What follows belongs to an exercise in optimizing a design on an open flow for small area, a short achievable clock period and few clock cycles per item; a production flow would make more cautious choices.
At most, simulation tests tie the RTL to the original design; equivalence was not proved.
The series may have gaps, and a smaller design here may also do less where the tests do not look.
Function not checked in runs 1 to 5, 14 and 15: the RTL went through the layout flow alone.

`flow/run.sh`:
```
#!/bin/bash
# synth_recipe.tcl (not shown) runs the flow's synth.tcl, then flattens the netlist and writes it again
# the make line also repeats each setting of config.mk as NAME=value (left out here)
make -C /OpenROAD-flow-scripts/flow DESIGN_CONFIG=/design/flow/config.mk WORK_HOME=/design/flow/orfs CLKGATE_MAP_FILE= SYNTH_SCRIPT=/design/flow/synth_recipe.tcl finish
```
`flow/config.mk`:
```
export PLATFORM = sky130hd
export DESIGN_NAME = main
export DESIGN_NICKNAME = main
export VERILOG_FILES = /design/flow/design.v
export SDC_FILE = /design/flow/constraint.sdc
export NUM_CORES = 4
export LEC_CHECK = 0
export CAP_MARGIN = 20
export CORE_MARGIN = 2
export CORE_UTILIZATION = 40
export SLEW_MARGIN = 20
```
`flow/constraint.sdc`:
```
create_clock -name core_clock -period 13.0 [get_ports {clk}]
set_input_delay 2.6000 -clock core_clock [delete_from_list [all_inputs] [get_ports {clk}]]
set_output_delay 2.6000 -clock core_clock [all_outputs]
set_load 0.01 [all_outputs]
```
`flow/design.v`:
```
module bmul (
    input wire [13:0] a,
    input wire [15:0] b,
    input wire neg,
    input wire rnd,
    input wire [15:0] ea,
    input wire [8:0] eb,
    output wire [15:0] p
);
    wire [16:0] be = {b, 1'b0};
    wire [14:0] ae = {a[13], a};
    wire n0 = be[2] ^ neg;
    wire o0 = be[1] ^ be[0];
    wire t0 = (be[2] & ~be[1] & ~be[0]) | (~be[2] & be[1] & be[0]);
    wire p0_0 = (o0 & ae[0]) ^ n0;
    wire p0_1 = ((o0 & ae[1]) | (t0 & ae[0])) ^ n0;
    wire p0_2 = ((o0 & ae[2]) | (t0 & ae[1])) ^ n0;
    wire p0_3 = ((o0 & ae[3]) | (t0 & ae[2])) ^ n0;
    wire p0_4 = ((o0 & ae[4]) | (t0 & ae[3])) ^ n0;
    wire p0_5 = ((o0 & ae[5]) | (t0 & ae[4])) ^ n0;
    wire p0_6 = ((o0 & ae[6]) | (t0 & ae[5])) ^ n0;
    wire p0_7 = ((o0 & ae[7]) | (t0 & ae[6])) ^ n0;
    wire p0_8 = ((o0 & ae[8]) | (t0 & ae[7])) ^ n0;
    wire p0_9 = ((o0 & ae[9]) | (t0 & ae[8])) ^ n0;
    wire p0_10 = ((o0 & ae[10]) | (t0 & ae[9])) ^ n0;
    wire p0_11 = ((o0 & ae[11]) | (t0 & ae[10])) ^ n0;
    wire p0_12 = ((o0 & ae[12]) | (t0 & ae[11])) ^ n0;
    wire p0_13 = ((o0 & ae[13]) | (t0 & ae[12])) ^ n0;
    wire p0_14 = ~(((o0 & ae[14]) | (t0 & ae[13])) ^ n0);
    wire n1 = be[4] ^ neg;
    wire o1 = be[3] ^ be[2];
    wire t1 = (be[4] & ~be[3] & ~be[2]) | (~be[4] & be[3] & be[2]);
    wire p1_0 = (o1 & ae[0]) ^ n1;
    wire p1_1 = ((o1 & ae[1]) | (t1 & ae[0])) ^ n1;
    wire p1_2 = ((o1 & ae[2]) | (t1 & ae[1])) ^ n1;
    wire p1_3 = ((o1 & ae[3]) | (t1 & ae[2])) ^ n1;
    wire p1_4 = ((o1 & ae[4]) | (t1 & ae[3])) ^ n1;
    wire p1_5 = ((o1 & ae[5]) | (t1 & ae[4])) ^ n1;
    wire p1_6 = ((o1 & ae[6]) | (t1 & ae[5])) ^ n1;
    wire p1_7 = ((o1 & ae[7]) | (t1 & ae[6])) ^ n1;
    wire p1_8 = ((o1 & ae[8]) | (t1 & ae[7])) ^ n1;
    wire p1_9 = ((o1 & ae[9]) | (t1 & ae[8])) ^ n1;
    wire p1_10 = ((o1 & ae[10]) | (t1 & ae[9])) ^ n1;
    wire p1_11 = ((o1 & ae[11]) | (t1 & ae[10])) ^ n1;
    wire p1_12 = ((o1 & ae[12]) | (t1 & ae[11])) ^ n1;
    wire p1_13 = ((o1 & ae[13]) | (t1 & ae[12])) ^ n1;
    wire p1_14 = ~(((o1 & ae[14]) | (t1 & ae[13])) ^ n1);
    wire n2 = be[6] ^ neg;
    wire o2 = be[5] ^ be[4];
    wire t2 = (be[6] & ~be[5] & ~be[4]) | (~be[6] & be[5] & be[4]);
    wire p2_0 = (o2 & ae[0]) ^ n2;
    wire p2_1 = ((o2 & ae[1]) | (t2 & ae[0])) ^ n2;
    wire p2_2 = ((o2 & ae[2]) | (t2 & ae[1])) ^ n2;
    wire p2_3 = ((o2 & ae[3]) | (t2 & ae[2])) ^ n2;
    wire p2_4 = ((o2 & ae[4]) | (t2 & ae[3])) ^ n2;
    wire p2_5 = ((o2 & ae[5]) | (t2 & ae[4])) ^ n2;
    wire p2_6 = ((o2 & ae[6]) | (t2 & ae[5])) ^ n2;
    wire p2_7 = ((o2 & ae[7]) | (t2 & ae[6])) ^ n2;
    wire p2_8 = ((o2 & ae[8]) | (t2 & ae[7])) ^ n2;
    wire p2_9 = ((o2 & ae[9]) | (t2 & ae[8])) ^ n2;
    wire p2_10 = ((o2 & ae[10]) | (t2 & ae[9])) ^ n2;
    wire p2_11 = ((o2 & ae[11]) | (t2 & ae[10])) ^ n2;
    wire p2_12 = ((o2 & ae[12]) | (t2 & ae[11])) ^ n2;
    wire p2_13 = ((o2 & ae[13]) | (t2 & ae[12])) ^ n2;
    wire p2_14 = ~(((o2 & ae[14]) | (t2 & ae[13])) ^ n2);
    wire n3 = be[8] ^ neg;
    wire o3 = be[7] ^ be[6];
    wire t3 = (be[8] & ~be[7] & ~be[6]) | (~be[8] & be[7] & be[6]);
    wire p3_0 = (o3 & ae[0]) ^ n3;
    wire p3_1 = ((o3 & ae[1]) | (t3 & ae[0])) ^ n3;
    wire p3_2 = ((o3 & ae[2]) | (t3 & ae[1])) ^ n3;
    wire p3_3 = ((o3 & ae[3]) | (t3 & ae[2])) ^ n3;
    wire p3_4 = ((o3 & ae[4]) | (t3 & ae[3])) ^ n3;
    wire p3_5 = ((o3 & ae[5]) | (t3 & ae[4])) ^ n3;
    wire p3_6 = ((o3 & ae[6]) | (t3 & ae[5])) ^ n3;
    wire p3_7 = ((o3 & ae[7]) | (t3 & ae[6])) ^ n3;
    wire p3_8 = ((o3 & ae[8]) | (t3 & ae[7])) ^ n3;
    wire p3_9 = ((o3 & ae[9]) | (t3 & ae[8])) ^ n3;
    wire p3_10 = ((o3 & ae[10]) | (t3 & ae[9])) ^ n3;
    wire p3_11 = ((o3 & ae[11]) | (t3 & ae[10])) ^ n3;
    wire p3_12 = ((o3 & ae[12]) | (t3 & ae[11])) ^ n3;
    wire p3_13 = ((o3 & ae[13]) | (t3 & ae[12])) ^ n3;
    wire p3_14 = ~(((o3 & ae[14]) | (t3 & ae[13])) ^ n3);
    wire n4 = be[10] ^ neg;
    wire o4 = be[9] ^ be[8];
    wire t4 = (be[10] & ~be[9] & ~be[8]) | (~be[10] & be[9] & be[8]);
    wire p4_0 = (o4 & ae[0]) ^ n4;
    wire p4_1 = ((o4 & ae[1]) | (t4 & ae[0])) ^ n4;
    wire p4_2 = ((o4 & ae[2]) | (t4 & ae[1])) ^ n4;
    wire p4_3 = ((o4 & ae[3]) | (t4 & ae[2])) ^ n4;
    wire p4_4 = ((o4 & ae[4]) | (t4 & ae[3])) ^ n4;
    wire p4_5 = ((o4 & ae[5]) | (t4 & ae[4])) ^ n4;
    wire p4_6 = ((o4 & ae[6]) | (t4 & ae[5])) ^ n4;
    wire p4_7 = ((o4 & ae[7]) | (t4 & ae[6])) ^ n4;
    wire p4_8 = ((o4 & ae[8]) | (t4 & ae[7])) ^ n4;
    wire p4_9 = ((o4 & ae[9]) | (t4 & ae[8])) ^ n4;
    wire p4_10 = ((o4 & ae[10]) | (t4 & ae[9])) ^ n4;
    wire p4_11 = ((o4 & ae[11]) | (t4 & ae[10])) ^ n4;
    wire p4_12 = ((o4 & ae[12]) | (t4 & ae[11])) ^ n4;
    wire p4_13 = ((o4 & ae[13]) | (t4 & ae[12])) ^ n4;
    wire p4_14 = ~(((o4 & ae[14]) | (t4 & ae[13])) ^ n4);
    wire n5 = be[12] ^ neg;
    wire o5 = be[11] ^ be[10];
    wire t5 = (be[12] & ~be[11] & ~be[10]) | (~be[12] & be[11] & be[10]);
    wire p5_0 = (o5 & ae[0]) ^ n5;
    wire p5_1 = ((o5 & ae[1]) | (t5 & ae[0])) ^ n5;
    wire p5_2 = ((o5 & ae[2]) | (t5 & ae[1])) ^ n5;
    wire p5_3 = ((o5 & ae[3]) | (t5 & ae[2])) ^ n5;
    wire p5_4 = ((o5 & ae[4]) | (t5 & ae[3])) ^ n5;
    wire p5_5 = ((o5 & ae[5]) | (t5 & ae[4])) ^ n5;
    wire p5_6 = ((o5 & ae[6]) | (t5 & ae[5])) ^ n5;
    wire p5_7 = ((o5 & ae[7]) | (t5 & ae[6])) ^ n5;
    wire p5_8 = ((o5 & ae[8]) | (t5 & ae[7])) ^ n5;
    wire p5_9 = ((o5 & ae[9]) | (t5 & ae[8])) ^ n5;
    wire p5_10 = ((o5 & ae[10]) | (t5 & ae[9])) ^ n5;
    wire p5_11 = ((o5 & ae[11]) | (t5 & ae[10])) ^ n5;
    wire p5_12 = ((o5 & ae[12]) | (t5 & ae[11])) ^ n5;
    wire p5_13 = ((o5 & ae[13]) | (t5 & ae[12])) ^ n5;
    wire p5_14 = ~(((o5 & ae[14]) | (t5 & ae[13])) ^ n5);
    wire n6 = be[14] ^ neg;
    wire o6 = be[13] ^ be[12];
    wire t6 = (be[14] & ~be[13] & ~be[12]) | (~be[14] & be[13] & be[12]);
    wire p6_0 = (o6 & ae[0]) ^ n6;
    wire p6_1 = ((o6 & ae[1]) | (t6 & ae[0])) ^ n6;
    wire p6_2 = ((o6 & ae[2]) | (t6 & ae[1])) ^ n6;
    wire p6_3 = ((o6 & ae[3]) | (t6 & ae[2])) ^ n6;
    wire p6_4 = ((o6 & ae[4]) | (t6 & ae[3])) ^ n6;
    wire p6_5 = ((o6 & ae[5]) | (t6 & ae[4])) ^ n6;
    wire p6_6 = ((o6 & ae[6]) | (t6 & ae[5])) ^ n6;
    wire p6_7 = ((o6 & ae[7]) | (t6 & ae[6])) ^ n6;
    wire p6_8 = ((o6 & ae[8]) | (t6 & ae[7])) ^ n6;
    wire p6_9 = ((o6 & ae[9]) | (t6 & ae[8])) ^ n6;
    wire p6_10 = ((o6 & ae[10]) | (t6 & ae[9])) ^ n6;
    wire p6_11 = ((o6 & ae[11]) | (t6 & ae[10])) ^ n6;
    wire p6_12 = ((o6 & ae[12]) | (t6 & ae[11])) ^ n6;
    wire p6_13 = ((o6 & ae[13]) | (t6 & ae[12])) ^ n6;
    wire p6_14 = ~(((o6 & ae[14]) | (t6 & ae[13])) ^ n6);
    wire n7 = be[16] ^ neg;
    wire o7 = be[15] ^ be[14];
    wire t7 = (be[16] & ~be[15] & ~be[14]) | (~be[16] & be[15] & be[14]);
    wire p7_0 = (o7 & ae[0]) ^ n7;
    wire p7_1 = ((o7 & ae[1]) | (t7 & ae[0])) ^ n7;
    wire p7_2 = ((o7 & ae[2]) | (t7 & ae[1])) ^ n7;
    wire p7_3 = ((o7 & ae[3]) | (t7 & ae[2])) ^ n7;
    wire p7_4 = ((o7 & ae[4]) | (t7 & ae[3])) ^ n7;
    wire p7_5 = ((o7 & ae[5]) | (t7 & ae[4])) ^ n7;
    wire p7_6 = ((o7 & ae[6]) | (t7 & ae[5])) ^ n7;
    wire p7_7 = ((o7 & ae[7]) | (t7 & ae[6])) ^ n7;
    wire p7_8 = ((o7 & ae[8]) | (t7 & ae[7])) ^ n7;
    wire p7_9 = ((o7 & ae[9]) | (t7 & ae[8])) ^ n7;
    wire p7_10 = ((o7 & ae[10]) | (t7 & ae[9])) ^ n7;
    wire p7_11 = ((o7 & ae[11]) | (t7 & ae[10])) ^ n7;
    wire p7_12 = ((o7 & ae[12]) | (t7 & ae[11])) ^ n7;
    wire w1 = ea[1] ^ eb[1];
    wire w2 = ea[1] & eb[1];
    wire w3 = ea[2] ^ eb[2];
    wire w4 = ea[2] & eb[2];
    wire w5 = ea[3] ^ eb[3] ^ 1'b1;
    wire w6 = (ea[3] & eb[3]) | (ea[3] & 1'b1) | (eb[3] & 1'b1);
    wire w7 = n7 ^ p0_14 ^ p1_12;
    wire w8 = (n7 & p0_14) | (n7 & p1_12) | (p0_14 & p1_12);
    wire w9 = ea[4] ^ eb[4] ^ 1'b1;
    wire w10 = (ea[4] & eb[4]) | (ea[4] & 1'b1) | (eb[4] & 1'b1);
    wire w11 = p1_13 ^ p2_11;
    wire w12 = p1_13 & p2_11;
    wire w13 = ea[5] ^ eb[5] ^ p1_14;
    wire w14 = (ea[5] & eb[5]) | (ea[5] & p1_14) | (eb[5] & p1_14);
    wire w15 = ea[6] ^ eb[6];
    wire w16 = ea[6] & eb[6];
    wire w17 = rnd ^ n4;
    wire w18 = rnd & n4;
    wire w19 = rnd ^ p0_9;
    wire w20 = rnd & p0_9;
    wire w21 = rnd ^ n5 ^ p0_10;
    wire w22 = (rnd & n5) | (rnd & p0_10) | (n5 & p0_10);
    wire w23 = p1_8 ^ p2_6;
    wire w24 = p1_8 & p2_6;
    wire w25 = ea[0] ^ eb[0] ^ p0_11;
    wire w26 = (ea[0] & eb[0]) | (ea[0] & p0_11) | (eb[0] & p0_11);
    wire w27 = p1_9 ^ p2_7 ^ p3_5;
    wire w28 = (p1_9 & p2_7) | (p1_9 & p3_5) | (p2_7 & p3_5);
    wire w29 = n6 ^ w1 ^ p0_12;
    wire w30 = (n6 & w1) | (n6 & p0_12) | (w1 & p0_12);
    wire w31 = p1_10 ^ p2_8 ^ p3_6;
    wire w32 = (p1_10 & p2_8) | (p1_10 & p3_6) | (p2_8 & p3_6);
    wire w33 = p4_4 ^ p5_2;
    wire w34 = p4_4 & p5_2;
    wire w35 = w2 ^ w3 ^ p0_13;
    wire w36 = (w2 & w3) | (w2 & p0_13) | (w3 & p0_13);
    wire w37 = p1_11 ^ p2_9 ^ p3_7;
    wire w38 = (p1_11 & p2_9) | (p1_11 & p3_7) | (p2_9 & p3_7);
    wire w39 = p4_5 ^ p5_3 ^ p6_1;
    wire w40 = (p4_5 & p5_3) | (p4_5 & p6_1) | (p5_3 & p6_1);
    wire w41 = w4 ^ p2_10 ^ p3_8;
    wire w42 = (w4 & p2_10) | (w4 & p3_8) | (p2_10 & p3_8);
    wire w43 = p4_6 ^ p5_4 ^ p6_2;
    wire w44 = (p4_6 & p5_4) | (p4_6 & p6_2) | (p5_4 & p6_2);
    wire w45 = p7_0 ^ w5 ^ w7;
    wire w46 = (p7_0 & w5) | (p7_0 & w7) | (w5 & w7);
    wire w47 = p3_9 ^ p4_7 ^ p5_5;
    wire w48 = (p3_9 & p4_7) | (p3_9 & p5_5) | (p4_7 & p5_5);
    wire w49 = p6_3 ^ p7_1 ^ w6;
    wire w50 = (p6_3 & p7_1) | (p6_3 & w6) | (p7_1 & w6);
    wire w51 = w9 ^ w11 ^ w8;
    wire w52 = (w9 & w11) | (w9 & w8) | (w11 & w8);
    wire w53 = p2_12 ^ p3_10 ^ p4_8;
    wire w54 = (p2_12 & p3_10) | (p2_12 & p4_8) | (p3_10 & p4_8);
    wire w55 = p5_6 ^ p6_4 ^ p7_2;
    wire w56 = (p5_6 & p6_4) | (p5_6 & p7_2) | (p6_4 & p7_2);
    wire w57 = w10 ^ w12 ^ w13;
    wire w58 = (w10 & w12) | (w10 & w13) | (w12 & w13);
    wire w59 = 1'b1 ^ w15 ^ p2_13;
    wire w60 = (1'b1 & w15) | (1'b1 & p2_13) | (w15 & p2_13);
    wire w61 = p3_11 ^ p4_9 ^ p5_7;
    wire w62 = (p3_11 & p4_9) | (p3_11 & p5_7) | (p4_9 & p5_7);
    wire w63 = p6_5 ^ p7_3 ^ w14;
    wire w64 = (p6_5 & p7_3) | (p6_5 & w14) | (p7_3 & w14);
    wire w65 = ea[7] ^ eb[7] ^ w16;
    wire w66 = (ea[7] & eb[7]) | (ea[7] & w16) | (eb[7] & w16);
    wire w67 = p2_14 ^ p3_12 ^ p4_10;
    wire w68 = (p2_14 & p3_12) | (p2_14 & p4_10) | (p3_12 & p4_10);
    wire w69 = p5_8 ^ p6_6 ^ p7_4;
    wire w70 = (p5_8 & p6_6) | (p5_8 & p7_4) | (p6_6 & p7_4);
    wire w71 = ea[8] ^ eb[8] ^ 1'b1;
    wire w72 = (ea[8] & eb[8]) | (ea[8] & 1'b1) | (eb[8] & 1'b1);
    wire w73 = p3_13 ^ p4_11 ^ p5_9;
    wire w74 = (p3_13 & p4_11) | (p3_13 & p5_9) | (p4_11 & p5_9);
    wire w75 = p6_7 ^ p7_5;
    wire w76 = p6_7 & p7_5;
    wire w77 = ea[9] ^ p3_14 ^ p4_12;
    wire w78 = (ea[9] & p3_14) | (ea[9] & p4_12) | (p3_14 & p4_12);
    wire w79 = p5_10 ^ p6_8;
    wire w80 = p5_10 & p6_8;
    wire w81 = ea[10] ^ 1'b1 ^ p4_13;
    wire w82 = (ea[10] & 1'b1) | (ea[10] & p4_13) | (1'b1 & p4_13);
    wire w83 = rnd ^ n2;
    wire w84 = rnd & n2;
    wire w85 = rnd ^ p0_5;
    wire w86 = rnd & p0_5;
    wire w87 = rnd ^ n3 ^ p0_6;
    wire w88 = (rnd & n3) | (rnd & p0_6) | (n3 & p0_6);
    wire w89 = p1_4 ^ p2_2;
    wire w90 = p1_4 & p2_2;
    wire w91 = rnd ^ p0_7 ^ p1_5;
    wire w92 = (rnd & p0_7) | (rnd & p1_5) | (p0_7 & p1_5);
    wire w93 = p2_3 ^ p3_1;
    wire w94 = p2_3 & p3_1;
    wire w95 = w17 ^ p0_8 ^ p1_6;
    wire w96 = (w17 & p0_8) | (w17 & p1_6) | (p0_8 & p1_6);
    wire w97 = p2_4 ^ p3_2 ^ p4_0;
    wire w98 = (p2_4 & p3_2) | (p2_4 & p4_0) | (p3_2 & p4_0);
    wire w99 = w18 ^ p1_7 ^ p2_5;
    wire w100 = (w18 & p1_7) | (w18 & p2_5) | (p1_7 & p2_5);
    wire w101 = p3_3 ^ p4_1 ^ w19;
    wire w102 = (p3_3 & p4_1) | (p3_3 & w19) | (p4_1 & w19);
    wire w103 = p3_4 ^ p4_2 ^ p5_0;
    wire w104 = (p3_4 & p4_2) | (p3_4 & p5_0) | (p4_2 & p5_0);
    wire w105 = w20 ^ w23 ^ w21;
    wire w106 = (w20 & w23) | (w20 & w21) | (w23 & w21);
    wire w107 = p4_3 ^ p5_1 ^ w24;
    wire w108 = (p4_3 & p5_1) | (p4_3 & w24) | (p5_1 & w24);
    wire w109 = w22 ^ w25 ^ w27;
    wire w110 = (w22 & w25) | (w22 & w27) | (w25 & w27);
    wire w111 = p6_0 ^ w33 ^ w26;
    wire w112 = (p6_0 & w33) | (p6_0 & w26) | (w33 & w26);
    wire w113 = w28 ^ w29 ^ w31;
    wire w114 = (w28 & w29) | (w28 & w31) | (w29 & w31);
    wire w115 = w34 ^ w30 ^ w32;
    wire w116 = (w34 & w30) | (w34 & w32) | (w30 & w32);
    wire w117 = w35 ^ w37 ^ w39;
    wire w118 = (w35 & w37) | (w35 & w39) | (w37 & w39);
    wire w119 = w36 ^ w38 ^ w40;
    wire w120 = (w36 & w38) | (w36 & w40) | (w38 & w40);
    wire w121 = w41 ^ w43 ^ w45;
    wire w122 = (w41 & w43) | (w41 & w45) | (w43 & w45);
    wire w123 = w42 ^ w44 ^ w47;
    wire w124 = (w42 & w44) | (w42 & w47) | (w44 & w47);
    wire w125 = w49 ^ w46 ^ w51;
    wire w126 = (w49 & w46) | (w49 & w51) | (w46 & w51);
    wire w127 = w48 ^ w53 ^ w55;
    wire w128 = (w48 & w53) | (w48 & w55) | (w53 & w55);
    wire w129 = w50 ^ w52 ^ w57;
    wire w130 = (w50 & w52) | (w50 & w57) | (w52 & w57);
    wire w131 = w54 ^ w56 ^ w59;
    wire w132 = (w54 & w56) | (w54 & w59) | (w56 & w59);
    wire w133 = w61 ^ w58 ^ w63;
    wire w134 = (w61 & w58) | (w61 & w63) | (w58 & w63);
    wire w135 = w65 ^ w60 ^ w62;
    wire w136 = (w65 & w60) | (w65 & w62) | (w60 & w62);
    wire w137 = w67 ^ w69 ^ w64;
    wire w138 = (w67 & w69) | (w67 & w64) | (w69 & w64);
    wire w139 = w71 ^ w75 ^ w66;
    wire w140 = (w71 & w75) | (w71 & w66) | (w75 & w66);
    wire w141 = w68 ^ w70 ^ w73;
    wire w142 = (w68 & w70) | (w68 & w73) | (w70 & w73);
    wire w143 = p7_6 ^ w72 ^ w76;
    wire w144 = (p7_6 & w72) | (p7_6 & w76) | (w72 & w76);
    wire w145 = w79 ^ w74 ^ w77;
    wire w146 = (w79 & w74) | (w79 & w77) | (w74 & w77);
    wire w147 = p5_11 ^ p6_9 ^ p7_7;
    wire w148 = (p5_11 & p6_9) | (p5_11 & p7_7) | (p6_9 & p7_7);
    wire w149 = w80 ^ w78 ^ w81;
    wire w150 = (w80 & w78) | (w80 & w81) | (w78 & w81);
    wire w151 = ea[11] ^ p4_14 ^ p5_12;
    wire w152 = (ea[11] & p4_14) | (ea[11] & p5_12) | (p4_14 & p5_12);
    wire w153 = p6_10 ^ p7_8 ^ w82;
    wire w154 = (p6_10 & p7_8) | (p6_10 & w82) | (p7_8 & w82);
    wire w155 = ea[12] ^ 1'b1 ^ p5_13;
    wire w156 = (ea[12] & 1'b1) | (ea[12] & p5_13) | (1'b1 & p5_13);
    wire w157 = p6_11 ^ p7_9;
    wire w158 = p6_11 & p7_9;
    wire w159 = ea[13] ^ p5_14 ^ p6_12;
    wire w160 = (ea[13] & p5_14) | (ea[13] & p6_12) | (p5_14 & p6_12);
    wire w161 = ea[14] ^ 1'b1;
    wire w162 = ea[14] & 1'b1;
    wire w163 = ~ea[15] ^ 1'b1;
    wire w164 = ~ea[15] & 1'b1;
    wire w165 = rnd ^ n1;
    wire w166 = rnd & n1;
    wire w167 = rnd ^ p0_3;
    wire w168 = rnd & p0_3;
    wire w169 = w83 ^ p0_4 ^ p1_2;
    wire w170 = (w83 & p0_4) | (w83 & p1_2) | (p0_4 & p1_2);
    wire w171 = w84 ^ p1_3 ^ p2_1;
    wire w172 = (w84 & p1_3) | (w84 & p2_1) | (p1_3 & p2_1);
    wire w173 = p3_0 ^ w86 ^ w89;
    wire w174 = (p3_0 & w86) | (p3_0 & w89) | (w86 & w89);
    wire w175 = w90 ^ w93 ^ w88;
    wire w176 = (w90 & w93) | (w90 & w88) | (w93 & w88);
    wire w177 = w94 ^ w92 ^ w95;
    wire w178 = (w94 & w92) | (w94 & w95) | (w92 & w95);
    wire w179 = w96 ^ w98 ^ w99;
    wire w180 = (w96 & w98) | (w96 & w99) | (w98 & w99);
    wire w181 = w100 ^ w103 ^ w102;
    wire w182 = (w100 & w103) | (w100 & w102) | (w103 & w102);
    wire w183 = w104 ^ w107 ^ w106;
    wire w184 = (w104 & w107) | (w104 & w106) | (w107 & w106);
    wire w185 = w108 ^ w110 ^ w111;
    wire w186 = (w108 & w110) | (w108 & w111) | (w110 & w111);
    wire w187 = w112 ^ w114 ^ w115;
    wire w188 = (w112 & w114) | (w112 & w115) | (w114 & w115);
    wire w189 = w116 ^ w118 ^ w119;
    wire w190 = (w116 & w118) | (w116 & w119) | (w118 & w119);
    wire w191 = w120 ^ w123 ^ w122;
    wire w192 = (w120 & w123) | (w120 & w122) | (w123 & w122);
    wire w193 = w124 ^ w127 ^ w126;
    wire w194 = (w124 & w127) | (w124 & w126) | (w127 & w126);
    wire w195 = w128 ^ w131 ^ w130;
    wire w196 = (w128 & w131) | (w128 & w130) | (w131 & w130);
    wire w197 = w132 ^ w135 ^ w134;
    wire w198 = (w132 & w135) | (w132 & w134) | (w135 & w134);
    wire w199 = w139 ^ w136 ^ w141;
    wire w200 = (w139 & w136) | (w139 & w141) | (w136 & w141);
    wire w201 = w143 ^ w140 ^ w142;
    wire w202 = (w143 & w140) | (w143 & w142) | (w140 & w142);
    wire w203 = w147 ^ w144 ^ w146;
    wire w204 = (w147 & w144) | (w147 & w146) | (w144 & w146);
    wire w205 = w148 ^ w151 ^ w150;
    wire w206 = (w148 & w151) | (w148 & w150) | (w151 & w150);
    wire w207 = w157 ^ w152 ^ w155;
    wire w208 = (w157 & w152) | (w157 & w155) | (w152 & w155);
    wire w209 = p7_10 ^ w158 ^ w156;
    wire w210 = (p7_10 & w158) | (p7_10 & w156) | (w158 & w156);
    wire w211 = w161 ^ p6_13 ^ p7_11;
    wire w212 = (w161 & p6_13) | (w161 & p7_11) | (p6_13 & p7_11);
    wire w213 = w162 ^ w163 ^ p6_14;
    wire w214 = (w162 & w163) | (w162 & p6_14) | (w163 & p6_14);
    wire w215 = rnd ^ n0;
    wire w216 = rnd & n0;
    wire w217 = rnd ^ p0_1;
    wire w218 = rnd & p0_1;
    wire w219 = w165 ^ p0_2 ^ p1_0;
    wire w220 = (w165 & p0_2) | (w165 & p1_0) | (p0_2 & p1_0);
    wire w221 = w166 ^ p1_1 ^ w167;
    wire w222 = (w166 & p1_1) | (w166 & w167) | (p1_1 & w167);
    wire w223 = p2_0 ^ w168 ^ w169;
    wire w224 = (p2_0 & w168) | (p2_0 & w169) | (w168 & w169);
    wire w225 = w85 ^ w170 ^ w171;
    wire w226 = (w85 & w170) | (w85 & w171) | (w170 & w171);
    wire w227 = w172 ^ w87 ^ w173;
    wire w228 = (w172 & w87) | (w172 & w173) | (w87 & w173);
    wire w229 = w91 ^ w174 ^ w175;
    wire w230 = (w91 & w174) | (w91 & w175) | (w174 & w175);
    wire w231 = w97 ^ w176 ^ w177;
    wire w232 = (w97 & w176) | (w97 & w177) | (w176 & w177);
    wire w233 = w101 ^ w178 ^ w179;
    wire w234 = (w101 & w178) | (w101 & w179) | (w178 & w179);
    wire w235 = w180 ^ w105 ^ w181;
    wire w236 = (w180 & w105) | (w180 & w181) | (w105 & w181);
    wire w237 = w109 ^ w182 ^ w183;
    wire w238 = (w109 & w182) | (w109 & w183) | (w182 & w183);
    wire w239 = w113 ^ w184 ^ w185;
    wire w240 = (w113 & w184) | (w113 & w185) | (w184 & w185);
    wire w241 = w117 ^ w186 ^ w187;
    wire w242 = (w117 & w186) | (w117 & w187) | (w186 & w187);
    wire w243 = w188 ^ w189 ^ w121;
    wire w244 = (w188 & w189) | (w188 & w121) | (w189 & w121);
    wire w245 = w190 ^ w125 ^ w191;
    wire w246 = (w190 & w125) | (w190 & w191) | (w125 & w191);
    wire w247 = w129 ^ w192 ^ w193;
    wire w248 = (w129 & w192) | (w129 & w193) | (w192 & w193);
    wire w249 = w133 ^ w194 ^ w195;
    wire w250 = (w133 & w194) | (w133 & w195) | (w194 & w195);
    wire w251 = w137 ^ w196 ^ w197;
    wire w252 = (w137 & w196) | (w137 & w197) | (w196 & w197);
    wire w253 = w199 ^ w138 ^ w198;
    wire w254 = (w199 & w138) | (w199 & w198) | (w138 & w198);
    wire w255 = w145 ^ w200 ^ w201;
    wire w256 = (w145 & w200) | (w145 & w201) | (w200 & w201);
    wire w257 = w149 ^ w202 ^ w203;
    wire w258 = (w149 & w202) | (w149 & w203) | (w202 & w203);
    wire w259 = w153 ^ w204 ^ w205;
    wire w260 = (w153 & w204) | (w153 & w205) | (w204 & w205);
    wire w261 = w207 ^ w154 ^ w206;
    wire w262 = (w207 & w154) | (w207 & w206) | (w154 & w206);
    wire w263 = w159 ^ w208 ^ w209;
    wire w264 = (w159 & w208) | (w159 & w209) | (w208 & w209);
    wire w265 = w211 ^ w160 ^ w210;
    wire w266 = (w211 & w160) | (w211 & w210) | (w160 & w210);
    wire w267 = p7_12 ^ w212 ^ w213;
    wire w268 = (p7_12 & w212) | (p7_12 & w213) | (w212 & w213);
    wire w269 = w215 & p0_0;
    wire w270 = w215 ^ p0_0;
    wire w271 = w216 & w217;
    wire w272 = w216 ^ w217;
    wire w273 = w218 & w219;
    wire w274 = w218 ^ w219;
    wire w275 = w220 & w221;
    wire w276 = w220 ^ w221;
    wire w277 = w222 & w223;
    wire w278 = w222 ^ w223;
    wire w279 = w224 & w225;
    wire w280 = w224 ^ w225;
    wire w281 = w226 & w227;
    wire w282 = w226 ^ w227;
    wire w283 = w228 & w229;
    wire w284 = w228 ^ w229;
    wire w285 = w230 & w231;
    wire w286 = w230 ^ w231;
    wire w287 = w232 & w233;
    wire w288 = w232 ^ w233;
    wire w289 = w234 & w235;
    wire w290 = w234 ^ w235;
    wire w291 = w236 & w237;
    wire w292 = w236 ^ w237;
    wire w293 = w238 & w239;
    wire w294 = w238 ^ w239;
    wire w295 = w240 & w241;
    wire w296 = w240 ^ w241;
    wire w297 = w242 & w243;
    wire w298 = w242 ^ w243;
    wire w299 = w244 & w245;
    wire w300 = w244 ^ w245;
    wire w301 = w246 & w247;
    wire w302 = w246 ^ w247;
    wire w303 = w248 & w249;
    wire w304 = w248 ^ w249;
    wire w305 = w250 & w251;
    wire w306 = w250 ^ w251;
    wire w307 = w252 & w253;
    wire w308 = w252 ^ w253;
    wire w309 = w254 & w255;
    wire w310 = w254 ^ w255;
    wire w311 = w256 & w257;
    wire w312 = w256 ^ w257;
    wire w313 = w258 & w259;
    wire w314 = w258 ^ w259;
    wire w315 = w260 & w261;
    wire w316 = w260 ^ w261;
    wire w317 = w262 & w263;
    wire w318 = w262 ^ w263;
    wire w319 = w264 & w265;
    wire w320 = w264 ^ w265;
    wire w321 = w266 & w267;
    wire w322 = w266 ^ w267;
    wire w323 = w271 | (w272 & w269);
    wire w324 = w275 | (w276 & w273);
    wire w325 = w276 & w274;
    wire w326 = w279 | (w280 & w277);
    wire w327 = w280 & w278;
    wire w328 = w283 | (w284 & w281);
    wire w329 = w284 & w282;
    wire w330 = w287 | (w288 & w285);
    wire w331 = w288 & w286;
    wire w332 = w291 | (w292 & w289);
    wire w333 = w292 & w290;
    wire w334 = w295 | (w296 & w293);
    wire w335 = w296 & w294;
    wire w336 = w299 | (w300 & w297);
    wire w337 = w300 & w298;
    wire w338 = w303 | (w304 & w301);
    wire w339 = w304 & w302;
    wire w340 = w307 | (w308 & w305);
    wire w341 = w308 & w306;
    wire w342 = w311 | (w312 & w309);
    wire w343 = w312 & w310;
    wire w344 = w315 | (w316 & w313);
    wire w345 = w316 & w314;
    wire w346 = w319 | (w320 & w317);
    wire w347 = w320 & w318;
    wire w348 = w273 | (w274 & w323);
    wire w349 = w324 | (w325 & w323);
    wire w350 = w281 | (w282 & w326);
    wire w351 = w282 & w327;
    wire w352 = w328 | (w329 & w326);
    wire w353 = w329 & w327;
    wire w354 = w289 | (w290 & w330);
    wire w355 = w290 & w331;
    wire w356 = w332 | (w333 & w330);
    wire w357 = w333 & w331;
    wire w358 = w297 | (w298 & w334);
    wire w359 = w298 & w335;
    wire w360 = w336 | (w337 & w334);
    wire w361 = w337 & w335;
    wire w362 = w305 | (w306 & w338);
    wire w363 = w306 & w339;
    wire w364 = w340 | (w341 & w338);
    wire w365 = w341 & w339;
    wire w366 = w313 | (w314 & w342);
    wire w367 = w314 & w343;
    wire w368 = w344 | (w345 & w342);
    wire w369 = w345 & w343;
    wire w370 = w321 | (w322 & w346);
    wire w371 = w322 & w347;
    wire w372 = w277 | (w278 & w349);
    wire w373 = w326 | (w327 & w349);
    wire w374 = w350 | (w351 & w349);
    wire w375 = w352 | (w353 & w349);
    wire w376 = w293 | (w294 & w356);
    wire w377 = w294 & w357;
    wire w378 = w334 | (w335 & w356);
    wire w379 = w335 & w357;
    wire w380 = w358 | (w359 & w356);
    wire w381 = w359 & w357;
    wire w382 = w360 | (w361 & w356);
    wire w383 = w361 & w357;
    wire w384 = w309 | (w310 & w364);
    wire w385 = w310 & w365;
    wire w386 = w342 | (w343 & w364);
    wire w387 = w343 & w365;
    wire w388 = w366 | (w367 & w364);
    wire w389 = w367 & w365;
    wire w390 = w368 | (w369 & w364);
    wire w391 = w369 & w365;
    wire w392 = w285 | (w286 & w375);
    wire w393 = w330 | (w331 & w375);
    wire w394 = w354 | (w355 & w375);
    wire w395 = w356 | (w357 & w375);
    wire w396 = w376 | (w377 & w375);
    wire w397 = w378 | (w379 & w375);
    wire w398 = w380 | (w381 & w375);
    wire w399 = w382 | (w383 & w375);
    wire w400 = w317 | (w318 & w390);
    wire w401 = w318 & w391;
    wire w402 = w346 | (w347 & w390);
    wire w403 = w347 & w391;
    wire w404 = w370 | (w371 & w390);
    wire w405 = w371 & w391;
    wire w406 = w301 | (w302 & w399);
    wire w407 = w338 | (w339 & w399);
    wire w408 = w362 | (w363 & w399);
    wire w409 = w364 | (w365 & w399);
    wire w410 = w384 | (w385 & w399);
    wire w411 = w386 | (w387 & w399);
    wire w412 = w388 | (w389 & w399);
    wire w413 = w390 | (w391 & w399);
    wire w414 = w400 | (w401 & w399);
    wire w415 = w402 | (w403 & w399);
    wire w416 = w404 | (w405 & w399);
    wire w417 = w292 ^ w394;
    wire w418 = w294 ^ w395;
    wire w419 = w296 ^ w396;
    wire w420 = w298 ^ w397;
    wire w421 = w300 ^ w398;
    wire w422 = w302 ^ w399;
    wire w423 = w304 ^ w406;
    wire w424 = w306 ^ w407;
    wire w425 = w308 ^ w408;
    wire w426 = w310 ^ w409;
    wire w427 = w312 ^ w410;
    wire w428 = w314 ^ w411;
    wire w429 = w316 ^ w412;
    wire w430 = w318 ^ w413;
    wire w431 = w320 ^ w414;
    wire w432 = w322 ^ w415;
    assign p = {w432, w431, w430, w429, w428, w427, w426, w425, w424, w423, w422, w421, w420, w419, w418, w417};
endmodule
module pre85 (
    input wire [14:0] X2,
    output wire [9:0] u1
);
    wire w1 = X2[0] ^ X2[2];
    wire w2 = X2[0] & X2[2];
    wire w3 = X2[1] ^ X2[3];
    wire w4 = X2[1] & X2[3];
    wire w5 = X2[2] ^ X2[4];
    wire w6 = X2[2] & X2[4];
    wire w7 = X2[3] ^ X2[5];
    wire w8 = X2[3] & X2[5];
    wire w9 = X2[4] ^ X2[6];
    wire w10 = X2[4] & X2[6];
    wire w11 = X2[5] ^ X2[7];
    wire w12 = X2[5] & X2[7];
    wire w13 = X2[6] ^ X2[8];
    wire w14 = X2[6] & X2[8];
    wire w15 = X2[7] ^ X2[9];
    wire w16 = X2[7] & X2[9];
    wire w17 = X2[8] ^ X2[10];
    wire w18 = X2[8] & X2[10];
    wire w19 = X2[0] ^ X2[2];
    wire w20 = X2[0] & X2[2];
    wire w21 = X2[1] ^ X2[3];
    wire w22 = X2[1] & X2[3];
    wire w23 = X2[4] ^ X2[6] ^ X2[0];
    wire w24 = (X2[4] & X2[6]) | (X2[4] & X2[0]) | (X2[6] & X2[0]);
    wire w25 = X2[5] ^ X2[7] ^ w2;
    wire w26 = (X2[5] & X2[7]) | (X2[5] & w2) | (X2[7] & w2);
    wire w27 = X2[6] ^ X2[8] ^ w4;
    wire w28 = (X2[6] & X2[8]) | (X2[6] & w4) | (X2[8] & w4);
    wire w29 = X2[7] ^ X2[9] ^ w6;
    wire w30 = (X2[7] & X2[9]) | (X2[7] & w6) | (X2[9] & w6);
    wire w31 = X2[8] ^ X2[10] ^ w8;
    wire w32 = (X2[8] & X2[10]) | (X2[8] & w8) | (X2[10] & w8);
    wire w33 = X2[9] ^ X2[11] ^ w10;
    wire w34 = (X2[9] & X2[11]) | (X2[9] & w10) | (X2[11] & w10);
    wire w35 = X2[10] ^ X2[12] ^ w12;
    wire w36 = (X2[10] & X2[12]) | (X2[10] & w12) | (X2[12] & w12);
    wire w37 = X2[11] ^ X2[13] ^ w14;
    wire w38 = (X2[11] & X2[13]) | (X2[11] & w14) | (X2[13] & w14);
    wire w39 = X2[12] ^ X2[14] ^ w16;
    wire w40 = (X2[12] & X2[14]) | (X2[12] & w16) | (X2[14] & w16);
    wire w41 = X2[9] ^ X2[11] ^ X2[13];
    wire w42 = (X2[9] & X2[11]) | (X2[9] & X2[13]) | (X2[11] & X2[13]);
    wire w43 = X2[10] ^ X2[12];
    wire w44 = X2[10] & X2[12];
    wire w45 = X2[0] ^ X2[2];
    wire w46 = X2[0] & X2[2];
    wire w47 = X2[1] ^ X2[3];
    wire w48 = X2[1] & X2[3];
    wire w49 = X2[4] ^ X2[0] ^ w19;
    wire w50 = (X2[4] & X2[0]) | (X2[4] & w19) | (X2[0] & w19);
    wire w51 = X2[5] ^ w20 ^ w21;
    wire w52 = (X2[5] & w20) | (X2[5] & w21) | (w20 & w21);
    wire w53 = w22 ^ w1 ^ w23;
    wire w54 = (w22 & w1) | (w22 & w23) | (w1 & w23);
    wire w55 = w3 ^ w24 ^ w25;
    wire w56 = (w3 & w24) | (w3 & w25) | (w24 & w25);
    wire w57 = w5 ^ w26 ^ w27;
    wire w58 = (w5 & w26) | (w5 & w27) | (w26 & w27);
    wire w59 = w7 ^ w28 ^ w29;
    wire w60 = (w7 & w28) | (w7 & w29) | (w28 & w29);
    wire w61 = w9 ^ w30 ^ w31;
    wire w62 = (w9 & w30) | (w9 & w31) | (w30 & w31);
    wire w63 = w11 ^ w32 ^ w33;
    wire w64 = (w11 & w32) | (w11 & w33) | (w32 & w33);
    wire w65 = w13 ^ w34 ^ w35;
    wire w66 = (w13 & w34) | (w13 & w35) | (w34 & w35);
    wire w67 = w15 ^ w36 ^ w37;
    wire w68 = (w15 & w36) | (w15 & w37) | (w36 & w37);
    wire w69 = w17 ^ w38 ^ w39;
    wire w70 = (w17 & w38) | (w17 & w39) | (w38 & w39);
    wire w71 = w18 ^ w41 ^ w40;
    wire w72 = (w18 & w41) | (w18 & w40) | (w41 & w40);
    wire w73 = X2[14] ^ w43 ^ w42;
    wire w74 = (X2[14] & w43) | (X2[14] & w42) | (w43 & w42);
    wire w75 = X2[11] ^ X2[13] ^ w44;
    wire w76 = (X2[11] & X2[13]) | (X2[11] & w44) | (X2[13] & w44);
    wire w77 = X2[12] ^ X2[14];
    wire w78 = X2[12] & X2[14];
    wire w79 = X2[0] & X2[0];
    wire w80 = X2[0] ^ X2[0];
    wire w81 = w45 & X2[0];
    wire w82 = w45 ^ X2[0];
    wire w83 = w46 & w47;
    wire w84 = w46 ^ w47;
    wire w85 = w48 & w49;
    wire w86 = w48 ^ w49;
    wire w87 = w50 & w51;
    wire w88 = w50 ^ w51;
    wire w89 = w52 & w53;
    wire w90 = w52 ^ w53;
    wire w91 = w54 & w55;
    wire w92 = w54 ^ w55;
    wire w93 = w56 & w57;
    wire w94 = w56 ^ w57;
    wire w95 = w58 & w59;
    wire w96 = w58 ^ w59;
    wire w97 = w60 & w61;
    wire w98 = w60 ^ w61;
    wire w99 = w62 & w63;
    wire w100 = w62 ^ w63;
    wire w101 = w64 & w65;
    wire w102 = w64 ^ w65;
    wire w103 = w66 & w67;
    wire w104 = w66 ^ w67;
    wire w105 = w68 & w69;
    wire w106 = w68 ^ w69;
    wire w107 = w70 & w71;
    wire w108 = w70 ^ w71;
    wire w109 = w72 & w73;
    wire w110 = w72 ^ w73;
    wire w111 = w74 & w75;
    wire w112 = w74 ^ w75;
    wire w113 = w76 & w77;
    wire w114 = w76 ^ w77;
    wire w115 = w78 & X2[13];
    wire w116 = w78 ^ X2[13];
    wire w117 = X2[1] & w79;
    wire w118 = w83 | (w84 & w81);
    wire w119 = w84 & w82;
    wire w120 = w87 | (w88 & w85);
    wire w121 = w88 & w86;
    wire w122 = w91 | (w92 & w89);
    wire w123 = w92 & w90;
    wire w124 = w95 | (w96 & w93);
    wire w125 = w96 & w94;
    wire w126 = w99 | (w100 & w97);
    wire w127 = w100 & w98;
    wire w128 = w103 | (w104 & w101);
    wire w129 = w104 & w102;
    wire w130 = w107 | (w108 & w105);
    wire w131 = w108 & w106;
    wire w132 = w111 | (w112 & w109);
    wire w133 = w112 & w110;
    wire w134 = w115 | (w116 & w113);
    wire w135 = w116 & w114;
    wire w136 = w81 | (w82 & w117);
    wire w137 = w118 | (w119 & w117);
    wire w138 = w89 | (w90 & w120);
    wire w139 = w90 & w121;
    wire w140 = w122 | (w123 & w120);
    wire w141 = w123 & w121;
    wire w142 = w97 | (w98 & w124);
    wire w143 = w98 & w125;
    wire w144 = w126 | (w127 & w124);
    wire w145 = w127 & w125;
    wire w146 = w105 | (w106 & w128);
    wire w147 = w106 & w129;
    wire w148 = w130 | (w131 & w128);
    wire w149 = w131 & w129;
    wire w150 = w113 | (w114 & w132);
    wire w151 = w114 & w133;
    wire w152 = w134 | (w135 & w132);
    wire w153 = w135 & w133;
    wire w154 = w85 | (w86 & w137);
    wire w155 = w120 | (w121 & w137);
    wire w156 = w138 | (w139 & w137);
    wire w157 = w140 | (w141 & w137);
    wire w158 = w101 | (w102 & w144);
    wire w159 = w102 & w145;
    wire w160 = w128 | (w129 & w144);
    wire w161 = w129 & w145;
    wire w162 = w146 | (w147 & w144);
    wire w163 = w147 & w145;
    wire w164 = w148 | (w149 & w144);
    wire w165 = w149 & w145;
    wire w166 = X2[14] & w152;
    wire w167 = X2[14] & w153;
    wire w168 = w93 | (w94 & w157);
    wire w169 = w124 | (w125 & w157);
    wire w170 = w142 | (w143 & w157);
    wire w171 = w144 | (w145 & w157);
    wire w172 = w158 | (w159 & w157);
    wire w173 = w160 | (w161 & w157);
    wire w174 = w162 | (w163 & w157);
    wire w175 = w164 | (w165 & w157);
    wire w176 = w109 | (w110 & w175);
    wire w177 = w132 | (w133 & w175);
    wire w178 = w150 | (w151 & w175);
    wire w179 = w152 | (w153 & w175);
    wire w180 = w166 | (w167 & w175);
    wire w181 = w100 ^ w170;
    wire w182 = w102 ^ w171;
    wire w183 = w104 ^ w172;
    wire w184 = w106 ^ w173;
    wire w185 = w108 ^ w174;
    wire w186 = w110 ^ w175;
    wire w187 = w112 ^ w176;
    wire w188 = w114 ^ w177;
    wire w189 = w116 ^ w178;
    wire w190 = X2[14] ^ w179;
    assign u1 = {w190, w189, w188, w187, w186, w185, w184, w183, w182, w181};
endmodule
module pre2 (
    input wire [13:0] T,
    input wire s,
    output wire [8:0] q
);
    wire m3 = ~s & T[0];
    wire m4 = s ? T[0] : T[1];
    wire m5 = s ? T[1] : T[2];
    wire m6 = s ? T[2] : T[3];
    wire m7 = s ? T[3] : T[4];
    wire m8 = s ? T[4] : T[5];
    wire m9 = s ? T[5] : T[6];
    wire m10 = s ? T[6] : T[7];
    wire m11 = s ? T[7] : T[8];
    wire m12 = s ? T[8] : T[9];
    wire m13 = s ? T[9] : T[10];
    wire m14 = s ? T[10] : T[11];
    wire m15 = s ? T[11] : T[12];
    wire m16 = s ? T[12] : T[13];
    wire m17 = s & T[13];
    wire w1 = T[3] ^ s;
    wire w2 = T[3] & s;
    wire w3 = T[4] ^ s ^ m4;
    wire w4 = (T[4] & s) | (T[4] & m4) | (s & m4);
    wire w5 = T[5] ^ s ^ m5;
    wire w6 = (T[5] & s) | (T[5] & m5) | (s & m5);
    wire w7 = T[6] ^ s ^ m6;
    wire w8 = (T[6] & s) | (T[6] & m6) | (s & m6);
    wire w9 = T[7] ^ s ^ m7;
    wire w10 = (T[7] & s) | (T[7] & m7) | (s & m7);
    wire w11 = T[8] ^ s ^ m8;
    wire w12 = (T[8] & s) | (T[8] & m8) | (s & m8);
    wire w13 = T[9] ^ m9;
    wire w14 = T[9] & m9;
    wire w15 = T[10] ^ m10;
    wire w16 = T[10] & m10;
    wire w17 = T[11] ^ m11;
    wire w18 = T[11] & m11;
    wire w19 = T[12] ^ m12;
    wire w20 = T[12] & m12;
    wire w21 = T[13] ^ m13;
    wire w22 = T[13] & m13;
    wire w23 = T[0] & s;
    wire w24 = T[0] ^ s;
    wire w25 = T[1] & s;
    wire w26 = T[1] ^ s;
    wire w27 = T[2] & s;
    wire w28 = T[2] ^ s;
    wire w29 = w1 & m3;
    wire w30 = w1 ^ m3;
    wire w31 = w2 & w3;
    wire w32 = w2 ^ w3;
    wire w33 = w4 & w5;
    wire w34 = w4 ^ w5;
    wire w35 = w6 & w7;
    wire w36 = w6 ^ w7;
    wire w37 = w8 & w9;
    wire w38 = w8 ^ w9;
    wire w39 = w10 & w11;
    wire w40 = w10 ^ w11;
    wire w41 = w12 & w13;
    wire w42 = w12 ^ w13;
    wire w43 = w14 & w15;
    wire w44 = w14 ^ w15;
    wire w45 = w16 & w17;
    wire w46 = w16 ^ w17;
    wire w47 = w18 & w19;
    wire w48 = w18 ^ w19;
    wire w49 = w20 & w21;
    wire w50 = w20 ^ w21;
    wire w51 = w22 & m14;
    wire w52 = w22 ^ m14;
    wire w53 = w25 | (w26 & w23);
    wire w54 = w29 | (w30 & w27);
    wire w55 = w30 & w28;
    wire w56 = w33 | (w34 & w31);
    wire w57 = w34 & w32;
    wire w58 = w37 | (w38 & w35);
    wire w59 = w38 & w36;
    wire w60 = w41 | (w42 & w39);
    wire w61 = w42 & w40;
    wire w62 = w45 | (w46 & w43);
    wire w63 = w46 & w44;
    wire w64 = w49 | (w50 & w47);
    wire w65 = w50 & w48;
    wire w66 = m15 & w51;
    wire w67 = m15 & w52;
    wire w68 = m17 & m16;
    wire w69 = w27 | (w28 & w53);
    wire w70 = w54 | (w55 & w53);
    wire w71 = w35 | (w36 & w56);
    wire w72 = w36 & w57;
    wire w73 = w58 | (w59 & w56);
    wire w74 = w59 & w57;
    wire w75 = w43 | (w44 & w60);
    wire w76 = w44 & w61;
    wire w77 = w62 | (w63 & w60);
    wire w78 = w63 & w61;
    wire w79 = w51 | (w52 & w64);
    wire w80 = w52 & w65;
    wire w81 = w66 | (w67 & w64);
    wire w82 = w67 & w65;
    wire w83 = w31 | (w32 & w70);
    wire w84 = w56 | (w57 & w70);
    wire w85 = w71 | (w72 & w70);
    wire w86 = w73 | (w74 & w70);
    wire w87 = w47 | (w48 & w77);
    wire w88 = w48 & w78;
    wire w89 = w64 | (w65 & w77);
    wire w90 = w65 & w78;
    wire w91 = w79 | (w80 & w77);
    wire w92 = w80 & w78;
    wire w93 = w81 | (w82 & w77);
    wire w94 = w82 & w78;
    wire w95 = w39 | (w40 & w86);
    wire w96 = w60 | (w61 & w86);
    wire w97 = w75 | (w76 & w86);
    wire w98 = w77 | (w78 & w86);
    wire w99 = w87 | (w88 & w86);
    wire w100 = w89 | (w90 & w86);
    wire w101 = w91 | (w92 & w86);
    wire w102 = w93 | (w94 & w86);
    wire w103 = m16 & w102;
    wire w104 = w68 & w102;
    wire w105 = w42 ^ w95;
    wire w106 = w44 ^ w96;
    wire w107 = w46 ^ w97;
    wire w108 = w48 ^ w98;
    wire w109 = w50 ^ w99;
    wire w110 = w52 ^ w100;
    wire w111 = m15 ^ w101;
    wire w112 = m16 ^ w102;
    wire w113 = m17 ^ w103;
    assign q = {w113, w112, w111, w110, w109, w108, w107, w106, w105};
endmodule
module main (
    input wire [15:0] v, x,
    input wire clk, reset, start,
    output wire done,
    output wire [15:0] final_result
);
    reg [2:0] ph;
    reg done_r;
    reg [14:0] X2;
    reg [13:0] T;
    reg [15:0] F;
    wire ph0 = (ph == 3'd0);
    wire ph1 = (ph == 3'd1);
    wire ph2 = (ph == 3'd2);
    wire ph3 = (ph == 3'd3);
    wire ph4 = (ph == 3'd4);
    wire ph5 = (ph == 3'd5);
    wire [9:0] u1;
    pre85 p85 (.X2(X2), .u1(u1));
    wire [8:0] a23;
    pre2 p2 (.T(T), .s(ph2), .q(a23));
    wire [8:0] t9 = T[8:0];
    wire k1 = (t9 != 9'd0), k2 = (t9 >= 9'd90), k3 = (t9 >= 9'd179);
    wire k4 = (t9 >= 9'd268), k5 = (t9 >= 9'd357), k6 = (t9 >= 9'd446);
    wire [2:0] a4 = {k4, (k2 & ~k4) | k6, (k1 & ~k2) | (k3 & ~k4) | (k5 & ~k6)};
    wire [13:0] acc_a = ph1 ? 14'd2048 : F[13:0];
    wire [13:0] acc_b = ph1 ? {1'b1, ~X2[14:1]} : (ph3 ? ~T : T);
    wire acc_ci = ph1 ? ~X2[0] : ph3;
    wire [13:0] acc_n = acc_a + acc_b + {13'b0, acc_ci};
    wire [13:0] A = ({14{ph0}} & x[13:0]) | ({14{ph1}} & {4'b0, u1}) |
                    ({14{ph2 | ph3}} & {5'b0, a23}) | ({14{ph4}} & {11'b0, a4}) |
                    ({14{ph5}} & F[13:0]);
    wire [15:0] B = ph0 ? {{2{x[13]}}, x[13:0]} : (ph5 ? v : {1'b0, X2});
    wire [15:0] ea = ph4 ? {{2{F[13]}}, F[13:0]} : 16'd0;
    wire [8:0] eb = ph4 ? T[8:0] : 9'd0;
    wire [15:0] P;
    bmul mul (.a(A), .b(B), .neg(ph4), .rnd(ph2), .ea(ea), .eb(eb), .p(P));
    always @(posedge clk) begin
        if (reset) begin
            ph <= 3'd0;
            done_r <= 1'b0;
        end else begin
            case (ph)
                3'd0: if (start) begin ph <= 3'd1; done_r <= 1'b0; end
                3'd5: begin ph <= 3'd0; done_r <= 1'b1; end
                default: ph <= ph + 3'd1;
            endcase
        end
    end
    always @(posedge clk) begin
        if (ph0) X2 <= P[14:0];
        T <= P[13:0];
        if (ph4 | ph5) F <= P;
        else if (!ph0) F[13:0] <= acc_n;
    end
    assign done = done_r;
    assign final_result = F;
endmodule
```
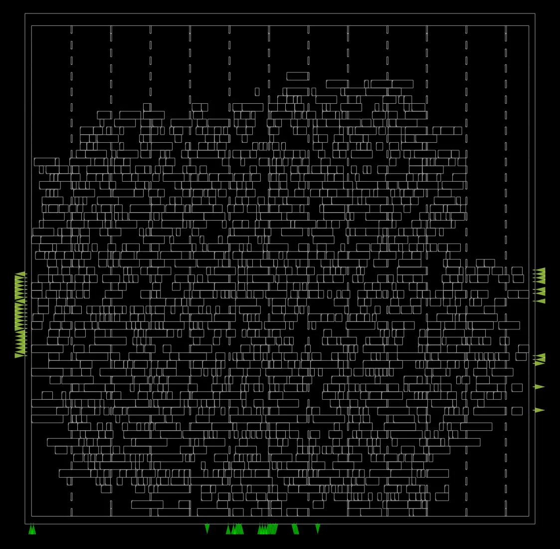
Fig. 1. Cell placement (run 1).
Rows: 63
n_taps: 390
register share of the cell area: 0.0975
# fillers: 2973

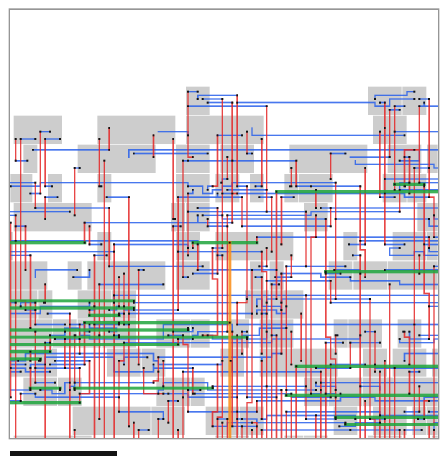
Fig. 2. Close-up of the layout (run 1).
The bar under the picture is 10 um long. Window x 25 to 65, y 114 to 154 um. Cells in grey, sequential cells in the stronger grey; small squares are vias.
| colour | layer |
|---|---|
| orange | M4 |
| green | M3 |
| blue | M1 |
| red | M2 |
sequential cells in the window: 0
cells with their middle in the window: 80
most frequent: o22ai_1 (21), xnor2_1 (20), inv_1 (15)

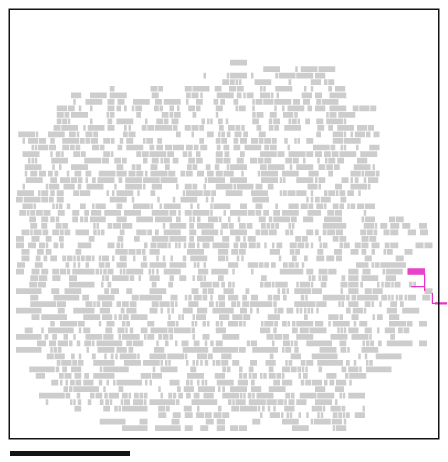
Fig. 3. Wires at chosen ports, followed through buffers (run 1).
The bar under the picture is 50 um long.
| colour | port | bits | direction | end cells | buffers | wire |
|---|---|---|---|---|---|---|
| magenta | done | 1 | output | 1 | 1 | 19.0 um |

==> metrics.cfg, run 1 <==
[timing]
clock.fmax_mhz = 95.1
final_max_slew_viol_count = 0
hold_slack_ps = 501
finalWorstSetupSlack_ps = 2490
fin_crit_ps = 10510
rsz0062_at_grt = false
fin_setup_tns_ps = 0

[grt]
grt_overflow_total = 0
grtUsageTotal = 0.241
grt_pass1_wl_um = 58500

[layout]
syn2layout_area_growth_pct = 8.93
antenna_cells = 0

[yosys]
synth.most_common_cell = inv_1
synth_area_leaders = fa_1, ha_1, xnor2_1
ys_async_sr_fraction = 0
yosysSeqAreaShare = 0.106
syn_inst = 1389
netlist_area_sq_mm = 0.0122
ys_types = 83

[critical_path]
crit_fanout = 30
critPathCaptureType = flip-flop
start_kind = flip-flop
r2r.worst_path.cells = 38

[die]
start_util = 0.408
fp.coreArea_sq_mm = 0.0298
die_y_um = 178

[placement]
place_ws_ps = 2570
hpwl_um = 28600

[status]
status = complete, no violations

[clock_tree]
cts_setup_buffers = 0

[routing]
drt-total-wl_um = 36700

==> run 1: final timing paths <==
check / from / endpoint / slack (ps)
setup / recovery: ph[2] / F[13] / 2490
hold / removal: done_r / done_r / 500
setup reg to reg: ph[2] / F[13] / 2490
hold reg to reg: done_r / done_r / 500
==> run 1: cells by family (layout without fill, tap and decap cells) <==
| family | after synthesis | in the layout | synth area share |
|---|---|---|---|
| AOI/OAI and AO/OA | 315 | 315 | 0.182 |
| and+or+nand+nor | 282 | 282 | 0.115 |
| buffers and inverters | 276 | 296 | 0.0916 |
| xor gates and xnor gates | 184 | 184 | 0.134 |
| DFF | 49 | 49 | 0.106 |
| muxes | 29 | 29 | 0.0251 |
| adders and majority gates | 254 | 254 | 0.346 |
==> run 1: per-layer routing <==
metal,global-route usage,wire (um)
met1,0.341,16800
met5,0,0
met4,0.0650,1060
met3,0.0332,2120
met2,0.384,16800
==> run 1: layout make-up <==
| cell class | instances | area (sq um) | share of cell area |
|---|---|---|---|
| clock buffer | 6 | 150 | 0.0113 |
| clock inverter | 2 | 20.0 | 0.00151 |
| inverter | 201 | 754 | 0.0570 |
| multi-input combinational | 1064 | 9760 | 0.737 |
| sequential | 49 | 1290 | 0.0975 |
| tap | 390 | 488 | 0.0368 |
| timing repair buffer | 87 | 776 | 0.0586 |
==> run 1: state kept, by name, indices dropped and copies added, names as in the netlist <==
register and count:
done_r 1, ph 3, X2 15, T 14
F 16
==> run 1: cell usage in the layout (no fill, tap or decap), drive strengths merged, types with 6 or more instances in the layout <==
master and instances:
a21o 12, a22o 8, nand2 75, nand3 17, o31ai 8, nor2b 18
a22oi 15, nand2b 16, inv 201, xor2 46, xnor2 138, and2 11
clkdlybuf4s50 49, o21ai 43, nor3b 6, edfxtp 31, ha 117, o22ai 77
buf 38, fa 137, mux2i 23, mux2 6, nand4 6, a211oi 11
nor3 19, clkbuf 6, and3 20, dfxtp 18, a221oi 11, nor2 77
a21oi 90
==> run 1: metrics by stage <==
step | util | cell area, sq um
after floorplan | - | 12200
after global placement | 0.439 | 13100
after detailed placement | 0.439 | 13100
after CTS | 0.444 | 13200
after global routing | 0.444 | 13200
final | 0.444 | 13200
==> run 1: critical path: cells and delay by family, from the launching register on <==
kind	cells	cell delay, ps
AOI/OAI and AO/OA	15	3210
xor gates and xnor gates	3	460
adders and majority gates	8	3290
buffers and inverters	6	1550
DFF	1	310
muxes	2	440
and+or+nand+nor	4	1000
Fig. 4: run 1, clock wiring as the flow saved it
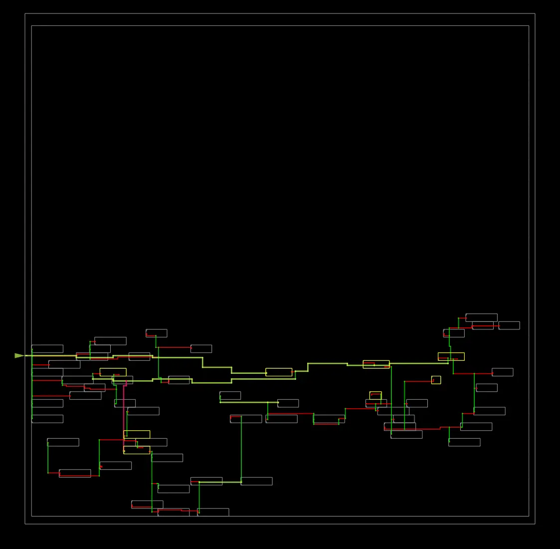

==> inputs of run 2 (changes only) <==
--- a/flow/config.mk
+++ b/flow/config.mk
@@ -8,4 +8,5 @@
 export CAP_MARGIN = 20
 export CORE_MARGIN = 2
 export CORE_UTILIZATION = 40
+export SETUP_SLACK_MARGIN = 5
 export SLEW_MARGIN = 20
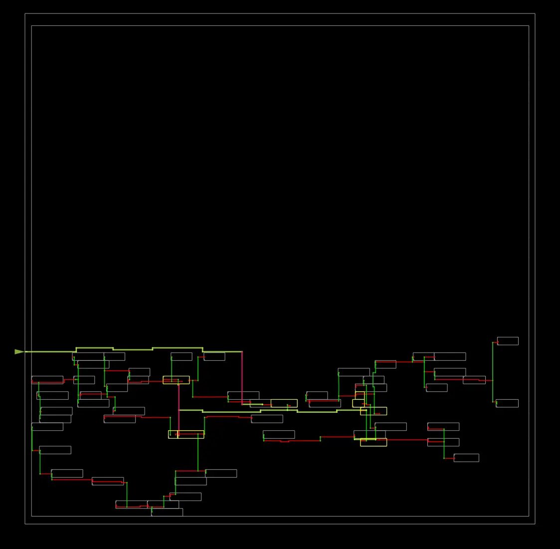
Fig. 5. Clock wiring as the flow saved it (run 2).
setup clock skew after layout: 10.1 ps
num sequential: 49

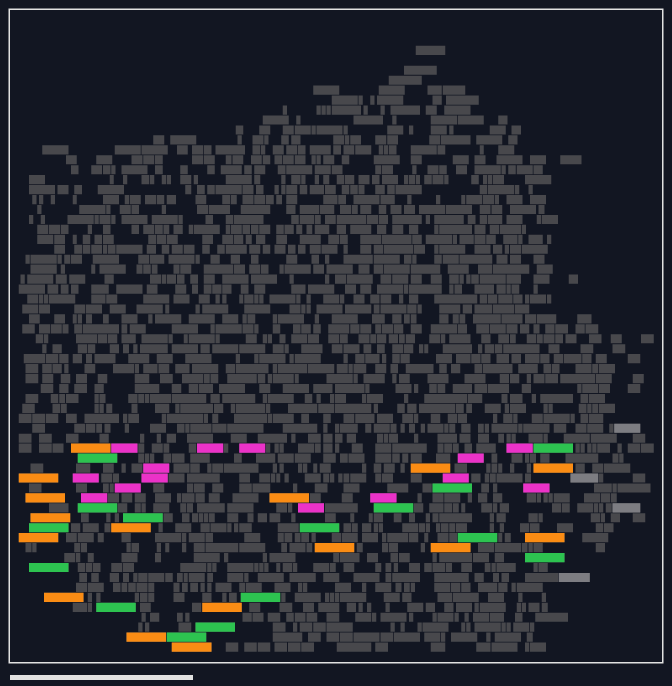
Fig. 6. Register map, names as in the netlist (run 2).
The bar under the picture is 50 um long. Other sequential cells in the stronger grey, the rest of the logic in the fainter grey.
| colour | netlist name | flops |
|---|---|---|
| green | X2 | 15 |
| magenta | T | 14 |
| orange | F | 16 |
not coloured: 4

==> metrics.cfg, run 2 <==
[placement]
place_ws_ps = 3190
hpwl_um = 28300
postPlaceCellArea_sq_mm = 0.0132

[layout]
reg_top3 = F: 16 flops, X2: 15 flops, T: 14 flops
mostFrequentLayoutCell = inv_1
antenna_cells = 0
post-route-cell-area_sq_mm = 0.0152
largest_reg_flops = 16
largest_register = F
final_cell_mix = inv_1, xnor2_1, fa_1

[critical_path]
critPathCaptureType = flip-flop
crit_fanout = 7

[yosys]
ys_async_sr_fraction = 0
yosysSeqAreaShare = 0.106
ys_types = 83
synth.most_common_cell = inv_1
netlist_area_sq_mm = 0.0122
synth_area_leaders = fa_1, ha_1, xnor2_1
syn_inst = 1389

[routing]
drt-total-wl_um = 40300

[timing]
rsz0062_at_grt = true
final_max_slew_viol_count = 0
fin_crit_ps = 8700
fin_setup_tns_ps = 0
period_share = 0.669
finalWorstSetupSlack_ps = 4300

[grt]
grt_pass1_wl_um = 63500

[status]
status = complete, no violations

[die]
die_y_um = 178

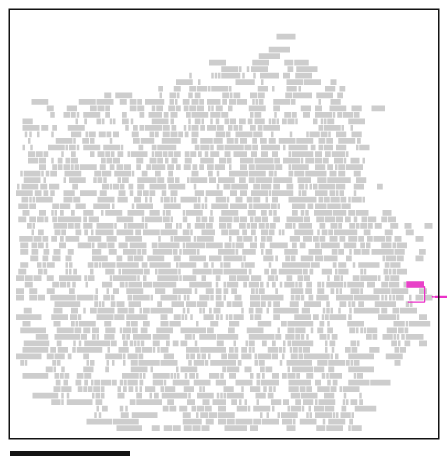
Fig. 7. Wires at chosen ports, followed through buffers (run 2).
The bar under the picture is 50 um long.
| colour | port | bits | direction | end cells | buffers | wire |
|---|---|---|---|---|---|---|
| magenta | done | 1 | output | 1 | 1 | 16.1 um |
I/O pin count: 52
Buffers on Ports: 49

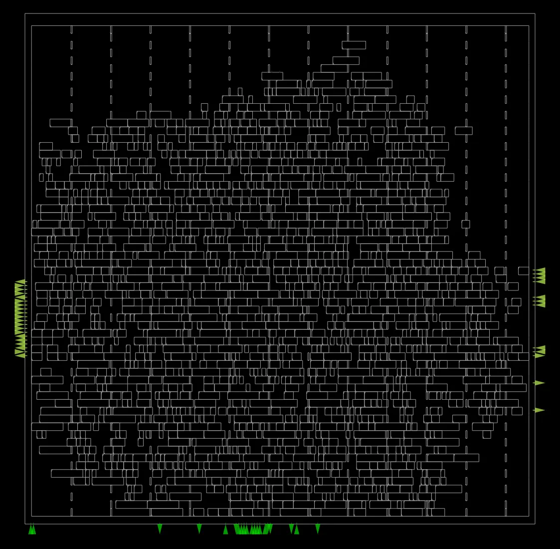
Fig. 8. Cell placement (run 2).
# fillers: 2766
final non-filler cell total: 1898
Post-Route Utilization: 0.512

[run 2: cell counts after synthesis]
No cell type changed its count.
[run 2: cell families after synthesis]
family / count (synthesis) / synth area share
simple gates: 282 / 0.115
flops: 49 / 0.106
compound gates: 315 / 0.182
xor+xnor: 184 / 0.134
buf+inv: 276 / 0.0916
mux: 29 / 0.0251
fa+ha+maj: 254 / 0.346
[run 2: repair_timing]
item                                    in CTS  in global routing
endpoints found under the setup margin      45                 45
resized for setup                          159                 34
pin swaps                                   84                 44
buffers inserted                            87                 16
gates cloned                                 4                  0
[run 2: path summary, 6_finish.rpt]
| check | startpoint | endpoint | slack, ps | depth (start not counted) |
|---|---|---|---|---|
| max | ph[0] | F[13] | 4300 | 40 |
| min | done_r | done_r | 510 | 2 |
| max reg2reg | ph[0] | F[13] | 4300 | 40 |
| min reg2reg | done_r | done_r | 510 | 2 |
[run 2: per-stage QoR]
stage / cells / utilization / hold slack (ps)
detailed placement: 1783 / 0.443 / 497
global route: 1898 / 0.512 / 575
global placement: 1783 / 0.443 / 467
CTS: 1882 / 0.501 / 516
finish: 1898 / 0.512 / 507
floorplan: 1389 / - / 510
[run 2: area by class of cell]
| type | count | area, sq um |
|---|---|---|
| repair inverters | 1 | 8.76 |
| repair buffers | 185 | 1730 |
| flip-flops and latches | 49 | 1300 |
| clock buffers | 5 | 125 |
| well taps | 390 | 488 |
| clock inverters | 3 | 28.8 |
| fillers | 2766 | 14600 |
| multi-input cells | 1064 | 10800 |
| inverters | 201 | 769 |
[run 2: critical path, delay by kind of cell, from the launching register on]
kind                     cells  cell delay [ps]
adder cells (fa/ha/maj)      9             3290
AO/OA/AOI/OAI               14             2780
buffers and inverters        7              650
AND/OR/NAND/NOR              5              570
multiplexers                 2              390
XOR/XNOR                     3              380
flip-flops                   1              340
[run 2: metal layers]
layer	vias to the layer above	track usage	part of all wire
met5	-	0	0
met4	0	0.0796	0.034
met2	408	0.427	0.47
li1	4938	-	-
met1	5399	0.354	0.43
met3	90	0.0354	0.062
Fig. 9: run 2, wiring by layer
The bar under the picture is 50 um long.
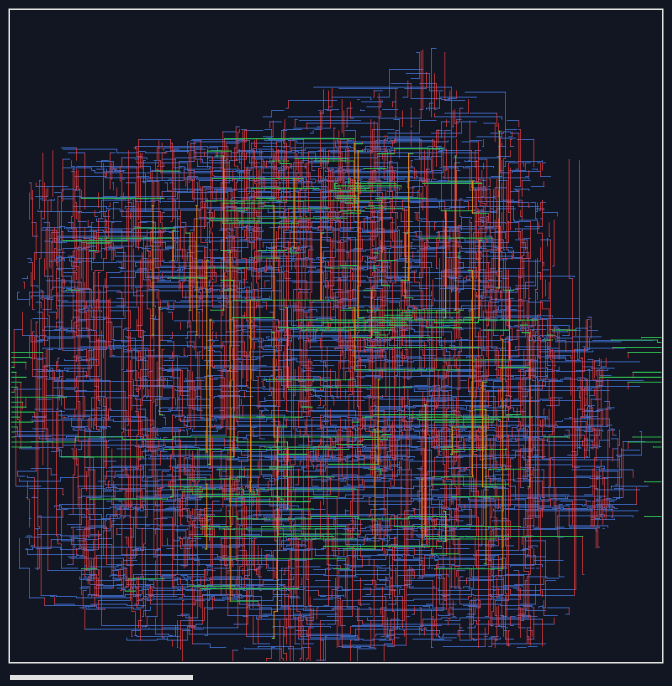

==> run 3: a larger rewrite; changed files in full <==
==> flow/design.v <==
module bmul (
    input wire [13:0] a,
    input wire [15:0] b,
    input wire neg,
    input wire [15:0] ea,
    input wire [8:0] eb,
    output wire [15:0] p
);
    wire [16:0] be = {b, 1'b0};
    wire [14:0] ae = {a[13], a};
    wire n0 = be[2] ^ neg;
    wire o0 = be[1] ^ be[0];
    wire t0 = (be[2] & ~be[1] & ~be[0]) | (~be[2] & be[1] & be[0]);
    wire p0_0 = (o0 & ae[0]) ^ n0;
    wire p0_1 = ((o0 & ae[1]) | (t0 & ae[0])) ^ n0;
    wire p0_2 = ((o0 & ae[2]) | (t0 & ae[1])) ^ n0;
    wire p0_3 = ((o0 & ae[3]) | (t0 & ae[2])) ^ n0;
    wire p0_4 = ((o0 & ae[4]) | (t0 & ae[3])) ^ n0;
    wire p0_5 = ((o0 & ae[5]) | (t0 & ae[4])) ^ n0;
    wire p0_6 = ((o0 & ae[6]) | (t0 & ae[5])) ^ n0;
    wire p0_7 = ((o0 & ae[7]) | (t0 & ae[6])) ^ n0;
    wire p0_8 = ((o0 & ae[8]) | (t0 & ae[7])) ^ n0;
    wire p0_9 = ((o0 & ae[9]) | (t0 & ae[8])) ^ n0;
    wire p0_10 = ((o0 & ae[10]) | (t0 & ae[9])) ^ n0;
    wire p0_11 = ((o0 & ae[11]) | (t0 & ae[10])) ^ n0;
    wire p0_12 = ((o0 & ae[12]) | (t0 & ae[11])) ^ n0;
    wire p0_13 = ((o0 & ae[13]) | (t0 & ae[12])) ^ n0;
    wire p0_14 = ~(((o0 & ae[14]) | (t0 & ae[13])) ^ n0);
    wire n1 = be[4] ^ neg;
    wire o1 = be[3] ^ be[2];
    wire t1 = (be[4] & ~be[3] & ~be[2]) | (~be[4] & be[3] & be[2]);
    wire p1_0 = (o1 & ae[0]) ^ n1;
    wire p1_1 = ((o1 & ae[1]) | (t1 & ae[0])) ^ n1;
    wire p1_2 = ((o1 & ae[2]) | (t1 & ae[1])) ^ n1;
    wire p1_3 = ((o1 & ae[3]) | (t1 & ae[2])) ^ n1;
    wire p1_4 = ((o1 & ae[4]) | (t1 & ae[3])) ^ n1;
    wire p1_5 = ((o1 & ae[5]) | (t1 & ae[4])) ^ n1;
    wire p1_6 = ((o1 & ae[6]) | (t1 & ae[5])) ^ n1;
    wire p1_7 = ((o1 & ae[7]) | (t1 & ae[6])) ^ n1;
    wire p1_8 = ((o1 & ae[8]) | (t1 & ae[7])) ^ n1;
    wire p1_9 = ((o1 & ae[9]) | (t1 & ae[8])) ^ n1;
    wire p1_10 = ((o1 & ae[10]) | (t1 & ae[9])) ^ n1;
    wire p1_11 = ((o1 & ae[11]) | (t1 & ae[10])) ^ n1;
    wire p1_12 = ((o1 & ae[12]) | (t1 & ae[11])) ^ n1;
    wire p1_13 = ((o1 & ae[13]) | (t1 & ae[12])) ^ n1;
    wire p1_14 = ~(((o1 & ae[14]) | (t1 & ae[13])) ^ n1);
    wire n2 = be[6] ^ neg;
    wire o2 = be[5] ^ be[4];
    wire t2 = (be[6] & ~be[5] & ~be[4]) | (~be[6] & be[5] & be[4]);
    wire p2_0 = (o2 & ae[0]) ^ n2;
    wire p2_1 = ((o2 & ae[1]) | (t2 & ae[0])) ^ n2;
    wire p2_2 = ((o2 & ae[2]) | (t2 & ae[1])) ^ n2;
    wire p2_3 = ((o2 & ae[3]) | (t2 & ae[2])) ^ n2;
    wire p2_4 = ((o2 & ae[4]) | (t2 & ae[3])) ^ n2;
    wire p2_5 = ((o2 & ae[5]) | (t2 & ae[4])) ^ n2;
    wire p2_6 = ((o2 & ae[6]) | (t2 & ae[5])) ^ n2;
    wire p2_7 = ((o2 & ae[7]) | (t2 & ae[6])) ^ n2;
    wire p2_8 = ((o2 & ae[8]) | (t2 & ae[7])) ^ n2;
    wire p2_9 = ((o2 & ae[9]) | (t2 & ae[8])) ^ n2;
    wire p2_10 = ((o2 & ae[10]) | (t2 & ae[9])) ^ n2;
    wire p2_11 = ((o2 & ae[11]) | (t2 & ae[10])) ^ n2;
    wire p2_12 = ((o2 & ae[12]) | (t2 & ae[11])) ^ n2;
    wire p2_13 = ((o2 & ae[13]) | (t2 & ae[12])) ^ n2;
    wire p2_14 = ~(((o2 & ae[14]) | (t2 & ae[13])) ^ n2);
    wire n3 = be[8] ^ neg;
    wire o3 = be[7] ^ be[6];
    wire t3 = (be[8] & ~be[7] & ~be[6]) | (~be[8] & be[7] & be[6]);
    wire p3_0 = (o3 & ae[0]) ^ n3;
    wire p3_1 = ((o3 & ae[1]) | (t3 & ae[0])) ^ n3;
    wire p3_2 = ((o3 & ae[2]) | (t3 & ae[1])) ^ n3;
    wire p3_3 = ((o3 & ae[3]) | (t3 & ae[2])) ^ n3;
    wire p3_4 = ((o3 & ae[4]) | (t3 & ae[3])) ^ n3;
    wire p3_5 = ((o3 & ae[5]) | (t3 & ae[4])) ^ n3;
    wire p3_6 = ((o3 & ae[6]) | (t3 & ae[5])) ^ n3;
    wire p3_7 = ((o3 & ae[7]) | (t3 & ae[6])) ^ n3;
    wire p3_8 = ((o3 & ae[8]) | (t3 & ae[7])) ^ n3;
    wire p3_9 = ((o3 & ae[9]) | (t3 & ae[8])) ^ n3;
    wire p3_10 = ((o3 & ae[10]) | (t3 & ae[9])) ^ n3;
    wire p3_11 = ((o3 & ae[11]) | (t3 & ae[10])) ^ n3;
    wire p3_12 = ((o3 & ae[12]) | (t3 & ae[11])) ^ n3;
    wire p3_13 = ((o3 & ae[13]) | (t3 & ae[12])) ^ n3;
    wire p3_14 = ~(((o3 & ae[14]) | (t3 & ae[13])) ^ n3);
    wire n4 = be[10] ^ neg;
    wire o4 = be[9] ^ be[8];
    wire t4 = (be[10] & ~be[9] & ~be[8]) | (~be[10] & be[9] & be[8]);
    wire p4_0 = (o4 & ae[0]) ^ n4;
    wire p4_1 = ((o4 & ae[1]) | (t4 & ae[0])) ^ n4;
    wire p4_2 = ((o4 & ae[2]) | (t4 & ae[1])) ^ n4;
    wire p4_3 = ((o4 & ae[3]) | (t4 & ae[2])) ^ n4;
    wire p4_4 = ((o4 & ae[4]) | (t4 & ae[3])) ^ n4;
    wire p4_5 = ((o4 & ae[5]) | (t4 & ae[4])) ^ n4;
    wire p4_6 = ((o4 & ae[6]) | (t4 & ae[5])) ^ n4;
    wire p4_7 = ((o4 & ae[7]) | (t4 & ae[6])) ^ n4;
    wire p4_8 = ((o4 & ae[8]) | (t4 & ae[7])) ^ n4;
    wire p4_9 = ((o4 & ae[9]) | (t4 & ae[8])) ^ n4;
    wire p4_10 = ((o4 & ae[10]) | (t4 & ae[9])) ^ n4;
    wire p4_11 = ((o4 & ae[11]) | (t4 & ae[10])) ^ n4;
    wire p4_12 = ((o4 & ae[12]) | (t4 & ae[11])) ^ n4;
    wire p4_13 = ((o4 & ae[13]) | (t4 & ae[12])) ^ n4;
    wire p4_14 = ~(((o4 & ae[14]) | (t4 & ae[13])) ^ n4);
    wire n5 = be[12] ^ neg;
    wire o5 = be[11] ^ be[10];
    wire t5 = (be[12] & ~be[11] & ~be[10]) | (~be[12] & be[11] & be[10]);
    wire p5_0 = (o5 & ae[0]) ^ n5;
    wire p5_1 = ((o5 & ae[1]) | (t5 & ae[0])) ^ n5;
    wire p5_2 = ((o5 & ae[2]) | (t5 & ae[1])) ^ n5;
    wire p5_3 = ((o5 & ae[3]) | (t5 & ae[2])) ^ n5;
    wire p5_4 = ((o5 & ae[4]) | (t5 & ae[3])) ^ n5;
    wire p5_5 = ((o5 & ae[5]) | (t5 & ae[4])) ^ n5;
    wire p5_6 = ((o5 & ae[6]) | (t5 & ae[5])) ^ n5;
    wire p5_7 = ((o5 & ae[7]) | (t5 & ae[6])) ^ n5;
    wire p5_8 = ((o5 & ae[8]) | (t5 & ae[7])) ^ n5;
    wire p5_9 = ((o5 & ae[9]) | (t5 & ae[8])) ^ n5;
    wire p5_10 = ((o5 & ae[10]) | (t5 & ae[9])) ^ n5;
    wire p5_11 = ((o5 & ae[11]) | (t5 & ae[10])) ^ n5;
    wire p5_12 = ((o5 & ae[12]) | (t5 & ae[11])) ^ n5;
    wire p5_13 = ((o5 & ae[13]) | (t5 & ae[12])) ^ n5;
    wire p5_14 = ~(((o5 & ae[14]) | (t5 & ae[13])) ^ n5);
    wire n6 = be[14] ^ neg;
    wire o6 = be[13] ^ be[12];
    wire t6 = (be[14] & ~be[13] & ~be[12]) | (~be[14] & be[13] & be[12]);
    wire p6_0 = (o6 & ae[0]) ^ n6;
    wire p6_1 = ((o6 & ae[1]) | (t6 & ae[0])) ^ n6;
    wire p6_2 = ((o6 & ae[2]) | (t6 & ae[1])) ^ n6;
    wire p6_3 = ((o6 & ae[3]) | (t6 & ae[2])) ^ n6;
    wire p6_4 = ((o6 & ae[4]) | (t6 & ae[3])) ^ n6;
    wire p6_5 = ((o6 & ae[5]) | (t6 & ae[4])) ^ n6;
    wire p6_6 = ((o6 & ae[6]) | (t6 & ae[5])) ^ n6;
    wire p6_7 = ((o6 & ae[7]) | (t6 & ae[6])) ^ n6;
    wire p6_8 = ((o6 & ae[8]) | (t6 & ae[7])) ^ n6;
    wire p6_9 = ((o6 & ae[9]) | (t6 & ae[8])) ^ n6;
    wire p6_10 = ((o6 & ae[10]) | (t6 & ae[9])) ^ n6;
    wire p6_11 = ((o6 & ae[11]) | (t6 & ae[10])) ^ n6;
    wire p6_12 = ((o6 & ae[12]) | (t6 & ae[11])) ^ n6;
    wire p6_13 = ((o6 & ae[13]) | (t6 & ae[12])) ^ n6;
    wire p6_14 = ~(((o6 & ae[14]) | (t6 & ae[13])) ^ n6);
    wire n7 = be[16] ^ neg;
    wire o7 = be[15] ^ be[14];
    wire t7 = (be[16] & ~be[15] & ~be[14]) | (~be[16] & be[15] & be[14]);
    wire p7_0 = (o7 & ae[0]) ^ n7;
    wire p7_1 = ((o7 & ae[1]) | (t7 & ae[0])) ^ n7;
    wire p7_2 = ((o7 & ae[2]) | (t7 & ae[1])) ^ n7;
    wire p7_3 = ((o7 & ae[3]) | (t7 & ae[2])) ^ n7;
    wire p7_4 = ((o7 & ae[4]) | (t7 & ae[3])) ^ n7;
    wire p7_5 = ((o7 & ae[5]) | (t7 & ae[4])) ^ n7;
    wire p7_6 = ((o7 & ae[6]) | (t7 & ae[5])) ^ n7;
    wire p7_7 = ((o7 & ae[7]) | (t7 & ae[6])) ^ n7;
    wire p7_8 = ((o7 & ae[8]) | (t7 & ae[7])) ^ n7;
    wire p7_9 = ((o7 & ae[9]) | (t7 & ae[8])) ^ n7;
    wire p7_10 = ((o7 & ae[10]) | (t7 & ae[9])) ^ n7;
    wire p7_11 = ((o7 & ae[11]) | (t7 & ae[10])) ^ n7;
    wire p7_12 = ((o7 & ae[12]) | (t7 & ae[11])) ^ n7;
    wire w1 = ea[1] ^ eb[1];
    wire w2 = ea[1] & eb[1];
    wire w3 = ea[2] ^ eb[2];
    wire w4 = ea[2] & eb[2];
    wire w5 = ea[3] ^ eb[3] ^ 1'b1;
    wire w6 = (ea[3] & eb[3]) | (ea[3] & 1'b1) | (eb[3] & 1'b1);
    wire w7 = n7 ^ p0_14 ^ p1_12;
    wire w8 = (n7 & p0_14) | (n7 & p1_12) | (p0_14 & p1_12);
    wire w9 = ea[4] ^ eb[4] ^ 1'b1;
    wire w10 = (ea[4] & eb[4]) | (ea[4] & 1'b1) | (eb[4] & 1'b1);
    wire w11 = p1_13 ^ p2_11;
    wire w12 = p1_13 & p2_11;
    wire w13 = ea[5] ^ eb[5] ^ p1_14;
    wire w14 = (ea[5] & eb[5]) | (ea[5] & p1_14) | (eb[5] & p1_14);
    wire w15 = ea[6] ^ eb[6];
    wire w16 = ea[6] & eb[6];
    wire w17 = n5 ^ p0_10;
    wire w18 = n5 & p0_10;
    wire w19 = ea[0] ^ eb[0] ^ p0_11;
    wire w20 = (ea[0] & eb[0]) | (ea[0] & p0_11) | (eb[0] & p0_11);
    wire w21 = p1_9 ^ p2_7;
    wire w22 = p1_9 & p2_7;
    wire w23 = n6 ^ w1 ^ p0_12;
    wire w24 = (n6 & w1) | (n6 & p0_12) | (w1 & p0_12);
    wire w25 = p1_10 ^ p2_8 ^ p3_6;
    wire w26 = (p1_10 & p2_8) | (p1_10 & p3_6) | (p2_8 & p3_6);
    wire w27 = p4_4 ^ p5_2;
    wire w28 = p4_4 & p5_2;
    wire w29 = w2 ^ w3 ^ p0_13;
    wire w30 = (w2 & w3) | (w2 & p0_13) | (w3 & p0_13);
    wire w31 = p1_11 ^ p2_9 ^ p3_7;
    wire w32 = (p1_11 & p2_9) | (p1_11 & p3_7) | (p2_9 & p3_7);
    wire w33 = p4_5 ^ p5_3 ^ p6_1;
    wire w34 = (p4_5 & p5_3) | (p4_5 & p6_1) | (p5_3 & p6_1);
    wire w35 = w4 ^ p2_10 ^ p3_8;
    wire w36 = (w4 & p2_10) | (w4 & p3_8) | (p2_10 & p3_8);
    wire w37 = p4_6 ^ p5_4 ^ p6_2;
    wire w38 = (p4_6 & p5_4) | (p4_6 & p6_2) | (p5_4 & p6_2);
    wire w39 = p7_0 ^ w5 ^ w7;
    wire w40 = (p7_0 & w5) | (p7_0 & w7) | (w5 & w7);
    wire w41 = p3_9 ^ p4_7 ^ p5_5;
    wire w42 = (p3_9 & p4_7) | (p3_9 & p5_5) | (p4_7 & p5_5);
    wire w43 = p6_3 ^ p7_1 ^ w6;
    wire w44 = (p6_3 & p7_1) | (p6_3 & w6) | (p7_1 & w6);
    wire w45 = w9 ^ w11 ^ w8;
    wire w46 = (w9 & w11) | (w9 & w8) | (w11 & w8);
    wire w47 = p2_12 ^ p3_10 ^ p4_8;
    wire w48 = (p2_12 & p3_10) | (p2_12 & p4_8) | (p3_10 & p4_8);
    wire w49 = p5_6 ^ p6_4 ^ p7_2;
    wire w50 = (p5_6 & p6_4) | (p5_6 & p7_2) | (p6_4 & p7_2);
    wire w51 = w10 ^ w12 ^ w13;
    wire w52 = (w10 & w12) | (w10 & w13) | (w12 & w13);
    wire w53 = 1'b1 ^ w15 ^ p2_13;
    wire w54 = (1'b1 & w15) | (1'b1 & p2_13) | (w15 & p2_13);
    wire w55 = p3_11 ^ p4_9 ^ p5_7;
    wire w56 = (p3_11 & p4_9) | (p3_11 & p5_7) | (p4_9 & p5_7);
    wire w57 = p6_5 ^ p7_3 ^ w14;
    wire w58 = (p6_5 & p7_3) | (p6_5 & w14) | (p7_3 & w14);
    wire w59 = ea[7] ^ eb[7] ^ w16;
    wire w60 = (ea[7] & eb[7]) | (ea[7] & w16) | (eb[7] & w16);
    wire w61 = p2_14 ^ p3_12 ^ p4_10;
    wire w62 = (p2_14 & p3_12) | (p2_14 & p4_10) | (p3_12 & p4_10);
    wire w63 = p5_8 ^ p6_6 ^ p7_4;
    wire w64 = (p5_8 & p6_6) | (p5_8 & p7_4) | (p6_6 & p7_4);
    wire w65 = ea[8] ^ eb[8] ^ 1'b1;
    wire w66 = (ea[8] & eb[8]) | (ea[8] & 1'b1) | (eb[8] & 1'b1);
    wire w67 = p3_13 ^ p4_11 ^ p5_9;
    wire w68 = (p3_13 & p4_11) | (p3_13 & p5_9) | (p4_11 & p5_9);
    wire w69 = p6_7 ^ p7_5;
    wire w70 = p6_7 & p7_5;
    wire w71 = ea[9] ^ p3_14 ^ p4_12;
    wire w72 = (ea[9] & p3_14) | (ea[9] & p4_12) | (p3_14 & p4_12);
    wire w73 = p5_10 ^ p6_8;
    wire w74 = p5_10 & p6_8;
    wire w75 = ea[10] ^ 1'b1 ^ p4_13;
    wire w76 = (ea[10] & 1'b1) | (ea[10] & p4_13) | (1'b1 & p4_13);
    wire w77 = n3 ^ p0_6;
    wire w78 = n3 & p0_6;
    wire w79 = p0_7 ^ p1_5;
    wire w80 = p0_7 & p1_5;
    wire w81 = n4 ^ p0_8 ^ p1_6;
    wire w82 = (n4 & p0_8) | (n4 & p1_6) | (p0_8 & p1_6);
    wire w83 = p2_4 ^ p3_2;
    wire w84 = p2_4 & p3_2;
    wire w85 = p0_9 ^ p1_7 ^ p2_5;
    wire w86 = (p0_9 & p1_7) | (p0_9 & p2_5) | (p1_7 & p2_5);
    wire w87 = p3_3 ^ p4_1;
    wire w88 = p3_3 & p4_1;
    wire w89 = p1_8 ^ p2_6 ^ p3_4;
    wire w90 = (p1_8 & p2_6) | (p1_8 & p3_4) | (p2_6 & p3_4);
    wire w91 = p4_2 ^ p5_0 ^ w17;
    wire w92 = (p4_2 & p5_0) | (p4_2 & w17) | (p5_0 & w17);
    wire w93 = p3_5 ^ p4_3 ^ p5_1;
    wire w94 = (p3_5 & p4_3) | (p3_5 & p5_1) | (p4_3 & p5_1);
    wire w95 = w18 ^ w21 ^ w19;
    wire w96 = (w18 & w21) | (w18 & w19) | (w21 & w19);
    wire w97 = p6_0 ^ w22 ^ w27;
    wire w98 = (p6_0 & w22) | (p6_0 & w27) | (w22 & w27);
    wire w99 = w20 ^ w23 ^ w25;
    wire w100 = (w20 & w23) | (w20 & w25) | (w23 & w25);
    wire w101 = w28 ^ w24 ^ w26;
    wire w102 = (w28 & w24) | (w28 & w26) | (w24 & w26);
    wire w103 = w29 ^ w31 ^ w33;
    wire w104 = (w29 & w31) | (w29 & w33) | (w31 & w33);
    wire w105 = w30 ^ w32 ^ w34;
    wire w106 = (w30 & w32) | (w30 & w34) | (w32 & w34);
    wire w107 = w35 ^ w37 ^ w39;
    wire w108 = (w35 & w37) | (w35 & w39) | (w37 & w39);
    wire w109 = w36 ^ w38 ^ w41;
    wire w110 = (w36 & w38) | (w36 & w41) | (w38 & w41);
    wire w111 = w43 ^ w40 ^ w45;
    wire w112 = (w43 & w40) | (w43 & w45) | (w40 & w45);
    wire w113 = w42 ^ w47 ^ w49;
    wire w114 = (w42 & w47) | (w42 & w49) | (w47 & w49);
    wire w115 = w44 ^ w46 ^ w51;
    wire w116 = (w44 & w46) | (w44 & w51) | (w46 & w51);
    wire w117 = w48 ^ w50 ^ w53;
    wire w118 = (w48 & w50) | (w48 & w53) | (w50 & w53);
    wire w119 = w55 ^ w52 ^ w57;
    wire w120 = (w55 & w52) | (w55 & w57) | (w52 & w57);
    wire w121 = w59 ^ w54 ^ w56;
    wire w122 = (w59 & w54) | (w59 & w56) | (w54 & w56);
    wire w123 = w61 ^ w63 ^ w58;
    wire w124 = (w61 & w63) | (w61 & w58) | (w63 & w58);
    wire w125 = w65 ^ w69 ^ w60;
    wire w126 = (w65 & w69) | (w65 & w60) | (w69 & w60);
    wire w127 = w62 ^ w64 ^ w67;
    wire w128 = (w62 & w64) | (w62 & w67) | (w64 & w67);
    wire w129 = p7_6 ^ w66 ^ w70;
    wire w130 = (p7_6 & w66) | (p7_6 & w70) | (w66 & w70);
    wire w131 = w73 ^ w68 ^ w71;
    wire w132 = (w73 & w68) | (w73 & w71) | (w68 & w71);
    wire w133 = p5_11 ^ p6_9 ^ p7_7;
    wire w134 = (p5_11 & p6_9) | (p5_11 & p7_7) | (p6_9 & p7_7);
    wire w135 = w74 ^ w72 ^ w75;
    wire w136 = (w74 & w72) | (w74 & w75) | (w72 & w75);
    wire w137 = ea[11] ^ p4_14 ^ p5_12;
    wire w138 = (ea[11] & p4_14) | (ea[11] & p5_12) | (p4_14 & p5_12);
    wire w139 = p6_10 ^ p7_8 ^ w76;
    wire w140 = (p6_10 & p7_8) | (p6_10 & w76) | (p7_8 & w76);
    wire w141 = ea[12] ^ 1'b1 ^ p5_13;
    wire w142 = (ea[12] & 1'b1) | (ea[12] & p5_13) | (1'b1 & p5_13);
    wire w143 = p6_11 ^ p7_9;
    wire w144 = p6_11 & p7_9;
    wire w145 = ea[13] ^ p5_14 ^ p6_12;
    wire w146 = (ea[13] & p5_14) | (ea[13] & p6_12) | (p5_14 & p6_12);
    wire w147 = ea[14] ^ 1'b1;
    wire w148 = ea[14] & 1'b1;
    wire w149 = ~ea[15] ^ 1'b1;
    wire w150 = ~ea[15] & 1'b1;
    wire w151 = n2 ^ p0_4;
    wire w152 = n2 & p0_4;
    wire w153 = p0_5 ^ p1_3;
    wire w154 = p0_5 & p1_3;
    wire w155 = p1_4 ^ p2_2 ^ p3_0;
    wire w156 = (p1_4 & p2_2) | (p1_4 & p3_0) | (p2_2 & p3_0);
    wire w157 = p2_3 ^ p3_1 ^ w78;
    wire w158 = (p2_3 & p3_1) | (p2_3 & w78) | (p3_1 & w78);
    wire w159 = p4_0 ^ w80 ^ w83;
    wire w160 = (p4_0 & w80) | (p4_0 & w83) | (w80 & w83);
    wire w161 = w84 ^ w87 ^ w82;
    wire w162 = (w84 & w87) | (w84 & w82) | (w87 & w82);
    wire w163 = w88 ^ w86 ^ w89;
    wire w164 = (w88 & w86) | (w88 & w89) | (w86 & w89);
    wire w165 = w90 ^ w93 ^ w92;
    wire w166 = (w90 & w93) | (w90 & w92) | (w93 & w92);
    wire w167 = w94 ^ w97 ^ w96;
    wire w168 = (w94 & w97) | (w94 & w96) | (w97 & w96);
    wire w169 = w98 ^ w100 ^ w101;
    wire w170 = (w98 & w100) | (w98 & w101) | (w100 & w101);
    wire w171 = w102 ^ w104 ^ w105;
    wire w172 = (w102 & w104) | (w102 & w105) | (w104 & w105);
    wire w173 = w106 ^ w109 ^ w108;
    wire w174 = (w106 & w109) | (w106 & w108) | (w109 & w108);
    wire w175 = w110 ^ w113 ^ w112;
    wire w176 = (w110 & w113) | (w110 & w112) | (w113 & w112);
    wire w177 = w114 ^ w117 ^ w116;
    wire w178 = (w114 & w117) | (w114 & w116) | (w117 & w116);
    wire w179 = w118 ^ w121 ^ w120;
    wire w180 = (w118 & w121) | (w118 & w120) | (w121 & w120);
    wire w181 = w125 ^ w122 ^ w127;
    wire w182 = (w125 & w122) | (w125 & w127) | (w122 & w127);
    wire w183 = w129 ^ w126 ^ w128;
    wire w184 = (w129 & w126) | (w129 & w128) | (w126 & w128);
    wire w185 = w133 ^ w130 ^ w132;
    wire w186 = (w133 & w130) | (w133 & w132) | (w130 & w132);
    wire w187 = w134 ^ w137 ^ w136;
    wire w188 = (w134 & w137) | (w134 & w136) | (w137 & w136);
    wire w189 = w143 ^ w138 ^ w141;
    wire w190 = (w143 & w138) | (w143 & w141) | (w138 & w141);
    wire w191 = p7_10 ^ w144 ^ w142;
    wire w192 = (p7_10 & w144) | (p7_10 & w142) | (w144 & w142);
    wire w193 = w147 ^ p6_13 ^ p7_11;
    wire w194 = (w147 & p6_13) | (w147 & p7_11) | (p6_13 & p7_11);
    wire w195 = w148 ^ w149 ^ p6_14;
    wire w196 = (w148 & w149) | (w148 & p6_14) | (w149 & p6_14);
    wire w197 = n1 ^ p0_2;
    wire w198 = n1 & p0_2;
    wire w199 = p0_3 ^ p1_1;
    wire w200 = p0_3 & p1_1;
    wire w201 = p1_2 ^ p2_0 ^ w151;
    wire w202 = (p1_2 & p2_0) | (p1_2 & w151) | (p2_0 & w151);
    wire w203 = p2_1 ^ w152 ^ w153;
    wire w204 = (p2_1 & w152) | (p2_1 & w153) | (w152 & w153);
    wire w205 = w154 ^ w77 ^ w155;
    wire w206 = (w154 & w77) | (w154 & w155) | (w77 & w155);
    wire w207 = w79 ^ w156 ^ w157;
    wire w208 = (w79 & w156) | (w79 & w157) | (w156 & w157);
    wire w209 = w81 ^ w158 ^ w159;
    wire w210 = (w81 & w158) | (w81 & w159) | (w158 & w159);
    wire w211 = w85 ^ w160 ^ w161;
    wire w212 = (w85 & w160) | (w85 & w161) | (w160 & w161);
    wire w213 = w91 ^ w162 ^ w163;
    wire w214 = (w91 & w162) | (w91 & w163) | (w162 & w163);
    wire w215 = w164 ^ w95 ^ w165;
    wire w216 = (w164 & w95) | (w164 & w165) | (w95 & w165);
    wire w217 = w99 ^ w166 ^ w167;
    wire w218 = (w99 & w166) | (w99 & w167) | (w166 & w167);
    wire w219 = w103 ^ w168 ^ w169;
    wire w220 = (w103 & w168) | (w103 & w169) | (w168 & w169);
    wire w221 = w170 ^ w171 ^ w107;
    wire w222 = (w170 & w171) | (w170 & w107) | (w171 & w107);
    wire w223 = w172 ^ w111 ^ w173;
    wire w224 = (w172 & w111) | (w172 & w173) | (w111 & w173);
    wire w225 = w115 ^ w174 ^ w175;
    wire w226 = (w115 & w174) | (w115 & w175) | (w174 & w175);
    wire w227 = w119 ^ w176 ^ w177;
    wire w228 = (w119 & w176) | (w119 & w177) | (w176 & w177);
    wire w229 = w123 ^ w178 ^ w179;
    wire w230 = (w123 & w178) | (w123 & w179) | (w178 & w179);
    wire w231 = w181 ^ w124 ^ w180;
    wire w232 = (w181 & w124) | (w181 & w180) | (w124 & w180);
    wire w233 = w131 ^ w182 ^ w183;
    wire w234 = (w131 & w182) | (w131 & w183) | (w182 & w183);
    wire w235 = w135 ^ w184 ^ w185;
    wire w236 = (w135 & w184) | (w135 & w185) | (w184 & w185);
    wire w237 = w139 ^ w186 ^ w187;
    wire w238 = (w139 & w186) | (w139 & w187) | (w186 & w187);
    wire w239 = w189 ^ w140 ^ w188;
    wire w240 = (w189 & w140) | (w189 & w188) | (w140 & w188);
    wire w241 = w145 ^ w190 ^ w191;
    wire w242 = (w145 & w190) | (w145 & w191) | (w190 & w191);
    wire w243 = w193 ^ w146 ^ w192;
    wire w244 = (w193 & w146) | (w193 & w192) | (w146 & w192);
    wire w245 = p7_12 ^ w194 ^ w195;
    wire w246 = (p7_12 & w194) | (p7_12 & w195) | (w194 & w195);
    wire [26:0] sx = {w244, w242, w240, w238, w236, w234, w232, w230, w228, w226, w224, w222, w220, w218, w216, w214, w212, w210, w208, w206, w204, w202, w200, w198, w197, p0_1, n0};
    wire [26:0] sy = {w245, w243, w241, w239, w237, w235, w233, w231, w229, w227, w225, w223, w221, w219, w217, w215, w213, w211, w209, w207, w205, w203, w201, w199, p1_0, 1'b0, p0_0};
    wire [26:0] sum = sx + sy;
    assign p = sum[26:11];
endmodule
module pre85 (
    input wire [14:0] X2,
    output wire [9:0] u1
);
    wire w1 = X2[0] ^ X2[2];
    wire w2 = X2[0] & X2[2];
    wire w3 = X2[1] ^ X2[3];
    wire w4 = X2[1] & X2[3];
    wire w5 = X2[2] ^ X2[4];
    wire w6 = X2[2] & X2[4];
    wire w7 = X2[3] ^ X2[5];
    wire w8 = X2[3] & X2[5];
    wire w9 = X2[4] ^ X2[6];
    wire w10 = X2[4] & X2[6];
    wire w11 = X2[5] ^ X2[7];
    wire w12 = X2[5] & X2[7];
    wire w13 = X2[6] ^ X2[8];
    wire w14 = X2[6] & X2[8];
    wire w15 = X2[7] ^ X2[9];
    wire w16 = X2[7] & X2[9];
    wire w17 = X2[8] ^ X2[10];
    wire w18 = X2[8] & X2[10];
    wire w19 = X2[0] ^ X2[2];
    wire w20 = X2[0] & X2[2];
    wire w21 = X2[1] ^ X2[3];
    wire w22 = X2[1] & X2[3];
    wire w23 = X2[4] ^ X2[6] ^ X2[0];
    wire w24 = (X2[4] & X2[6]) | (X2[4] & X2[0]) | (X2[6] & X2[0]);
    wire w25 = X2[5] ^ X2[7] ^ w2;
    wire w26 = (X2[5] & X2[7]) | (X2[5] & w2) | (X2[7] & w2);
    wire w27 = X2[6] ^ X2[8] ^ w4;
    wire w28 = (X2[6] & X2[8]) | (X2[6] & w4) | (X2[8] & w4);
    wire w29 = X2[7] ^ X2[9] ^ w6;
    wire w30 = (X2[7] & X2[9]) | (X2[7] & w6) | (X2[9] & w6);
    wire w31 = X2[8] ^ X2[10] ^ w8;
    wire w32 = (X2[8] & X2[10]) | (X2[8] & w8) | (X2[10] & w8);
    wire w33 = X2[9] ^ X2[11] ^ w10;
    wire w34 = (X2[9] & X2[11]) | (X2[9] & w10) | (X2[11] & w10);
    wire w35 = X2[10] ^ X2[12] ^ w12;
    wire w36 = (X2[10] & X2[12]) | (X2[10] & w12) | (X2[12] & w12);
    wire w37 = X2[11] ^ X2[13] ^ w14;
    wire w38 = (X2[11] & X2[13]) | (X2[11] & w14) | (X2[13] & w14);
    wire w39 = X2[12] ^ X2[14] ^ w16;
    wire w40 = (X2[12] & X2[14]) | (X2[12] & w16) | (X2[14] & w16);
    wire w41 = X2[9] ^ X2[11] ^ X2[13];
    wire w42 = (X2[9] & X2[11]) | (X2[9] & X2[13]) | (X2[11] & X2[13]);
    wire w43 = X2[10] ^ X2[12];
    wire w44 = X2[10] & X2[12];
    wire w45 = X2[0] ^ X2[2];
    wire w46 = X2[0] & X2[2];
    wire w47 = X2[1] ^ X2[3];
    wire w48 = X2[1] & X2[3];
    wire w49 = X2[4] ^ X2[0] ^ w19;
    wire w50 = (X2[4] & X2[0]) | (X2[4] & w19) | (X2[0] & w19);
    wire w51 = X2[5] ^ w20 ^ w21;
    wire w52 = (X2[5] & w20) | (X2[5] & w21) | (w20 & w21);
    wire w53 = w22 ^ w1 ^ w23;
    wire w54 = (w22 & w1) | (w22 & w23) | (w1 & w23);
    wire w55 = w3 ^ w24 ^ w25;
    wire w56 = (w3 & w24) | (w3 & w25) | (w24 & w25);
    wire w57 = w5 ^ w26 ^ w27;
    wire w58 = (w5 & w26) | (w5 & w27) | (w26 & w27);
    wire w59 = w7 ^ w28 ^ w29;
    wire w60 = (w7 & w28) | (w7 & w29) | (w28 & w29);
    wire w61 = w9 ^ w30 ^ w31;
    wire w62 = (w9 & w30) | (w9 & w31) | (w30 & w31);
    wire w63 = w11 ^ w32 ^ w33;
    wire w64 = (w11 & w32) | (w11 & w33) | (w32 & w33);
    wire w65 = w13 ^ w34 ^ w35;
    wire w66 = (w13 & w34) | (w13 & w35) | (w34 & w35);
    wire w67 = w15 ^ w36 ^ w37;
    wire w68 = (w15 & w36) | (w15 & w37) | (w36 & w37);
    wire w69 = w17 ^ w38 ^ w39;
    wire w70 = (w17 & w38) | (w17 & w39) | (w38 & w39);
    wire w71 = w18 ^ w41 ^ w40;
    wire w72 = (w18 & w41) | (w18 & w40) | (w41 & w40);
    wire w73 = X2[14] ^ w43 ^ w42;
    wire w74 = (X2[14] & w43) | (X2[14] & w42) | (w43 & w42);
    wire w75 = X2[11] ^ X2[13] ^ w44;
    wire w76 = (X2[11] & X2[13]) | (X2[11] & w44) | (X2[13] & w44);
    wire w77 = X2[12] ^ X2[14];
    wire w78 = X2[12] & X2[14];
    wire [20:0] sx = {X2[14], w78, w76, w74, w72, w70, w68, w66, w64, w62, w60, w58, w56, w54, w52, w50, w48, w46, w45, X2[1], X2[0]};
    wire [20:0] sy = {1'b0, X2[13], w77, w75, w73, w71, w69, w67, w65, w63, w61, w59, w57, w55, w53, w51, w49, w47, X2[0], 1'b0, X2[0]};
    wire [20:0] sum = sx + sy;
    assign u1 = sum[20:11];
endmodule
module pre2 (
    input wire [13:0] T,
    input wire s,
    output wire [8:0] q
);
    wire [13:0] Tn = T ^ {14{~s}};
    wire sgn = ~s & Tn[13];
    wire m3 = ~s & Tn[0];
    wire m4 = s ? T[0] : Tn[1];
    wire m5 = s ? T[1] : Tn[2];
    wire m6 = s ? T[2] : Tn[3];
    wire m7 = s ? T[3] : Tn[4];
    wire m8 = s ? T[4] : Tn[5];
    wire m9 = s ? T[5] : Tn[6];
    wire m10 = s ? T[6] : Tn[7];
    wire m11 = s ? T[7] : Tn[8];
    wire m12 = s ? T[8] : Tn[9];
    wire m13 = s ? T[9] : Tn[10];
    wire m14 = s ? T[10] : Tn[11];
    wire m15 = s ? T[11] : Tn[12];
    wire m16 = s ? T[12] : Tn[13];
    wire m17 = s ? T[13] : sgn;
    wire w1 = s ^ ~s;
    wire w2 = s & ~s;
    wire w3 = s ^ m4;
    wire w4 = s & m4;
    wire w5 = s ^ m5;
    wire w6 = s & m5;
    wire w7 = s ^ m6;
    wire w8 = s & m6;
    wire w9 = s ^ m7;
    wire w10 = s & m7;
    wire w11 = s ^ m8;
    wire w12 = s & m8;
    wire w13 = s ^ ~s;
    wire w14 = s & ~s;
    wire w15 = s ^ Tn[1];
    wire w16 = s & Tn[1];
    wire w17 = s ^ Tn[2];
    wire w18 = s & Tn[2];
    wire w19 = m3 ^ Tn[3] ^ w1;
    wire w20 = (m3 & Tn[3]) | (m3 & w1) | (Tn[3] & w1);
    wire w21 = Tn[4] ^ w2 ^ w3;
    wire w22 = (Tn[4] & w2) | (Tn[4] & w3) | (w2 & w3);
    wire w23 = Tn[5] ^ w4 ^ w5;
    wire w24 = (Tn[5] & w4) | (Tn[5] & w5) | (w4 & w5);
    wire w25 = Tn[6] ^ w6 ^ w7;
    wire w26 = (Tn[6] & w6) | (Tn[6] & w7) | (w6 & w7);
    wire w27 = Tn[7] ^ w8 ^ w9;
    wire w28 = (Tn[7] & w8) | (Tn[7] & w9) | (w8 & w9);
    wire w29 = Tn[8] ^ w10 ^ w11;
    wire w30 = (Tn[8] & w10) | (Tn[8] & w11) | (w10 & w11);
    wire w31 = m9 ^ Tn[9] ^ w12;
    wire w32 = (m9 & Tn[9]) | (m9 & w12) | (Tn[9] & w12);
    wire w33 = m10 ^ Tn[10];
    wire w34 = m10 & Tn[10];
    wire w35 = m11 ^ Tn[11];
    wire w36 = m11 & Tn[11];
    wire w37 = m12 ^ Tn[12];
    wire w38 = m12 & Tn[12];
    wire w39 = m13 ^ Tn[13];
    wire w40 = m13 & Tn[13];
    wire w41 = m14 ^ sgn;
    wire w42 = m14 & sgn;
    wire w43 = m15 ^ sgn;
    wire w44 = m15 & sgn;
    wire w45 = m16 ^ sgn;
    wire w46 = m16 & sgn;
    wire w47 = m17 ^ sgn;
    wire w48 = m17 & sgn;
    wire [17:0] sx = {w46, w44, w42, w40, w38, w36, w34, w32, w30, w28, w26, w24, w22, w20, w18, w16, w14, w13};
    wire [17:0] sy = {w47, w45, w43, w41, w39, w37, w35, w33, w31, w29, w27, w25, w23, w21, w19, w17, w15, Tn[0]};
    wire [17:0] sum = sx + sy;
    assign q = sum[17:9];
endmodule
module main (
    input wire [15:0] v, x,
    input wire clk, reset, start,
    output wire done,
    output wire [15:0] final_result
);
    reg [5:0] p;
    reg done_r;
    reg [14:0] X2;
    reg [13:0] T;
    reg [15:0] F;
    wire [9:0] u1;
    pre85 p85 (.X2(X2), .u1(u1));
    wire [8:0] a23;
    pre2 p23 (.T(T), .s(p[2]), .q(a23));
    wire [8:0] t9 = T[8:0];
    wire k1 = (t9 != 9'd0), k2 = (t9 >= 9'd90), k3 = (t9 >= 9'd179);
    wire k4 = (t9 >= 9'd268), k5 = (t9 >= 9'd357), k6 = (t9 >= 9'd446);
    wire [2:0] a4 = {k4, (k2 & ~k4) | k6, (k1 & ~k2) | (k3 & ~k4) | (k5 & ~k6)};
    wire [13:0] ra = p[1] ? 14'd2048 : F[13:0];
    wire [13:0] rb = p[1] ? {1'b1, ~X2[14:1]} : T;
    wire [14:0] rc;
    wire [13:0] acc_n;
    assign rc[0] = p[1] & ~X2[0];
    genvar i;
    generate
        for (i = 0; i < 14; i = i + 1) begin : rip
            assign acc_n[i] = ra[i] ^ rb[i] ^ rc[i];
            assign rc[i+1] = (ra[i] & rb[i]) | (ra[i] & rc[i]) | (rb[i] & rc[i]);
        end
    endgenerate
    wire [13:0] A = ({14{p[0]}} & x[13:0]) | ({14{p[1]}} & {4'b0, u1}) |
                    ({14{p[2] | p[3]}} & {5'b0, a23}) | ({14{p[4]}} & {11'b0, a4}) |
                    ({14{p[5]}} & F[13:0]);
    wire [15:0] B = ({16{p[0]}} & {{2{x[13]}}, x[13:0]}) | ({16{p[5]}} & v) |
                    ({16{~p[0] & ~p[5]}} & {1'b0, X2});
    wire [15:0] ea = {16{p[4]}} & {{2{F[13]}}, F[13:0]};
    wire [8:0] eb = {9{p[4]}} & T[8:0];
    wire [15:0] P;
    bmul mul (.a(A), .b(B), .neg(p[2] | p[4]), .ea(ea), .eb(eb), .p(P));
    always @(posedge clk) begin
        if (reset) begin
            p <= 6'b000001;
            done_r <= 1'b0;
        end else begin
            if (p[0]) begin
                if (start) begin p <= 6'b000010; done_r <= 1'b0; end
            end else begin
                p <= {p[4:0], p[5]};
                if (p[5]) done_r <= 1'b1;
            end
        end
    end
    always @(posedge clk) begin
        if (p[0]) X2 <= P[14:0];
        T <= P[13:0];
        if (p[4] | p[5]) F <= P;
        else if (!p[0]) F[13:0] <= acc_n;
    end
    assign done = done_r;
    assign final_result = F;
endmodule
==> flow/config.mk <==
export PLATFORM = sky130hd
export DESIGN_NAME = main
export DESIGN_NICKNAME = main
export VERILOG_FILES = /design/flow/design.v
export SDC_FILE = /design/flow/constraint.sdc
export NUM_CORES = 4
export LEC_CHECK = 0
export ABC_AREA = 1
export CAP_MARGIN = 20
export CORE_MARGIN = 2
export CORE_UTILIZATION = 40
export SETUP_SLACK_MARGIN = 5
export SLEW_MARGIN = 20
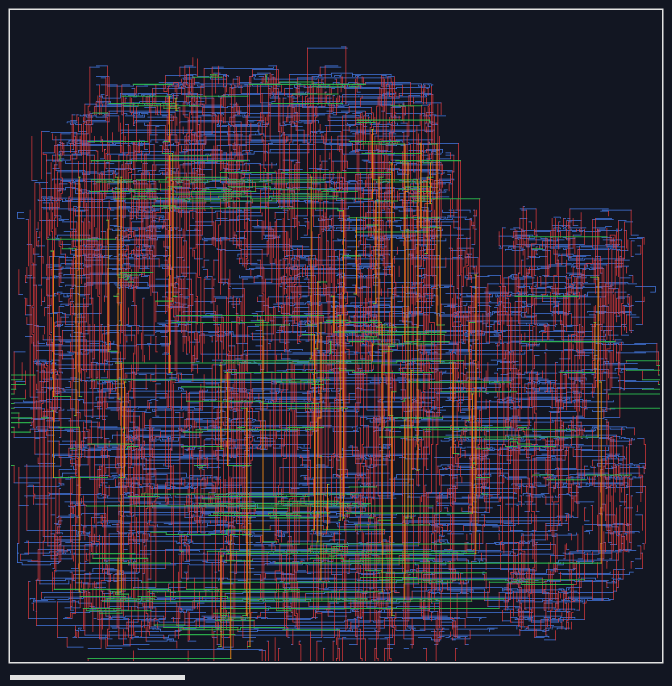
Fig. 10. Wiring by layer (run 3).
The bar under the picture is 50 um long.
| colour | layer | wire length |
|---|---|---|
| green | M3 | 4030 um |
| red | M2 | 23.4 mm |
| blue | M1 | 20.0 mm |
| orange | M4 | 2330 um |
overall routing resource usage: 0.280
final WL: 49700 um
drt wl/cell: 19.3 um
via count: 13668

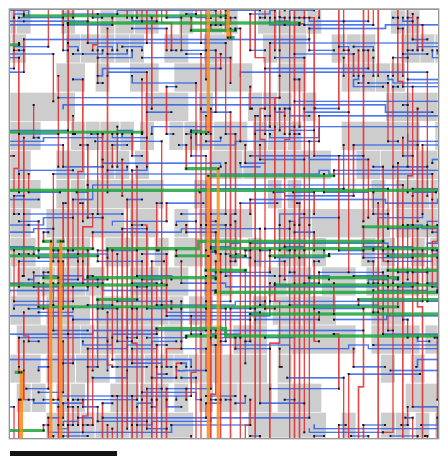
Fig. 11. Close-up of the layout (run 3).
The bar under the picture is 10 um long. Window x 27 to 67, y 120 to 160 um. Cells in grey, sequential cells in the stronger grey; small squares are vias.
| colour | layer |
|---|---|
| orange | M4 |
| red | M2 |
| blue | M1 |
| green | M3 |
sequential cells in the window: 0
cells with their middle in the window: 171
most frequent: nand2_1 (62), xor2_1 (19), inv_1 (19)

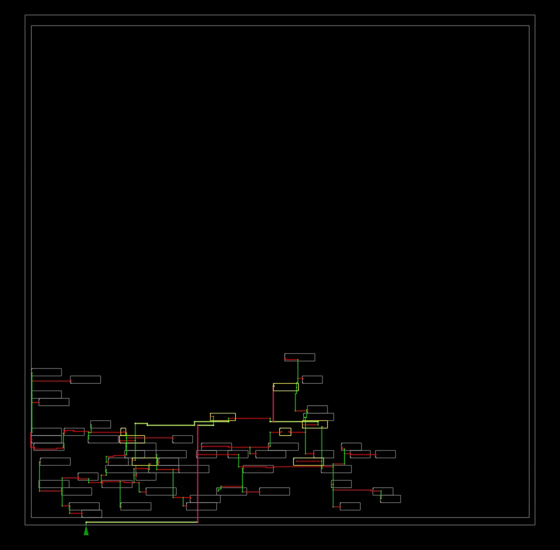
Fig. 12. Clock wiring as the flow saved it (run 3).
CTS Sinks: 52
setup clock skew after layout: 9.97 ps
num sequential: 52
worst skew pair latency: 300 ps

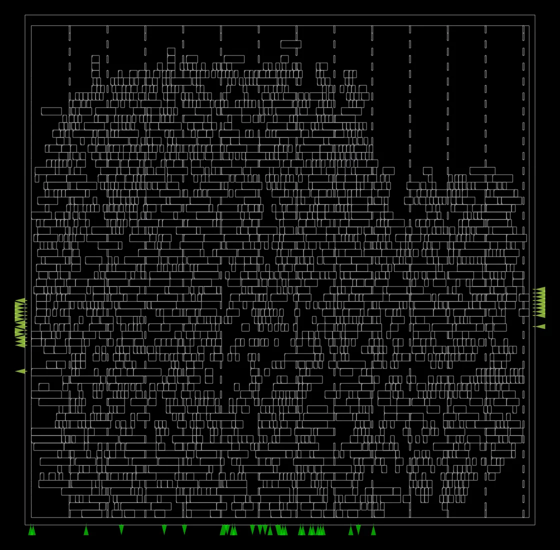
Fig. 13. Cell placement (run 3).
n_taps: 442
register share of the cell area: 0.0820
Rows: 66

==> metrics.cfg, run 3 <==
[critical_path]
start_kind = primary input
crit_fanout = 5
reg2reg_slack_ps = 5230
critPathCaptureType = flip-flop
regToRegStartpoint = X2[4]

[timing]
final_max_slew_viol_count = 0
fin_crit_ps = 7830
period_share = 0.603
clock.fmax_mhz = 128
hold_slack_ps = 494
rsz0062_at_grt = true

[layout]
largest_reg_flops = 16
largest_register = F
mostFrequentLayoutCell = nand2_1
nFillCells = 3267
antenna_cells = 0

[die]
die_y_um = 186
design.portCount = 52
fp.coreArea_sq_mm = 0.0326

[grt]
grt_overflow_total = 0
grt_pass1_wl_um = 72300

[placement]
hpwl_um = 37500
io_buffer_count = 49

[yosys]
netlist_area_sq_mm = 0.0133
ys_async_sr_fraction = 0
ys_types = 61

[min_path]
hold-path-cell-count = 2
hold_path_startpoint = done_r

[status]
status = complete, no violations

==> run 3: changes by cell type after synthesis, moves of 34 or more <==
cell,delta
xnor2_1,-130
nand2_1,+559
o22ai_1,-49
xor2_1,+34
inv_1,+146
nand3_1,+87
==> run 3: per-stage QoR <==
step                      instances  setup WS [ps]
after floorplan                1973           5220
after global placement         2437           4000
after detailed placement       2437           3940
after CTS                      2488           4990
after global routing           2577           4930
final                          2577           5170
==> run 3: layout make-up <==
type | count | area, sq um | area share
clock buffer | 5 | 125 | 0.00759
sequential | 52 | 1350 | 0.0820
tap | 442 | 553 | 0.0336
multi-input combinational | 1506 | 11200 | 0.677
clock inverter | 3 | 46.3 | 0.00281
inverter | 372 | 1440 | 0.0873
timing repair buffer | 197 | 1810 | 0.110
==> run 3: critical path: stages <==
cell and delay, ps:
clkdlybuf4s50_1 500, nand2_4 100, buf_12 170, o21ai_0 80
buf_4 250, nand2_1 100, xor2_1 240, fa_1 470
fa_1 540, inv_2 50, fa_2 350, inv_2 60
fa_1 390, fa_1 540, ha_4 240, a21oi_4 150
inv_2 70, a21oi_2 130, o21a_1 190, o21ai_1 80
a31oi_1 240, nand3_1 140, and2_1 190
==> run 3: worst max-delay path by stage <==
stage	start	to	cells past startpoint
detailed placement	x[1]	X2[13]	27
CTS	x[3]	X2[13]	24
global route	X2[4]	F[13]	42
floorplan	x[1]	X2[13]	26
global placement	x[1]	F[13]	28
finish	x[13]	X2[13]	23
==> run 3: layer usage <==
layer | share of wire | global-route usage | routed length (um) | vias up
met4 | 0.047 | 0.0989 | 2330 | 0
met1 | 0.40 | 0.363 | 20000 | 6519
li1 | - | - | - | 6476
met3 | 0.081 | 0.0442 | 4030 | 124
met5 | 0 | 0 | 0 | -
met2 | 0.47 | 0.473 | 23400 | 549
==> run 3: timing repair <==
action | CTS | global route
pin swaps | 16 | 86
endpoints found under the setup margin | 37 | 36
cloned | 0 | 3
setup buffers | 43 | 86
gates resized for setup | 52 | 195
==> run 3: logic make-up (layout without fill, tap and decap cells) <==
group / Yosys count / count (layout) / share of synthesized area
XOR/XNOR: 89 / 89 / 0.0619
AND/OR/NAND/NOR: 921 / 923 / 0.293
adder cells (fa/ha/maj): 245 / 245 / 0.308
flip-flops: 52 / 52 / 0.102
AO/OA/AOI/OAI: 249 / 249 / 0.111
buffers and inverters: 417 / 577 / 0.124
Fig. 14: run 3, wires at chosen ports, followed through buffers
The bar under the picture is 50 um long.
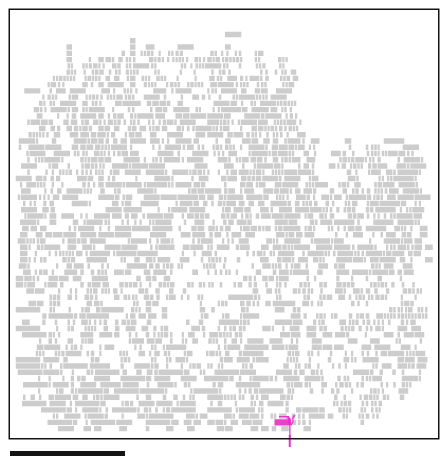

==> inputs of run 4 (changes only) <==
--- a/flow/design.v
+++ b/flow/design.v
@@ -396,10 +396,169 @@
     wire w244 = (w193 & w146) | (w193 & w192) | (w146 & w192);
     wire w245 = p7_12 ^ w194 ^ w195;
     wire w246 = (p7_12 & w194) | (p7_12 & w195) | (w194 & w195);
-    wire [26:0] sx = {w244, w242, w240, w238, w236, w234, w232, w230, w228, w226, w224, w222, w220, w218, w216, w214, w212, w210, w208, w206, w204, w202, w200, w198, w197, p0_1, n0};
-    wire [26:0] sy = {w245, w243, w241, w239, w237, w235, w233, w231, w229, w227, w225, w223, w221, w219, w217, w215, w213, w211, w209, w207, w205, w203, w201, w199, p1_0, 1'b0, p0_0};
-    wire [26:0] sum = sx + sy;
-    assign p = sum[26:11];
+    wire w247 = n0 & p0_0;
+    wire w248 = n0 ^ p0_0;
+    wire w249 = w197 & p1_0;
+    wire w250 = w197 ^ p1_0;
+    wire w251 = w198 & w199;
+    wire w252 = w198 ^ w199;
+    wire w253 = w200 & w201;
+    wire w254 = w200 ^ w201;
+    wire w255 = w202 & w203;
+    wire w256 = w202 ^ w203;
+    wire w257 = w204 & w205;
+    wire w258 = w204 ^ w205;
+    wire w259 = w206 & w207;
+    wire w260 = w206 ^ w207;
+    wire w261 = w208 & w209;
+    wire w262 = w208 ^ w209;
+    wire w263 = w210 & w211;
+    wire w264 = w210 ^ w211;
+    wire w265 = w212 & w213;
+    wire w266 = w212 ^ w213;
+    wire w267 = w214 & w215;
+    wire w268 = w214 ^ w215;
+    wire w269 = w216 & w217;
+    wire w270 = w216 ^ w217;
+    wire w271 = w218 & w219;
+    wire w272 = w218 ^ w219;
+    wire w273 = w220 & w221;
+    wire w274 = w220 ^ w221;
+    wire w275 = w222 & w223;
+    wire w276 = w222 ^ w223;
+    wire w277 = w224 & w225;
+    wire w278 = w224 ^ w225;
+    wire w279 = w226 & w227;
+    wire w280 = w226 ^ w227;
+    wire w281 = w228 & w229;
+    wire w282 = w228 ^ w229;
+    wire w283 = w230 & w231;
+    wire w284 = w230 ^ w231;
+    wire w285 = w232 & w233;
+    wire w286 = w232 ^ w233;
+    wire w287 = w234 & w235;
+    wire w288 = w234 ^ w235;
+    wire w289 = w236 & w237;
+    wire w290 = w236 ^ w237;
+    wire w291 = w238 & w239;
+    wire w292 = w238 ^ w239;
+    wire w293 = w240 & w241;
+    wire w294 = w240 ^ w241;
+    wire w295 = w242 & w243;
+    wire w296 = w242 ^ w243;
+    wire w297 = w244 & w245;
+    wire w298 = w244 ^ w245;
+    wire w299 = p0_1 & w247;
+    wire w300 = w251 | (w252 & w249);
+    wire w301 = w252 & w250;
+    wire w302 = w255 | (w256 & w253);
+    wire w303 = w256 & w254;
+    wire w304 = w259 | (w260 & w257);
+    wire w305 = w260 & w258;
+    wire w306 = w263 | (w264 & w261);
+    wire w307 = w264 & w262;
+    wire w308 = w267 | (w268 & w265);
+    wire w309 = w268 & w266;
+    wire w310 = w271 | (w272 & w269);
+    wire w311 = w272 & w270;
+    wire w312 = w275 | (w276 & w273);
+    wire w313 = w276 & w274;
+    wire w314 = w279 | (w280 & w277);
+    wire w315 = w280 & w278;
+    wire w316 = w283 | (w284 & w281);
+    wire w317 = w284 & w282;
+    wire w318 = w287 | (w288 & w285);
+    wire w319 = w288 & w286;
+    wire w320 = w291 | (w292 & w289);
+    wire w321 = w292 & w290;
+    wire w322 = w295 | (w296 & w293);
+    wire w323 = w296 & w294;
+    wire w324 = w249 | (w250 & w299);
+    wire w325 = w300 | (w301 & w299);
+    wire w326 = w257 | (w258 & w302);
+    wire w327 = w258 & w303;
+    wire w328 = w304 | (w305 & w302);
+    wire w329 = w305 & w303;
+    wire w330 = w265 | (w266 & w306);
+    wire w331 = w266 & w307;
+    wire w332 = w308 | (w309 & w306);
+    wire w333 = w309 & w307;
+    wire w334 = w273 | (w274 & w310);
+    wire w335 = w274 & w311;
+    wire w336 = w312 | (w313 & w310);
+    wire w337 = w313 & w311;
+    wire w338 = w281 | (w282 & w314);
+    wire w339 = w282 & w315;
+    wire w340 = w316 | (w317 & w314);
+    wire w341 = w317 & w315;
+    wire w342 = w289 | (w290 & w318);
+    wire w343 = w290 & w319;
+    wire w344 = w320 | (w321 & w318);
+    wire w345 = w321 & w319;
+    wire w346 = w297 | (w298 & w322);
+    wire w347 = w298 & w323;
+    wire w348 = w253 | (w254 & w325);
+    wire w349 = w302 | (w303 & w325);
+    wire w350 = w326 | (w327 & w325);
+    wire w351 = w328 | (w329 & w325);
+    wire w352 = w269 | (w270 & w332);
+    wire w353 = w270 & w333;
+    wire w354 = w310 | (w311 & w332);
+    wire w355 = w311 & w333;
+    wire w356 = w334 | (w335 & w332);
+    wire w357 = w335 & w333;
+    wire w358 = w336 | (w337 & w332);
+    wire w359 = w337 & w333;
+    wire w360 = w285 | (w286 & w340);
+    wire w361 = w286 & w341;
+    wire w362 = w318 | (w319 & w340);
+    wire w363 = w319 & w341;
+    wire w364 = w342 | (w343 & w340);
+    wire w365 = w343 & w341;
+    wire w366 = w344 | (w345 & w340);
+    wire w367 = w345 & w341;
+    wire w368 = w261 | (w262 & w351);
+    wire w369 = w306 | (w307 & w351);
+    wire w370 = w330 | (w331 & w351);
+    wire w371 = w332 | (w333 & w351);
+    wire w372 = w352 | (w353 & w351);
+    wire w373 = w354 | (w355 & w351);
+    wire w374 = w356 | (w357 & w351);
+    wire w375 = w358 | (w359 & w351);
+    wire w376 = w293 | (w294 & w366);
+    wire w377 = w294 & w367;
+    wire w378 = w322 | (w323 & w366);
+    wire w379 = w323 & w367;
+    wire w380 = w346 | (w347 & w366);
+    wire w381 = w347 & w367;
+    wire w382 = w277 | (w278 & w375);
+    wire w383 = w314 | (w315 & w375);
+    wire w384 = w338 | (w339 & w375);
+    wire w385 = w340 | (w341 & w375);
+    wire w386 = w360 | (w361 & w375);
+    wire w387 = w362 | (w363 & w375);
+    wire w388 = w364 | (w365 & w375);
+    wire w389 = w366 | (w367 & w375);
+    wire w390 = w376 | (w377 & w375);
+    wire w391 = w378 | (w379 & w375);
+    wire w392 = w380 | (w381 & w375);
+    wire w393 = w268 ^ w370;
+    wire w394 = w270 ^ w371;
+    wire w395 = w272 ^ w372;
+    wire w396 = w274 ^ w373;
+    wire w397 = w276 ^ w374;
+    wire w398 = w278 ^ w375;
+    wire w399 = w280 ^ w382;
+    wire w400 = w282 ^ w383;
+    wire w401 = w284 ^ w384;
+    wire w402 = w286 ^ w385;
+    wire w403 = w288 ^ w386;
+    wire w404 = w290 ^ w387;
+    wire w405 = w292 ^ w388;
+    wire w406 = w294 ^ w389;
+    wire w407 = w296 ^ w390;
+    wire w408 = w298 ^ w391;
+    assign p = {w408, w407, w406, w405, w404, w403, w402, w401, w400, w399, w398, w397, w396, w395, w394, w393};
 endmodule
 module pre85 (
     input wire [14:0] X2,
==> flow/flow/run.sh (new file) <==
#!/bin/bash
# The standard layout, with plain buffers on the ports instead of the delay
# cells buffer_ports picks by default. Every tool's output goes to
# standard_flow.log in this folder.
set -euo pipefail
export BUFFER_PORTS_ARGS="-buffer_cell sky130_fd_sc_hd__buf_2"
bash standard.sh > standard_flow.log 2>&1
==> flow/standard.sh (new file) <==
#!/bin/bash
# synth_recipe.tcl (not shown) runs the flow's synth.tcl, then flattens the netlist and writes it again
# the make line also repeats each setting of config.mk as NAME=value (left out here)
make -C /OpenROAD-flow-scripts/flow DESIGN_CONFIG=/design/flow/config.mk WORK_HOME=/design/flow/orfs CLKGATE_MAP_FILE= SYNTH_SCRIPT=/design/flow/synth_recipe.tcl "${@:-finish}"
--- a/flow/config.mk
+++ b/flow/config.mk
@@ -9,5 +9,5 @@
 export CAP_MARGIN = 20
 export CORE_MARGIN = 2
 export CORE_UTILIZATION = 40
-export SETUP_SLACK_MARGIN = 5
+export SETUP_SLACK_MARGIN = 3.5
 export SLEW_MARGIN = 20
removed: flow/run.sh
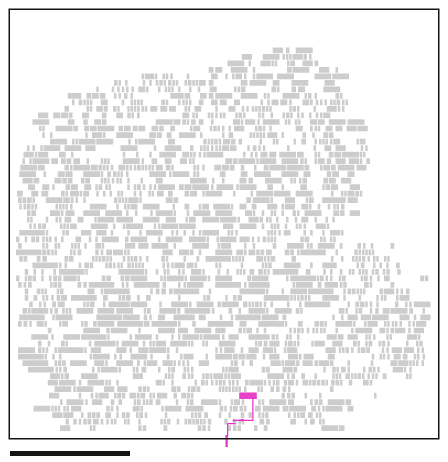
Fig. 15. Wires at chosen ports, followed through buffers (run 4).
The bar under the picture is 50 um long.

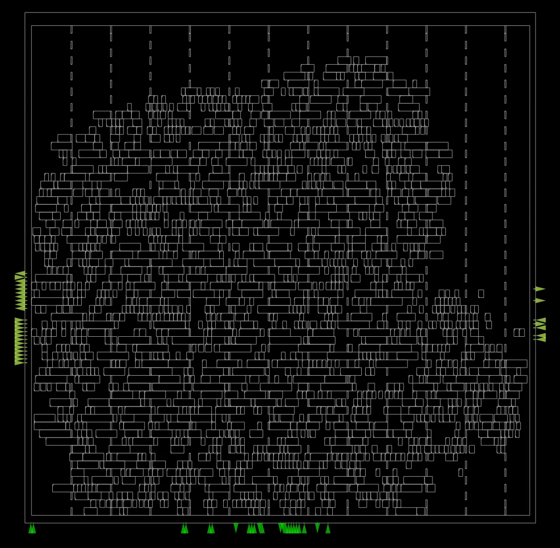
Fig. 16. Cell placement (run 4).
# fillers: 3134
final non-filler cell total: 2139
Rows: 63
Post-Route Utilization: 0.437
core area: 0.0299 sq mm

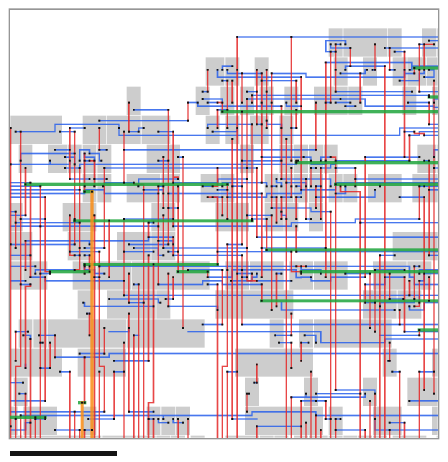
Fig. 17. Close-up of the layout (run 4).
The bar under the picture is 10 um long. Window x 25 to 65, y 114 to 154 um. Cells in grey, sequential cells in the stronger grey; small squares are vias.

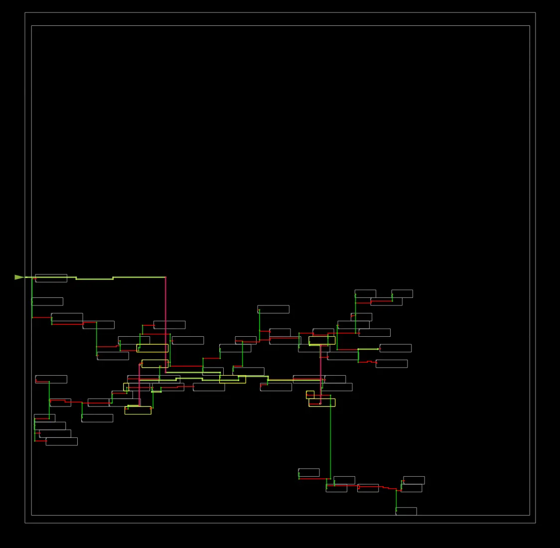
Fig. 18. Clock wiring as the flow saved it (run 4).
CTS Buf Count: 5
setup clock skew after layout: 7.98 ps

==> metrics.cfg, run 4 <==
[status]
status = complete, no violations

[clock_tree]
cts.sinks = 52
clk-insertion-delay-late_ps = 300

[routing]
drt-total-wl_um = 35400
wl_per_cell_um = 16.6

[yosys]
yosys.area_share.simple = 0.242
synth.most_common_cell = nand2_1
synth_fa_ha_area_frac = 0.336
synthMuxAreaShare = 0
ys_types = 50
synth_area_leaders = fa_1, nand2_1, ha_1
syn_inst = 1716
synth_top_family_by_area = adder cells
netlist_area_sq_mm = 0.0122
synth_compound_area_frac = 0.103
synth-xor-area-share = 0.0824
yosysSeqAreaShare = 0.111
ys_async_sr_fraction = 0

[placement]
placed_cells = 2125
place_ws_ps = 3800
postPlaceCellArea_sq_mm = 0.0128
hpwl_um = 29000

[grt]
grt_overflow_total = 0
grtUsageTotal = 0.232
grt_pass1_wl_um = 57100

[critical_path]
reg2reg_slack_ps = 4190
critPathSlowestCell = nor2_1
r2r.worst_path.cells = 39
start_kind = primary input
regToRegStartpoint = p[2]
timing.rr.end = X2[14]
crit_fanout = 9
critPathCaptureType = flip-flop

[min_path]
holdPathEnd = done_r
hold_path_startpoint = done_r
hold-path-cell-count = 2

[timing]
hold_slack_ps = 485
fin_setup_tns_ps = 0
fin_crit_ps = 8930
clock.fmax_mhz = 112
finalWorstSetupSlack_ps = 4070
slew_headroom = 0.251
final_max_slew_viol_count = 0
period_share = 0.687

[layout]
post-route-cell-area_sq_mm = 0.0131
final_cell_mix = nand2_1, inv_1, fa_1
largest_reg_flops = 16
syn2layout_area_growth_pct = 7.01

[die]
start_util = 0.409

## run 4: cell count changes in the layout (fill, tap and decap cells not counted), moves of 14 or more
| cell | delta |
|---|---|
| ha_4 | -16 |
| buf_4 | -104 |
| ha_1 | +22 |
| buf_6 | -14 |
| o21ai_1 | -22 |
| xor2_1 | +24 |
| nand2_2 | -40 |
| nand2_1 | -115 |
| buf_2 | +49 |
| inv_2 | -27 |
| o22ai_1 | +33 |
| nand3_1 | -25 |
| clkdlybuf4s50_1 | -43 |
## run 4: final cells by class
class / count / area [sq um]
multi-input combinational: 1272 / 9340
inverter: 348 / 1310
clock buffer: 5 / 125
fill: 3134 / 16800
timing repair buffer: 69 / 408
clock inverter: 3 / 42.5
sequential: 52 / 1350
tap: 390 / 488
## run 4: repair_timing
item / 4_1_cts / 5_1_grt
hold buffers: 0 / 0
setup endpoints to repair: 0 / 8
setup buffers: 0 / 6
hold endpoints to repair: 0 / 0
gates resized for setup: 0 / 3
## run 4: worst max path at each step
| stage | startpoint | end | slack (ps) | depth (start not counted) |
|---|---|---|---|---|
| detailed placement | x[2] | X2[14] | 3800 | 32 |
| CTS | p[2] | X2[14] | 3910 | 40 |
| global placement | x[2] | X2[14] | 3910 | 32 |
| global route | X2[0] | X2[13] | 3590 | 46 |
| floorplan | x[3] | F[14] | 4920 | 29 |
| finish | x[2] | X2[14] | 4070 | 32 |
## run 4: layer usage
| layer | share of wire | global-route usage | routed length [um] | up-vias |
|---|---|---|---|---|
| li1 | - | - | - | 5395 |
| met4 | 0.022 | 0.0549 | 769 | 0 |
| met5 | 0 | 0 | 0 | - |
| met2 | 0.47 | 0.388 | 16600 | 318 |
| met1 | 0.45 | 0.318 | 15800 | 5154 |
| met3 | 0.066 | 0.0299 | 2320 | 44 |
## run 4: cells by family after synthesis
group                    Yosys count
XOR/XNOR                         111
flip-flops                        52
buffers and inverters            392
AND/OR/NAND/NOR                  701
adder cells (fa/ha/maj)          246
AO/OA/AOI/OAI                    214
## run 4: worst max-delay path, delay by kind of cell
kind                     cells  cell delay [ps]
AO/OA/AOI/OAI               10             1540
XOR/XNOR                     1              220
adder cells (fa/ha/maj)      6             2500
buffers and inverters        7              930
AND/OR/NAND/NOR              8             1170
Fig. 19: run 4, wiring by layer
The bar under the picture is 50 um long.
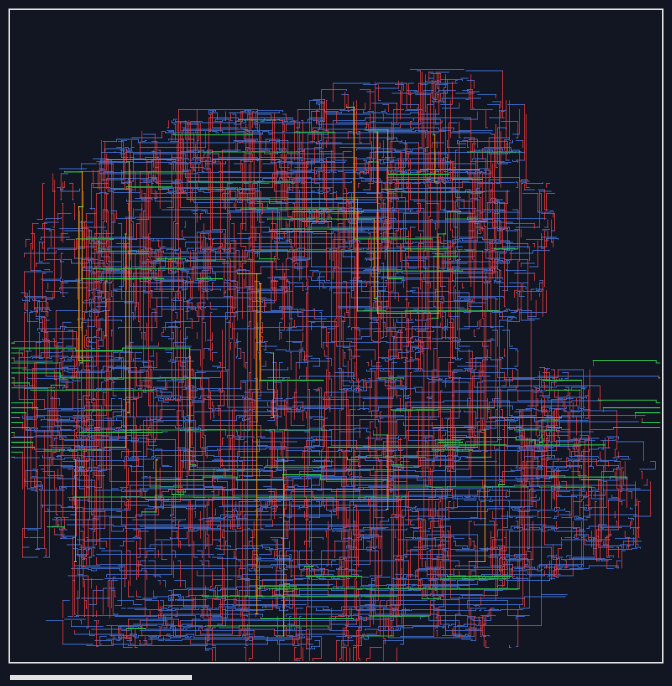

==> inputs of run 5 (changes only) <==
--- a/flow/design.v
+++ b/flow/design.v
@@ -717,10 +717,105 @@
     wire w46 = m16 & sgn;
     wire w47 = m17 ^ sgn;
     wire w48 = m17 & sgn;
-    wire [17:0] sx = {w46, w44, w42, w40, w38, w36, w34, w32, w30, w28, w26, w24, w22, w20, w18, w16, w14, w13};
-    wire [17:0] sy = {w47, w45, w43, w41, w39, w37, w35, w33, w31, w29, w27, w25, w23, w21, w19, w17, w15, Tn[0]};
-    wire [17:0] sum = sx + sy;
-    assign q = sum[17:9];
+    wire w49 = w13 & Tn[0];
+    wire w50 = w13 ^ Tn[0];
+    wire w51 = w14 & w15;
+    wire w52 = w14 ^ w15;
+    wire w53 = w16 & w17;
+    wire w54 = w16 ^ w17;
+    wire w55 = w18 & w19;
+    wire w56 = w18 ^ w19;
+    wire w57 = w20 & w21;
+    wire w58 = w20 ^ w21;
+    wire w59 = w22 & w23;
+    wire w60 = w22 ^ w23;
+    wire w61 = w24 & w25;
+    wire w62 = w24 ^ w25;
+    wire w63 = w26 & w27;
+    wire w64 = w26 ^ w27;
+    wire w65 = w28 & w29;
+    wire w66 = w28 ^ w29;
+    wire w67 = w30 & w31;
+    wire w68 = w30 ^ w31;
+    wire w69 = w32 & w33;
+    wire w70 = w32 ^ w33;
+    wire w71 = w34 & w35;
+    wire w72 = w34 ^ w35;
+    wire w73 = w36 & w37;
+    wire w74 = w36 ^ w37;
+    wire w75 = w38 & w39;
+    wire w76 = w38 ^ w39;
+    wire w77 = w40 & w41;
+    wire w78 = w40 ^ w41;
+    wire w79 = w42 & w43;
+    wire w80 = w42 ^ w43;
+    wire w81 = w44 & w45;
+    wire w82 = w44 ^ w45;
+    wire w83 = w46 & w47;
+    wire w84 = w46 ^ w47;
+    wire w85 = w51 | (w52 & w49);
+    wire w86 = w55 | (w56 & w53);
+    wire w87 = w56 & w54;
+    wire w88 = w59 | (w60 & w57);
+    wire w89 = w60 & w58;
+    wire w90 = w63 | (w64 & w61);
+    wire w91 = w64 & w62;
+    wire w92 = w67 | (w68 & w65);
+    wire w93 = w68 & w66;
+    wire w94 = w71 | (w72 & w69);
+    wire w95 = w72 & w70;
+    wire w96 = w75 | (w76 & w73);
+    wire w97 = w76 & w74;
+    wire w98 = w79 | (w80 & w77);
+    wire w99 = w80 & w78;
+    wire w100 = w83 | (w84 & w81);
+    wire w101 = w84 & w82;
+    wire w102 = w53 | (w54 & w85);
+    wire w103 = w86 | (w87 & w85);
+    wire w104 = w61 | (w62 & w88);
+    wire w105 = w62 & w89;
+    wire w106 = w90 | (w91 & w88);
+    wire w107 = w91 & w89;
+    wire w108 = w69 | (w70 & w92);
+    wire w109 = w70 & w93;
+    wire w110 = w94 | (w95 & w92);
+    wire w111 = w95 & w93;
+    wire w112 = w77 | (w78 & w96);
+    wire w113 = w78 & w97;
+    wire w114 = w98 | (w99 & w96);
+    wire w115 = w99 & w97;
+    wire w116 = w57 | (w58 & w103);
+    wire w117 = w88 | (w89 & w103);
+    wire w118 = w104 | (w105 & w103);
+    wire w119 = w106 | (w107 & w103);
+    wire w120 = w73 | (w74 & w110);
+    wire w121 = w74 & w111;
+    wire w122 = w96 | (w97 & w110);
+    wire w123 = w97 & w111;
+    wire w124 = w112 | (w113 & w110);
+    wire w125 = w113 & w111;
+    wire w126 = w114 | (w115 & w110);
+    wire w127 = w115 & w111;
+    wire w128 = w65 | (w66 & w119);
+    wire w129 = w92 | (w93 & w119);
+    wire w130 = w108 | (w109 & w119);
+    wire w131 = w110 | (w111 & w119);
+    wire w132 = w120 | (w121 & w119);
+    wire w133 = w122 | (w123 & w119);
+    wire w134 = w124 | (w125 & w119);
+    wire w135 = w126 | (w127 & w119);
+    wire w136 = w81 | (w82 & w135);
+    wire w137 = w100 | (w101 & w135);
+    wire w138 = w68 ^ w128;
+    wire w139 = w70 ^ w129;
+    wire w140 = w72 ^ w130;
+    wire w141 = w74 ^ w131;
+    wire w142 = w76 ^ w132;
+    wire w143 = w78 ^ w133;
+    wire w144 = w80 ^ w134;
+    wire w145 = w82 ^ w135;
+    wire w146 = w84 ^ w136;
+    assign q = {w146, w145, w144, w143, w142, w141, w140, w139, w138};
 endmodule
 module main (
     input wire [15:0] v, x,
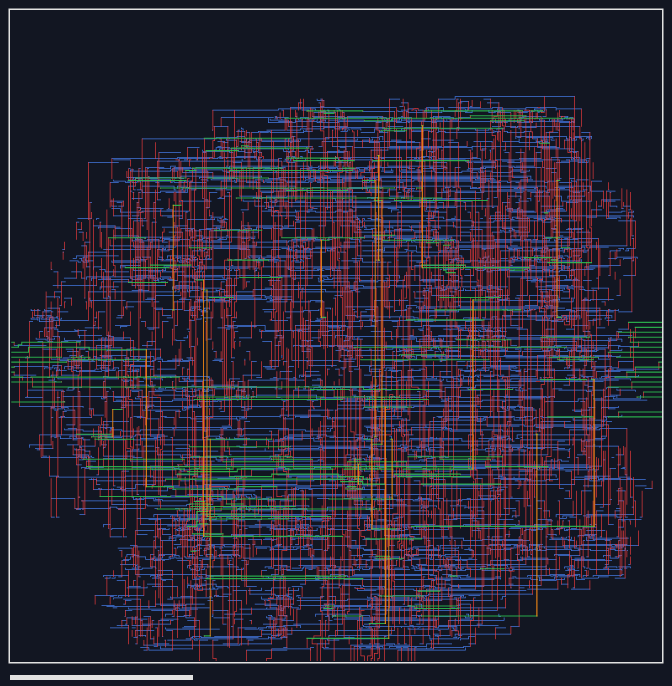
Fig. 20. Wiring by layer (run 5).
The bar under the picture is 50 um long.
drt wl/cell: 17.2 um
via count: 10842
final WL: 36200 um
overall routing resource usage: 0.234

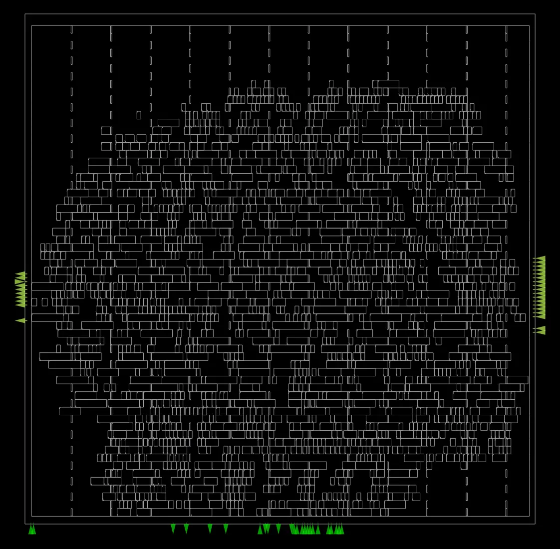
Fig. 21. Cell placement (run 5).
Post-Route Utilization: 0.436
register share of the cell area: 0.104
n_taps: 390
final non-filler cell total: 2105

==> metrics.cfg, run 5 <==
[layout]
final_cell_mix = nand2_1, inv_1, fa_1
syn2layout_area_growth_pct = 7.02
largest_register = F
antenna_cells = 0
nFillCells = 3126
largest_reg_flops = 16
mostFrequentLayoutCell = nand2_1
reg_top3 = F: 16 flops, X2: 15 flops, T: 14 flops

[yosys]
syn_inst = 1684
synth_area_leaders = fa_1, nand2_1, ha_1
ys_types = 53
netlist_area_sq_mm = 0.0121
synth-edff-count = 31
ys_async_sr_fraction = 0
synth.most_common_cell = nand2_1
yosysSeqAreaShare = 0.111

[grt]
top_usage_layer = met2
met2_usage = 0.370
grt_pass1_wl_um = 56800
antenna_found_initial = 0
grt_overflow_total = 0
use_met1 = 0.336
gr-usage-met3 = 0.0367

[min_path]
hold_path_startpoint = done_r

[critical_path]
critical-path-max-stage-delay_ps = 490
critPathCaptureType = flip-flop
critPathSlowestCell = fa_1
crit_start = x[1]
start_kind = primary input
path_common_cell = inv_1
regToRegStartpoint = X2[11]

[timing]
slew_headroom = 0.381
final_max_slew_viol_count = 0
clock.fmax_mhz = 113
period_share = 0.683
fin_crit_ps = 8880
rsz0062_at_grt = false
fin_setup_tns_ps = 0

[status]
status = complete, no violations

[die]
design.portCount = 52
rows = 63
die_area_sq_mm = 0.0317
die_y_um = 178
start_util = 0.407
fp.coreArea_sq_mm = 0.0298

[placement]
hpwl_um = 29700
io_buffer_count = 49

[clock_tree]
numCtsBuffers = 5
clk-insertion-delay-late_ps = 300
cts.sinks = 52

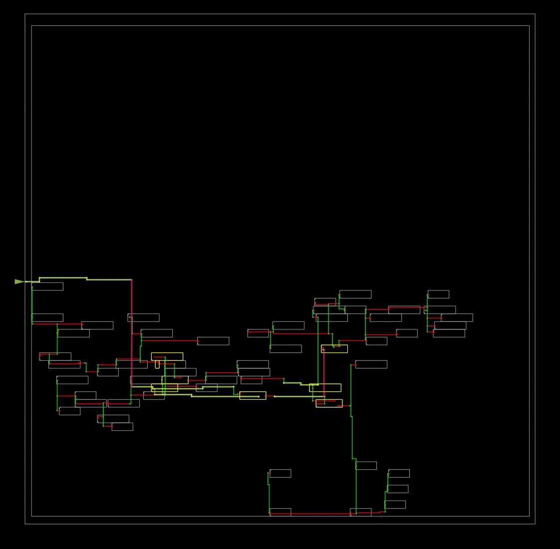
Fig. 22. Clock wiring as the flow saved it (run 5).
setup clock skew after layout: 15.2 ps
CLK BUF: 6

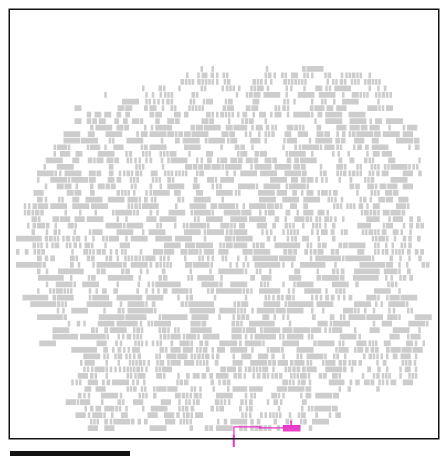
Fig. 23. Wires at chosen ports, followed through buffers (run 5).
The bar under the picture is 50 um long.
| colour | port | bits | direction | end cells | buffers | wire |
|---|---|---|---|---|---|---|
| magenta | done | 1 | output | 1 | 1 | 36.3 um |

[run 5: cell types whose count changed after synthesis, sizes merged, moves of 2 or more]
cell     change
nand4        -3
xnor2        -3
o2111ai      +2
o21ai       -11
nand3       +11
inv          -7
a21oi        -7
nand2        +6
nand3b       -3
nor2        -10
xor2         -6
o21bai       -3
[run 5: routing by layer]
layer | up-vias | share of wire
met1 | 5153 | 0.45
li1 | 5285 | -
met2 | 359 | 0.45
met4 | 0 | 0.022
met5 | - | 0
met3 | 45 | 0.081
[run 5: layout make-up]
cell class | instances | area (sq um) | area share
timing repair buffer | 65 | 378 | 0.0291
sequential | 52 | 1350 | 0.104
multi-input combinational | 1249 | 9290 | 0.716
inverter | 341 | 1290 | 0.0991
clock inverter | 2 | 60.1 | 0.00462
clock buffer | 6 | 129 | 0.00992
tap | 390 | 488 | 0.0376
[run 5: final timing paths]
| kind | slack, ps | end | cells past startpoint |
|---|---|---|---|
| setup reg to reg | 4140 | X2[14] | 39 |
| hold reg to reg | 470 | done_r | 2 |
| setup / recovery | 4120 | X2[14] | 34 |
| hold / removal | 470 | done_r | 2 |
[run 5: timing repair]
action,4_1_cts,5_1_grt
endpoints found under the setup margin,2,14
resized for setup,1,12
pin swaps,0,1
setup buffers,0,1
hold buffers,0,0
[run 5: stage by stage]
stage | hold slack, ps | std cells | setup WS [ps] | instance area (sq um)
floorplan | 477 | 1684 | 4630 | 12100
global placement | 469 | 2096 | 3600 | 12700
detailed placement | 461 | 2096 | 3470 | 12700
CTS | 473 | 2104 | 3690 | 12900
global route | 512 | 2105 | 3520 | 13000
finish | 474 | 2105 | 4120 | 13000
[run 5: logic make-up after synthesis]
| logic type | Yosys count | synth area share |
|---|---|---|
| AND/OR/NAND/NOR | 702 | 0.247 |
| buffers and inverters | 383 | 0.125 |
| adder cells (fa/ha/maj) | 247 | 0.340 |
| AO/OA/AOI/OAI | 198 | 0.101 |
| XOR/XNOR | 102 | 0.0755 |
| flip-flops | 52 | 0.111 |
[run 5: worst max-delay path: cells and delay by family]
kind                     cells  cell delay, ps
AO/OA/AOI/OAI               10            1820
XOR/XNOR                     1             240
adder cells (fa/ha/maj)      6            2420
buffers and inverters        9             890
AND/OR/NAND/NOR              8             950
Fig. 24: run 5, register map, names as in the netlist
The bar under the picture is 50 um long. Other sequential cells in the stronger grey, the rest of the logic in the fainter grey.
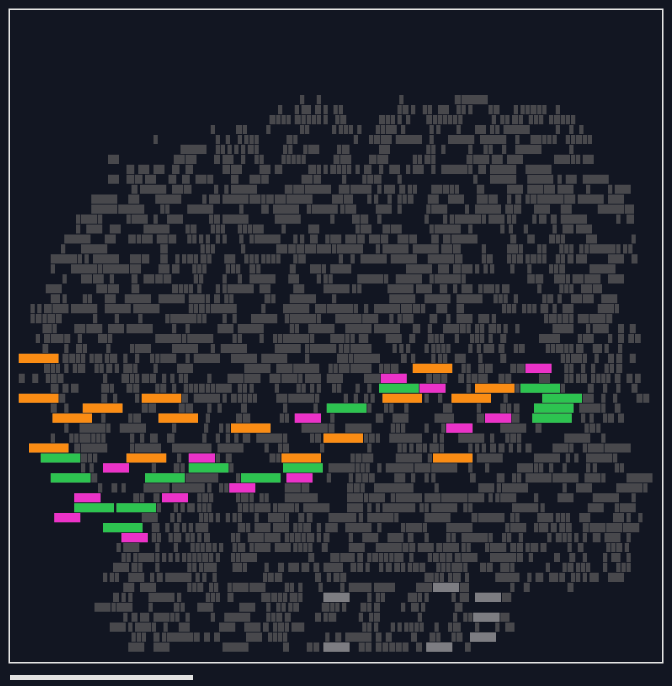

==> inputs of run 6 (changes only) <==
--- a/flow/design.v
+++ b/flow/design.v
@@ -642,10 +642,119 @@
     wire w76 = (X2[11] & X2[13]) | (X2[11] & w44) | (X2[13] & w44);
     wire w77 = X2[12] ^ X2[14];
     wire w78 = X2[12] & X2[14];
-    wire [20:0] sx = {X2[14], w78, w76, w74, w72, w70, w68, w66, w64, w62, w60, w58, w56, w54, w52, w50, w48, w46, w45, X2[1], X2[0]};
-    wire [20:0] sy = {1'b0, X2[13], w77, w75, w73, w71, w69, w67, w65, w63, w61, w59, w57, w55, w53, w51, w49, w47, X2[0], 1'b0, X2[0]};
-    wire [20:0] sum = sx + sy;
-    assign u1 = sum[20:11];
+    wire w79 = X2[0] & X2[0];
+    wire w80 = X2[0] ^ X2[0];
+    wire w81 = w45 & X2[0];
+    wire w82 = w45 ^ X2[0];
+    wire w83 = w46 & w47;
+    wire w84 = w46 ^ w47;
+    wire w85 = w48 & w49;
+    wire w86 = w48 ^ w49;
+    wire w87 = w50 & w51;
+    wire w88 = w50 ^ w51;
+    wire w89 = w52 & w53;
+    wire w90 = w52 ^ w53;
+    wire w91 = w54 & w55;
+    wire w92 = w54 ^ w55;
+    wire w93 = w56 & w57;
+    wire w94 = w56 ^ w57;
+    wire w95 = w58 & w59;
+    wire w96 = w58 ^ w59;
+    wire w97 = w60 & w61;
+    wire w98 = w60 ^ w61;
+    wire w99 = w62 & w63;
+    wire w100 = w62 ^ w63;
+    wire w101 = w64 & w65;
+    wire w102 = w64 ^ w65;
+    wire w103 = w66 & w67;
+    wire w104 = w66 ^ w67;
+    wire w105 = w68 & w69;
+    wire w106 = w68 ^ w69;
+    wire w107 = w70 & w71;
+    wire w108 = w70 ^ w71;
+    wire w109 = w72 & w73;
+    wire w110 = w72 ^ w73;
+    wire w111 = w74 & w75;
+    wire w112 = w74 ^ w75;
+    wire w113 = w76 & w77;
+    wire w114 = w76 ^ w77;
+    wire w115 = w78 & X2[13];
+    wire w116 = w78 ^ X2[13];
+    wire w117 = X2[1] & w79;
+    wire w118 = w83 | (w84 & w81);
+    wire w119 = w84 & w82;
+    wire w120 = w87 | (w88 & w85);
+    wire w121 = w88 & w86;
+    wire w122 = w91 | (w92 & w89);
+    wire w123 = w92 & w90;
+    wire w124 = w95 | (w96 & w93);
+    wire w125 = w96 & w94;
+    wire w126 = w99 | (w100 & w97);
+    wire w127 = w100 & w98;
+    wire w128 = w103 | (w104 & w101);
+    wire w129 = w104 & w102;
+    wire w130 = w107 | (w108 & w105);
+    wire w131 = w108 & w106;
+    wire w132 = w111 | (w112 & w109);
+    wire w133 = w112 & w110;
+    wire w134 = w115 | (w116 & w113);
+    wire w135 = w116 & w114;
+    wire w136 = w81 | (w82 & w117);
+    wire w137 = w118 | (w119 & w117);
+    wire w138 = w89 | (w90 & w120);
+    wire w139 = w90 & w121;
+    wire w140 = w122 | (w123 & w120);
+    wire w141 = w123 & w121;
+    wire w142 = w97 | (w98 & w124);
+    wire w143 = w98 & w125;
+    wire w144 = w126 | (w127 & w124);
+    wire w145 = w127 & w125;
+    wire w146 = w105 | (w106 & w128);
+    wire w147 = w106 & w129;
+    wire w148 = w130 | (w131 & w128);
+    wire w149 = w131 & w129;
+    wire w150 = w113 | (w114 & w132);
+    wire w151 = w114 & w133;
+    wire w152 = w134 | (w135 & w132);
+    wire w153 = w135 & w133;
+    wire w154 = w85 | (w86 & w137);
+    wire w155 = w120 | (w121 & w137);
+    wire w156 = w138 | (w139 & w137);
+    wire w157 = w140 | (w141 & w137);
+    wire w158 = w101 | (w102 & w144);
+    wire w159 = w102 & w145;
+    wire w160 = w128 | (w129 & w144);
+    wire w161 = w129 & w145;
+    wire w162 = w146 | (w147 & w144);
+    wire w163 = w147 & w145;
+    wire w164 = w148 | (w149 & w144);
+    wire w165 = w149 & w145;
+    wire w166 = X2[14] & w152;
+    wire w167 = X2[14] & w153;
+    wire w168 = w93 | (w94 & w157);
+    wire w169 = w124 | (w125 & w157);
+    wire w170 = w142 | (w143 & w157);
+    wire w171 = w144 | (w145 & w157);
+    wire w172 = w158 | (w159 & w157);
+    wire w173 = w160 | (w161 & w157);
+    wire w174 = w162 | (w163 & w157);
+    wire w175 = w164 | (w165 & w157);
+    wire w176 = w109 | (w110 & w175);
+    wire w177 = w132 | (w133 & w175);
+    wire w178 = w150 | (w151 & w175);
+    wire w179 = w152 | (w153 & w175);
+    wire w180 = w166 | (w167 & w175);
+    wire w181 = w100 ^ w170;
+    wire w182 = w102 ^ w171;
+    wire w183 = w104 ^ w172;
+    wire w184 = w106 ^ w173;
+    wire w185 = w108 ^ w174;
+    wire w186 = w110 ^ w175;
+    wire w187 = w112 ^ w176;
+    wire w188 = w114 ^ w177;
+    wire w189 = w116 ^ w178;
+    wire w190 = X2[14] ^ w179;
+    assign u1 = {w190, w189, w188, w187, w186, w185, w184, w183, w182, w181};
 endmodule
 module pre2 (
     input wire [13:0] T,
@@ -653,7 +762,7 @@
     output wire [8:0] q
 );
     wire [13:0] Tn = T ^ {14{~s}};
-    wire sgn = ~s & Tn[13];
+    wire sx = ~s & Tn[13];
     wire m3 = ~s & Tn[0];
     wire m4 = s ? T[0] : Tn[1];
     wire m5 = s ? T[1] : Tn[2];
@@ -668,7 +777,7 @@
     wire m14 = s ? T[10] : Tn[11];
     wire m15 = s ? T[11] : Tn[12];
     wire m16 = s ? T[12] : Tn[13];
-    wire m17 = s ? T[13] : sgn;
+    wire m17 = s ? T[13] : sx;
     wire w1 = s ^ ~s;
     wire w2 = s & ~s;
     wire w3 = s ^ m4;
@@ -709,14 +818,14 @@
     wire w38 = m12 & Tn[12];
     wire w39 = m13 ^ Tn[13];
     wire w40 = m13 & Tn[13];
-    wire w41 = m14 ^ sgn;
-    wire w42 = m14 & sgn;
-    wire w43 = m15 ^ sgn;
-    wire w44 = m15 & sgn;
-    wire w45 = m16 ^ sgn;
-    wire w46 = m16 & sgn;
-    wire w47 = m17 ^ sgn;
-    wire w48 = m17 & sgn;
+    wire w41 = m14 ^ sx;
+    wire w42 = m14 & sx;
+    wire w43 = m15 ^ sx;
+    wire w44 = m15 & sx;
+    wire w45 = m16 ^ sx;
+    wire w46 = m16 & sx;
+    wire w47 = m17 ^ sx;
+    wire w48 = m17 & sx;
     wire w49 = w13 & Tn[0];
     wire w50 = w13 ^ Tn[0];
     wire w51 = w14 & w15;
==> flow/run.sh (new file) <==
#!/bin/bash
# synth_recipe.tcl (not shown) runs the flow's synth.tcl, then flattens the netlist and writes it again
# the make line also repeats each setting of config.mk as NAME=value (left out here)
make -C /OpenROAD-flow-scripts/flow DESIGN_CONFIG=/design/flow/config.mk WORK_HOME=/design/flow/orfs CLKGATE_MAP_FILE= SYNTH_SCRIPT=/design/flow/synth_recipe.tcl finish
--- a/flow/config.mk
+++ b/flow/config.mk
@@ -8,6 +8,6 @@
 export ABC_AREA = 1
 export CAP_MARGIN = 20
 export CORE_MARGIN = 2
-export CORE_UTILIZATION = 40
-export SETUP_SLACK_MARGIN = 3.5
+export CORE_UTILIZATION = 60
+export SETUP_SLACK_MARGIN = 5
 export SLEW_MARGIN = 20
removed: flow/flow/run.sh
removed: flow/standard.sh
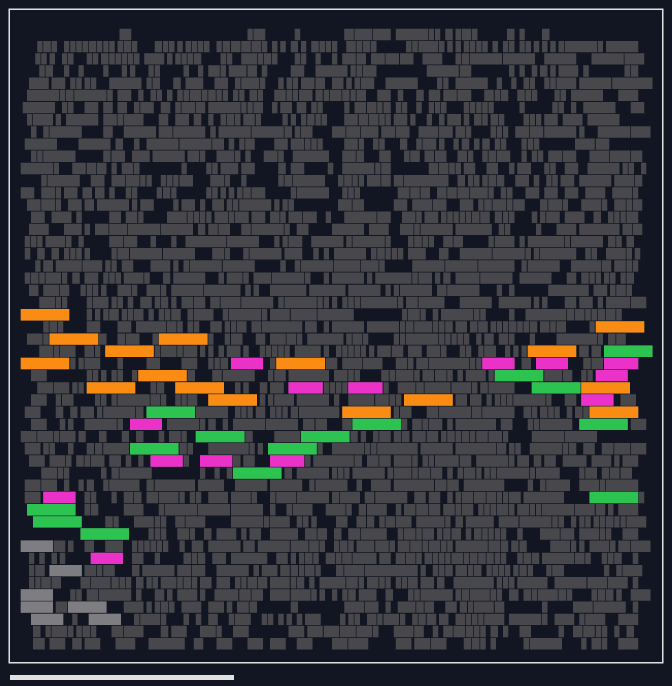
Fig. 25. Register map, names as in the netlist (run 6).
The bar under the picture is 50 um long. Other sequential cells in the stronger grey, the rest of the logic in the fainter grey.
| colour | netlist name | flops |
|---|---|---|
| green | X2 | 15 |
| magenta | T | 14 |
| orange | F | 16 |

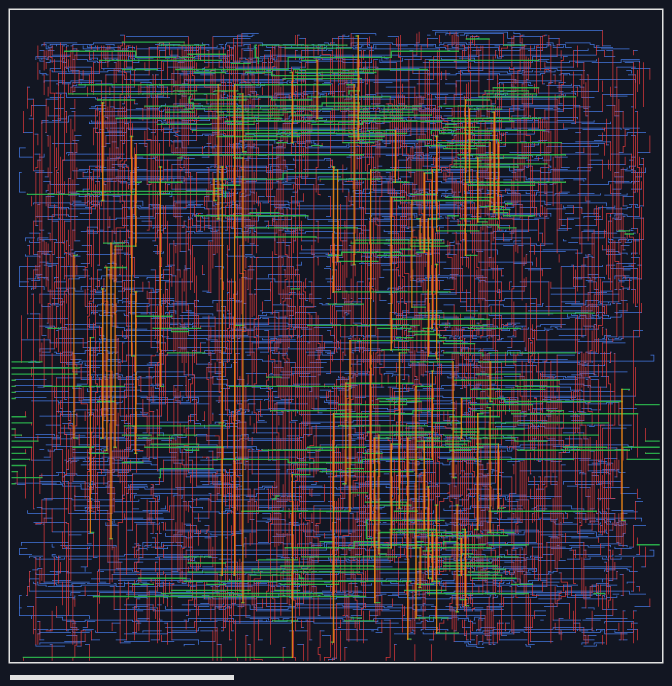
Fig. 26. Wiring by layer (run 6).
The bar under the picture is 50 um long.
| colour | layer | wire length |
|---|---|---|
| orange | M4 | 2000 um |
| red | M2 | 17600 um |
| blue | M1 | 15100 um |
| green | M3 | 3800 um |
drt wl/cell: 18.3 um
via count: 11855
overall routing resource usage: 0.350
final WL: 38500 um

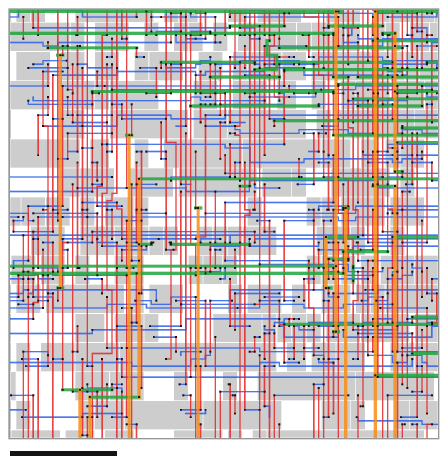
Fig. 27. Close-up of the layout (run 6).
The bar under the picture is 10 um long. Window x 16 to 56, y 89 to 129 um. Cells in grey, sequential cells in the stronger grey; small squares are vias.

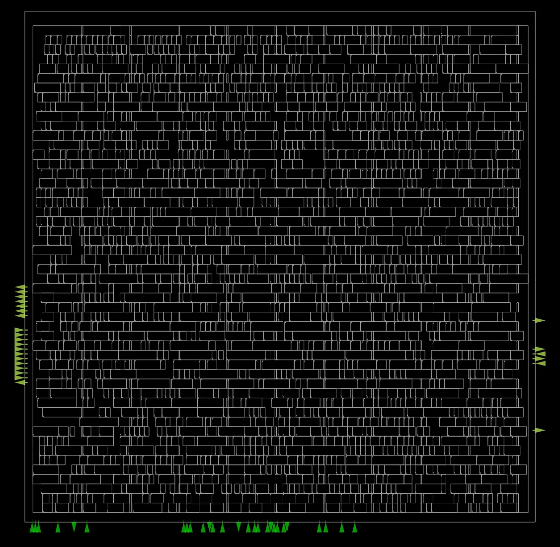
Fig. 28. Cell placement (run 6).
Post-Route Utilization: 0.749
# fillers: 1548
core area: 0.0196 sq mm

==> metrics.cfg, run 6 <==
[status]
status = complete, no violations

[die]
design.portCount = 52
die_y_um = 146
die_area_sq_mm = 0.0212

[placement]
place_ws_ps = 3690
postPlaceCellArea_sq_mm = 0.0127

[layout]
largest_reg_flops = 16
final_cell_mix = nand2_1, inv_1, fa_1

[critical_path]
regToRegStartpoint = X2[3]
critPathCaptureType = flip-flop
start_kind = flip-flop
critical-path-max-stage-delay_ps = 530
path_common_cell = nand2_2
r2r.worst_path.cells = 44

[yosys]
ys_async_sr_fraction = 0
yosysSeqAreaShare = 0.112
syn_inst = 1692
netlist_area_sq_mm = 0.0120
synth_area_leaders = fa_1, nand2_1, ha_1
synth.most_common_cell = nand2_1

[clock_tree]
numCtsBuffers = 5
postCtsHoldBufs = 0
clk-insertion-delay-late_ps = 300

[timing]
final_max_slew_viol_count = 0
fin_crit_ps = 8290
slew_headroom = 0.279
period_share = 0.638

[grt]
grt_pass1_wl_um = 58000

Testbench counts for the RTL of run 6, summed over its fixed seeds: cycles 14,400, items 2,400.
==> run 6: cell count changes after synthesis, moves of 10 or more <==
cell	change
xor2_1	-14
nor2_1	-10
nand2_1	+46
o22ai_1	-23
nand2_2	+16
inv_1	-21
==> run 6: cell type report <==
type	instances	area (sq um)
well taps	265	332
clock buffers	7	154
repair buffers	185	1630
flip-flops and latches	52	1360
inverters	324	1240
clock inverters	1	8.76
fillers	1548	4910
multi-input cells	1273	9950
==> run 6: layer usage <==
layer,up-vias,part of all wire,global-route usage
met1,5508,0.39,0.472
li1,5531,-,-
met3,142,0.099,0.0643
met2,674,0.46,0.559
met4,0,0.052,0.143
met5,-,0,0
==> run 6: kinds of logic (layout without fill, tap and decap cells) <==
family,after synthesis,count (layout),share of synthesized area
AND/OR/NAND/NOR,756,757,0.266
buffers and inverters,368,517,0.122
adder cells (fa/ha/maj),247,247,0.344
AO/OA/AOI/OAI,181,181,0.0906
XOR/XNOR,88,88,0.0647
flip-flops,52,52,0.112
==> run 6: worst max-delay path: cells and delay by family, from the launching register on <==
family | cells | cell delay (ps)
adders and majority gates | 11 | 4740
AOI/OAI and AO/OA | 5 | 470
buffers and inverters | 8 | 550
and+or+nand+nor | 20 | 1770
DFF | 1 | 470
==> run 6: what timing repair did <==
action,CTS,global route
setup endpoints to repair,32,32
resized for setup,126,105
buffers inserted,87,27
pin swaps,52,65
gates cloned,2,1
==> run 6: worst max path at each step <==
stage,startpoint,end,depth (start not counted)
final,X2[3],F[5],44
after global routing,X2[3],F[5],44
after CTS,X2[3],F[5],44
after detailed placement,x[1],X2[12],28
after global placement,x[5],X2[12],29
after floorplan,p[2],X2[12],49
==> run 6: metrics by stage <==
| stage | instances |
|---|---|
| 2_1_floorplan | 1692 |
| 3_3_place_gp | 1981 |
| 3_5_place_dp | 1982 |
| 4_1_cts | 2079 |
| 5_1_grt | 2107 |
| 6_report | 2107 |
Fig. 29: run 6, clock wiring as the flow saved it
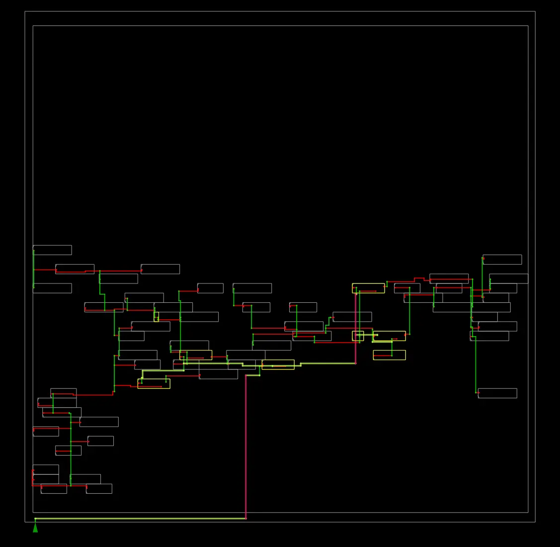

==> inputs of run 7 (changes only) <==
--- a/flow/config.mk
+++ b/flow/config.mk
@@ -8,6 +8,6 @@
 export ABC_AREA = 1
 export CAP_MARGIN = 20
 export CORE_MARGIN = 2
-export CORE_UTILIZATION = 60
+export CORE_UTILIZATION = 40
 export SETUP_SLACK_MARGIN = 5
 export SLEW_MARGIN = 20
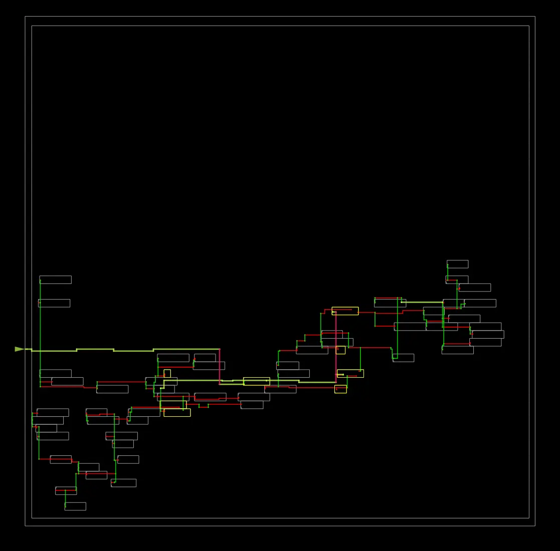
Fig. 30. Clock wiring as the flow saved it (run 7).
setup clock skew after layout: 6.05 ps
CLK BUF: 5

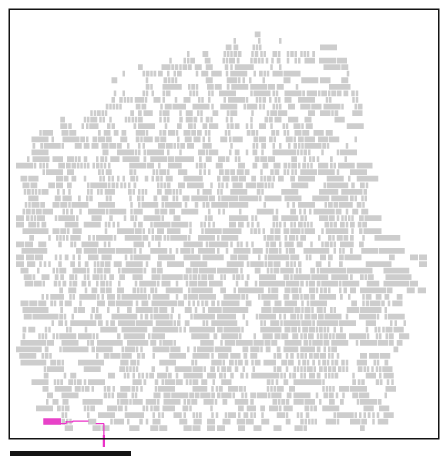
Fig. 31. Wires at chosen ports, followed through buffers (run 7).
The bar under the picture is 50 um long.

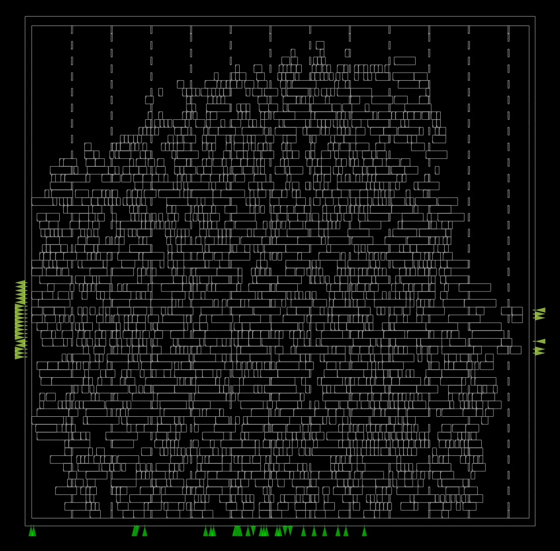
Fig. 32. Cell placement (run 7).
Post-Route Utilization: 0.501
# fillers: 2937
final non-filler cell total: 2219

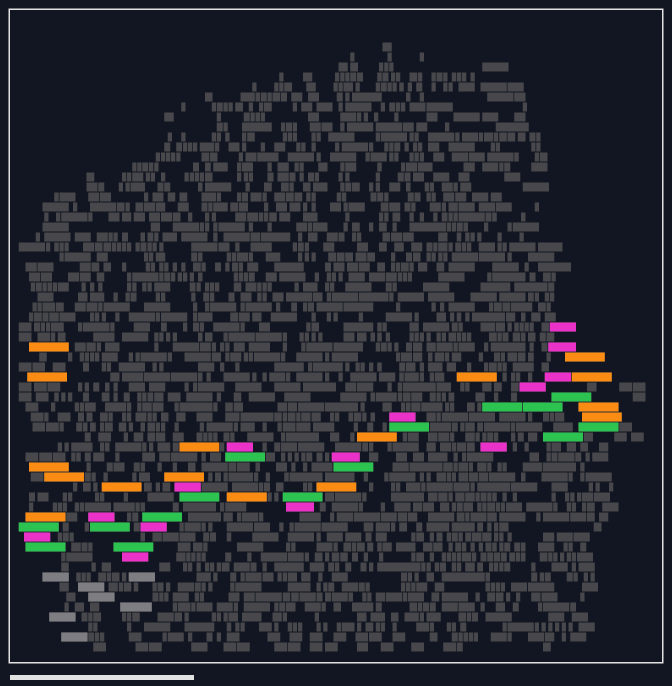
Fig. 33. Register map, names as in the netlist (run 7).
The bar under the picture is 50 um long. Other sequential cells in the stronger grey, the rest of the logic in the fainter grey.
Register Area: 0.00136 sq mm
register share of the cell area: 0.0916

==> metrics.cfg, run 7 <==
[die]
rows = 63
die_y_um = 177
die_area_sq_mm = 0.0315
design.portCount = 52
fp.coreArea_sq_mm = 0.0296
start_util = 0.406

[yosys]
synth-edff-count = 31
synthMuxAreaShare = 0
synth_compound_area_frac = 0.0906
ys_async_sr_fraction = 0
synth_area_leaders = fa_1, nand2_1, ha_1
netlist_area_sq_mm = 0.0120
synth-xor-area-share = 0.0647
synth.most_common_cell = nand2_1
yosysSeqAreaShare = 0.112
syn_inst = 1692
ys_types = 50
synth_top_family_by_area = adder cells

[grt]
grtUsageTotal = 0.250
antenna_found_initial = 1
grt_pass1_wl_um = 60500

[layout]
syn2layout_area_growth_pct = 23.4
mostFrequentLayoutCell = nand2_1
final_cell_mix = nand2_1, inv_1, fa_1
reg_top3 = F: 16 flops, X2: 15 flops, T: 14 flops
largest_reg_flops = 16

[critical_path]
critPathCaptureType = flip-flop
crit_fanout = 5
path_common_cell = buf_4
critical-path-max-stage-delay_ps = 510
start_kind = flip-flop
critPathSlowestCell = fa_1

[routing]
wl_met3_um = 2860
drt-total-wl_um = 38900
top_layer = met5
via_count = 11565
wl_met2_um = 17900

[timing]
hold_slack_ps = 468
clock.fmax_mhz = 120
final_max_slew_viol_count = 0
slew_headroom = 0.379

[placement]
io_buffer_count = 49
placed_cells = 2107

[clock_tree]
clk-insertion-delay-late_ps = 300
cts.sinks = 52
postCtsHoldBufs = 0

[status]
status = complete, no violations

run 7: cell count changes in the layout (fill, tap and decap cells not counted), moves of 4 or more:
cell     delta
nand2_2     -8
buf_4      -12
nand2_4     +4
inv_2       -4
buf_12      +4
nand2_1     +4
nor2_1      -6
nor2_2      +6
run 7: worst max-delay path: cells and delay by family, from the launching register on:
kind	cells	cell delay [ps]
adder cells (fa/ha/maj)	10	3820
buffers and inverters	19	2120
AO/OA/AOI/OAI	6	1050
AND/OR/NAND/NOR	5	600
flip-flops	1	430
XOR/XNOR	1	150
run 7: repair_timing:
action	in CTS	in global routing
cloned	3	0
setup endpoints to repair	32	38
resized for setup	141	98
pin swaps	36	51
buffers inserted	84	17
run 7: metrics by stage:
stage          worst slack, ps  cell area (sq um)
2_1_floorplan             5030              12000
3_3_place_gp              3650              12900
3_5_place_dp              3640              12900
4_1_cts                   4900              14300
5_1_grt                   4400              14800
6_report                  4660              14800
run 7: layout make-up:
type	count	area, sq um
sequential	52	1360
fill	2937	14800
inverter	324	1250
clock buffer	5	125
tap	390	488
clock inverter	3	26.3
multi-input combinational	1273	10000
timing repair buffer	172	1570
run 7: path summary, 6_finish.rpt:
check	slack (ps)	endpoint	depth (start not counted)	from
setup / recovery	4660	F[5]	41	X2[4]
hold / removal	470	done_r	2	done_r
setup reg to reg	4660	F[5]	41	X2[4]
hold reg to reg	470	done_r	2	done_r
run 7: cells by family after synthesis:
logic type,Yosys count
AO/OA/AOI/OAI,181
XOR/XNOR,88
adder cells (fa/ha/maj),247
buffers and inverters,368
flip-flops,52
AND/OR/NAND/NOR,756
run 7: layer usage:
layer,vias to the layer above,track usage
li1,5504,-
met1,5524,0.333
met2,442,0.408
met3,93,0.0461
met4,2,0.0816
met5,-,0
Fig. 34: run 7, close-up of the layout
The bar under the picture is 10 um long. Window x 24 to 64, y 113 to 153 um. Cells in grey, sequential cells in the stronger grey; small squares are vias.
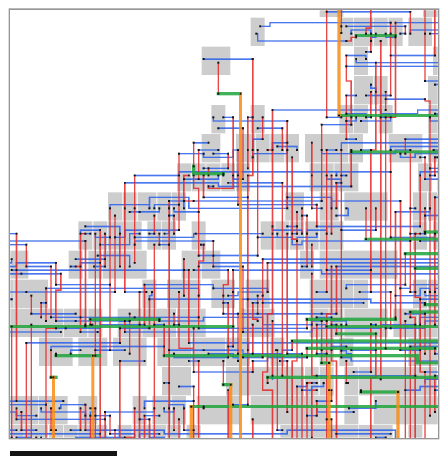

==> inputs of run 8 (changes only) <==
--- a/flow/config.mk
+++ b/flow/config.mk
@@ -9,5 +9,5 @@
 export CAP_MARGIN = 20
 export CORE_MARGIN = 2
 export CORE_UTILIZATION = 40
-export SETUP_SLACK_MARGIN = 5
+export SETUP_SLACK_MARGIN = 3.5
 export SLEW_MARGIN = 20
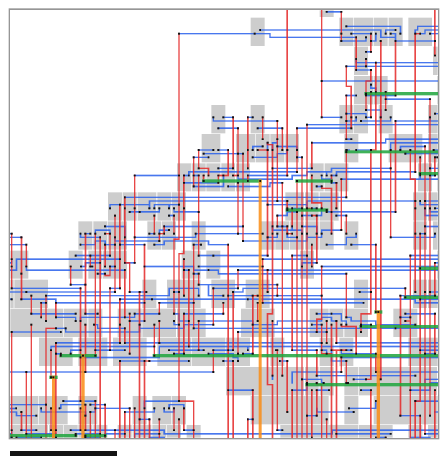
Fig. 35. Close-up of the layout (run 8).
The bar under the picture is 10 um long. Window x 24 to 64, y 113 to 153 um. Cells in grey, sequential cells in the stronger grey; small squares are vias.
| colour | layer |
|---|---|
| orange | M4 |
| blue | M1 |
| red | M2 |
| green | M3 |
cells with their middle in the window: 105
most frequent: nand2_1 (46), inv_1 (12), xor2_1 (10)
sequential cells in the window: 0

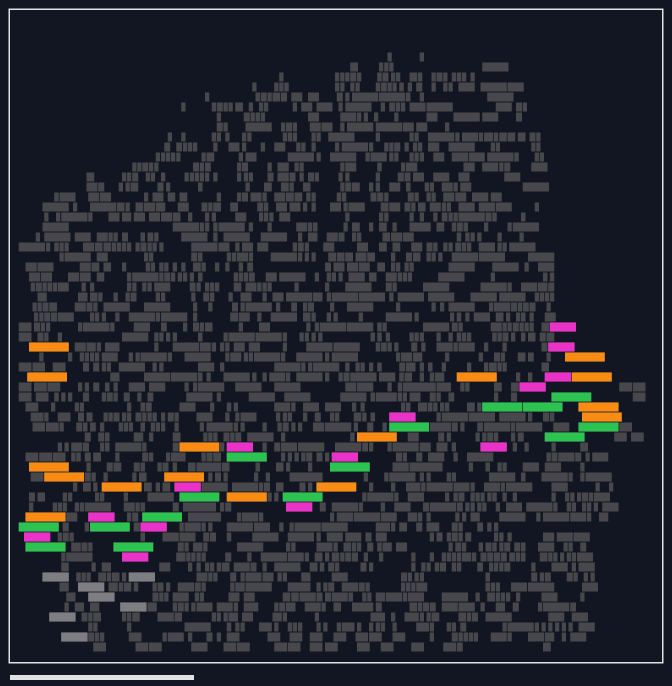
Fig. 36. Register map, names as in the netlist (run 8).
The bar under the picture is 50 um long. Other sequential cells in the stronger grey, the rest of the logic in the fainter grey.
Post-Route Utilization: 0.441
register share of the cell area: 0.103

==> metrics.cfg, run 8 <==
[placement]
postPlaceCellArea_sq_mm = 0.0129
hpwl_um = 28500
placed_cells = 2107
place_ws_ps = 3640

[layout]
largest_register = F
largest_reg_flops = 16
reg_top3 = F: 16 flops, X2: 15 flops, T: 14 flops
syn2layout_area_growth_pct = 8.71
final_cells = 2115
post-route-cell-area_sq_mm = 0.0131
final_cell_mix = nand2_1, inv_1, fa_1

[grt]
grt_pass1_wl_um = 56300
antenna_found_initial = 0
grtUsageTotal = 0.230

[yosys]
netlist_area_sq_mm = 0.0120
synth-edff-count = 31
syn_inst = 1692
yosysSeqAreaShare = 0.112
synth.most_common_cell = nand2_1
synth_area_leaders = fa_1, nand2_1, ha_1
ys_types = 50

[die]
rows = 63
start_util = 0.406
design.portCount = 52

[timing]
final_max_slew_viol_count = 0
fin_crit_ps = 9040
fin_setup_tns_ps = 0
rsz0062_at_grt = false

[status]
status = complete, no violations

[critical_path]
critPathSlowestCell = a21oi_1
path_buf_inv = 6
path_common_cell = nand2_1
critical-path-max-stage-delay_ps = 550
critPathTopFamily = adder cells

[routing]
top_layer = met4
wl_met1_um = 15800
wl_met2_um = 16300
wl_per_cell_um = 16.6
wl_met3_um = 2270

[clock_tree]
numCtsBuffers = 5

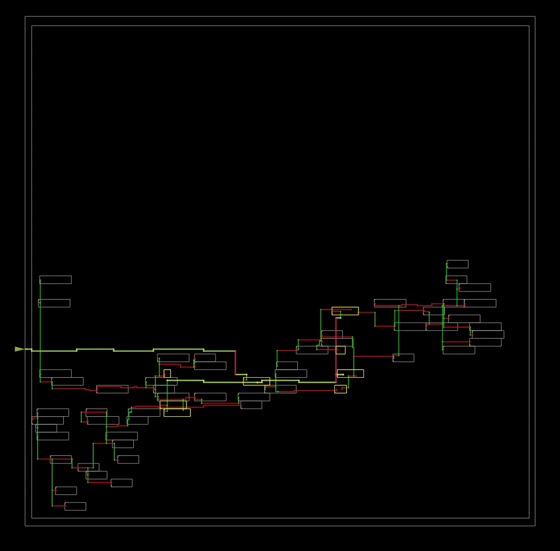
Fig. 37. Clock wiring as the flow saved it (run 8).
setup clock skew after layout: 5.00 ps

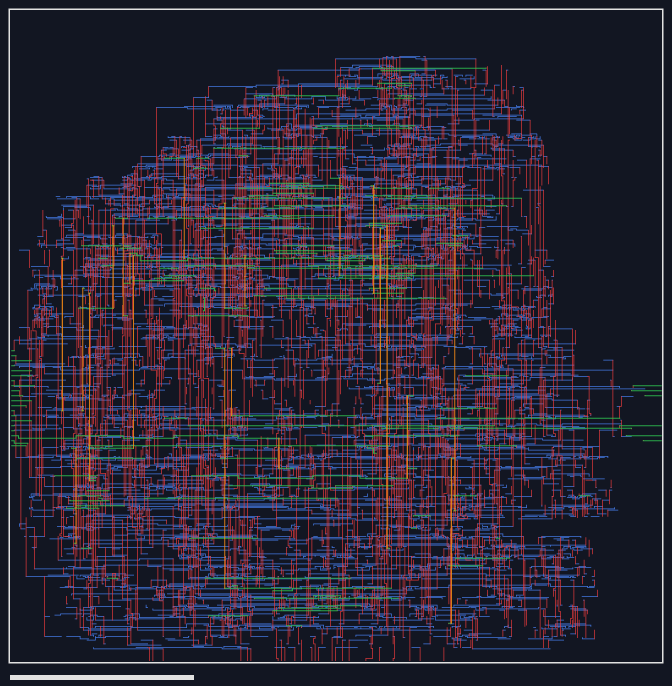
Fig. 38. Wiring by layer (run 8).
The bar under the picture is 50 um long.
| colour | layer | wire length |
|---|---|---|
| red | M2 | 16300 um |
| orange | M4 | 758 um |
| green | M3 | 2270 um |
| blue | M1 | 15800 um |

-- run 8: cell counts after synthesis --
Identical to the previous run, type by type.
-- run 8: worst paths after layout --
check	cells past startpoint	endpoint	slack [ps]	from
min	2	done_r	470	done_r
max reg2reg	43	F[5]	4110	X2[1]
min reg2reg	2	done_r	470	done_r
max	32	F[15]	3960	x[9]
-- run 8: cell type report --
class                           instances  area (sq um)
Sequential cell                        52          1350
Tap cell                              390           488
Timing Repair Buffer                   69           641
Clock inverter                          3          26.3
Inverter                              324          1220
Multi-Input combinational cell       1272          9220
Fill cell                            3149         16600
Clock buffer                            5           125
-- run 8: kinds of logic after synthesis --
logic type               share of synthesized area
buffers and inverters                        0.122
flip-flops                                   0.112
AND/OR/NAND/NOR                              0.266
AO/OA/AOI/OAI                               0.0906
XOR/XNOR                                    0.0647
adder cells (fa/ha/maj)                      0.344
-- run 8: routing by layer --
layer	GRT usage	up-vias
met5	0	-
met4	0.0451	0
met3	0.0396	44
met2	0.382	312
met1	0.317	5164
li1	-	5287
-- run 8: timing repair --
action / 4_1_cts / 5_1_grt
endpoints found under the setup margin: 0 / 5
setup buffers: 0 / 0
resized for setup: 0 / 3
-- run 8: worst register-to-register path, delay by kind of cell (launching register included) --
kind / cells / cell delay (ps)
compound gates: 5 / 1010
buf+inv: 9 / 870
simple gates: 18 / 1840
fa+ha+maj: 11 / 4520
flops: 1 / 480
Fig. 39: run 8, wires at chosen ports, followed through buffers
The bar under the picture is 50 um long.
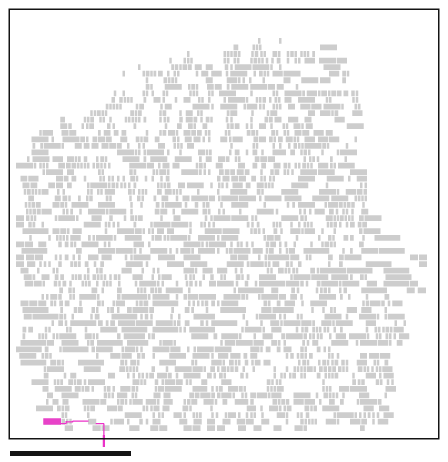

==> inputs of run 9 (changes only) <==
==> flow/flow/run.sh (new file) <==
#!/bin/bash
# The standard layout, with plain buffers on the ports instead of the delay
# cells buffer_ports picks by default. Every tool's output goes to
# standard_flow.log in this folder.
set -euo pipefail
export BUFFER_PORTS_ARGS="-buffer_cell sky130_fd_sc_hd__buf_2"
bash standard.sh > standard_flow.log 2>&1
==> flow/standard.sh (new file) <==
#!/bin/bash
# synth_recipe.tcl (not shown) runs the flow's synth.tcl, then flattens the netlist and writes it again
# the make line also repeats each setting of config.mk as NAME=value (left out here)
make -C /OpenROAD-flow-scripts/flow DESIGN_CONFIG=/design/flow/config.mk WORK_HOME=/design/flow/orfs CLKGATE_MAP_FILE= SYNTH_SCRIPT=/design/flow/synth_recipe.tcl "${@:-finish}"
removed: flow/run.sh
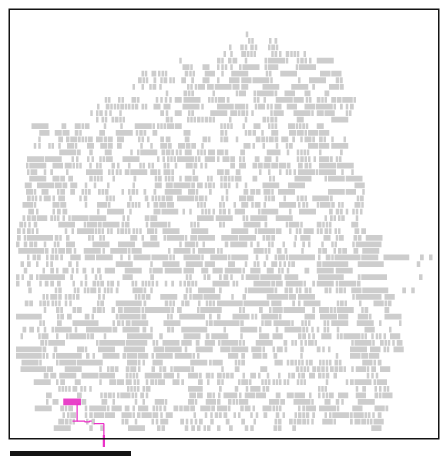
Fig. 40. Wires at chosen ports, followed through buffers (run 9).
The bar under the picture is 50 um long.
| colour | port | bits | direction | end cells | buffers | wire |
|---|---|---|---|---|---|---|
| magenta | done | 1 | output | 1 | 1 | 26.8 um |

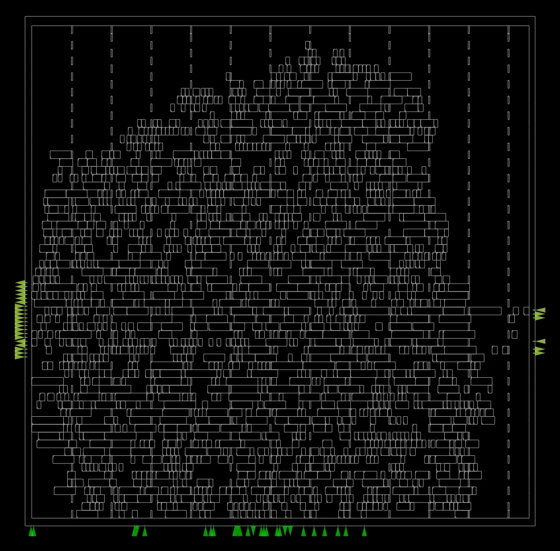
Fig. 41. Cell placement (run 9).
final non-filler cell total: 2113
core area: 0.0296 sq mm
Post-Route Utilization: 0.433
# fillers: 3088

==> metrics.cfg, run 9 <==
[status]
status = complete, no violations

[yosys]
netlist_area_sq_mm = 0.0120
synth_compound_area_frac = 0.0906
syn_inst = 1692
synth-edff-count = 31
ys_async_sr_fraction = 0
ys_types = 50
synth.most_common_cell = nand2_1
synth-xor-area-share = 0.0647
yosysSeqAreaShare = 0.112
synth_top_family_by_area = adder cells
synth_fa_ha_area_frac = 0.344
yosys.area_share.simple = 0.266

[die]
die_area_sq_mm = 0.0315
rows = 63
die_y_um = 177

[critical_path]
path_buf_inv = 9
critPathCaptureType = flip-flop
path_common_cell = nand2_1
critPathTopFamily = adder cells
critPathSlowestCell = fa_1
crit_fanout = 10
critical-path-max-stage-delay_ps = 560
start_kind = flip-flop

[grt]
antenna_found_initial = 0
grt_overflow_total = 0
grt_pass1_wl_um = 55600

[timing]
finalClockSkew_ps = 7.15
clock.fmax_mhz = 112
slew_headroom = 0.232
hold_slack_ps = 478
final_max_slew_viol_count = 0
fin_crit_ps = 8930
period_share = 0.687

[layout]
mostFrequentLayoutCell = nand2_1
largest_reg_flops = 16
syn2layout_area_growth_pct = 6.77
reg_top3 = F: 16 flops, X2: 15 flops, T: 14 flops

[placement]
hpwl_um = 28100

[clock_tree]
cts.sinks = 52
cts_setup_buffers = 0
numCtsBuffers = 5

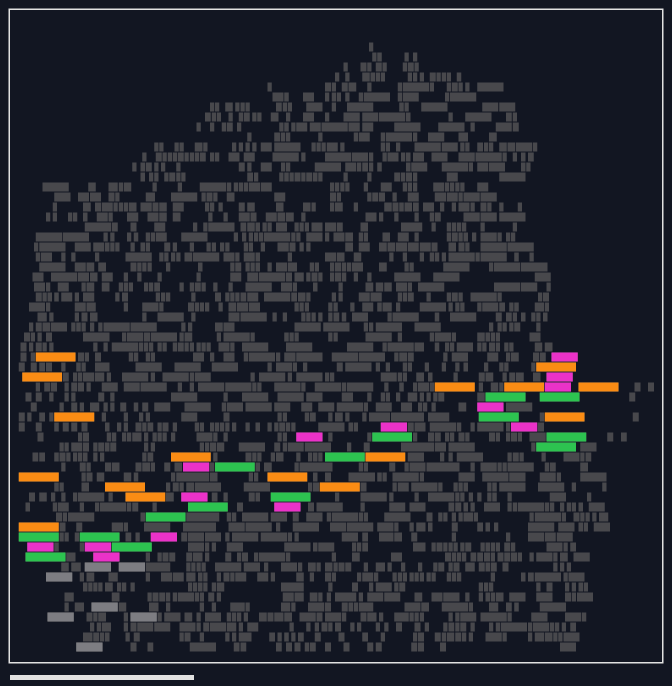
Fig. 42. Register map, names as in the netlist (run 9).
The bar under the picture is 50 um long. Other sequential cells in the stronger grey, the rest of the logic in the fainter grey.
| colour | netlist name | flops |
|---|---|---|
| green | X2 | 15 |
| magenta | T | 14 |
| orange | F | 16 |
register share of the cell area: 0.105
Register Area: 0.00135 sq mm

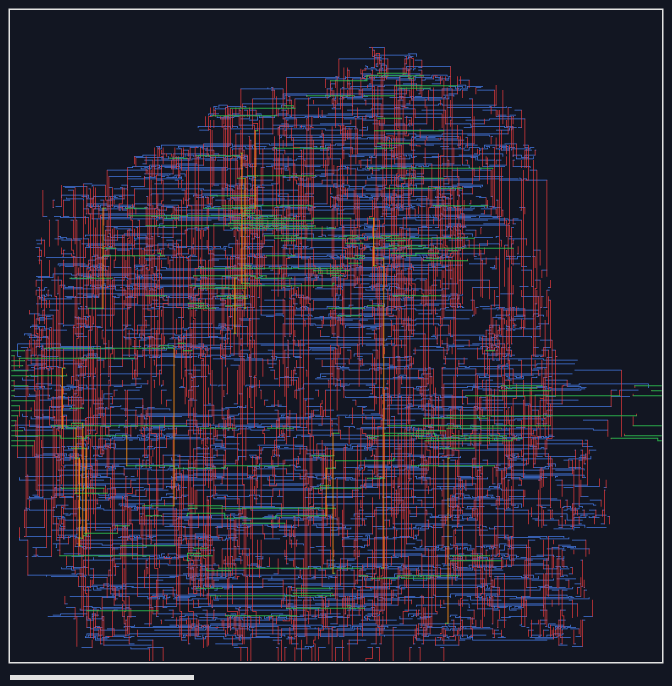
Fig. 43. Wiring by layer (run 9).
The bar under the picture is 50 um long.
final WL: 34600 um
via count: 10877
overall routing resource usage: 0.226
drt wl/cell: 16.4 um

[run 9: changes by cell type in the layout (fill, tap and decap cells not counted), moves of 2 or more]
cell	delta
buf_2	+49
clkbuf_16	+2
clkdlybuf4s50_1	-49
buf_4	-2
[run 9: routing by layer]
| metal | vias to the layer above | part of all wire | track usage |
|---|---|---|---|
| met4 | 0 | 0.014 | 0.0338 |
| met1 | 5179 | 0.46 | 0.318 |
| met5 | - | 0 | 0 |
| met2 | 369 | 0.47 | 0.381 |
| met3 | 35 | 0.061 | 0.0263 |
| li1 | 5294 | - | - |
[run 9: final timing paths]
kind / startpoint / endpoint / slack [ps] / cells after the start
setup / recovery: X2[1] / F[5] / 4070 / 43
hold / removal: done_r / done_r / 480 / 2
setup reg to reg: X2[1] / F[5] / 4070 / 43
hold reg to reg: done_r / done_r / 480 / 2
[run 9: through the flow]
| stage | area, sq um | instances |
|---|---|---|
| floorplan | 12000 | 1692 |
| global placement | 12600 | 2105 |
| detailed placement | 12600 | 2105 |
| CTS | 12800 | 2113 |
| global route | 12800 | 2113 |
| finish | 12800 | 2113 |
[run 9: cell type report]
cell class / count / area [sq um] / share of cell area
multi-input combinational: 1272 / 9210 / 0.718
clock inverter: 1 / 8.76 / 0.000682
tap: 390 / 488 / 0.0380
sequential: 52 / 1350 / 0.105
timing repair buffer: 67 / 380 / 0.0296
inverter: 324 / 1220 / 0.0952
clock buffer: 7 / 175 / 0.0136
[run 9: cells by family after synthesis]
| logic type | count (synthesis) |
|---|---|
| buffers and inverters | 368 |
| adders and majority gates | 247 |
| xor gates and xnor gates | 88 |
| DFF | 52 |
| AOI/OAI and AO/OA | 181 |
| and+or+nand+nor | 756 |
[run 9: worst reg2reg max path: cells and delay by family, from the launching register on]
kind	cells	cell delay [ps]
compound gates	5	1100
fa+ha+maj	11	4530
buf+inv	9	820
flops	1	500
simple gates	18	1830
[run 9: timing repair]
| action | in CTS | in global routing |
|---|---|---|
| endpoints found under the hold margin | 0 | 0 |
| endpoints found under the setup margin | 0 | 5 |
| gates resized for setup | 0 | 2 |
Fig. 44: run 9, clock wiring as the flow saved it
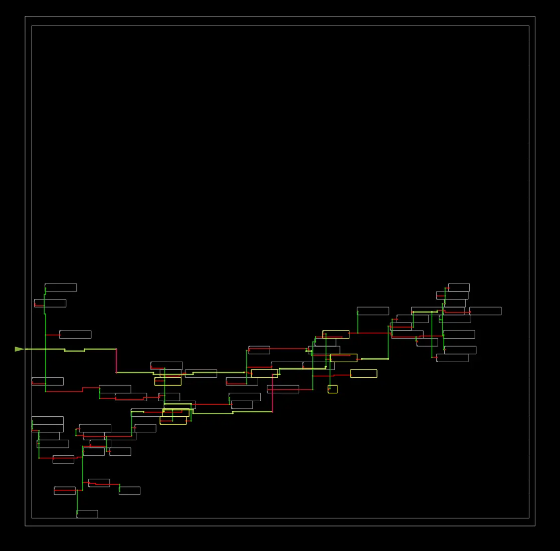

==> inputs of run 10 (changes only) <==
==> flow/flow/run.sh (replaced) <==
#!/bin/bash
# The standard layout (standard.sh) with two changes:
#  - the ports get plain buf_2 buffers instead of the delay cells buffer_ports
#    picks by default (every port still gets its buffer);
#  - after the standard synthesis, flow/polopt.py chooses the polarity of each
#    full-adder cell (a full adder is self-dual) so that fewer inverters are
#    needed between adder cells. Registers and their names are untouched.
# Each tool's output goes to its own log file in this folder.
set -euo pipefail
export BUFFER_PORTS_ARGS="-buffer_cell sky130_fd_sc_hd__buf_2"
RES="$PWD/orfs/results/sky130hd/main/base"
bash standard.sh "$RES/1_2_yosys.v" > synth.log 2>&1
python3 flow/polopt.py "$RES/1_2_yosys.v" "$RES/1_2_yosys_pol.v" > polopt.log 2>&1
mv "$RES/1_2_yosys_pol.v" "$RES/1_2_yosys.v"
bash standard.sh > standard_flow.log 2>&1
==> flow/flow/polopt.py (new file) <==
#!/usr/bin/env python3
"""Full-adder polarity pass for a Yosys gate netlist (one flat module).

A full adder is self-dual: FA(~a,~b,~c) = (~sum, ~cout). Yosys's adder
extraction leaves inverters between adder cells; this pass chooses, for each
sky130 fa cell, whether to use it in inverted form so that as few inverters as
possible are needed, then rebuilds the inverters (one per signal and polarity).
The logic function of every net that is a port or a register input is unchanged.

usage: polopt.py IN.v OUT.v
"""
import re, sys
from collections import defaultdict

src = open(sys.argv[1]).read()
m = re.search(r'module\s+(\w+)\s*\((.*?)\);(.*)endmodule', src, re.S)
top, portlist, body = m.group(1), m.group(2), m.group(3)

# statements: declarations and cell instances
cell_re = re.compile(r'\s*(sky130_fd_sc_hd__\w+)\s+(\S+)\s*\((.*?)\);', re.S)
decl_re = re.compile(r'\s*(input|output|inout|wire)\b[^;]*;', re.S)
pin_re = re.compile(r'\.(\w+)\(\s*([^()]*?)\s*\)')

stmts = []
pos = 0
decls = []
cells = []
for mm in re.finditer(r'[^;]*;', body, re.S):
    st = mm.group(0)
    if decl_re.fullmatch(st):
        decls.append(st.strip())
    else:
        cm = cell_re.fullmatch(st)
        if not cm:
            if st.strip():
                raise SystemExit("unparsed statement: " + st.strip()[:200])
            continue
        pins = dict(pin_re.findall(cm.group(3)))
        cells.append([cm.group(1), cm.group(2), pins])

OUTPINS = {'X', 'Y', 'Q', 'Q_N', 'SUM', 'COUT', 'HI', 'LO'}
def is_inv(t):
    return re.match(r'sky130_fd_sc_hd__(clk)?inv_\d+$', t) is not None
def is_fa(t):
    return re.match(r'sky130_fd_sc_hd__fa_\d+$', t) is not None

outputs = set()
for d in decls:
    if d.startswith('output'):
        mm = re.match(r'output\s*(\[(\d+):(\d+)\])?\s*(\w+)\s*;', d)
        if mm.group(1):
            hi, lo = int(mm.group(2)), int(mm.group(3))
            for i in range(min(hi, lo), max(hi, lo) + 1):
                outputs.add(f"{mm.group(4)}[{i}]")
        else:
            outputs.add(mm.group(4))

# driver map
drv = {}
for c in cells:
    for p, n in c[2].items():
        if p in OUTPINS:
            drv[n] = c
inv_of = {}   # inverter output net -> input net
for c in cells:
    if is_inv(c[0]):
        inv_of[c[2]['Y']] = c[2]['A']

def root(n):
    """(root net, polarity): n == root ^ pol"""
    pol = 0
    while n in inv_of:
        n = inv_of[n]
        pol ^= 1
    return n, pol

# inverters that drive an output port stay as they are (their net names are fixed)
keep_inv = set()
for c in cells:
    if is_inv(c[0]) and c[2]['Y'] in outputs:
        keep_inv.add(c[1])

fas = [c for c in cells if is_fa(c[0])]
fa_of_out = {}
for c in fas:
    fa_of_out[c[2]['SUM']] = c
    fa_of_out[c[2]['COUT']] = c

# consumers: every input pin of a non-inverter cell (and kept inverters), wanting (root, pol)
cons = []   # [cell, pin, root, pol]
for c in cells:
    if is_inv(c[0]) and c[1] not in keep_inv:
        continue
    for p, n in c[2].items():
        if p in OUTPINS or n == '':
            continue
        r, q = root(n)
        cons.append([c, p, r, q])
cons_by_root = defaultdict(list)
for k in cons:
    cons_by_root[k[2]].append(k)

flip = {c[1]: 0 for c in fas}
def is_const(r):
    return r in ("1'h0", "1'h1", "1'b0", "1'b1")

def phys_pol(r):
    c = fa_of_out.get(r)
    return flip[c[1]] if c is not None else 0

def need(k):
    """polarity (relative to the root's function) this consumer needs"""
    c = k[0]
    return k[3] ^ (flip[c[1]] if is_fa(c[0]) else 0)

def root_cost(r):
    if is_const(r):
        return 0
    pp = phys_pol(r)
    return 1 if any(need(k) != pp for k in cons_by_root[r]) else 0

def local_roots(c):
    rs = set()
    for p in ('A', 'B', 'CIN'):
        rs.add(root(c[2][p])[0])
    rs.add(c[2]['SUM']); rs.add(c[2]['COUT'])
    return rs

total0 = sum(root_cost(r) for r in cons_by_root)
improved = True
rounds = 0
while improved and rounds < 50:
    improved = False
    rounds += 1
    for c in fas:
        rs = local_roots(c)
        before = sum(root_cost(r) for r in rs)
        flip[c[1]] ^= 1
        after = sum(root_cost(r) for r in rs)
        if after < before:
            improved = True
        else:
            flip[c[1]] ^= 1
total1 = sum(root_cost(r) for r in cons_by_root)
ninv0 = sum(1 for c in cells if is_inv(c[0]))
sys.stderr.write(f"polopt: {ninv0} inverters before; signals needing an inverter {total0} -> {total1}; "
                 f"{sum(flip.values())} of {len(fas)} adders flipped\n")

# rebuild
new_cells = []
inv_net = {}
newwires = []
def inverted(r):
    if r in ("1'h0", "1'b0"):
        return "1'h1"
    if r in ("1'h1", "1'b1"):
        return "1'h0"
    if r not in inv_net:
        nm = f"_polinv{len(inv_net)}_"
        inv_net[r] = nm
        newwires.append(nm)
        new_cells.append(['sky130_fd_sc_hd__inv_1', f"_polinv_cell{len(inv_net)}_", {'A': r, 'Y': nm}])
    return inv_net[r]

for c in cells:
    if is_inv(c[0]) and c[1] not in keep_inv:
        continue
    new_cells.append(c)
for k in cons:
    c, p, r, q = k
    want = need(k)
    c[2][p] = r if want == phys_pol(r) else inverted(r)
# a flipped adder keeps its output nets: they now carry the inverted function, which
# phys_pol accounts for; every consumer was rewired above.

out = [f"module {top}({portlist});"]
out += ["  " + d for d in decls]
out += [f"  wire {w};" for w in newwires]
for t, nm, pins in new_cells:
    pl = ",\n".join(f"    .{p}({n}{' ' if n.startswith(chr(92)) else ''})" for p, n in pins.items())
    out.append(f"  {t} {nm} (\n{pl}\n  );")
out.append("endmodule")
open(sys.argv[2], 'w').write("\n".join(out) + "\n")
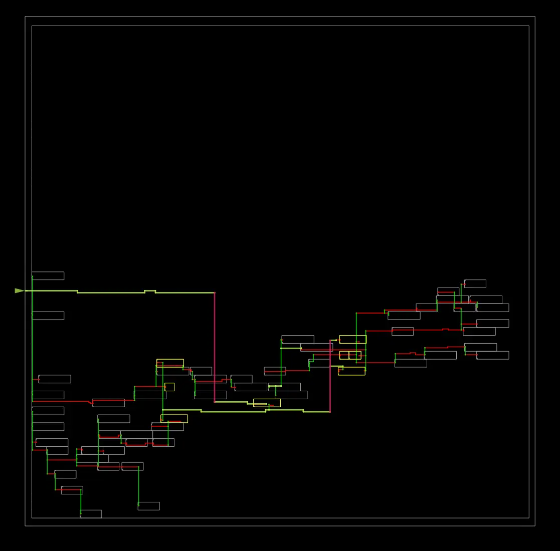
Fig. 45. Clock wiring as the flow saved it (run 10).
worst skew pair latency: 310 ps
setup clock skew after layout: 6.44 ps

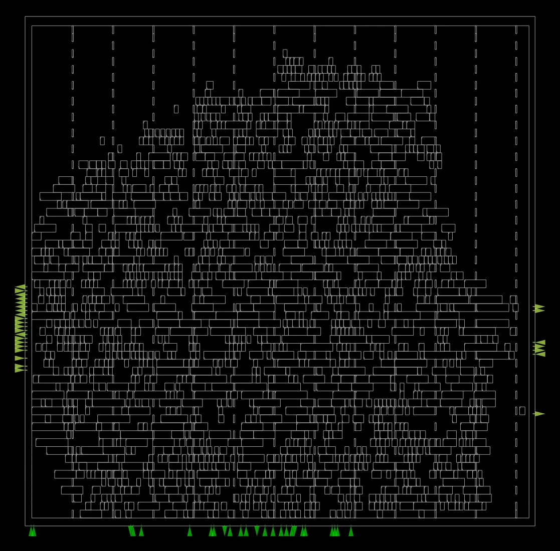
Fig. 46. Cell placement (run 10).
core area: 0.0287 sq mm
Post-Route Utilization: 0.434
final non-filler cell total: 2014
# fillers: 3015
Rows: 62

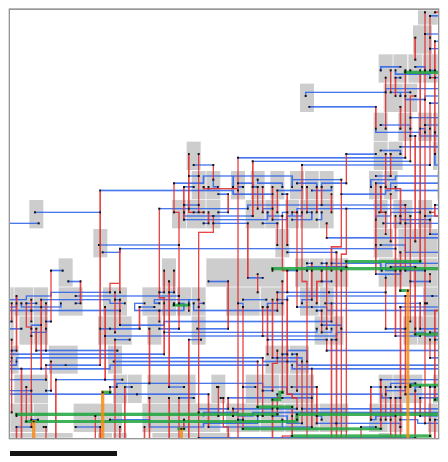
Fig. 47. Close-up of the layout (run 10).
The bar under the picture is 10 um long. Window x 24 to 64, y 111 to 151 um. Cells in grey, sequential cells in the stronger grey; small squares are vias.

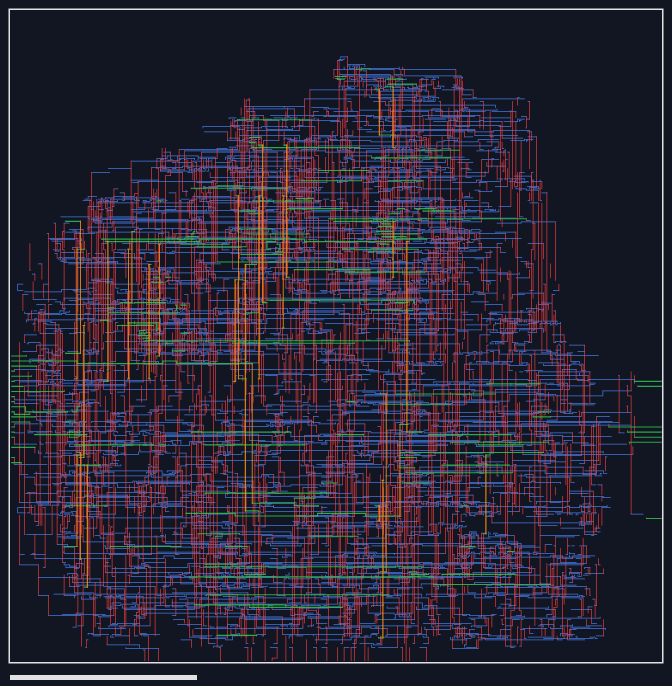
Fig. 48. Wiring by layer (run 10).
The bar under the picture is 50 um long.
final WL: 34300 um
drt wl/cell: 17.0 um
via count: 10514
overall routing resource usage: 0.231

==> metrics.cfg, run 10 <==
[clock_tree]
cts.sinks = 52

[die]
design.portCount = 52
die_area_sq_mm = 0.0305
start_util = 0.405
die_y_um = 175

[timing]
hold_slack_ps = 463
final_max_slew_viol_count = 0
period_share = 0.689
rsz0062_at_grt = true

[status]
status = complete, no violations

[critical_path]
path_common_cell = nand2_1
critPathSlowestCell = fa_1
critPathCaptureType = flip-flop
start_kind = flip-flop
crit_fanout = 10

[layout]
largest_reg_flops = 16
mostFrequentLayoutCell = nand2_1
largest_register = F

[grt]
grt_overflow_total = 0
grt_pass1_wl_um = 55200

[yosys]
syn_inst = 1591
netlist_area_sq_mm = 0.0116

[placement]
hpwl_um = 27400
placed_cells = 1999

==> run 10: metrics by stage <==
stage	worst slack [ps]	cell area (sq um)
after global placement	4040	12300
after floorplan	5060	11600
final	4040	12500
after CTS	3940	12400
after global routing	3450	12500
after detailed placement	3960	12300
==> run 10: worst max-delay path, delay by kind of cell (launching register included) <==
| kind | cells | cell delay (ps) |
|---|---|---|
| buffers and inverters | 5 | 560 |
| adders and majority gates | 10 | 4210 |
| AOI/OAI and AO/OA | 6 | 1220 |
| and+or+nand+nor | 23 | 2200 |
| DFF | 1 | 480 |
==> run 10: per-layer routing <==
metal,part of all wire,global-route usage
met1,0.46,0.326
met2,0.46,0.376
met3,0.057,0.0217
met4,0.027,0.0694
met5,0,0
==> run 10: final cells by class <==
class                   instances  area, sq um
fillers                      3015        16200
repair buffers                 73          429
repair inverters                2         12.5
clock buffers                   5          125
clock inverters                 3         28.8
inverters                     223          845
flip-flops and latches         52         1350
multi-input cells            1272         9200
well taps                     384          480
==> run 10: what timing repair did <==
| action | in CTS | in global routing |
|---|---|---|
| setup endpoints to repair | 0 | 19 |
| setup buffers | 0 | 5 |
| hold buffers | 0 | 0 |
| hold endpoints to repair | 0 | 0 |
| resized for setup | 0 | 4 |
==> run 10: final timing paths <==
path | from | end | cells past startpoint
min reg2reg | done_r | done_r | 2
max reg2reg | X2[2] | F[15] | 44
max | X2[2] | F[15] | 44
min | done_r | done_r | 2
Fig. 49: run 10, register map, names as in the netlist
The bar under the picture is 50 um long. Other sequential cells in the stronger grey, the rest of the logic in the fainter grey.
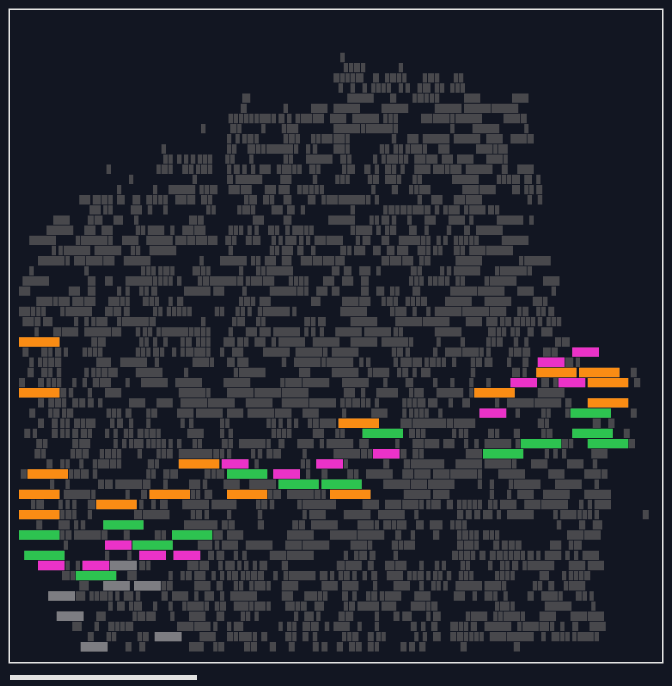

==> inputs of run 11 (changes only) <==
--- a/flow/flow/run.sh
+++ b/flow/flow/run.sh
@@ -4,7 +4,9 @@
 #    picks by default (every port still gets its buffer);
 #  - after the standard synthesis, flow/polopt.py chooses the polarity of each
 #    full-adder cell (a full adder is self-dual) so that fewer inverters are
-#    needed between adder cells. Registers and their names are untouched.
+#    needed between adder cells, and rebuilds a half adder from plain gates
+#    (xnor2, nand2) where its outputs are wanted inverted. Registers and their
+#    names are untouched.
 # Each tool's output goes to its own log file in this folder.
 set -euo pipefail
 export BUFFER_PORTS_ARGS="-buffer_cell sky130_fd_sc_hd__buf_2"
--- a/flow/flow/polopt.py
+++ b/flow/flow/polopt.py
@@ -146,6 +146,28 @@
 sys.stderr.write(f"polopt: {ninv0} inverters before; signals needing an inverter {total0} -> {total1}; "
                  f"{sum(flip.values())} of {len(fas)} adders flipped\n")
 
+# half adders whose outputs are wanted inverted: build them from plain gates
+# (xnor2 / nand2 give the inverted sum / carry directly), when that is smaller
+def is_ha(t):
+    return re.match(r'sky130_fd_sc_hd__ha_\d+$', t) is not None
+ha_remap = {}   # HA cell name -> {'SUM': set(pols), 'COUT': set(pols)}
+for c in cells:
+    if not is_ha(c[0]):
+        continue
+    needs = {}
+    for p in ('SUM', 'COUT'):
+        r = c[2].get(p, '')
+        needs[p] = {need(k) for k in cons_by_root.get(r, [])} if r else set()
+    # area: ha 12.5, inv 3.75, xor2/xnor2 8.76, and2 6.26, nand2 3.75
+    keep = 12.51 + 3.75 * (1 in needs['SUM']) + 3.75 * (1 in needs['COUT'])
+    if len(needs['SUM']) > 1 or len(needs['COUT']) > 1:
+        continue
+    gates = 0.0
+    gates += 8.76 if needs['SUM'] else 0.0
+    gates += (3.75 if needs['COUT'] == {1} else 6.26) if needs['COUT'] else 0.0
+    if gates < keep:
+        ha_remap[c[1]] = needs
+
 # rebuild
 new_cells = []
 inv_net = {}
@@ -162,14 +184,37 @@
         new_cells.append(['sky130_fd_sc_hd__inv_1', f"_polinv_cell{len(inv_net)}_", {'A': r, 'Y': nm}])
     return inv_net[r]
 
+gate_out = {}   # (root net, polarity) -> replacement net driven by a plain gate
+pending = []    # plain gates replacing half adders; built once the adders' inputs are rewired
 for c in cells:
     if is_inv(c[0]) and c[1] not in keep_inv:
+        continue
+    if c[1] in ha_remap:
+        needs = ha_remap[c[1]]
+        for p, pols in needs.items():
+            if not pols:
+                continue
+            pol = next(iter(pols))
+            nm = f"_polg{len(gate_out)}_"
+            newwires.append(nm)
+            gate_out[(c[2][p], pol)] = nm
+            pending.append((c, p, pol, nm, len(gate_out)))
         continue
     new_cells.append(c)
 for k in cons:
     c, p, r, q = k
     want = need(k)
-    c[2][p] = r if want == phys_pol(r) else inverted(r)
+    if (r, want) in gate_out:
+        c[2][p] = gate_out[(r, want)]
+    else:
+        c[2][p] = r if want == phys_pol(r) else inverted(r)
+for c, p, pol, nm, i in pending:
+    a, b = c[2]['A'], c[2]['B']
+    if p == 'SUM':
+        t = 'sky130_fd_sc_hd__xnor2_1' if pol else 'sky130_fd_sc_hd__xor2_1'
+    else:
+        t = 'sky130_fd_sc_hd__nand2_1' if pol else 'sky130_fd_sc_hd__and2_1'
+    new_cells.append([t, f"_polg_cell{i}_", {'A': a, 'B': b, ('Y' if pol else 'X'): nm}])
 # a flipped adder keeps its output nets: they now carry the inverted function, which
 # phys_pol accounts for; every consumer was rewired above.
 
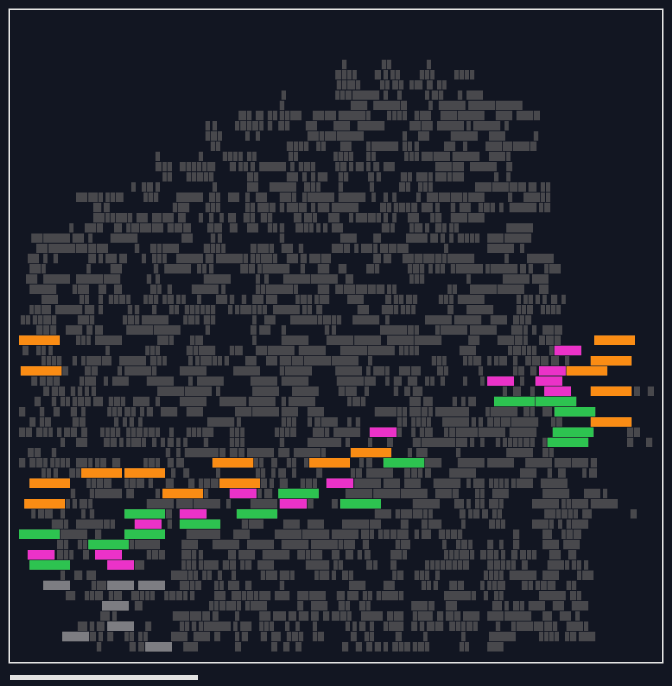
Fig. 50. Register map, names as in the netlist (run 11).
The bar under the picture is 50 um long. Other sequential cells in the stronger grey, the rest of the logic in the fainter grey.
| colour | netlist name | flops |
|---|---|---|
| orange | F | 16 |
| magenta | T | 14 |
| green | X2 | 15 |
not coloured: 7
Post-Route Utilization: 0.433
register share of the cell area: 0.109

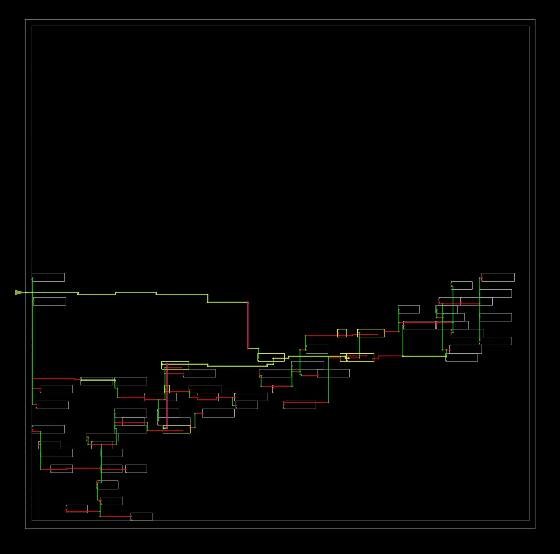
Fig. 51. Clock wiring as the flow saved it (run 11).
worst skew pair latency: 300 ps
setup clock skew after layout: 6.21 ps

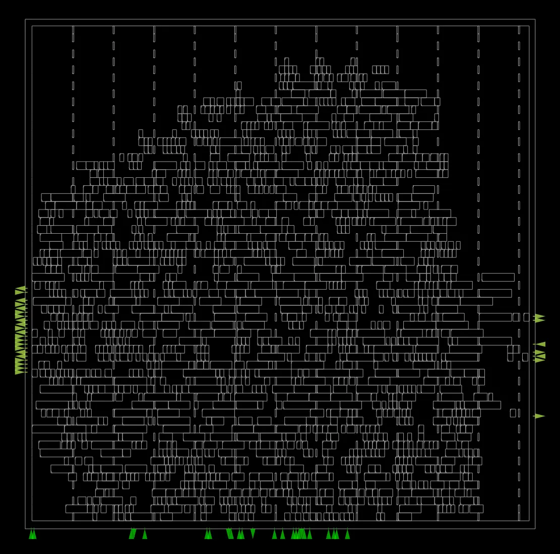
Fig. 52. Cell placement (run 11).
# fillers: 2988
core area: 0.0285 sq mm
n_taps: 384
final non-filler cell total: 2007

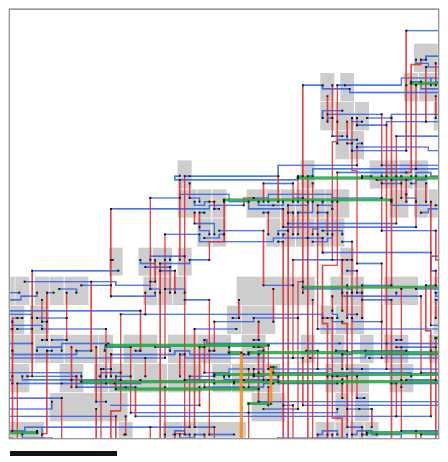
Fig. 53. Close-up of the layout (run 11).
The bar under the picture is 10 um long. Window x 23 to 63, y 110 to 150 um. Cells in grey, sequential cells in the stronger grey; small squares are vias.
| colour | layer |
|---|---|
| green | M3 |
| red | M2 |
| orange | M4 |
| blue | M1 |
sequential cells in the window: 0
most frequent: nand2_1 (42), inv_1 (12), nand3_1 (10)
cells with their middle in the window: 96

==> metrics.cfg, run 11 <==
[yosys]
netlist_area_sq_mm = 0.0115
syn_inst = 1583

[grt]
antenna_found_initial = 0
grt_pass1_wl_um = 53800
grt_overflow_total = 0
grtUsageTotal = 0.226

[layout]
reg_top3 = F: 16 flops, X2: 15 flops, T: 14 flops
antenna_cells = 0
mostFrequentLayoutCell = nand2_1
regArea_sq_mm = 0.00135
multiInputGateArea_sq_mm = 0.00920
largest_reg_flops = 16
final_cell_mix = nand2_1, inv_1, fa_1

[die]
rows = 62
design.portCount = 52
die_y_um = 174
die_area_sq_mm = 0.0301
start_util = 0.403

[timing]
rsz0062_at_grt = false
final_max_slew_viol_count = 0
fin_setup_tns_ps = 0
clock.fmax_mhz = 112
slew_headroom = 0.265
finalWorstSetupSlack_ps = 4070
period_share = 0.687
fin_crit_ps = 8930

[placement]
hpwl_um = 27200
io_buffer_count = 49
place_ws_ps = 3850
placed_cells = 1992

[clock_tree]
cts_max_path_buffers = 2
clk_pin_slew_worst_paths_ps = 70
cts.sinks = 52
clockRootBuffer = clkbuf_16
numCtsBuffers = 5

[min_path]
hold_path_startpoint = done_r

[status]
status = complete, no violations

[critical_path]
critical-path-max-stage-delay_ps = 560
path_common_cell = nand2_1
crit_start = X2[1]
critPathSlowestCell = fa_1
crit_fanout = 11
critPathCaptureType = flip-flop
start_kind = flip-flop
regToRegStartpoint = X2[1]

[routing]
drc = 0
via_count = 10418
wl_per_cell_um = 16.9

==> run 11: final cells by class <==
class / instances / share of cell area
Clock buffer: 5 / 0.0101
Clock inverter: 3 / 0.00162
Timing Repair Buffer: 74 / 0.0354
Timing Repair inverter: 2 / 0.000810
Inverter: 191 / 0.0587
Sequential cell: 52 / 0.109
Multi-Input combinational cell: 1296 / 0.745
Tap cell: 384 / 0.0389
==> run 11: worst max-delay path: cells and delay by family, from the launching register on <==
family / cells / cell delay [ps]
xor+xnor: 1 / 100
simple gates: 19 / 1680
compound gates: 6 / 1210
fa+ha+maj: 11 / 4730
flops: 1 / 500
buf+inv: 4 / 420
==> run 11: final timing paths <==
path | to | cells past startpoint
max reg2reg | F[6] | 41
min | done_r | 2
min reg2reg | done_r | 2
max | F[6] | 41
==> run 11: timing repair <==
item,CTS,global route
hold buffers,0,0
resized for setup,0,5
endpoints found under the setup margin,0,24
setup buffers,0,5
==> run 11: through the flow <==
step | util | hold slack [ps] | instance area, sq um
floorplan | - | 477 | 11500
global route | 0.433 | 529 | 12400
global placement | 0.425 | 448 | 12100
finish | 0.433 | 473 | 12400
detailed placement | 0.425 | 466 | 12100
CTS | 0.430 | 477 | 12300
==> run 11: per-layer routing <==
metal	GRT usage	share of wire	vias up
li1	-	-	5089
met1	0.328	0.45	4912
met2	0.372	0.46	376
met3	0.0239	0.067	41
met4	0.0364	0.014	0
met5	0	0	-
Fig. 54: run 11, wires at chosen ports, followed through buffers
The bar under the picture is 50 um long.
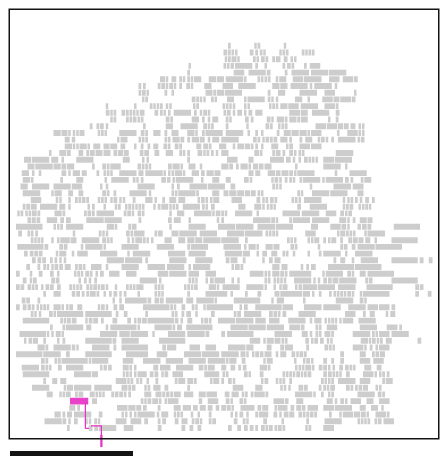

==> inputs of run 12 (changes only) <==
--- a/flow/config.mk
+++ b/flow/config.mk
@@ -9,5 +9,5 @@
 export CAP_MARGIN = 20
 export CORE_MARGIN = 2
 export CORE_UTILIZATION = 40
-export SETUP_SLACK_MARGIN = 3.5
+export SETUP_SLACK_MARGIN = 4.5
 export SLEW_MARGIN = 20
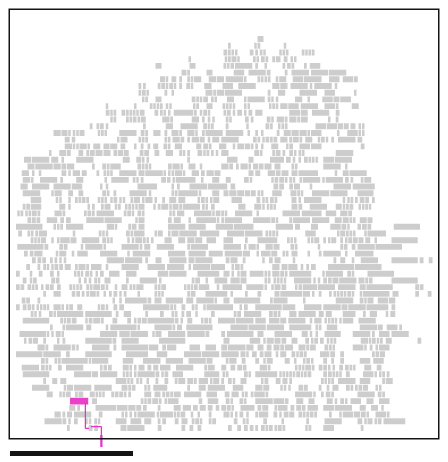
Fig. 55. Wires at chosen ports, followed through buffers (run 12).
The bar under the picture is 50 um long.
| colour | port | bits | direction | end cells | buffers | wire |
|---|---|---|---|---|---|---|
| magenta | done | 1 | output | 1 | 1 | 20.9 um |

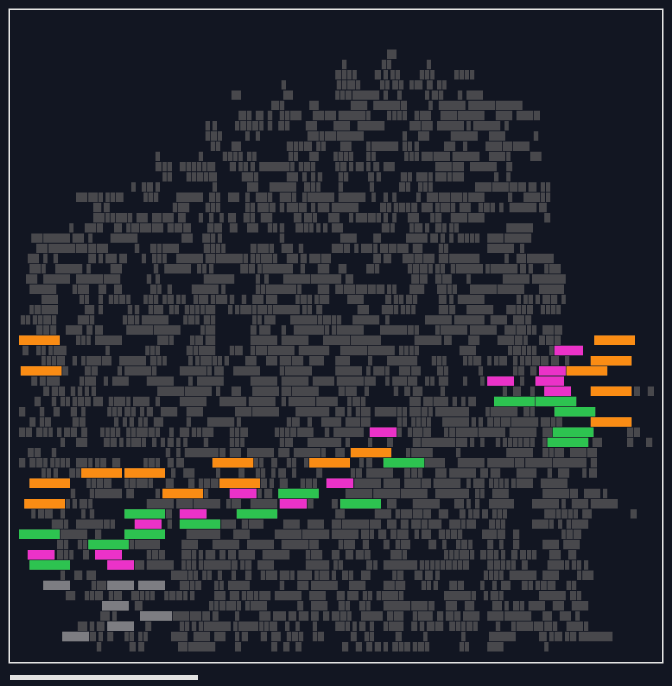
Fig. 56. Register map, names as in the netlist (run 12).
The bar under the picture is 50 um long. Other sequential cells in the stronger grey, the rest of the logic in the fainter grey.
| colour | netlist name | flops |
|---|---|---|
| orange | F | 16 |
| magenta | T | 14 |
| green | X2 | 15 |
not coloured: 7

==> metrics.cfg, run 12 <==
[die]
die_area_sq_mm = 0.0301
design.portCount = 52
start_util = 0.403
die_y_um = 174

[layout]
largest_reg_flops = 16
reg_top3 = F: 16 flops, X2: 15 flops, T: 14 flops
antenna_cells = 0
final_cell_mix = nand2_1, inv_1, fa_1
utilization = 0.464
largest_register = F
nFillCells = 2916
syn2layout_area_growth_pct = 15.0
mostFrequentLayoutCell = nand2_1

[grt]
grt_pass1_wl_um = 54400
antenna_found_initial = 0
grt_overflow_total = 0
grtUsageTotal = 0.229

[critical_path]
reg2reg_slack_ps = 4730
path_common_cell = nand2_2
timing.rr.end = F[6]
crit_fanout = 7
start_kind = flip-flop
regToRegStartpoint = X2[3]
critical-path-max-stage-delay_ps = 580
critPathSlowestCell = fa_1
r2r.worst_path.cells = 38

[clock_tree]
cts.sinks = 52
numCtsBuffers = 5
clockRootBuffer = clkbuf_16
clk_pin_slew_worst_paths_ps = 80
cts_max_path_buffers = 2
clk-insertion-delay-late_ps = 300

[routing]
wl_per_cell_um = 17.2
via_count = 10749
drt-total-wl_um = 35500

[timing]
fin_crit_ps = 8270
slew_headroom = 0.235
hold_viol_final = 0
rsz0062_at_grt = false
clock.fmax_mhz = 121
fin_setup_tns_ps = 0

[yosys]
syn_inst = 1583
netlist_area_sq_mm = 0.0115

[min_path]
hold_path_startpoint = done_r
hold-path-cell-count = 2

[placement]
io_buffer_count = 49
hpwl_um = 27200

[status]
status = complete, no violations

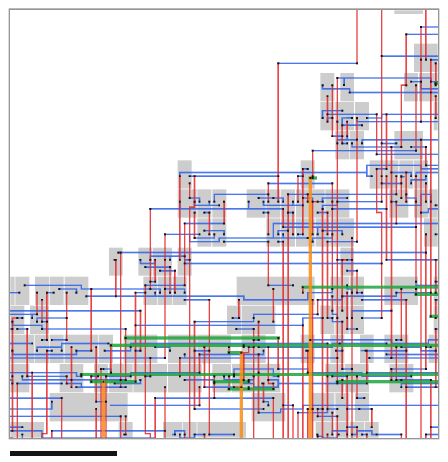
Fig. 57. Close-up of the layout (run 12).
The bar under the picture is 10 um long. Window x 23 to 63, y 110 to 150 um. Cells in grey, sequential cells in the stronger grey; small squares are vias.

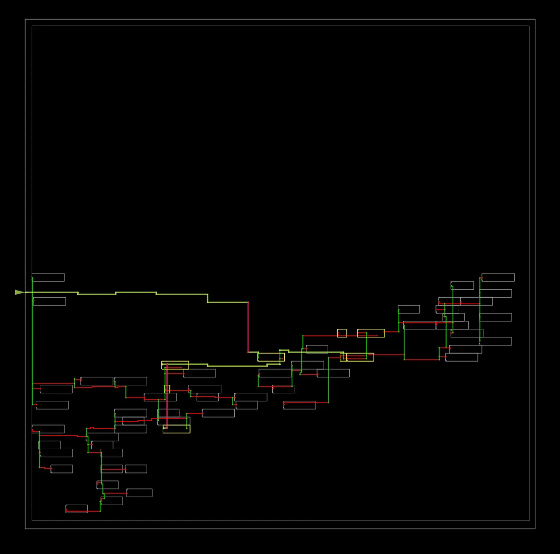
Fig. 58. Clock wiring as the flow saved it (run 12).
setup clock skew after layout: 5.26 ps

run 12: how the worst max path moves through the flow:
stage / end / slack [ps] / start / cells after the start
2_1_floorplan: X2[12] / 4990 / p[2] / 50
3_3_place_gp: F[15] / 3980 / p[2] / 48
3_5_place_dp: F[15] / 3850 / p[2] / 48
4_1_cts: F[15] / 4500 / p[2] / 49
5_1_grt: F[12] / 4400 / X2[3] / 45
6_report: F[6] / 4730 / X2[3] / 38
run 12: layout make-up:
class | instances | area [sq um] | share of cell area
Clock buffer | 5 | 125 | 0.00945
Clock inverter | 3 | 20.0 | 0.00151
Inverter | 191 | 723 | 0.0546
Multi-Input combinational cell | 1296 | 9540 | 0.721
Sequential cell | 52 | 1360 | 0.103
Tap cell | 384 | 480 | 0.0363
Timing Repair Buffer | 136 | 981 | 0.0741
Timing Repair inverter | 2 | 12.5 | 0.000945
run 12: routing by layer:
metal	vias to the layer above	share of wire	GRT usage	wire length [um]
met1	5097	0.44	0.330	15700
met5	-	0	0	0
met2	382	0.47	0.376	16500
met4	0	0.021	0.0389	731
li1	5214	-	-	-
met3	56	0.072	0.0281	2550
run 12: repair_timing:
action | 4_1_cts | 5_1_grt
hold buffers | 0 | 0
buffers inserted | 12 | 54
gates cloned | 2 | 1
endpoints found under the setup margin | 30 | 30
pin swaps | 2 | 50
gates resized for setup | 13 | 97
run 12: critical path, delay by kind of cell (launching register included):
family,cells,cell delay (ps)
adder cells (fa/ha/maj),10,4380
buffers and inverters,3,340
AO/OA/AOI/OAI,5,790
XOR/XNOR,2,260
AND/OR/NAND/NOR,18,1730
flip-flops,1,520
run 12: metrics by stage:
step	hold WS [ps]	cell area, sq um	worst slack [ps]	cells
floorplan	477	11500	4990	1583
global placement	448	12100	3980	1992
detailed placement	466	12100	3850	1992
CTS	477	12400	4500	2014
global route	529	13200	4400	2069
finish	472	13200	4730	2069
Fig. 59: run 12, cell placement
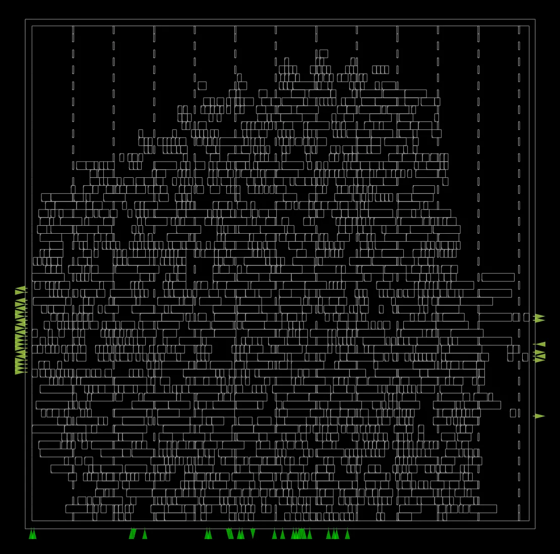

==> inputs of run 13 (changes only) <==
--- a/flow/config.mk
+++ b/flow/config.mk
@@ -9,5 +9,5 @@
 export CAP_MARGIN = 20
 export CORE_MARGIN = 2
 export CORE_UTILIZATION = 40
-export SETUP_SLACK_MARGIN = 4.5
+export SETUP_SLACK_MARGIN = 3.0
 export SLEW_MARGIN = 20
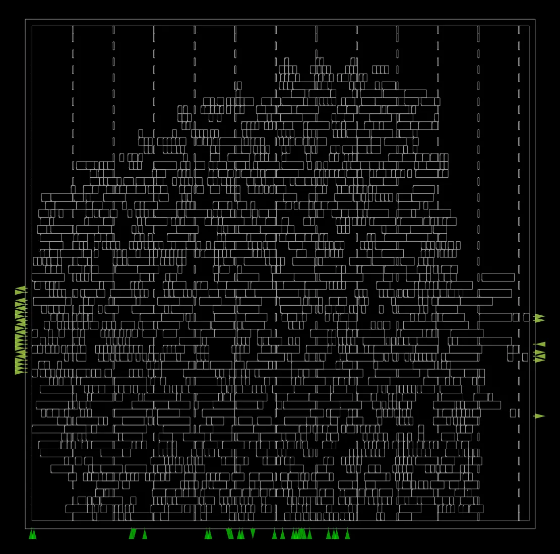
Fig. 60. Cell placement (run 13).
register share of the cell area: 0.110
final non-filler cell total: 2000
Post-Route Utilization: 0.430
# fillers: 2992

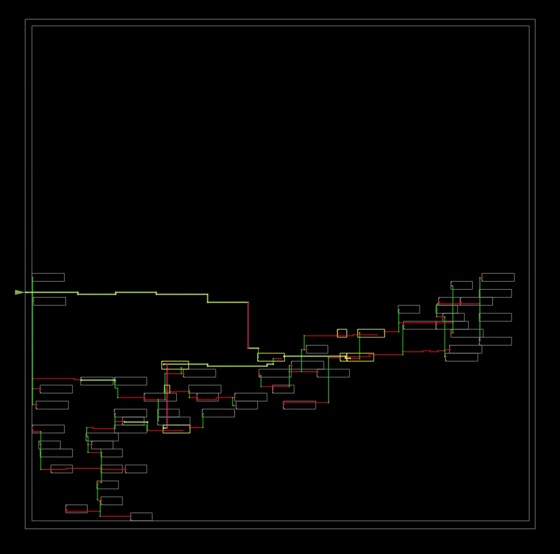
Fig. 61. Clock wiring as the flow saved it (run 13).
setup clock skew after layout: 6.22 ps

==> metrics.cfg, run 13 <==
[status]
status = complete, no violations

[layout]
mostFrequentLayoutCell = nand2_1
antenna_cells = 0
largest_register = F
largest_reg_flops = 16
reg_top3 = F: 16 flops, X2: 15 flops, T: 14 flops
final_cell_mix = nand2_1, inv_1, fa_1
syn2layout_area_growth_pct = 6.70
post-route-cell-area_sq_mm = 0.0123

[critical_path]
critical-path-max-stage-delay_ps = 590
crit_fanout = 27
start_kind = flip-flop
regToRegStartpoint = p[2]
critPathCaptureType = flip-flop
critPathSlowestCell = fa_1
timing.rr.end = F[15]

[yosys]
netlist_area_sq_mm = 0.0115
syn_inst = 1583

[die]
die_y_um = 174
design.portCount = 52
fp.coreArea_sq_mm = 0.0285
rows = 62
die_area_sq_mm = 0.0301
start_util = 0.403

[clock_tree]
cts_setup_buffers = 0
clk_pin_slew_worst_paths_ps = 80
clockRootBuffer = clkbuf_16
clk-insertion-delay-late_ps = 300
cts_max_path_buffers = 2
numCtsBuffers = 5
cts-resized-gates = 0
postCtsHoldBufs = 0

[grt]
grtUsageTotal = 0.226
grt_overflow_total = 0
grt_pass1_wl_um = 53800

[min_path]
hold_path_startpoint = done_r
holdPathEnd = done_r
hold-path-cell-count = 2

[routing]
drt-total-wl_um = 33600
drc = 0
wl_per_cell_um = 16.8
via_count = 10376

[placement]
io_buffer_count = 49
hpwl_um = 27200
postPlaceCellArea_sq_mm = 0.0121
placed_cells = 1992

[timing]
slew_headroom = 0.255
clock.fmax_mhz = 109
rsz0062_at_grt = false
period_share = 0.708
fin_crit_ps = 9210
hold_slack_ps = 473

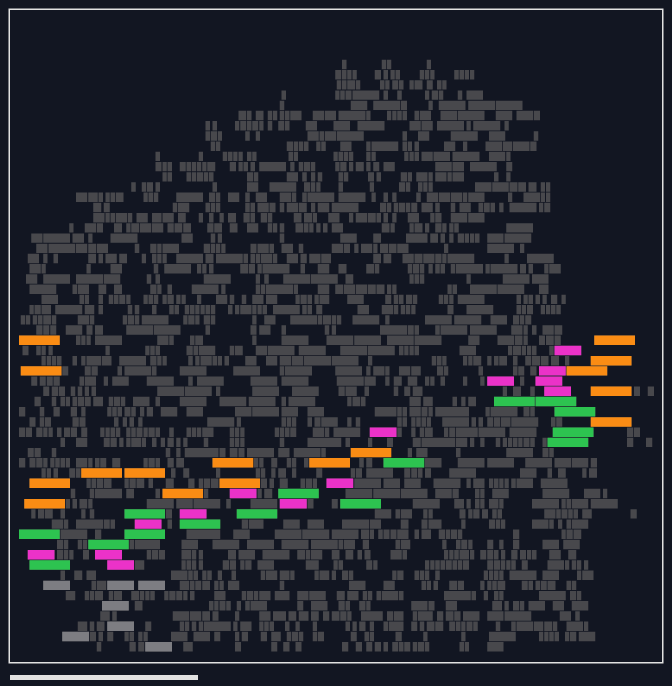
Fig. 62. Register map, names as in the netlist (run 13).
The bar under the picture is 50 um long. Other sequential cells in the stronger grey, the rest of the logic in the fainter grey.

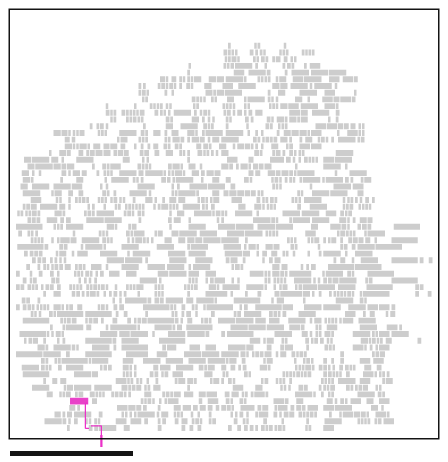
Fig. 63. Wires at chosen ports, followed through buffers (run 13).
The bar under the picture is 50 um long.
| colour | port | bits | direction | end cells | buffers | wire |
|---|---|---|---|---|---|---|
| magenta | done | 1 | output | 1 | 1 | 21.2 um |

[run 13: final cells by class]
cell class,instances,area [sq um]
well taps,384,480
multi-input cells,1296,9190
clock inverters,3,20.0
fillers,2992,16300
repair buffers,69,395
inverters,191,717
flip-flops and latches,52,1350
clock buffers,5,125
[run 13: worst max path at each step]
stage | depth (start not counted) | start | endpoint
floorplan | 50 | p[2] | X2[12]
global route | 50 | p[2] | F[15]
global placement | 48 | p[2] | F[15]
detailed placement | 48 | p[2] | F[15]
CTS | 48 | p[2] | F[15]
finish | 48 | p[2] | F[15]
[run 13: routing by layer]
layer | global-route usage | part of all wire | routed length, um
met5 | 0 | 0 | 0
met4 | 0.0364 | 0.015 | 506
met3 | 0.0239 | 0.069 | 2310
met2 | 0.372 | 0.47 | 15700
met1 | 0.328 | 0.45 | 15100
[run 13: stage by stage]
step / setup WS [ps]
finish: 3790
global placement: 3980
detailed placement: 3850
floorplan: 4990
global route: 3000
CTS: 3830
[run 13: worst max-delay path: cells and delay by family (launching register included)]
family	cells	cell delay, ps
flops	1	300
compound gates	7	1620
fa+ha+maj	8	3510
buf+inv	5	1050
simple gates	28	2480
Fig. 64: run 13, wiring by layer
The bar under the picture is 50 um long.
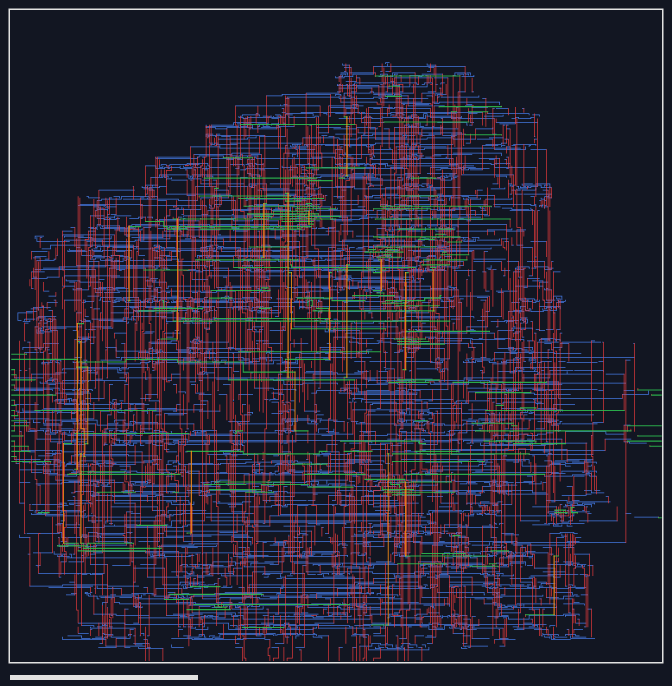

## Run 14: large edit since run 13, in outline
flow/design.v: 990 -> 935 lines; modules unchanged: 3
  bmul: edited, 562 -> 507 lines
==> flow/run.sh (new file) <==
#!/bin/bash
# synth_recipe.tcl (not shown) runs the flow's synth.tcl, then flattens the netlist and writes it again
# the make line also repeats each setting of config.mk as NAME=value (left out here)
make -C /OpenROAD-flow-scripts/flow DESIGN_CONFIG=/design/flow/config.mk WORK_HOME=/design/flow/orfs CLKGATE_MAP_FILE= SYNTH_SCRIPT=/design/flow/synth_recipe.tcl finish
--- a/flow/config.mk
+++ b/flow/config.mk
@@ -10,4 +10,4 @@
 export CORE_MARGIN = 2
 export CORE_UTILIZATION = 40
-export SETUP_SLACK_MARGIN = 3.0
+export SETUP_SLACK_MARGIN = 5
 export SLEW_MARGIN = 20
removed: flow/flow/run.sh
removed: flow/flow/polopt.py
removed: flow/standard.sh
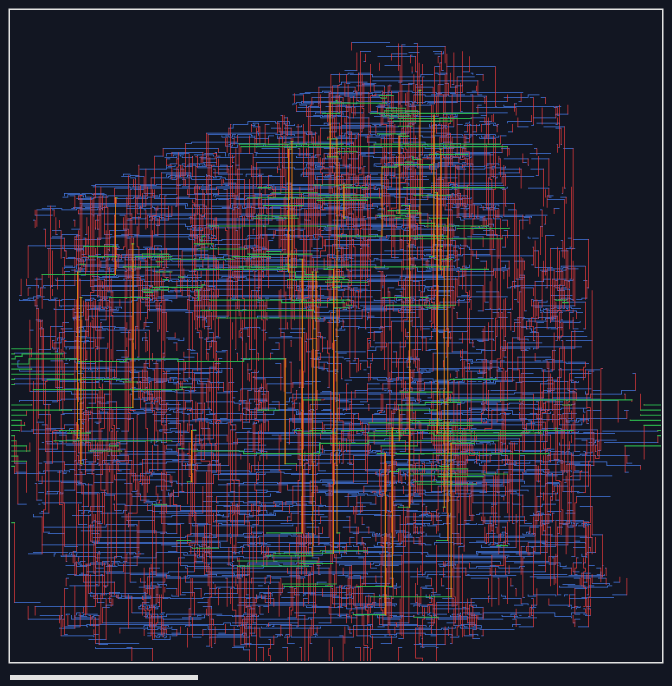
Fig. 65. Wiring by layer (run 14).
The bar under the picture is 50 um long.
| colour | layer | wire length |
|---|---|---|
| orange | M4 | 1230 um |
| red | M2 | 16400 um |
| blue | M1 | 15700 um |
| green | M3 | 2170 um |
drt wl/cell: 17.1 um
final WL: 35500 um
via count: 10754
overall routing resource usage: 0.234

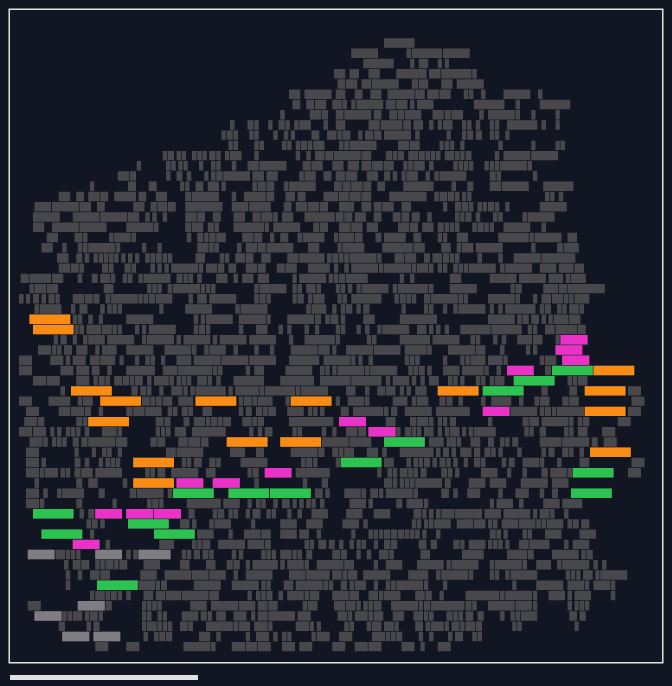
Fig. 66. Register map, names as in the netlist (run 14).
The bar under the picture is 50 um long. Other sequential cells in the stronger grey, the rest of the logic in the fainter grey.
| colour | netlist name | flops |
|---|---|---|
| green | X2 | 15 |
| orange | F | 16 |
| magenta | T | 14 |
register share of the cell area: 0.0968
Register Area: 0.00136 sq mm
Post-Route Utilization: 0.500

==> metrics.cfg, run 14 <==
[timing]
fin_crit_ps = 9040
hold_viol_final = 0
clock.fmax_mhz = 111
finalWorstSetupSlack_ps = 3960
slew_headroom = 0.354

[grt]
antenna_found_initial = 0
grt_pass1_wl_um = 55700

[yosys]
synth.most_common_cell = nand2_1
synth-edff-count = 31
synth_area_leaders = fa_1, nand2_1, inv_1
synth_top_family_by_area = adder cells
synth-xor-area-share = 0.0793
yosys.area_share.simple = 0.235
synth_fa_ha_area_frac = 0.348
synth_compound_area_frac = 0.0959

[die]
die_area_sq_mm = 0.0301
design.portCount = 52
die_y_um = 173
fp.coreArea_sq_mm = 0.0280

[placement]
postPlaceCellArea_sq_mm = 0.0125
place_ws_ps = 3170
io_buffer_count = 49
hpwl_um = 26900

[critical_path]
critPathSlowestCell = fa_1
critPathCaptureType = flip-flop
regToRegStartpoint = X2[4]
critical-path-max-stage-delay_ps = 600
crit_fanout = 5
timing.rr.end = F[14]
start_kind = flip-flop

[min_path]
hold-path-cell-count = 2
hold_path_startpoint = done_r
holdPathEnd = done_r

[clock_tree]
cts_max_path_buffers = 2
clockRootBuffer = clkbuf_16
clk_pin_slew_worst_paths_ps = 80
postCtsHoldBufs = 0
numCtsBuffers = 5

[layout]
post-route-cell-area_sq_mm = 0.0140
final_cell_mix = nand2_1, inv_1, fa_1
largest_reg_flops = 16
syn2layout_area_growth_pct = 22.1
reg_top3 = F: 16 flops, X2: 15 flops, T: 14 flops

[status]
status = complete, no violations

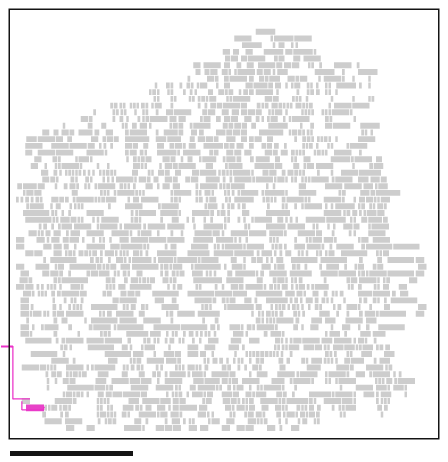
Fig. 67. Wires at chosen ports, followed through buffers (run 14).
The bar under the picture is 50 um long.
| colour | port | bits | direction | end cells | buffers | wire |
|---|---|---|---|---|---|---|
| magenta | done | 1 | output | 1 | 1 | 42.5 um |

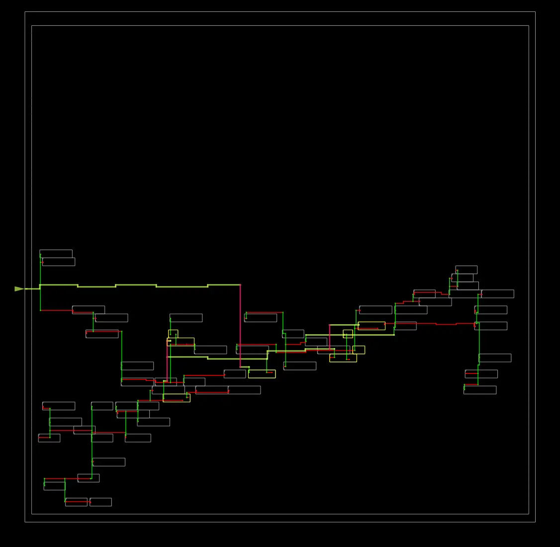
Fig. 68. Clock wiring as the flow saved it (run 14).
worst skew pair latency: 310 ps
setup clock skew after layout: 5.17 ps

run 14: worst max path at each step:
stage	startpoint	endpoint	slack, ps
final	X2[4]	F[14]	3960
after CTS	X2[4]	F[5]	4010
after global placement	x[11]	X2[14]	3290
after global routing	X2[4]	F[6]	3670
after detailed placement	x[9]	X2[14]	3170
after floorplan	X2[5]	F[5]	4560
run 14: area by class of cell:
type	instances	area, sq um
inverters	315	1220
repair buffers	162	1470
multi-input cells	1165	9330
clock buffers	5	125
flip-flops and latches	52	1360
well taps	378	473
fillers	2753	14000
clock inverters	3	28.8
run 14: critical path, delay by kind of cell (launching register included):
kind	cells	cell delay (ps)
adders and majority gates	13	4800
DFF	1	500
and+or+nand+nor	14	1540
buffers and inverters	16	1120
xor gates and xnor gates	1	90
AOI/OAI and AO/OA	5	730
run 14: metrics by stage:
| stage | utilization | hold slack [ps] | instances |
|---|---|---|---|
| global route | 0.500 | 511 | 2080 |
| detailed placement | 0.445 | 459 | 1970 |
| CTS | 0.488 | 478 | 2054 |
| global placement | 0.445 | 462 | 1970 |
| finish | 0.500 | 472 | 2080 |
| floorplan | - | 477 | 1575 |
run 14: cells by family (layout without fill, tap and decap cells):
logic type	Yosys count	after routing
AO/OA/AOI/OAI	184	185
XOR/XNOR	100	100
adder cells (fa/ha/maj)	227	227
buffers and inverters	359	485
flip-flops	52	52
multiplexers	2	2
AND/OR/NAND/NOR	651	651
run 14: metal layers:
layer / global-route usage / up-vias / routed length (um)
met5: 0 / - / 0
met3: 0.0265 / 59 / 2170
met1: 0.324 / 5211 / 15700
met2: 0.386 / 375 / 16400
li1: - / 5109 / -
met4: 0.0731 / 0 / 1230
run 14: repair_timing:
| action | 4_1_cts | 5_1_grt |
|---|---|---|
| endpoints found under the setup margin | 45 | 45 |
| setup buffers | 74 | 26 |
| pin swaps | 66 | 31 |
| gates resized for setup | 118 | 35 |
| gates cloned | 2 | 0 |
Fig. 69: run 14, cell placement
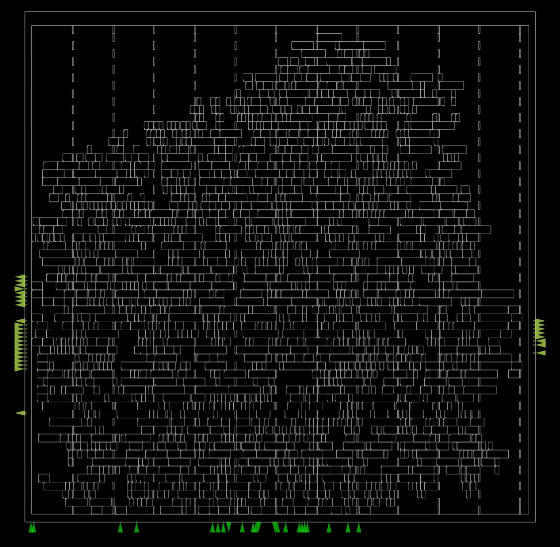

==> run 15: too many edits to list; what changed since run 14 <==
flow/design.v: 935 -> 823 lines; modules unchanged: 2
  bmul: edited, 507 -> 395 lines
  main: edited, 62 -> 62 lines
==> module main as of run 15 <==
module main (
    input wire [15:0] v, x,
    input wire clk, reset, start,
    output wire done,
    output wire [15:0] final_result
);
    reg [5:0] p;
    reg done_r;
    reg [14:0] X2;
    reg [13:0] T;
    reg [15:0] F;
    wire [9:0] u1;
    pre85 p85 (.X2(X2), .u1(u1));
    wire [8:0] a23;
    pre2 p23 (.T(T), .s(p[2]), .q(a23));
    wire [8:0] t9 = T[8:0];
    wire k1 = (t9 != 9'd0), k2 = (t9 >= 9'd90), k3 = (t9 >= 9'd179);
    wire k4 = (t9 >= 9'd268), k5 = (t9 >= 9'd357), k6 = (t9 >= 9'd446);
    wire [2:0] a4 = {k4, (k2 & ~k4) | k6, (k1 & ~k2) | (k3 & ~k4) | (k5 & ~k6)};
    wire [13:0] ra = p[1] ? 14'd2048 : F[13:0];
    wire [13:0] rb = p[1] ? {1'b1, ~X2[14:1]} : T;
    wire [14:0] rc;
    wire [13:0] acc_n;
    assign rc[0] = p[1] & ~X2[0];
    genvar i;
    generate
        for (i = 0; i < 14; i = i + 1) begin : rip
            assign acc_n[i] = ra[i] ^ rb[i] ^ rc[i];
            assign rc[i+1] = (ra[i] & rb[i]) | (ra[i] & rc[i]) | (rb[i] & rc[i]);
        end
    endgenerate
    wire [13:0] B = ({14{p[0]}} & x[13:0]) | ({14{p[1]}} & {4'b0, u1}) |
                    ({14{p[2] | p[3]}} & {5'b0, a23}) | ({14{p[4]}} & {11'b0, a4}) |
                    ({14{p[5]}} & F[13:0]);
    wire [15:0] A = ({16{p[0]}} & {{2{x[13]}}, x[13:0]}) | ({16{p[5]}} & v) |
                    ({16{~p[0] & ~p[5]}} & {1'b0, X2});
    wire [15:0] ea = {16{p[4]}} & {{2{F[13]}}, F[13:0]};
    wire [8:0] eb = {9{p[4]}} & T[8:0];
    wire [15:0] P;
    bmul mul (.a(A), .b(B), .neg(p[2] | p[4]), .ea(ea), .eb(eb), .p(P));
    always @(posedge clk) begin
        if (reset) begin
            p <= 6'b000001;
            done_r <= 1'b0;
        end else begin
            if (p[0]) begin
                if (start) begin p <= 6'b000010; done_r <= 1'b0; end
            end else begin
                p <= {p[4:0], p[5]};
                if (p[5]) done_r <= 1'b1;
            end
        end
    end
    always @(posedge clk) begin
        if (p[0]) X2 <= P[14:0];
        T <= P[13:0];
        if (p[4] | p[5]) F <= P;
        else if (!p[0]) F[13:0] <= acc_n;
    end
    assign done = done_r;
    assign final_result = F;
endmodule
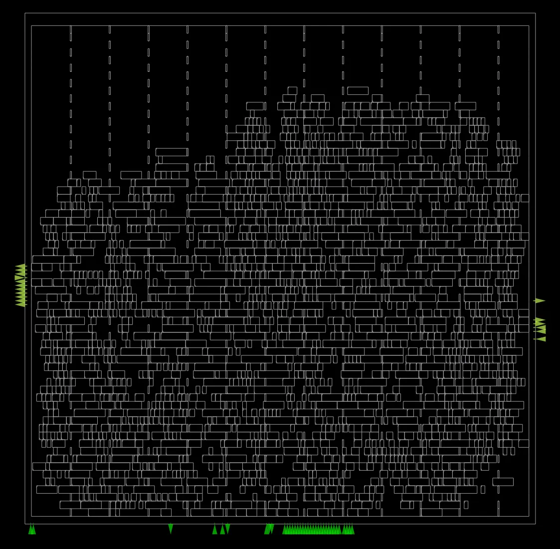
Fig. 70. Cell placement (run 15).
# fillers: 3034
Rows: 64
core area: 0.0307 sq mm
n_taps: 396

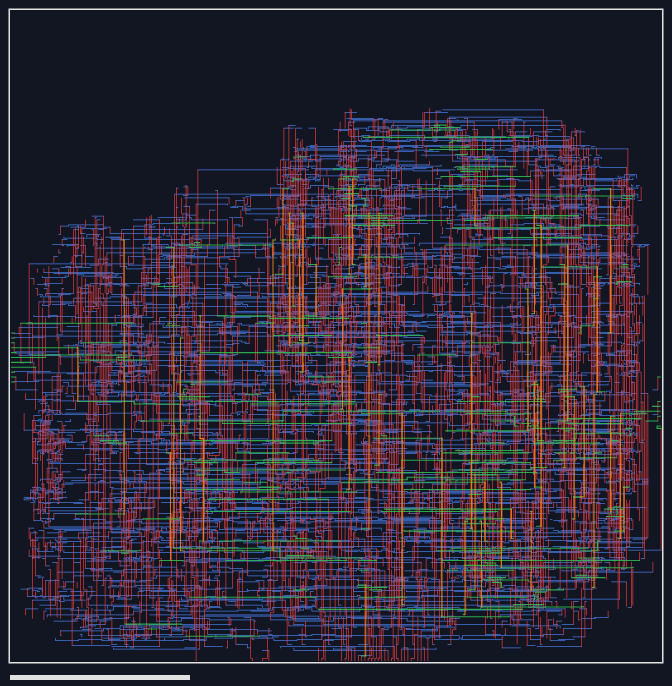
Fig. 71. Wiring by layer (run 15).
The bar under the picture is 50 um long.
drt wl/cell: 19.7 um
overall routing resource usage: 0.264
via count: 12224
final WL: 44100 um

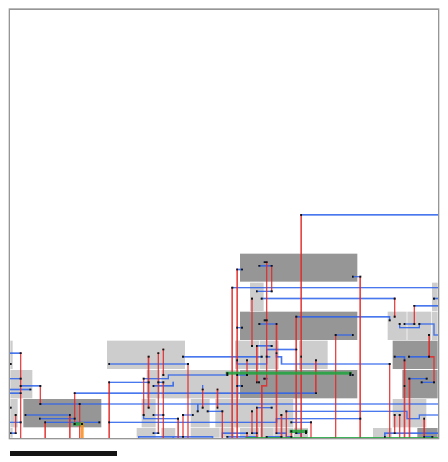
Fig. 72. Close-up of the layout (run 15).
The bar under the picture is 10 um long. Window x 25 to 65, y 116 to 156 um. Cells in grey, sequential cells in the stronger grey; small squares are vias.

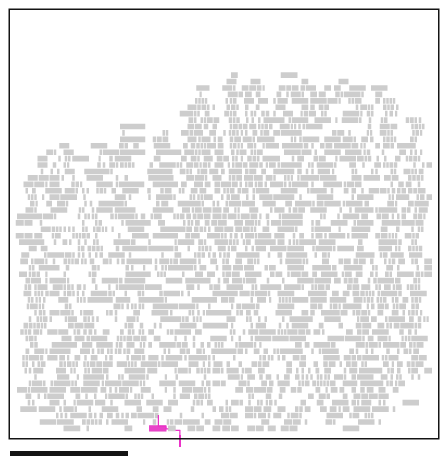
Fig. 73. Wires at chosen ports, followed through buffers (run 15).
The bar under the picture is 50 um long.

==> metrics.cfg, run 15 <==
[layout]
largest_reg_flops = 16
regArea_sq_mm = 0.00135
reg_top3 = F: 16 flops, X2: 15 flops, T: 14 flops
final_cell_mix = nand2_1, inv_1, fa_1
post-route-cell-area_sq_mm = 0.0152
syn2layout_area_growth_pct = 21.2

[status]
status = complete, no violations

[yosys]
synth-edff-count = 31
ys_async_sr_fraction = 0

[placement]
hpwl_um = 34500
io_buffer_count = 49
postPlaceCellArea_sq_mm = 0.0134

[critical_path]
critPathCaptureType = flip-flop
start_kind = flip-flop
crit_fanout = 5
regToRegStartpoint = X2[2]

[timing]
fin_setup_tns_ps = 0
final_max_slew_viol_count = 0
fin_crit_ps = 8170

[die]
design.portCount = 52
die_y_um = 181

[clock_tree]
clk_pin_slew_worst_paths_ps = 80
clockRootBuffer = clkbuf_16
cts.sinks = 52

[grt]
antenna_found_initial = 0

[min_path]
hold-path-cell-count = 2

-- run 15: critical path, delay by kind of cell (launching register included) --
kind                       cells  cell delay, ps
AOI/OAI and AO/OA              6             790
xor gates and xnor gates       2             460
adders and majority gates     10            4100
buffers and inverters         10             840
DFF                            1             570
and+or+nand+nor               14            1150
-- run 15: cells by family after synthesis --
group                      Yosys count  synth area share
and+or+nand+nor                    710             0.244
buffers and inverters              407             0.128
xor gates and xnor gates           115            0.0858
DFF                                 52             0.108
muxes                                2           0.00159
AOI/OAI and AO/OA                  229             0.108
adders and majority gates          244             0.324
-- run 15: area by class of cell --
type	instances	area share
Timing Repair Buffer	127	0.0766
Sequential cell	52	0.0887
Tap cell	396	0.0325
Inverter	358	0.0903
Multi-Input combinational cell	1300	0.701
Clock buffer	7	0.00936
Clock inverter	1	0.000493
Timing Repair inverter	1	0.000493
-- run 15: metrics by stage --
stage               cells  setup WS, ps   util
floorplan            1759          5380      -
global placement     2176          3530  0.437
detailed placement   2176          3500  0.437
CTS                  2221          4890  0.471
global route         2242          4430  0.495
finish               2242          4830  0.495
-- run 15: worst max path at each step --
stage / endpoint / cells after the start / slack [ps]
after floorplan: X2[13] / 39 / 5380
after detailed placement: F[15] / 40 / 3500
final: F[15] / 42 / 4830
after CTS: F[15] / 42 / 4890
after global placement: F[15] / 40 / 3530
after global routing: X2[14] / 44 / 4430
-- run 15: layer usage --
metal / global-route usage / wire length (um)
met5: 0 / 0
met4: 0.0875 / 1790
met3: 0.0312 / 3030
met2: 0.428 / 20100
met1: 0.366 / 19200
-- run 15: timing repair --
| item | CTS | global route |
|---|---|---|
| endpoints found under the setup margin | 45 | 43 |
| pin swaps | 61 | 83 |
| hold buffers | 0 | 0 |
| resized for setup | 155 | 173 |
| gates cloned | 1 | 0 |
| endpoints found under the hold margin | 0 | 0 |
| setup buffers | 36 | 21 |

==> screenshots <==
Wiring by layer.
The bar under the picture is 50 um long.
panel A
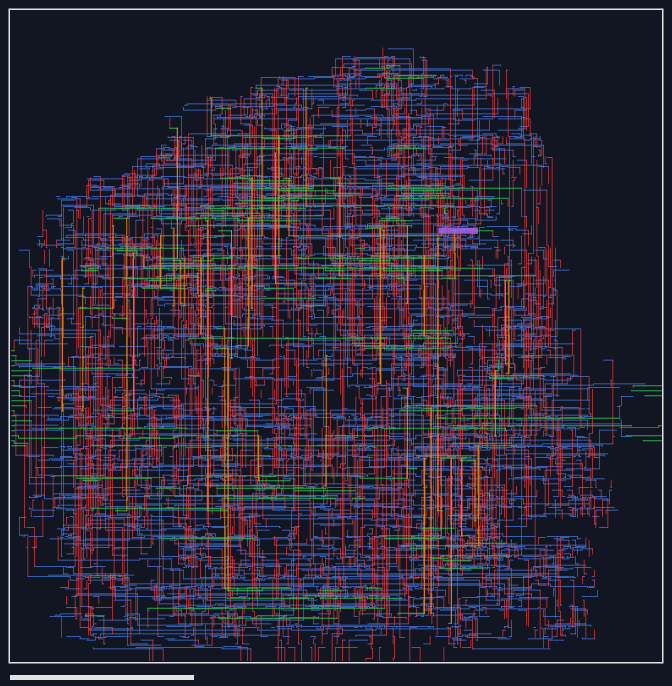
panel B
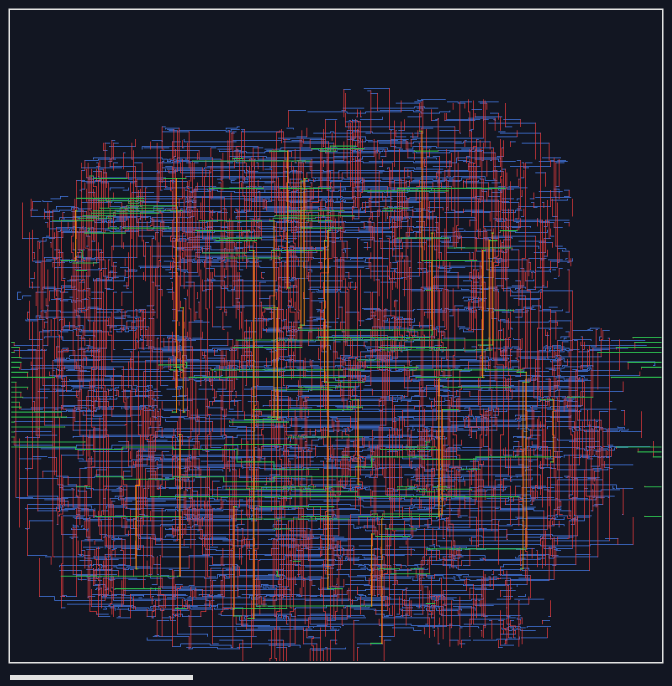
For run 7, see panel A.
For run 1, see panel B.

Key to panel A:
| colour | layer | wire length |
|---|---|---|
| red | M2 | 17900 um |
| orange | M4 | 1400 um |
| purple | M5 | 9.20 um |
| blue | M1 | 16600 um |
| green | M3 | 2860 um |


==> layout pictures side by side <==
Close-up of the layout.
shot_01.png
The bar under the picture is 10 um long. Window x 25 to 65, y 114 to 154 um. Cells in grey, sequential cells in the stronger grey; small squares are vias.
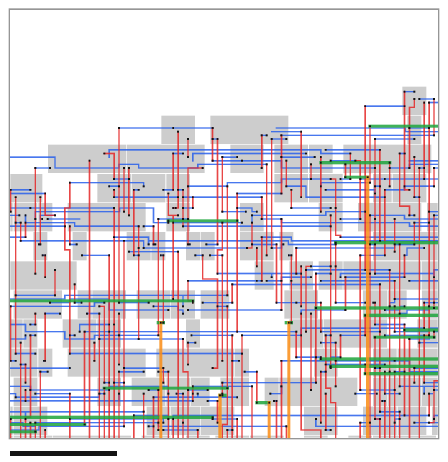
shot_02.png
The bar under the picture is 10 um long. Window x 24 to 64, y 113 to 153 um. Cells in grey, sequential cells in the stronger grey; small squares are vias.
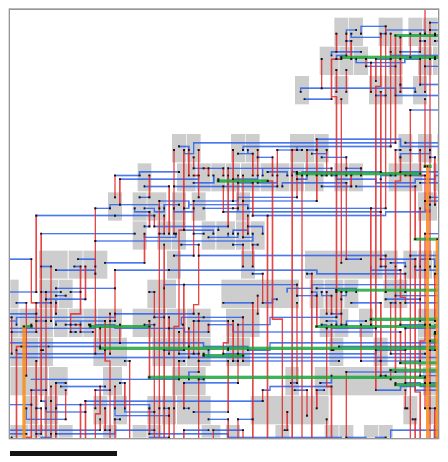
shot_03.png
The bar under the picture is 10 um long. Window x 25 to 65, y 114 to 154 um. Cells in grey, sequential cells in the stronger grey; small squares are vias.
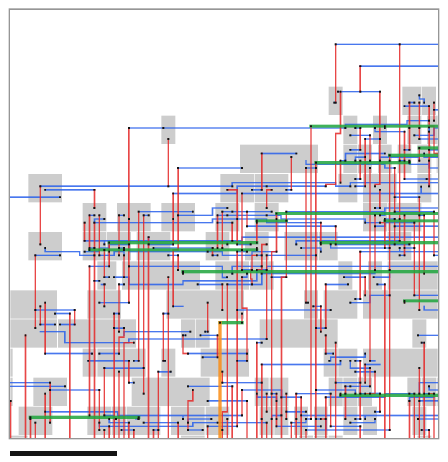
shot_04.png
The bar under the picture is 10 um long. Window x 23 to 63, y 110 to 150 um. Cells in grey, sequential cells in the stronger grey; small squares are vias.
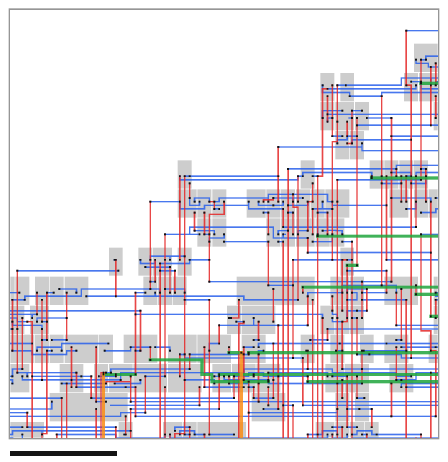
shot_05.png
The bar under the picture is 10 um long. Window x 23 to 63, y 110 to 150 um. Cells in grey, sequential cells in the stronger grey; small squares are vias.
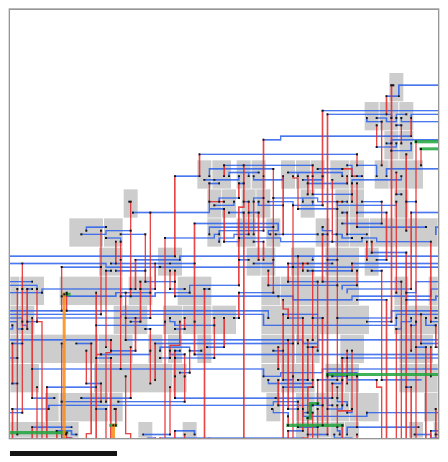
- shot_04.png = run 13
- shot_02.png = run 9
- shot_03.png = run 5
- shot_05.png = run 14
- shot_01.png = run 2

Key to shot_01.png:
| colour | layer |
|---|---|
| orange | M4 |
| red | M2 |
| blue | M1 |
| green | M3 |
sequential cells in the window: 0
cells with their middle in the window: 79
most frequent: o22ai_1 (17), xnor2_1 (16), inv_1 (13)

==> afterwards: timing with drivers on the ports <==
The results above use ideal ports. As a check the final layouts listed here were re-extracted and re-timed, cells and wires unchanged. Step 1 sets driving cells, clkbuf_16 on the clock port and buf_2 on the other inputs (assumed; they add their load-dependent delay and slew). Step 2 times the ports against the registers' clock, not the clock port: input delays grow and output delays shrink by t, the midpoint of the rising clock arrivals with the driver on. Slacks: no drivers / after step 1 / after step 2; pairs: no drivers / after step 1.
| run | t, ns | setup slack, ns | clock arrival spread, ns | worst data-port slew with drivers (ns) |
|---|---|---|---|---|
| run 1 | 0.351 | 2.488 / 2.488 / 2.488 | 0.008 / 0.008 | 0.04 |
| run 2 | 0.345 | 4.302 / 4.302 / 4.018 | 0.010 / 0.010 | 0.04 |
| run 3 | 0.330 | 5.165 / 5.176 / 4.846 | 0.010 / 0.010 | 0.04 |
| run 4 | 0.339 | 4.071 / 4.093 / 3.754 | 0.008 / 0.008 | 0.03 |
| run 5 | 0.336 | 4.115 / 4.126 / 3.790 | 0.015 / 0.015 | 0.04 |
| run 6 | 0.337 | 4.712 / 4.712 / 4.528 | 0.007 / 0.006 | 0.04 |
| run 7 | 0.339 | 4.661 / 4.661 / 4.449 | 0.006 / 0.006 | 0.04 |
| run 8 | 0.340 | 3.964 / 3.980 / 3.640 | 0.005 / 0.005 | 0.04 |
| run 9 | 0.336 | 4.068 / 4.068 / 3.806 | 0.008 / 0.007 | 0.05 |
| run 10 | 0.348 | 4.040 / 4.040 / 3.896 | 0.006 / 0.006 | 0.03 |
| run 11 | 0.337 | 4.067 / 4.067 / 3.849 | 0.007 / 0.006 | 0.04 |
| run 12 | 0.339 | 4.729 / 4.729 / 4.511 | 0.005 / 0.006 | 0.04 |
| run 13 | 0.335 | 3.793 / 3.793 / 3.793 | 0.006 / 0.006 | 0.04 |
| run 14 | 0.343 | 3.961 / 3.961 / 3.751 | 0.005 / 0.006 | 0.04 |
| run 15 | 0.327 | 4.826 / 4.826 / 4.574 | 0.009 / 0.010 | 0.06 |
After both steps setup and hold are still met in every run listed. For run 5, which loses most, drivers alone change the setup slack by +0.011 ns; drivers and shift together by -0.325 ns.
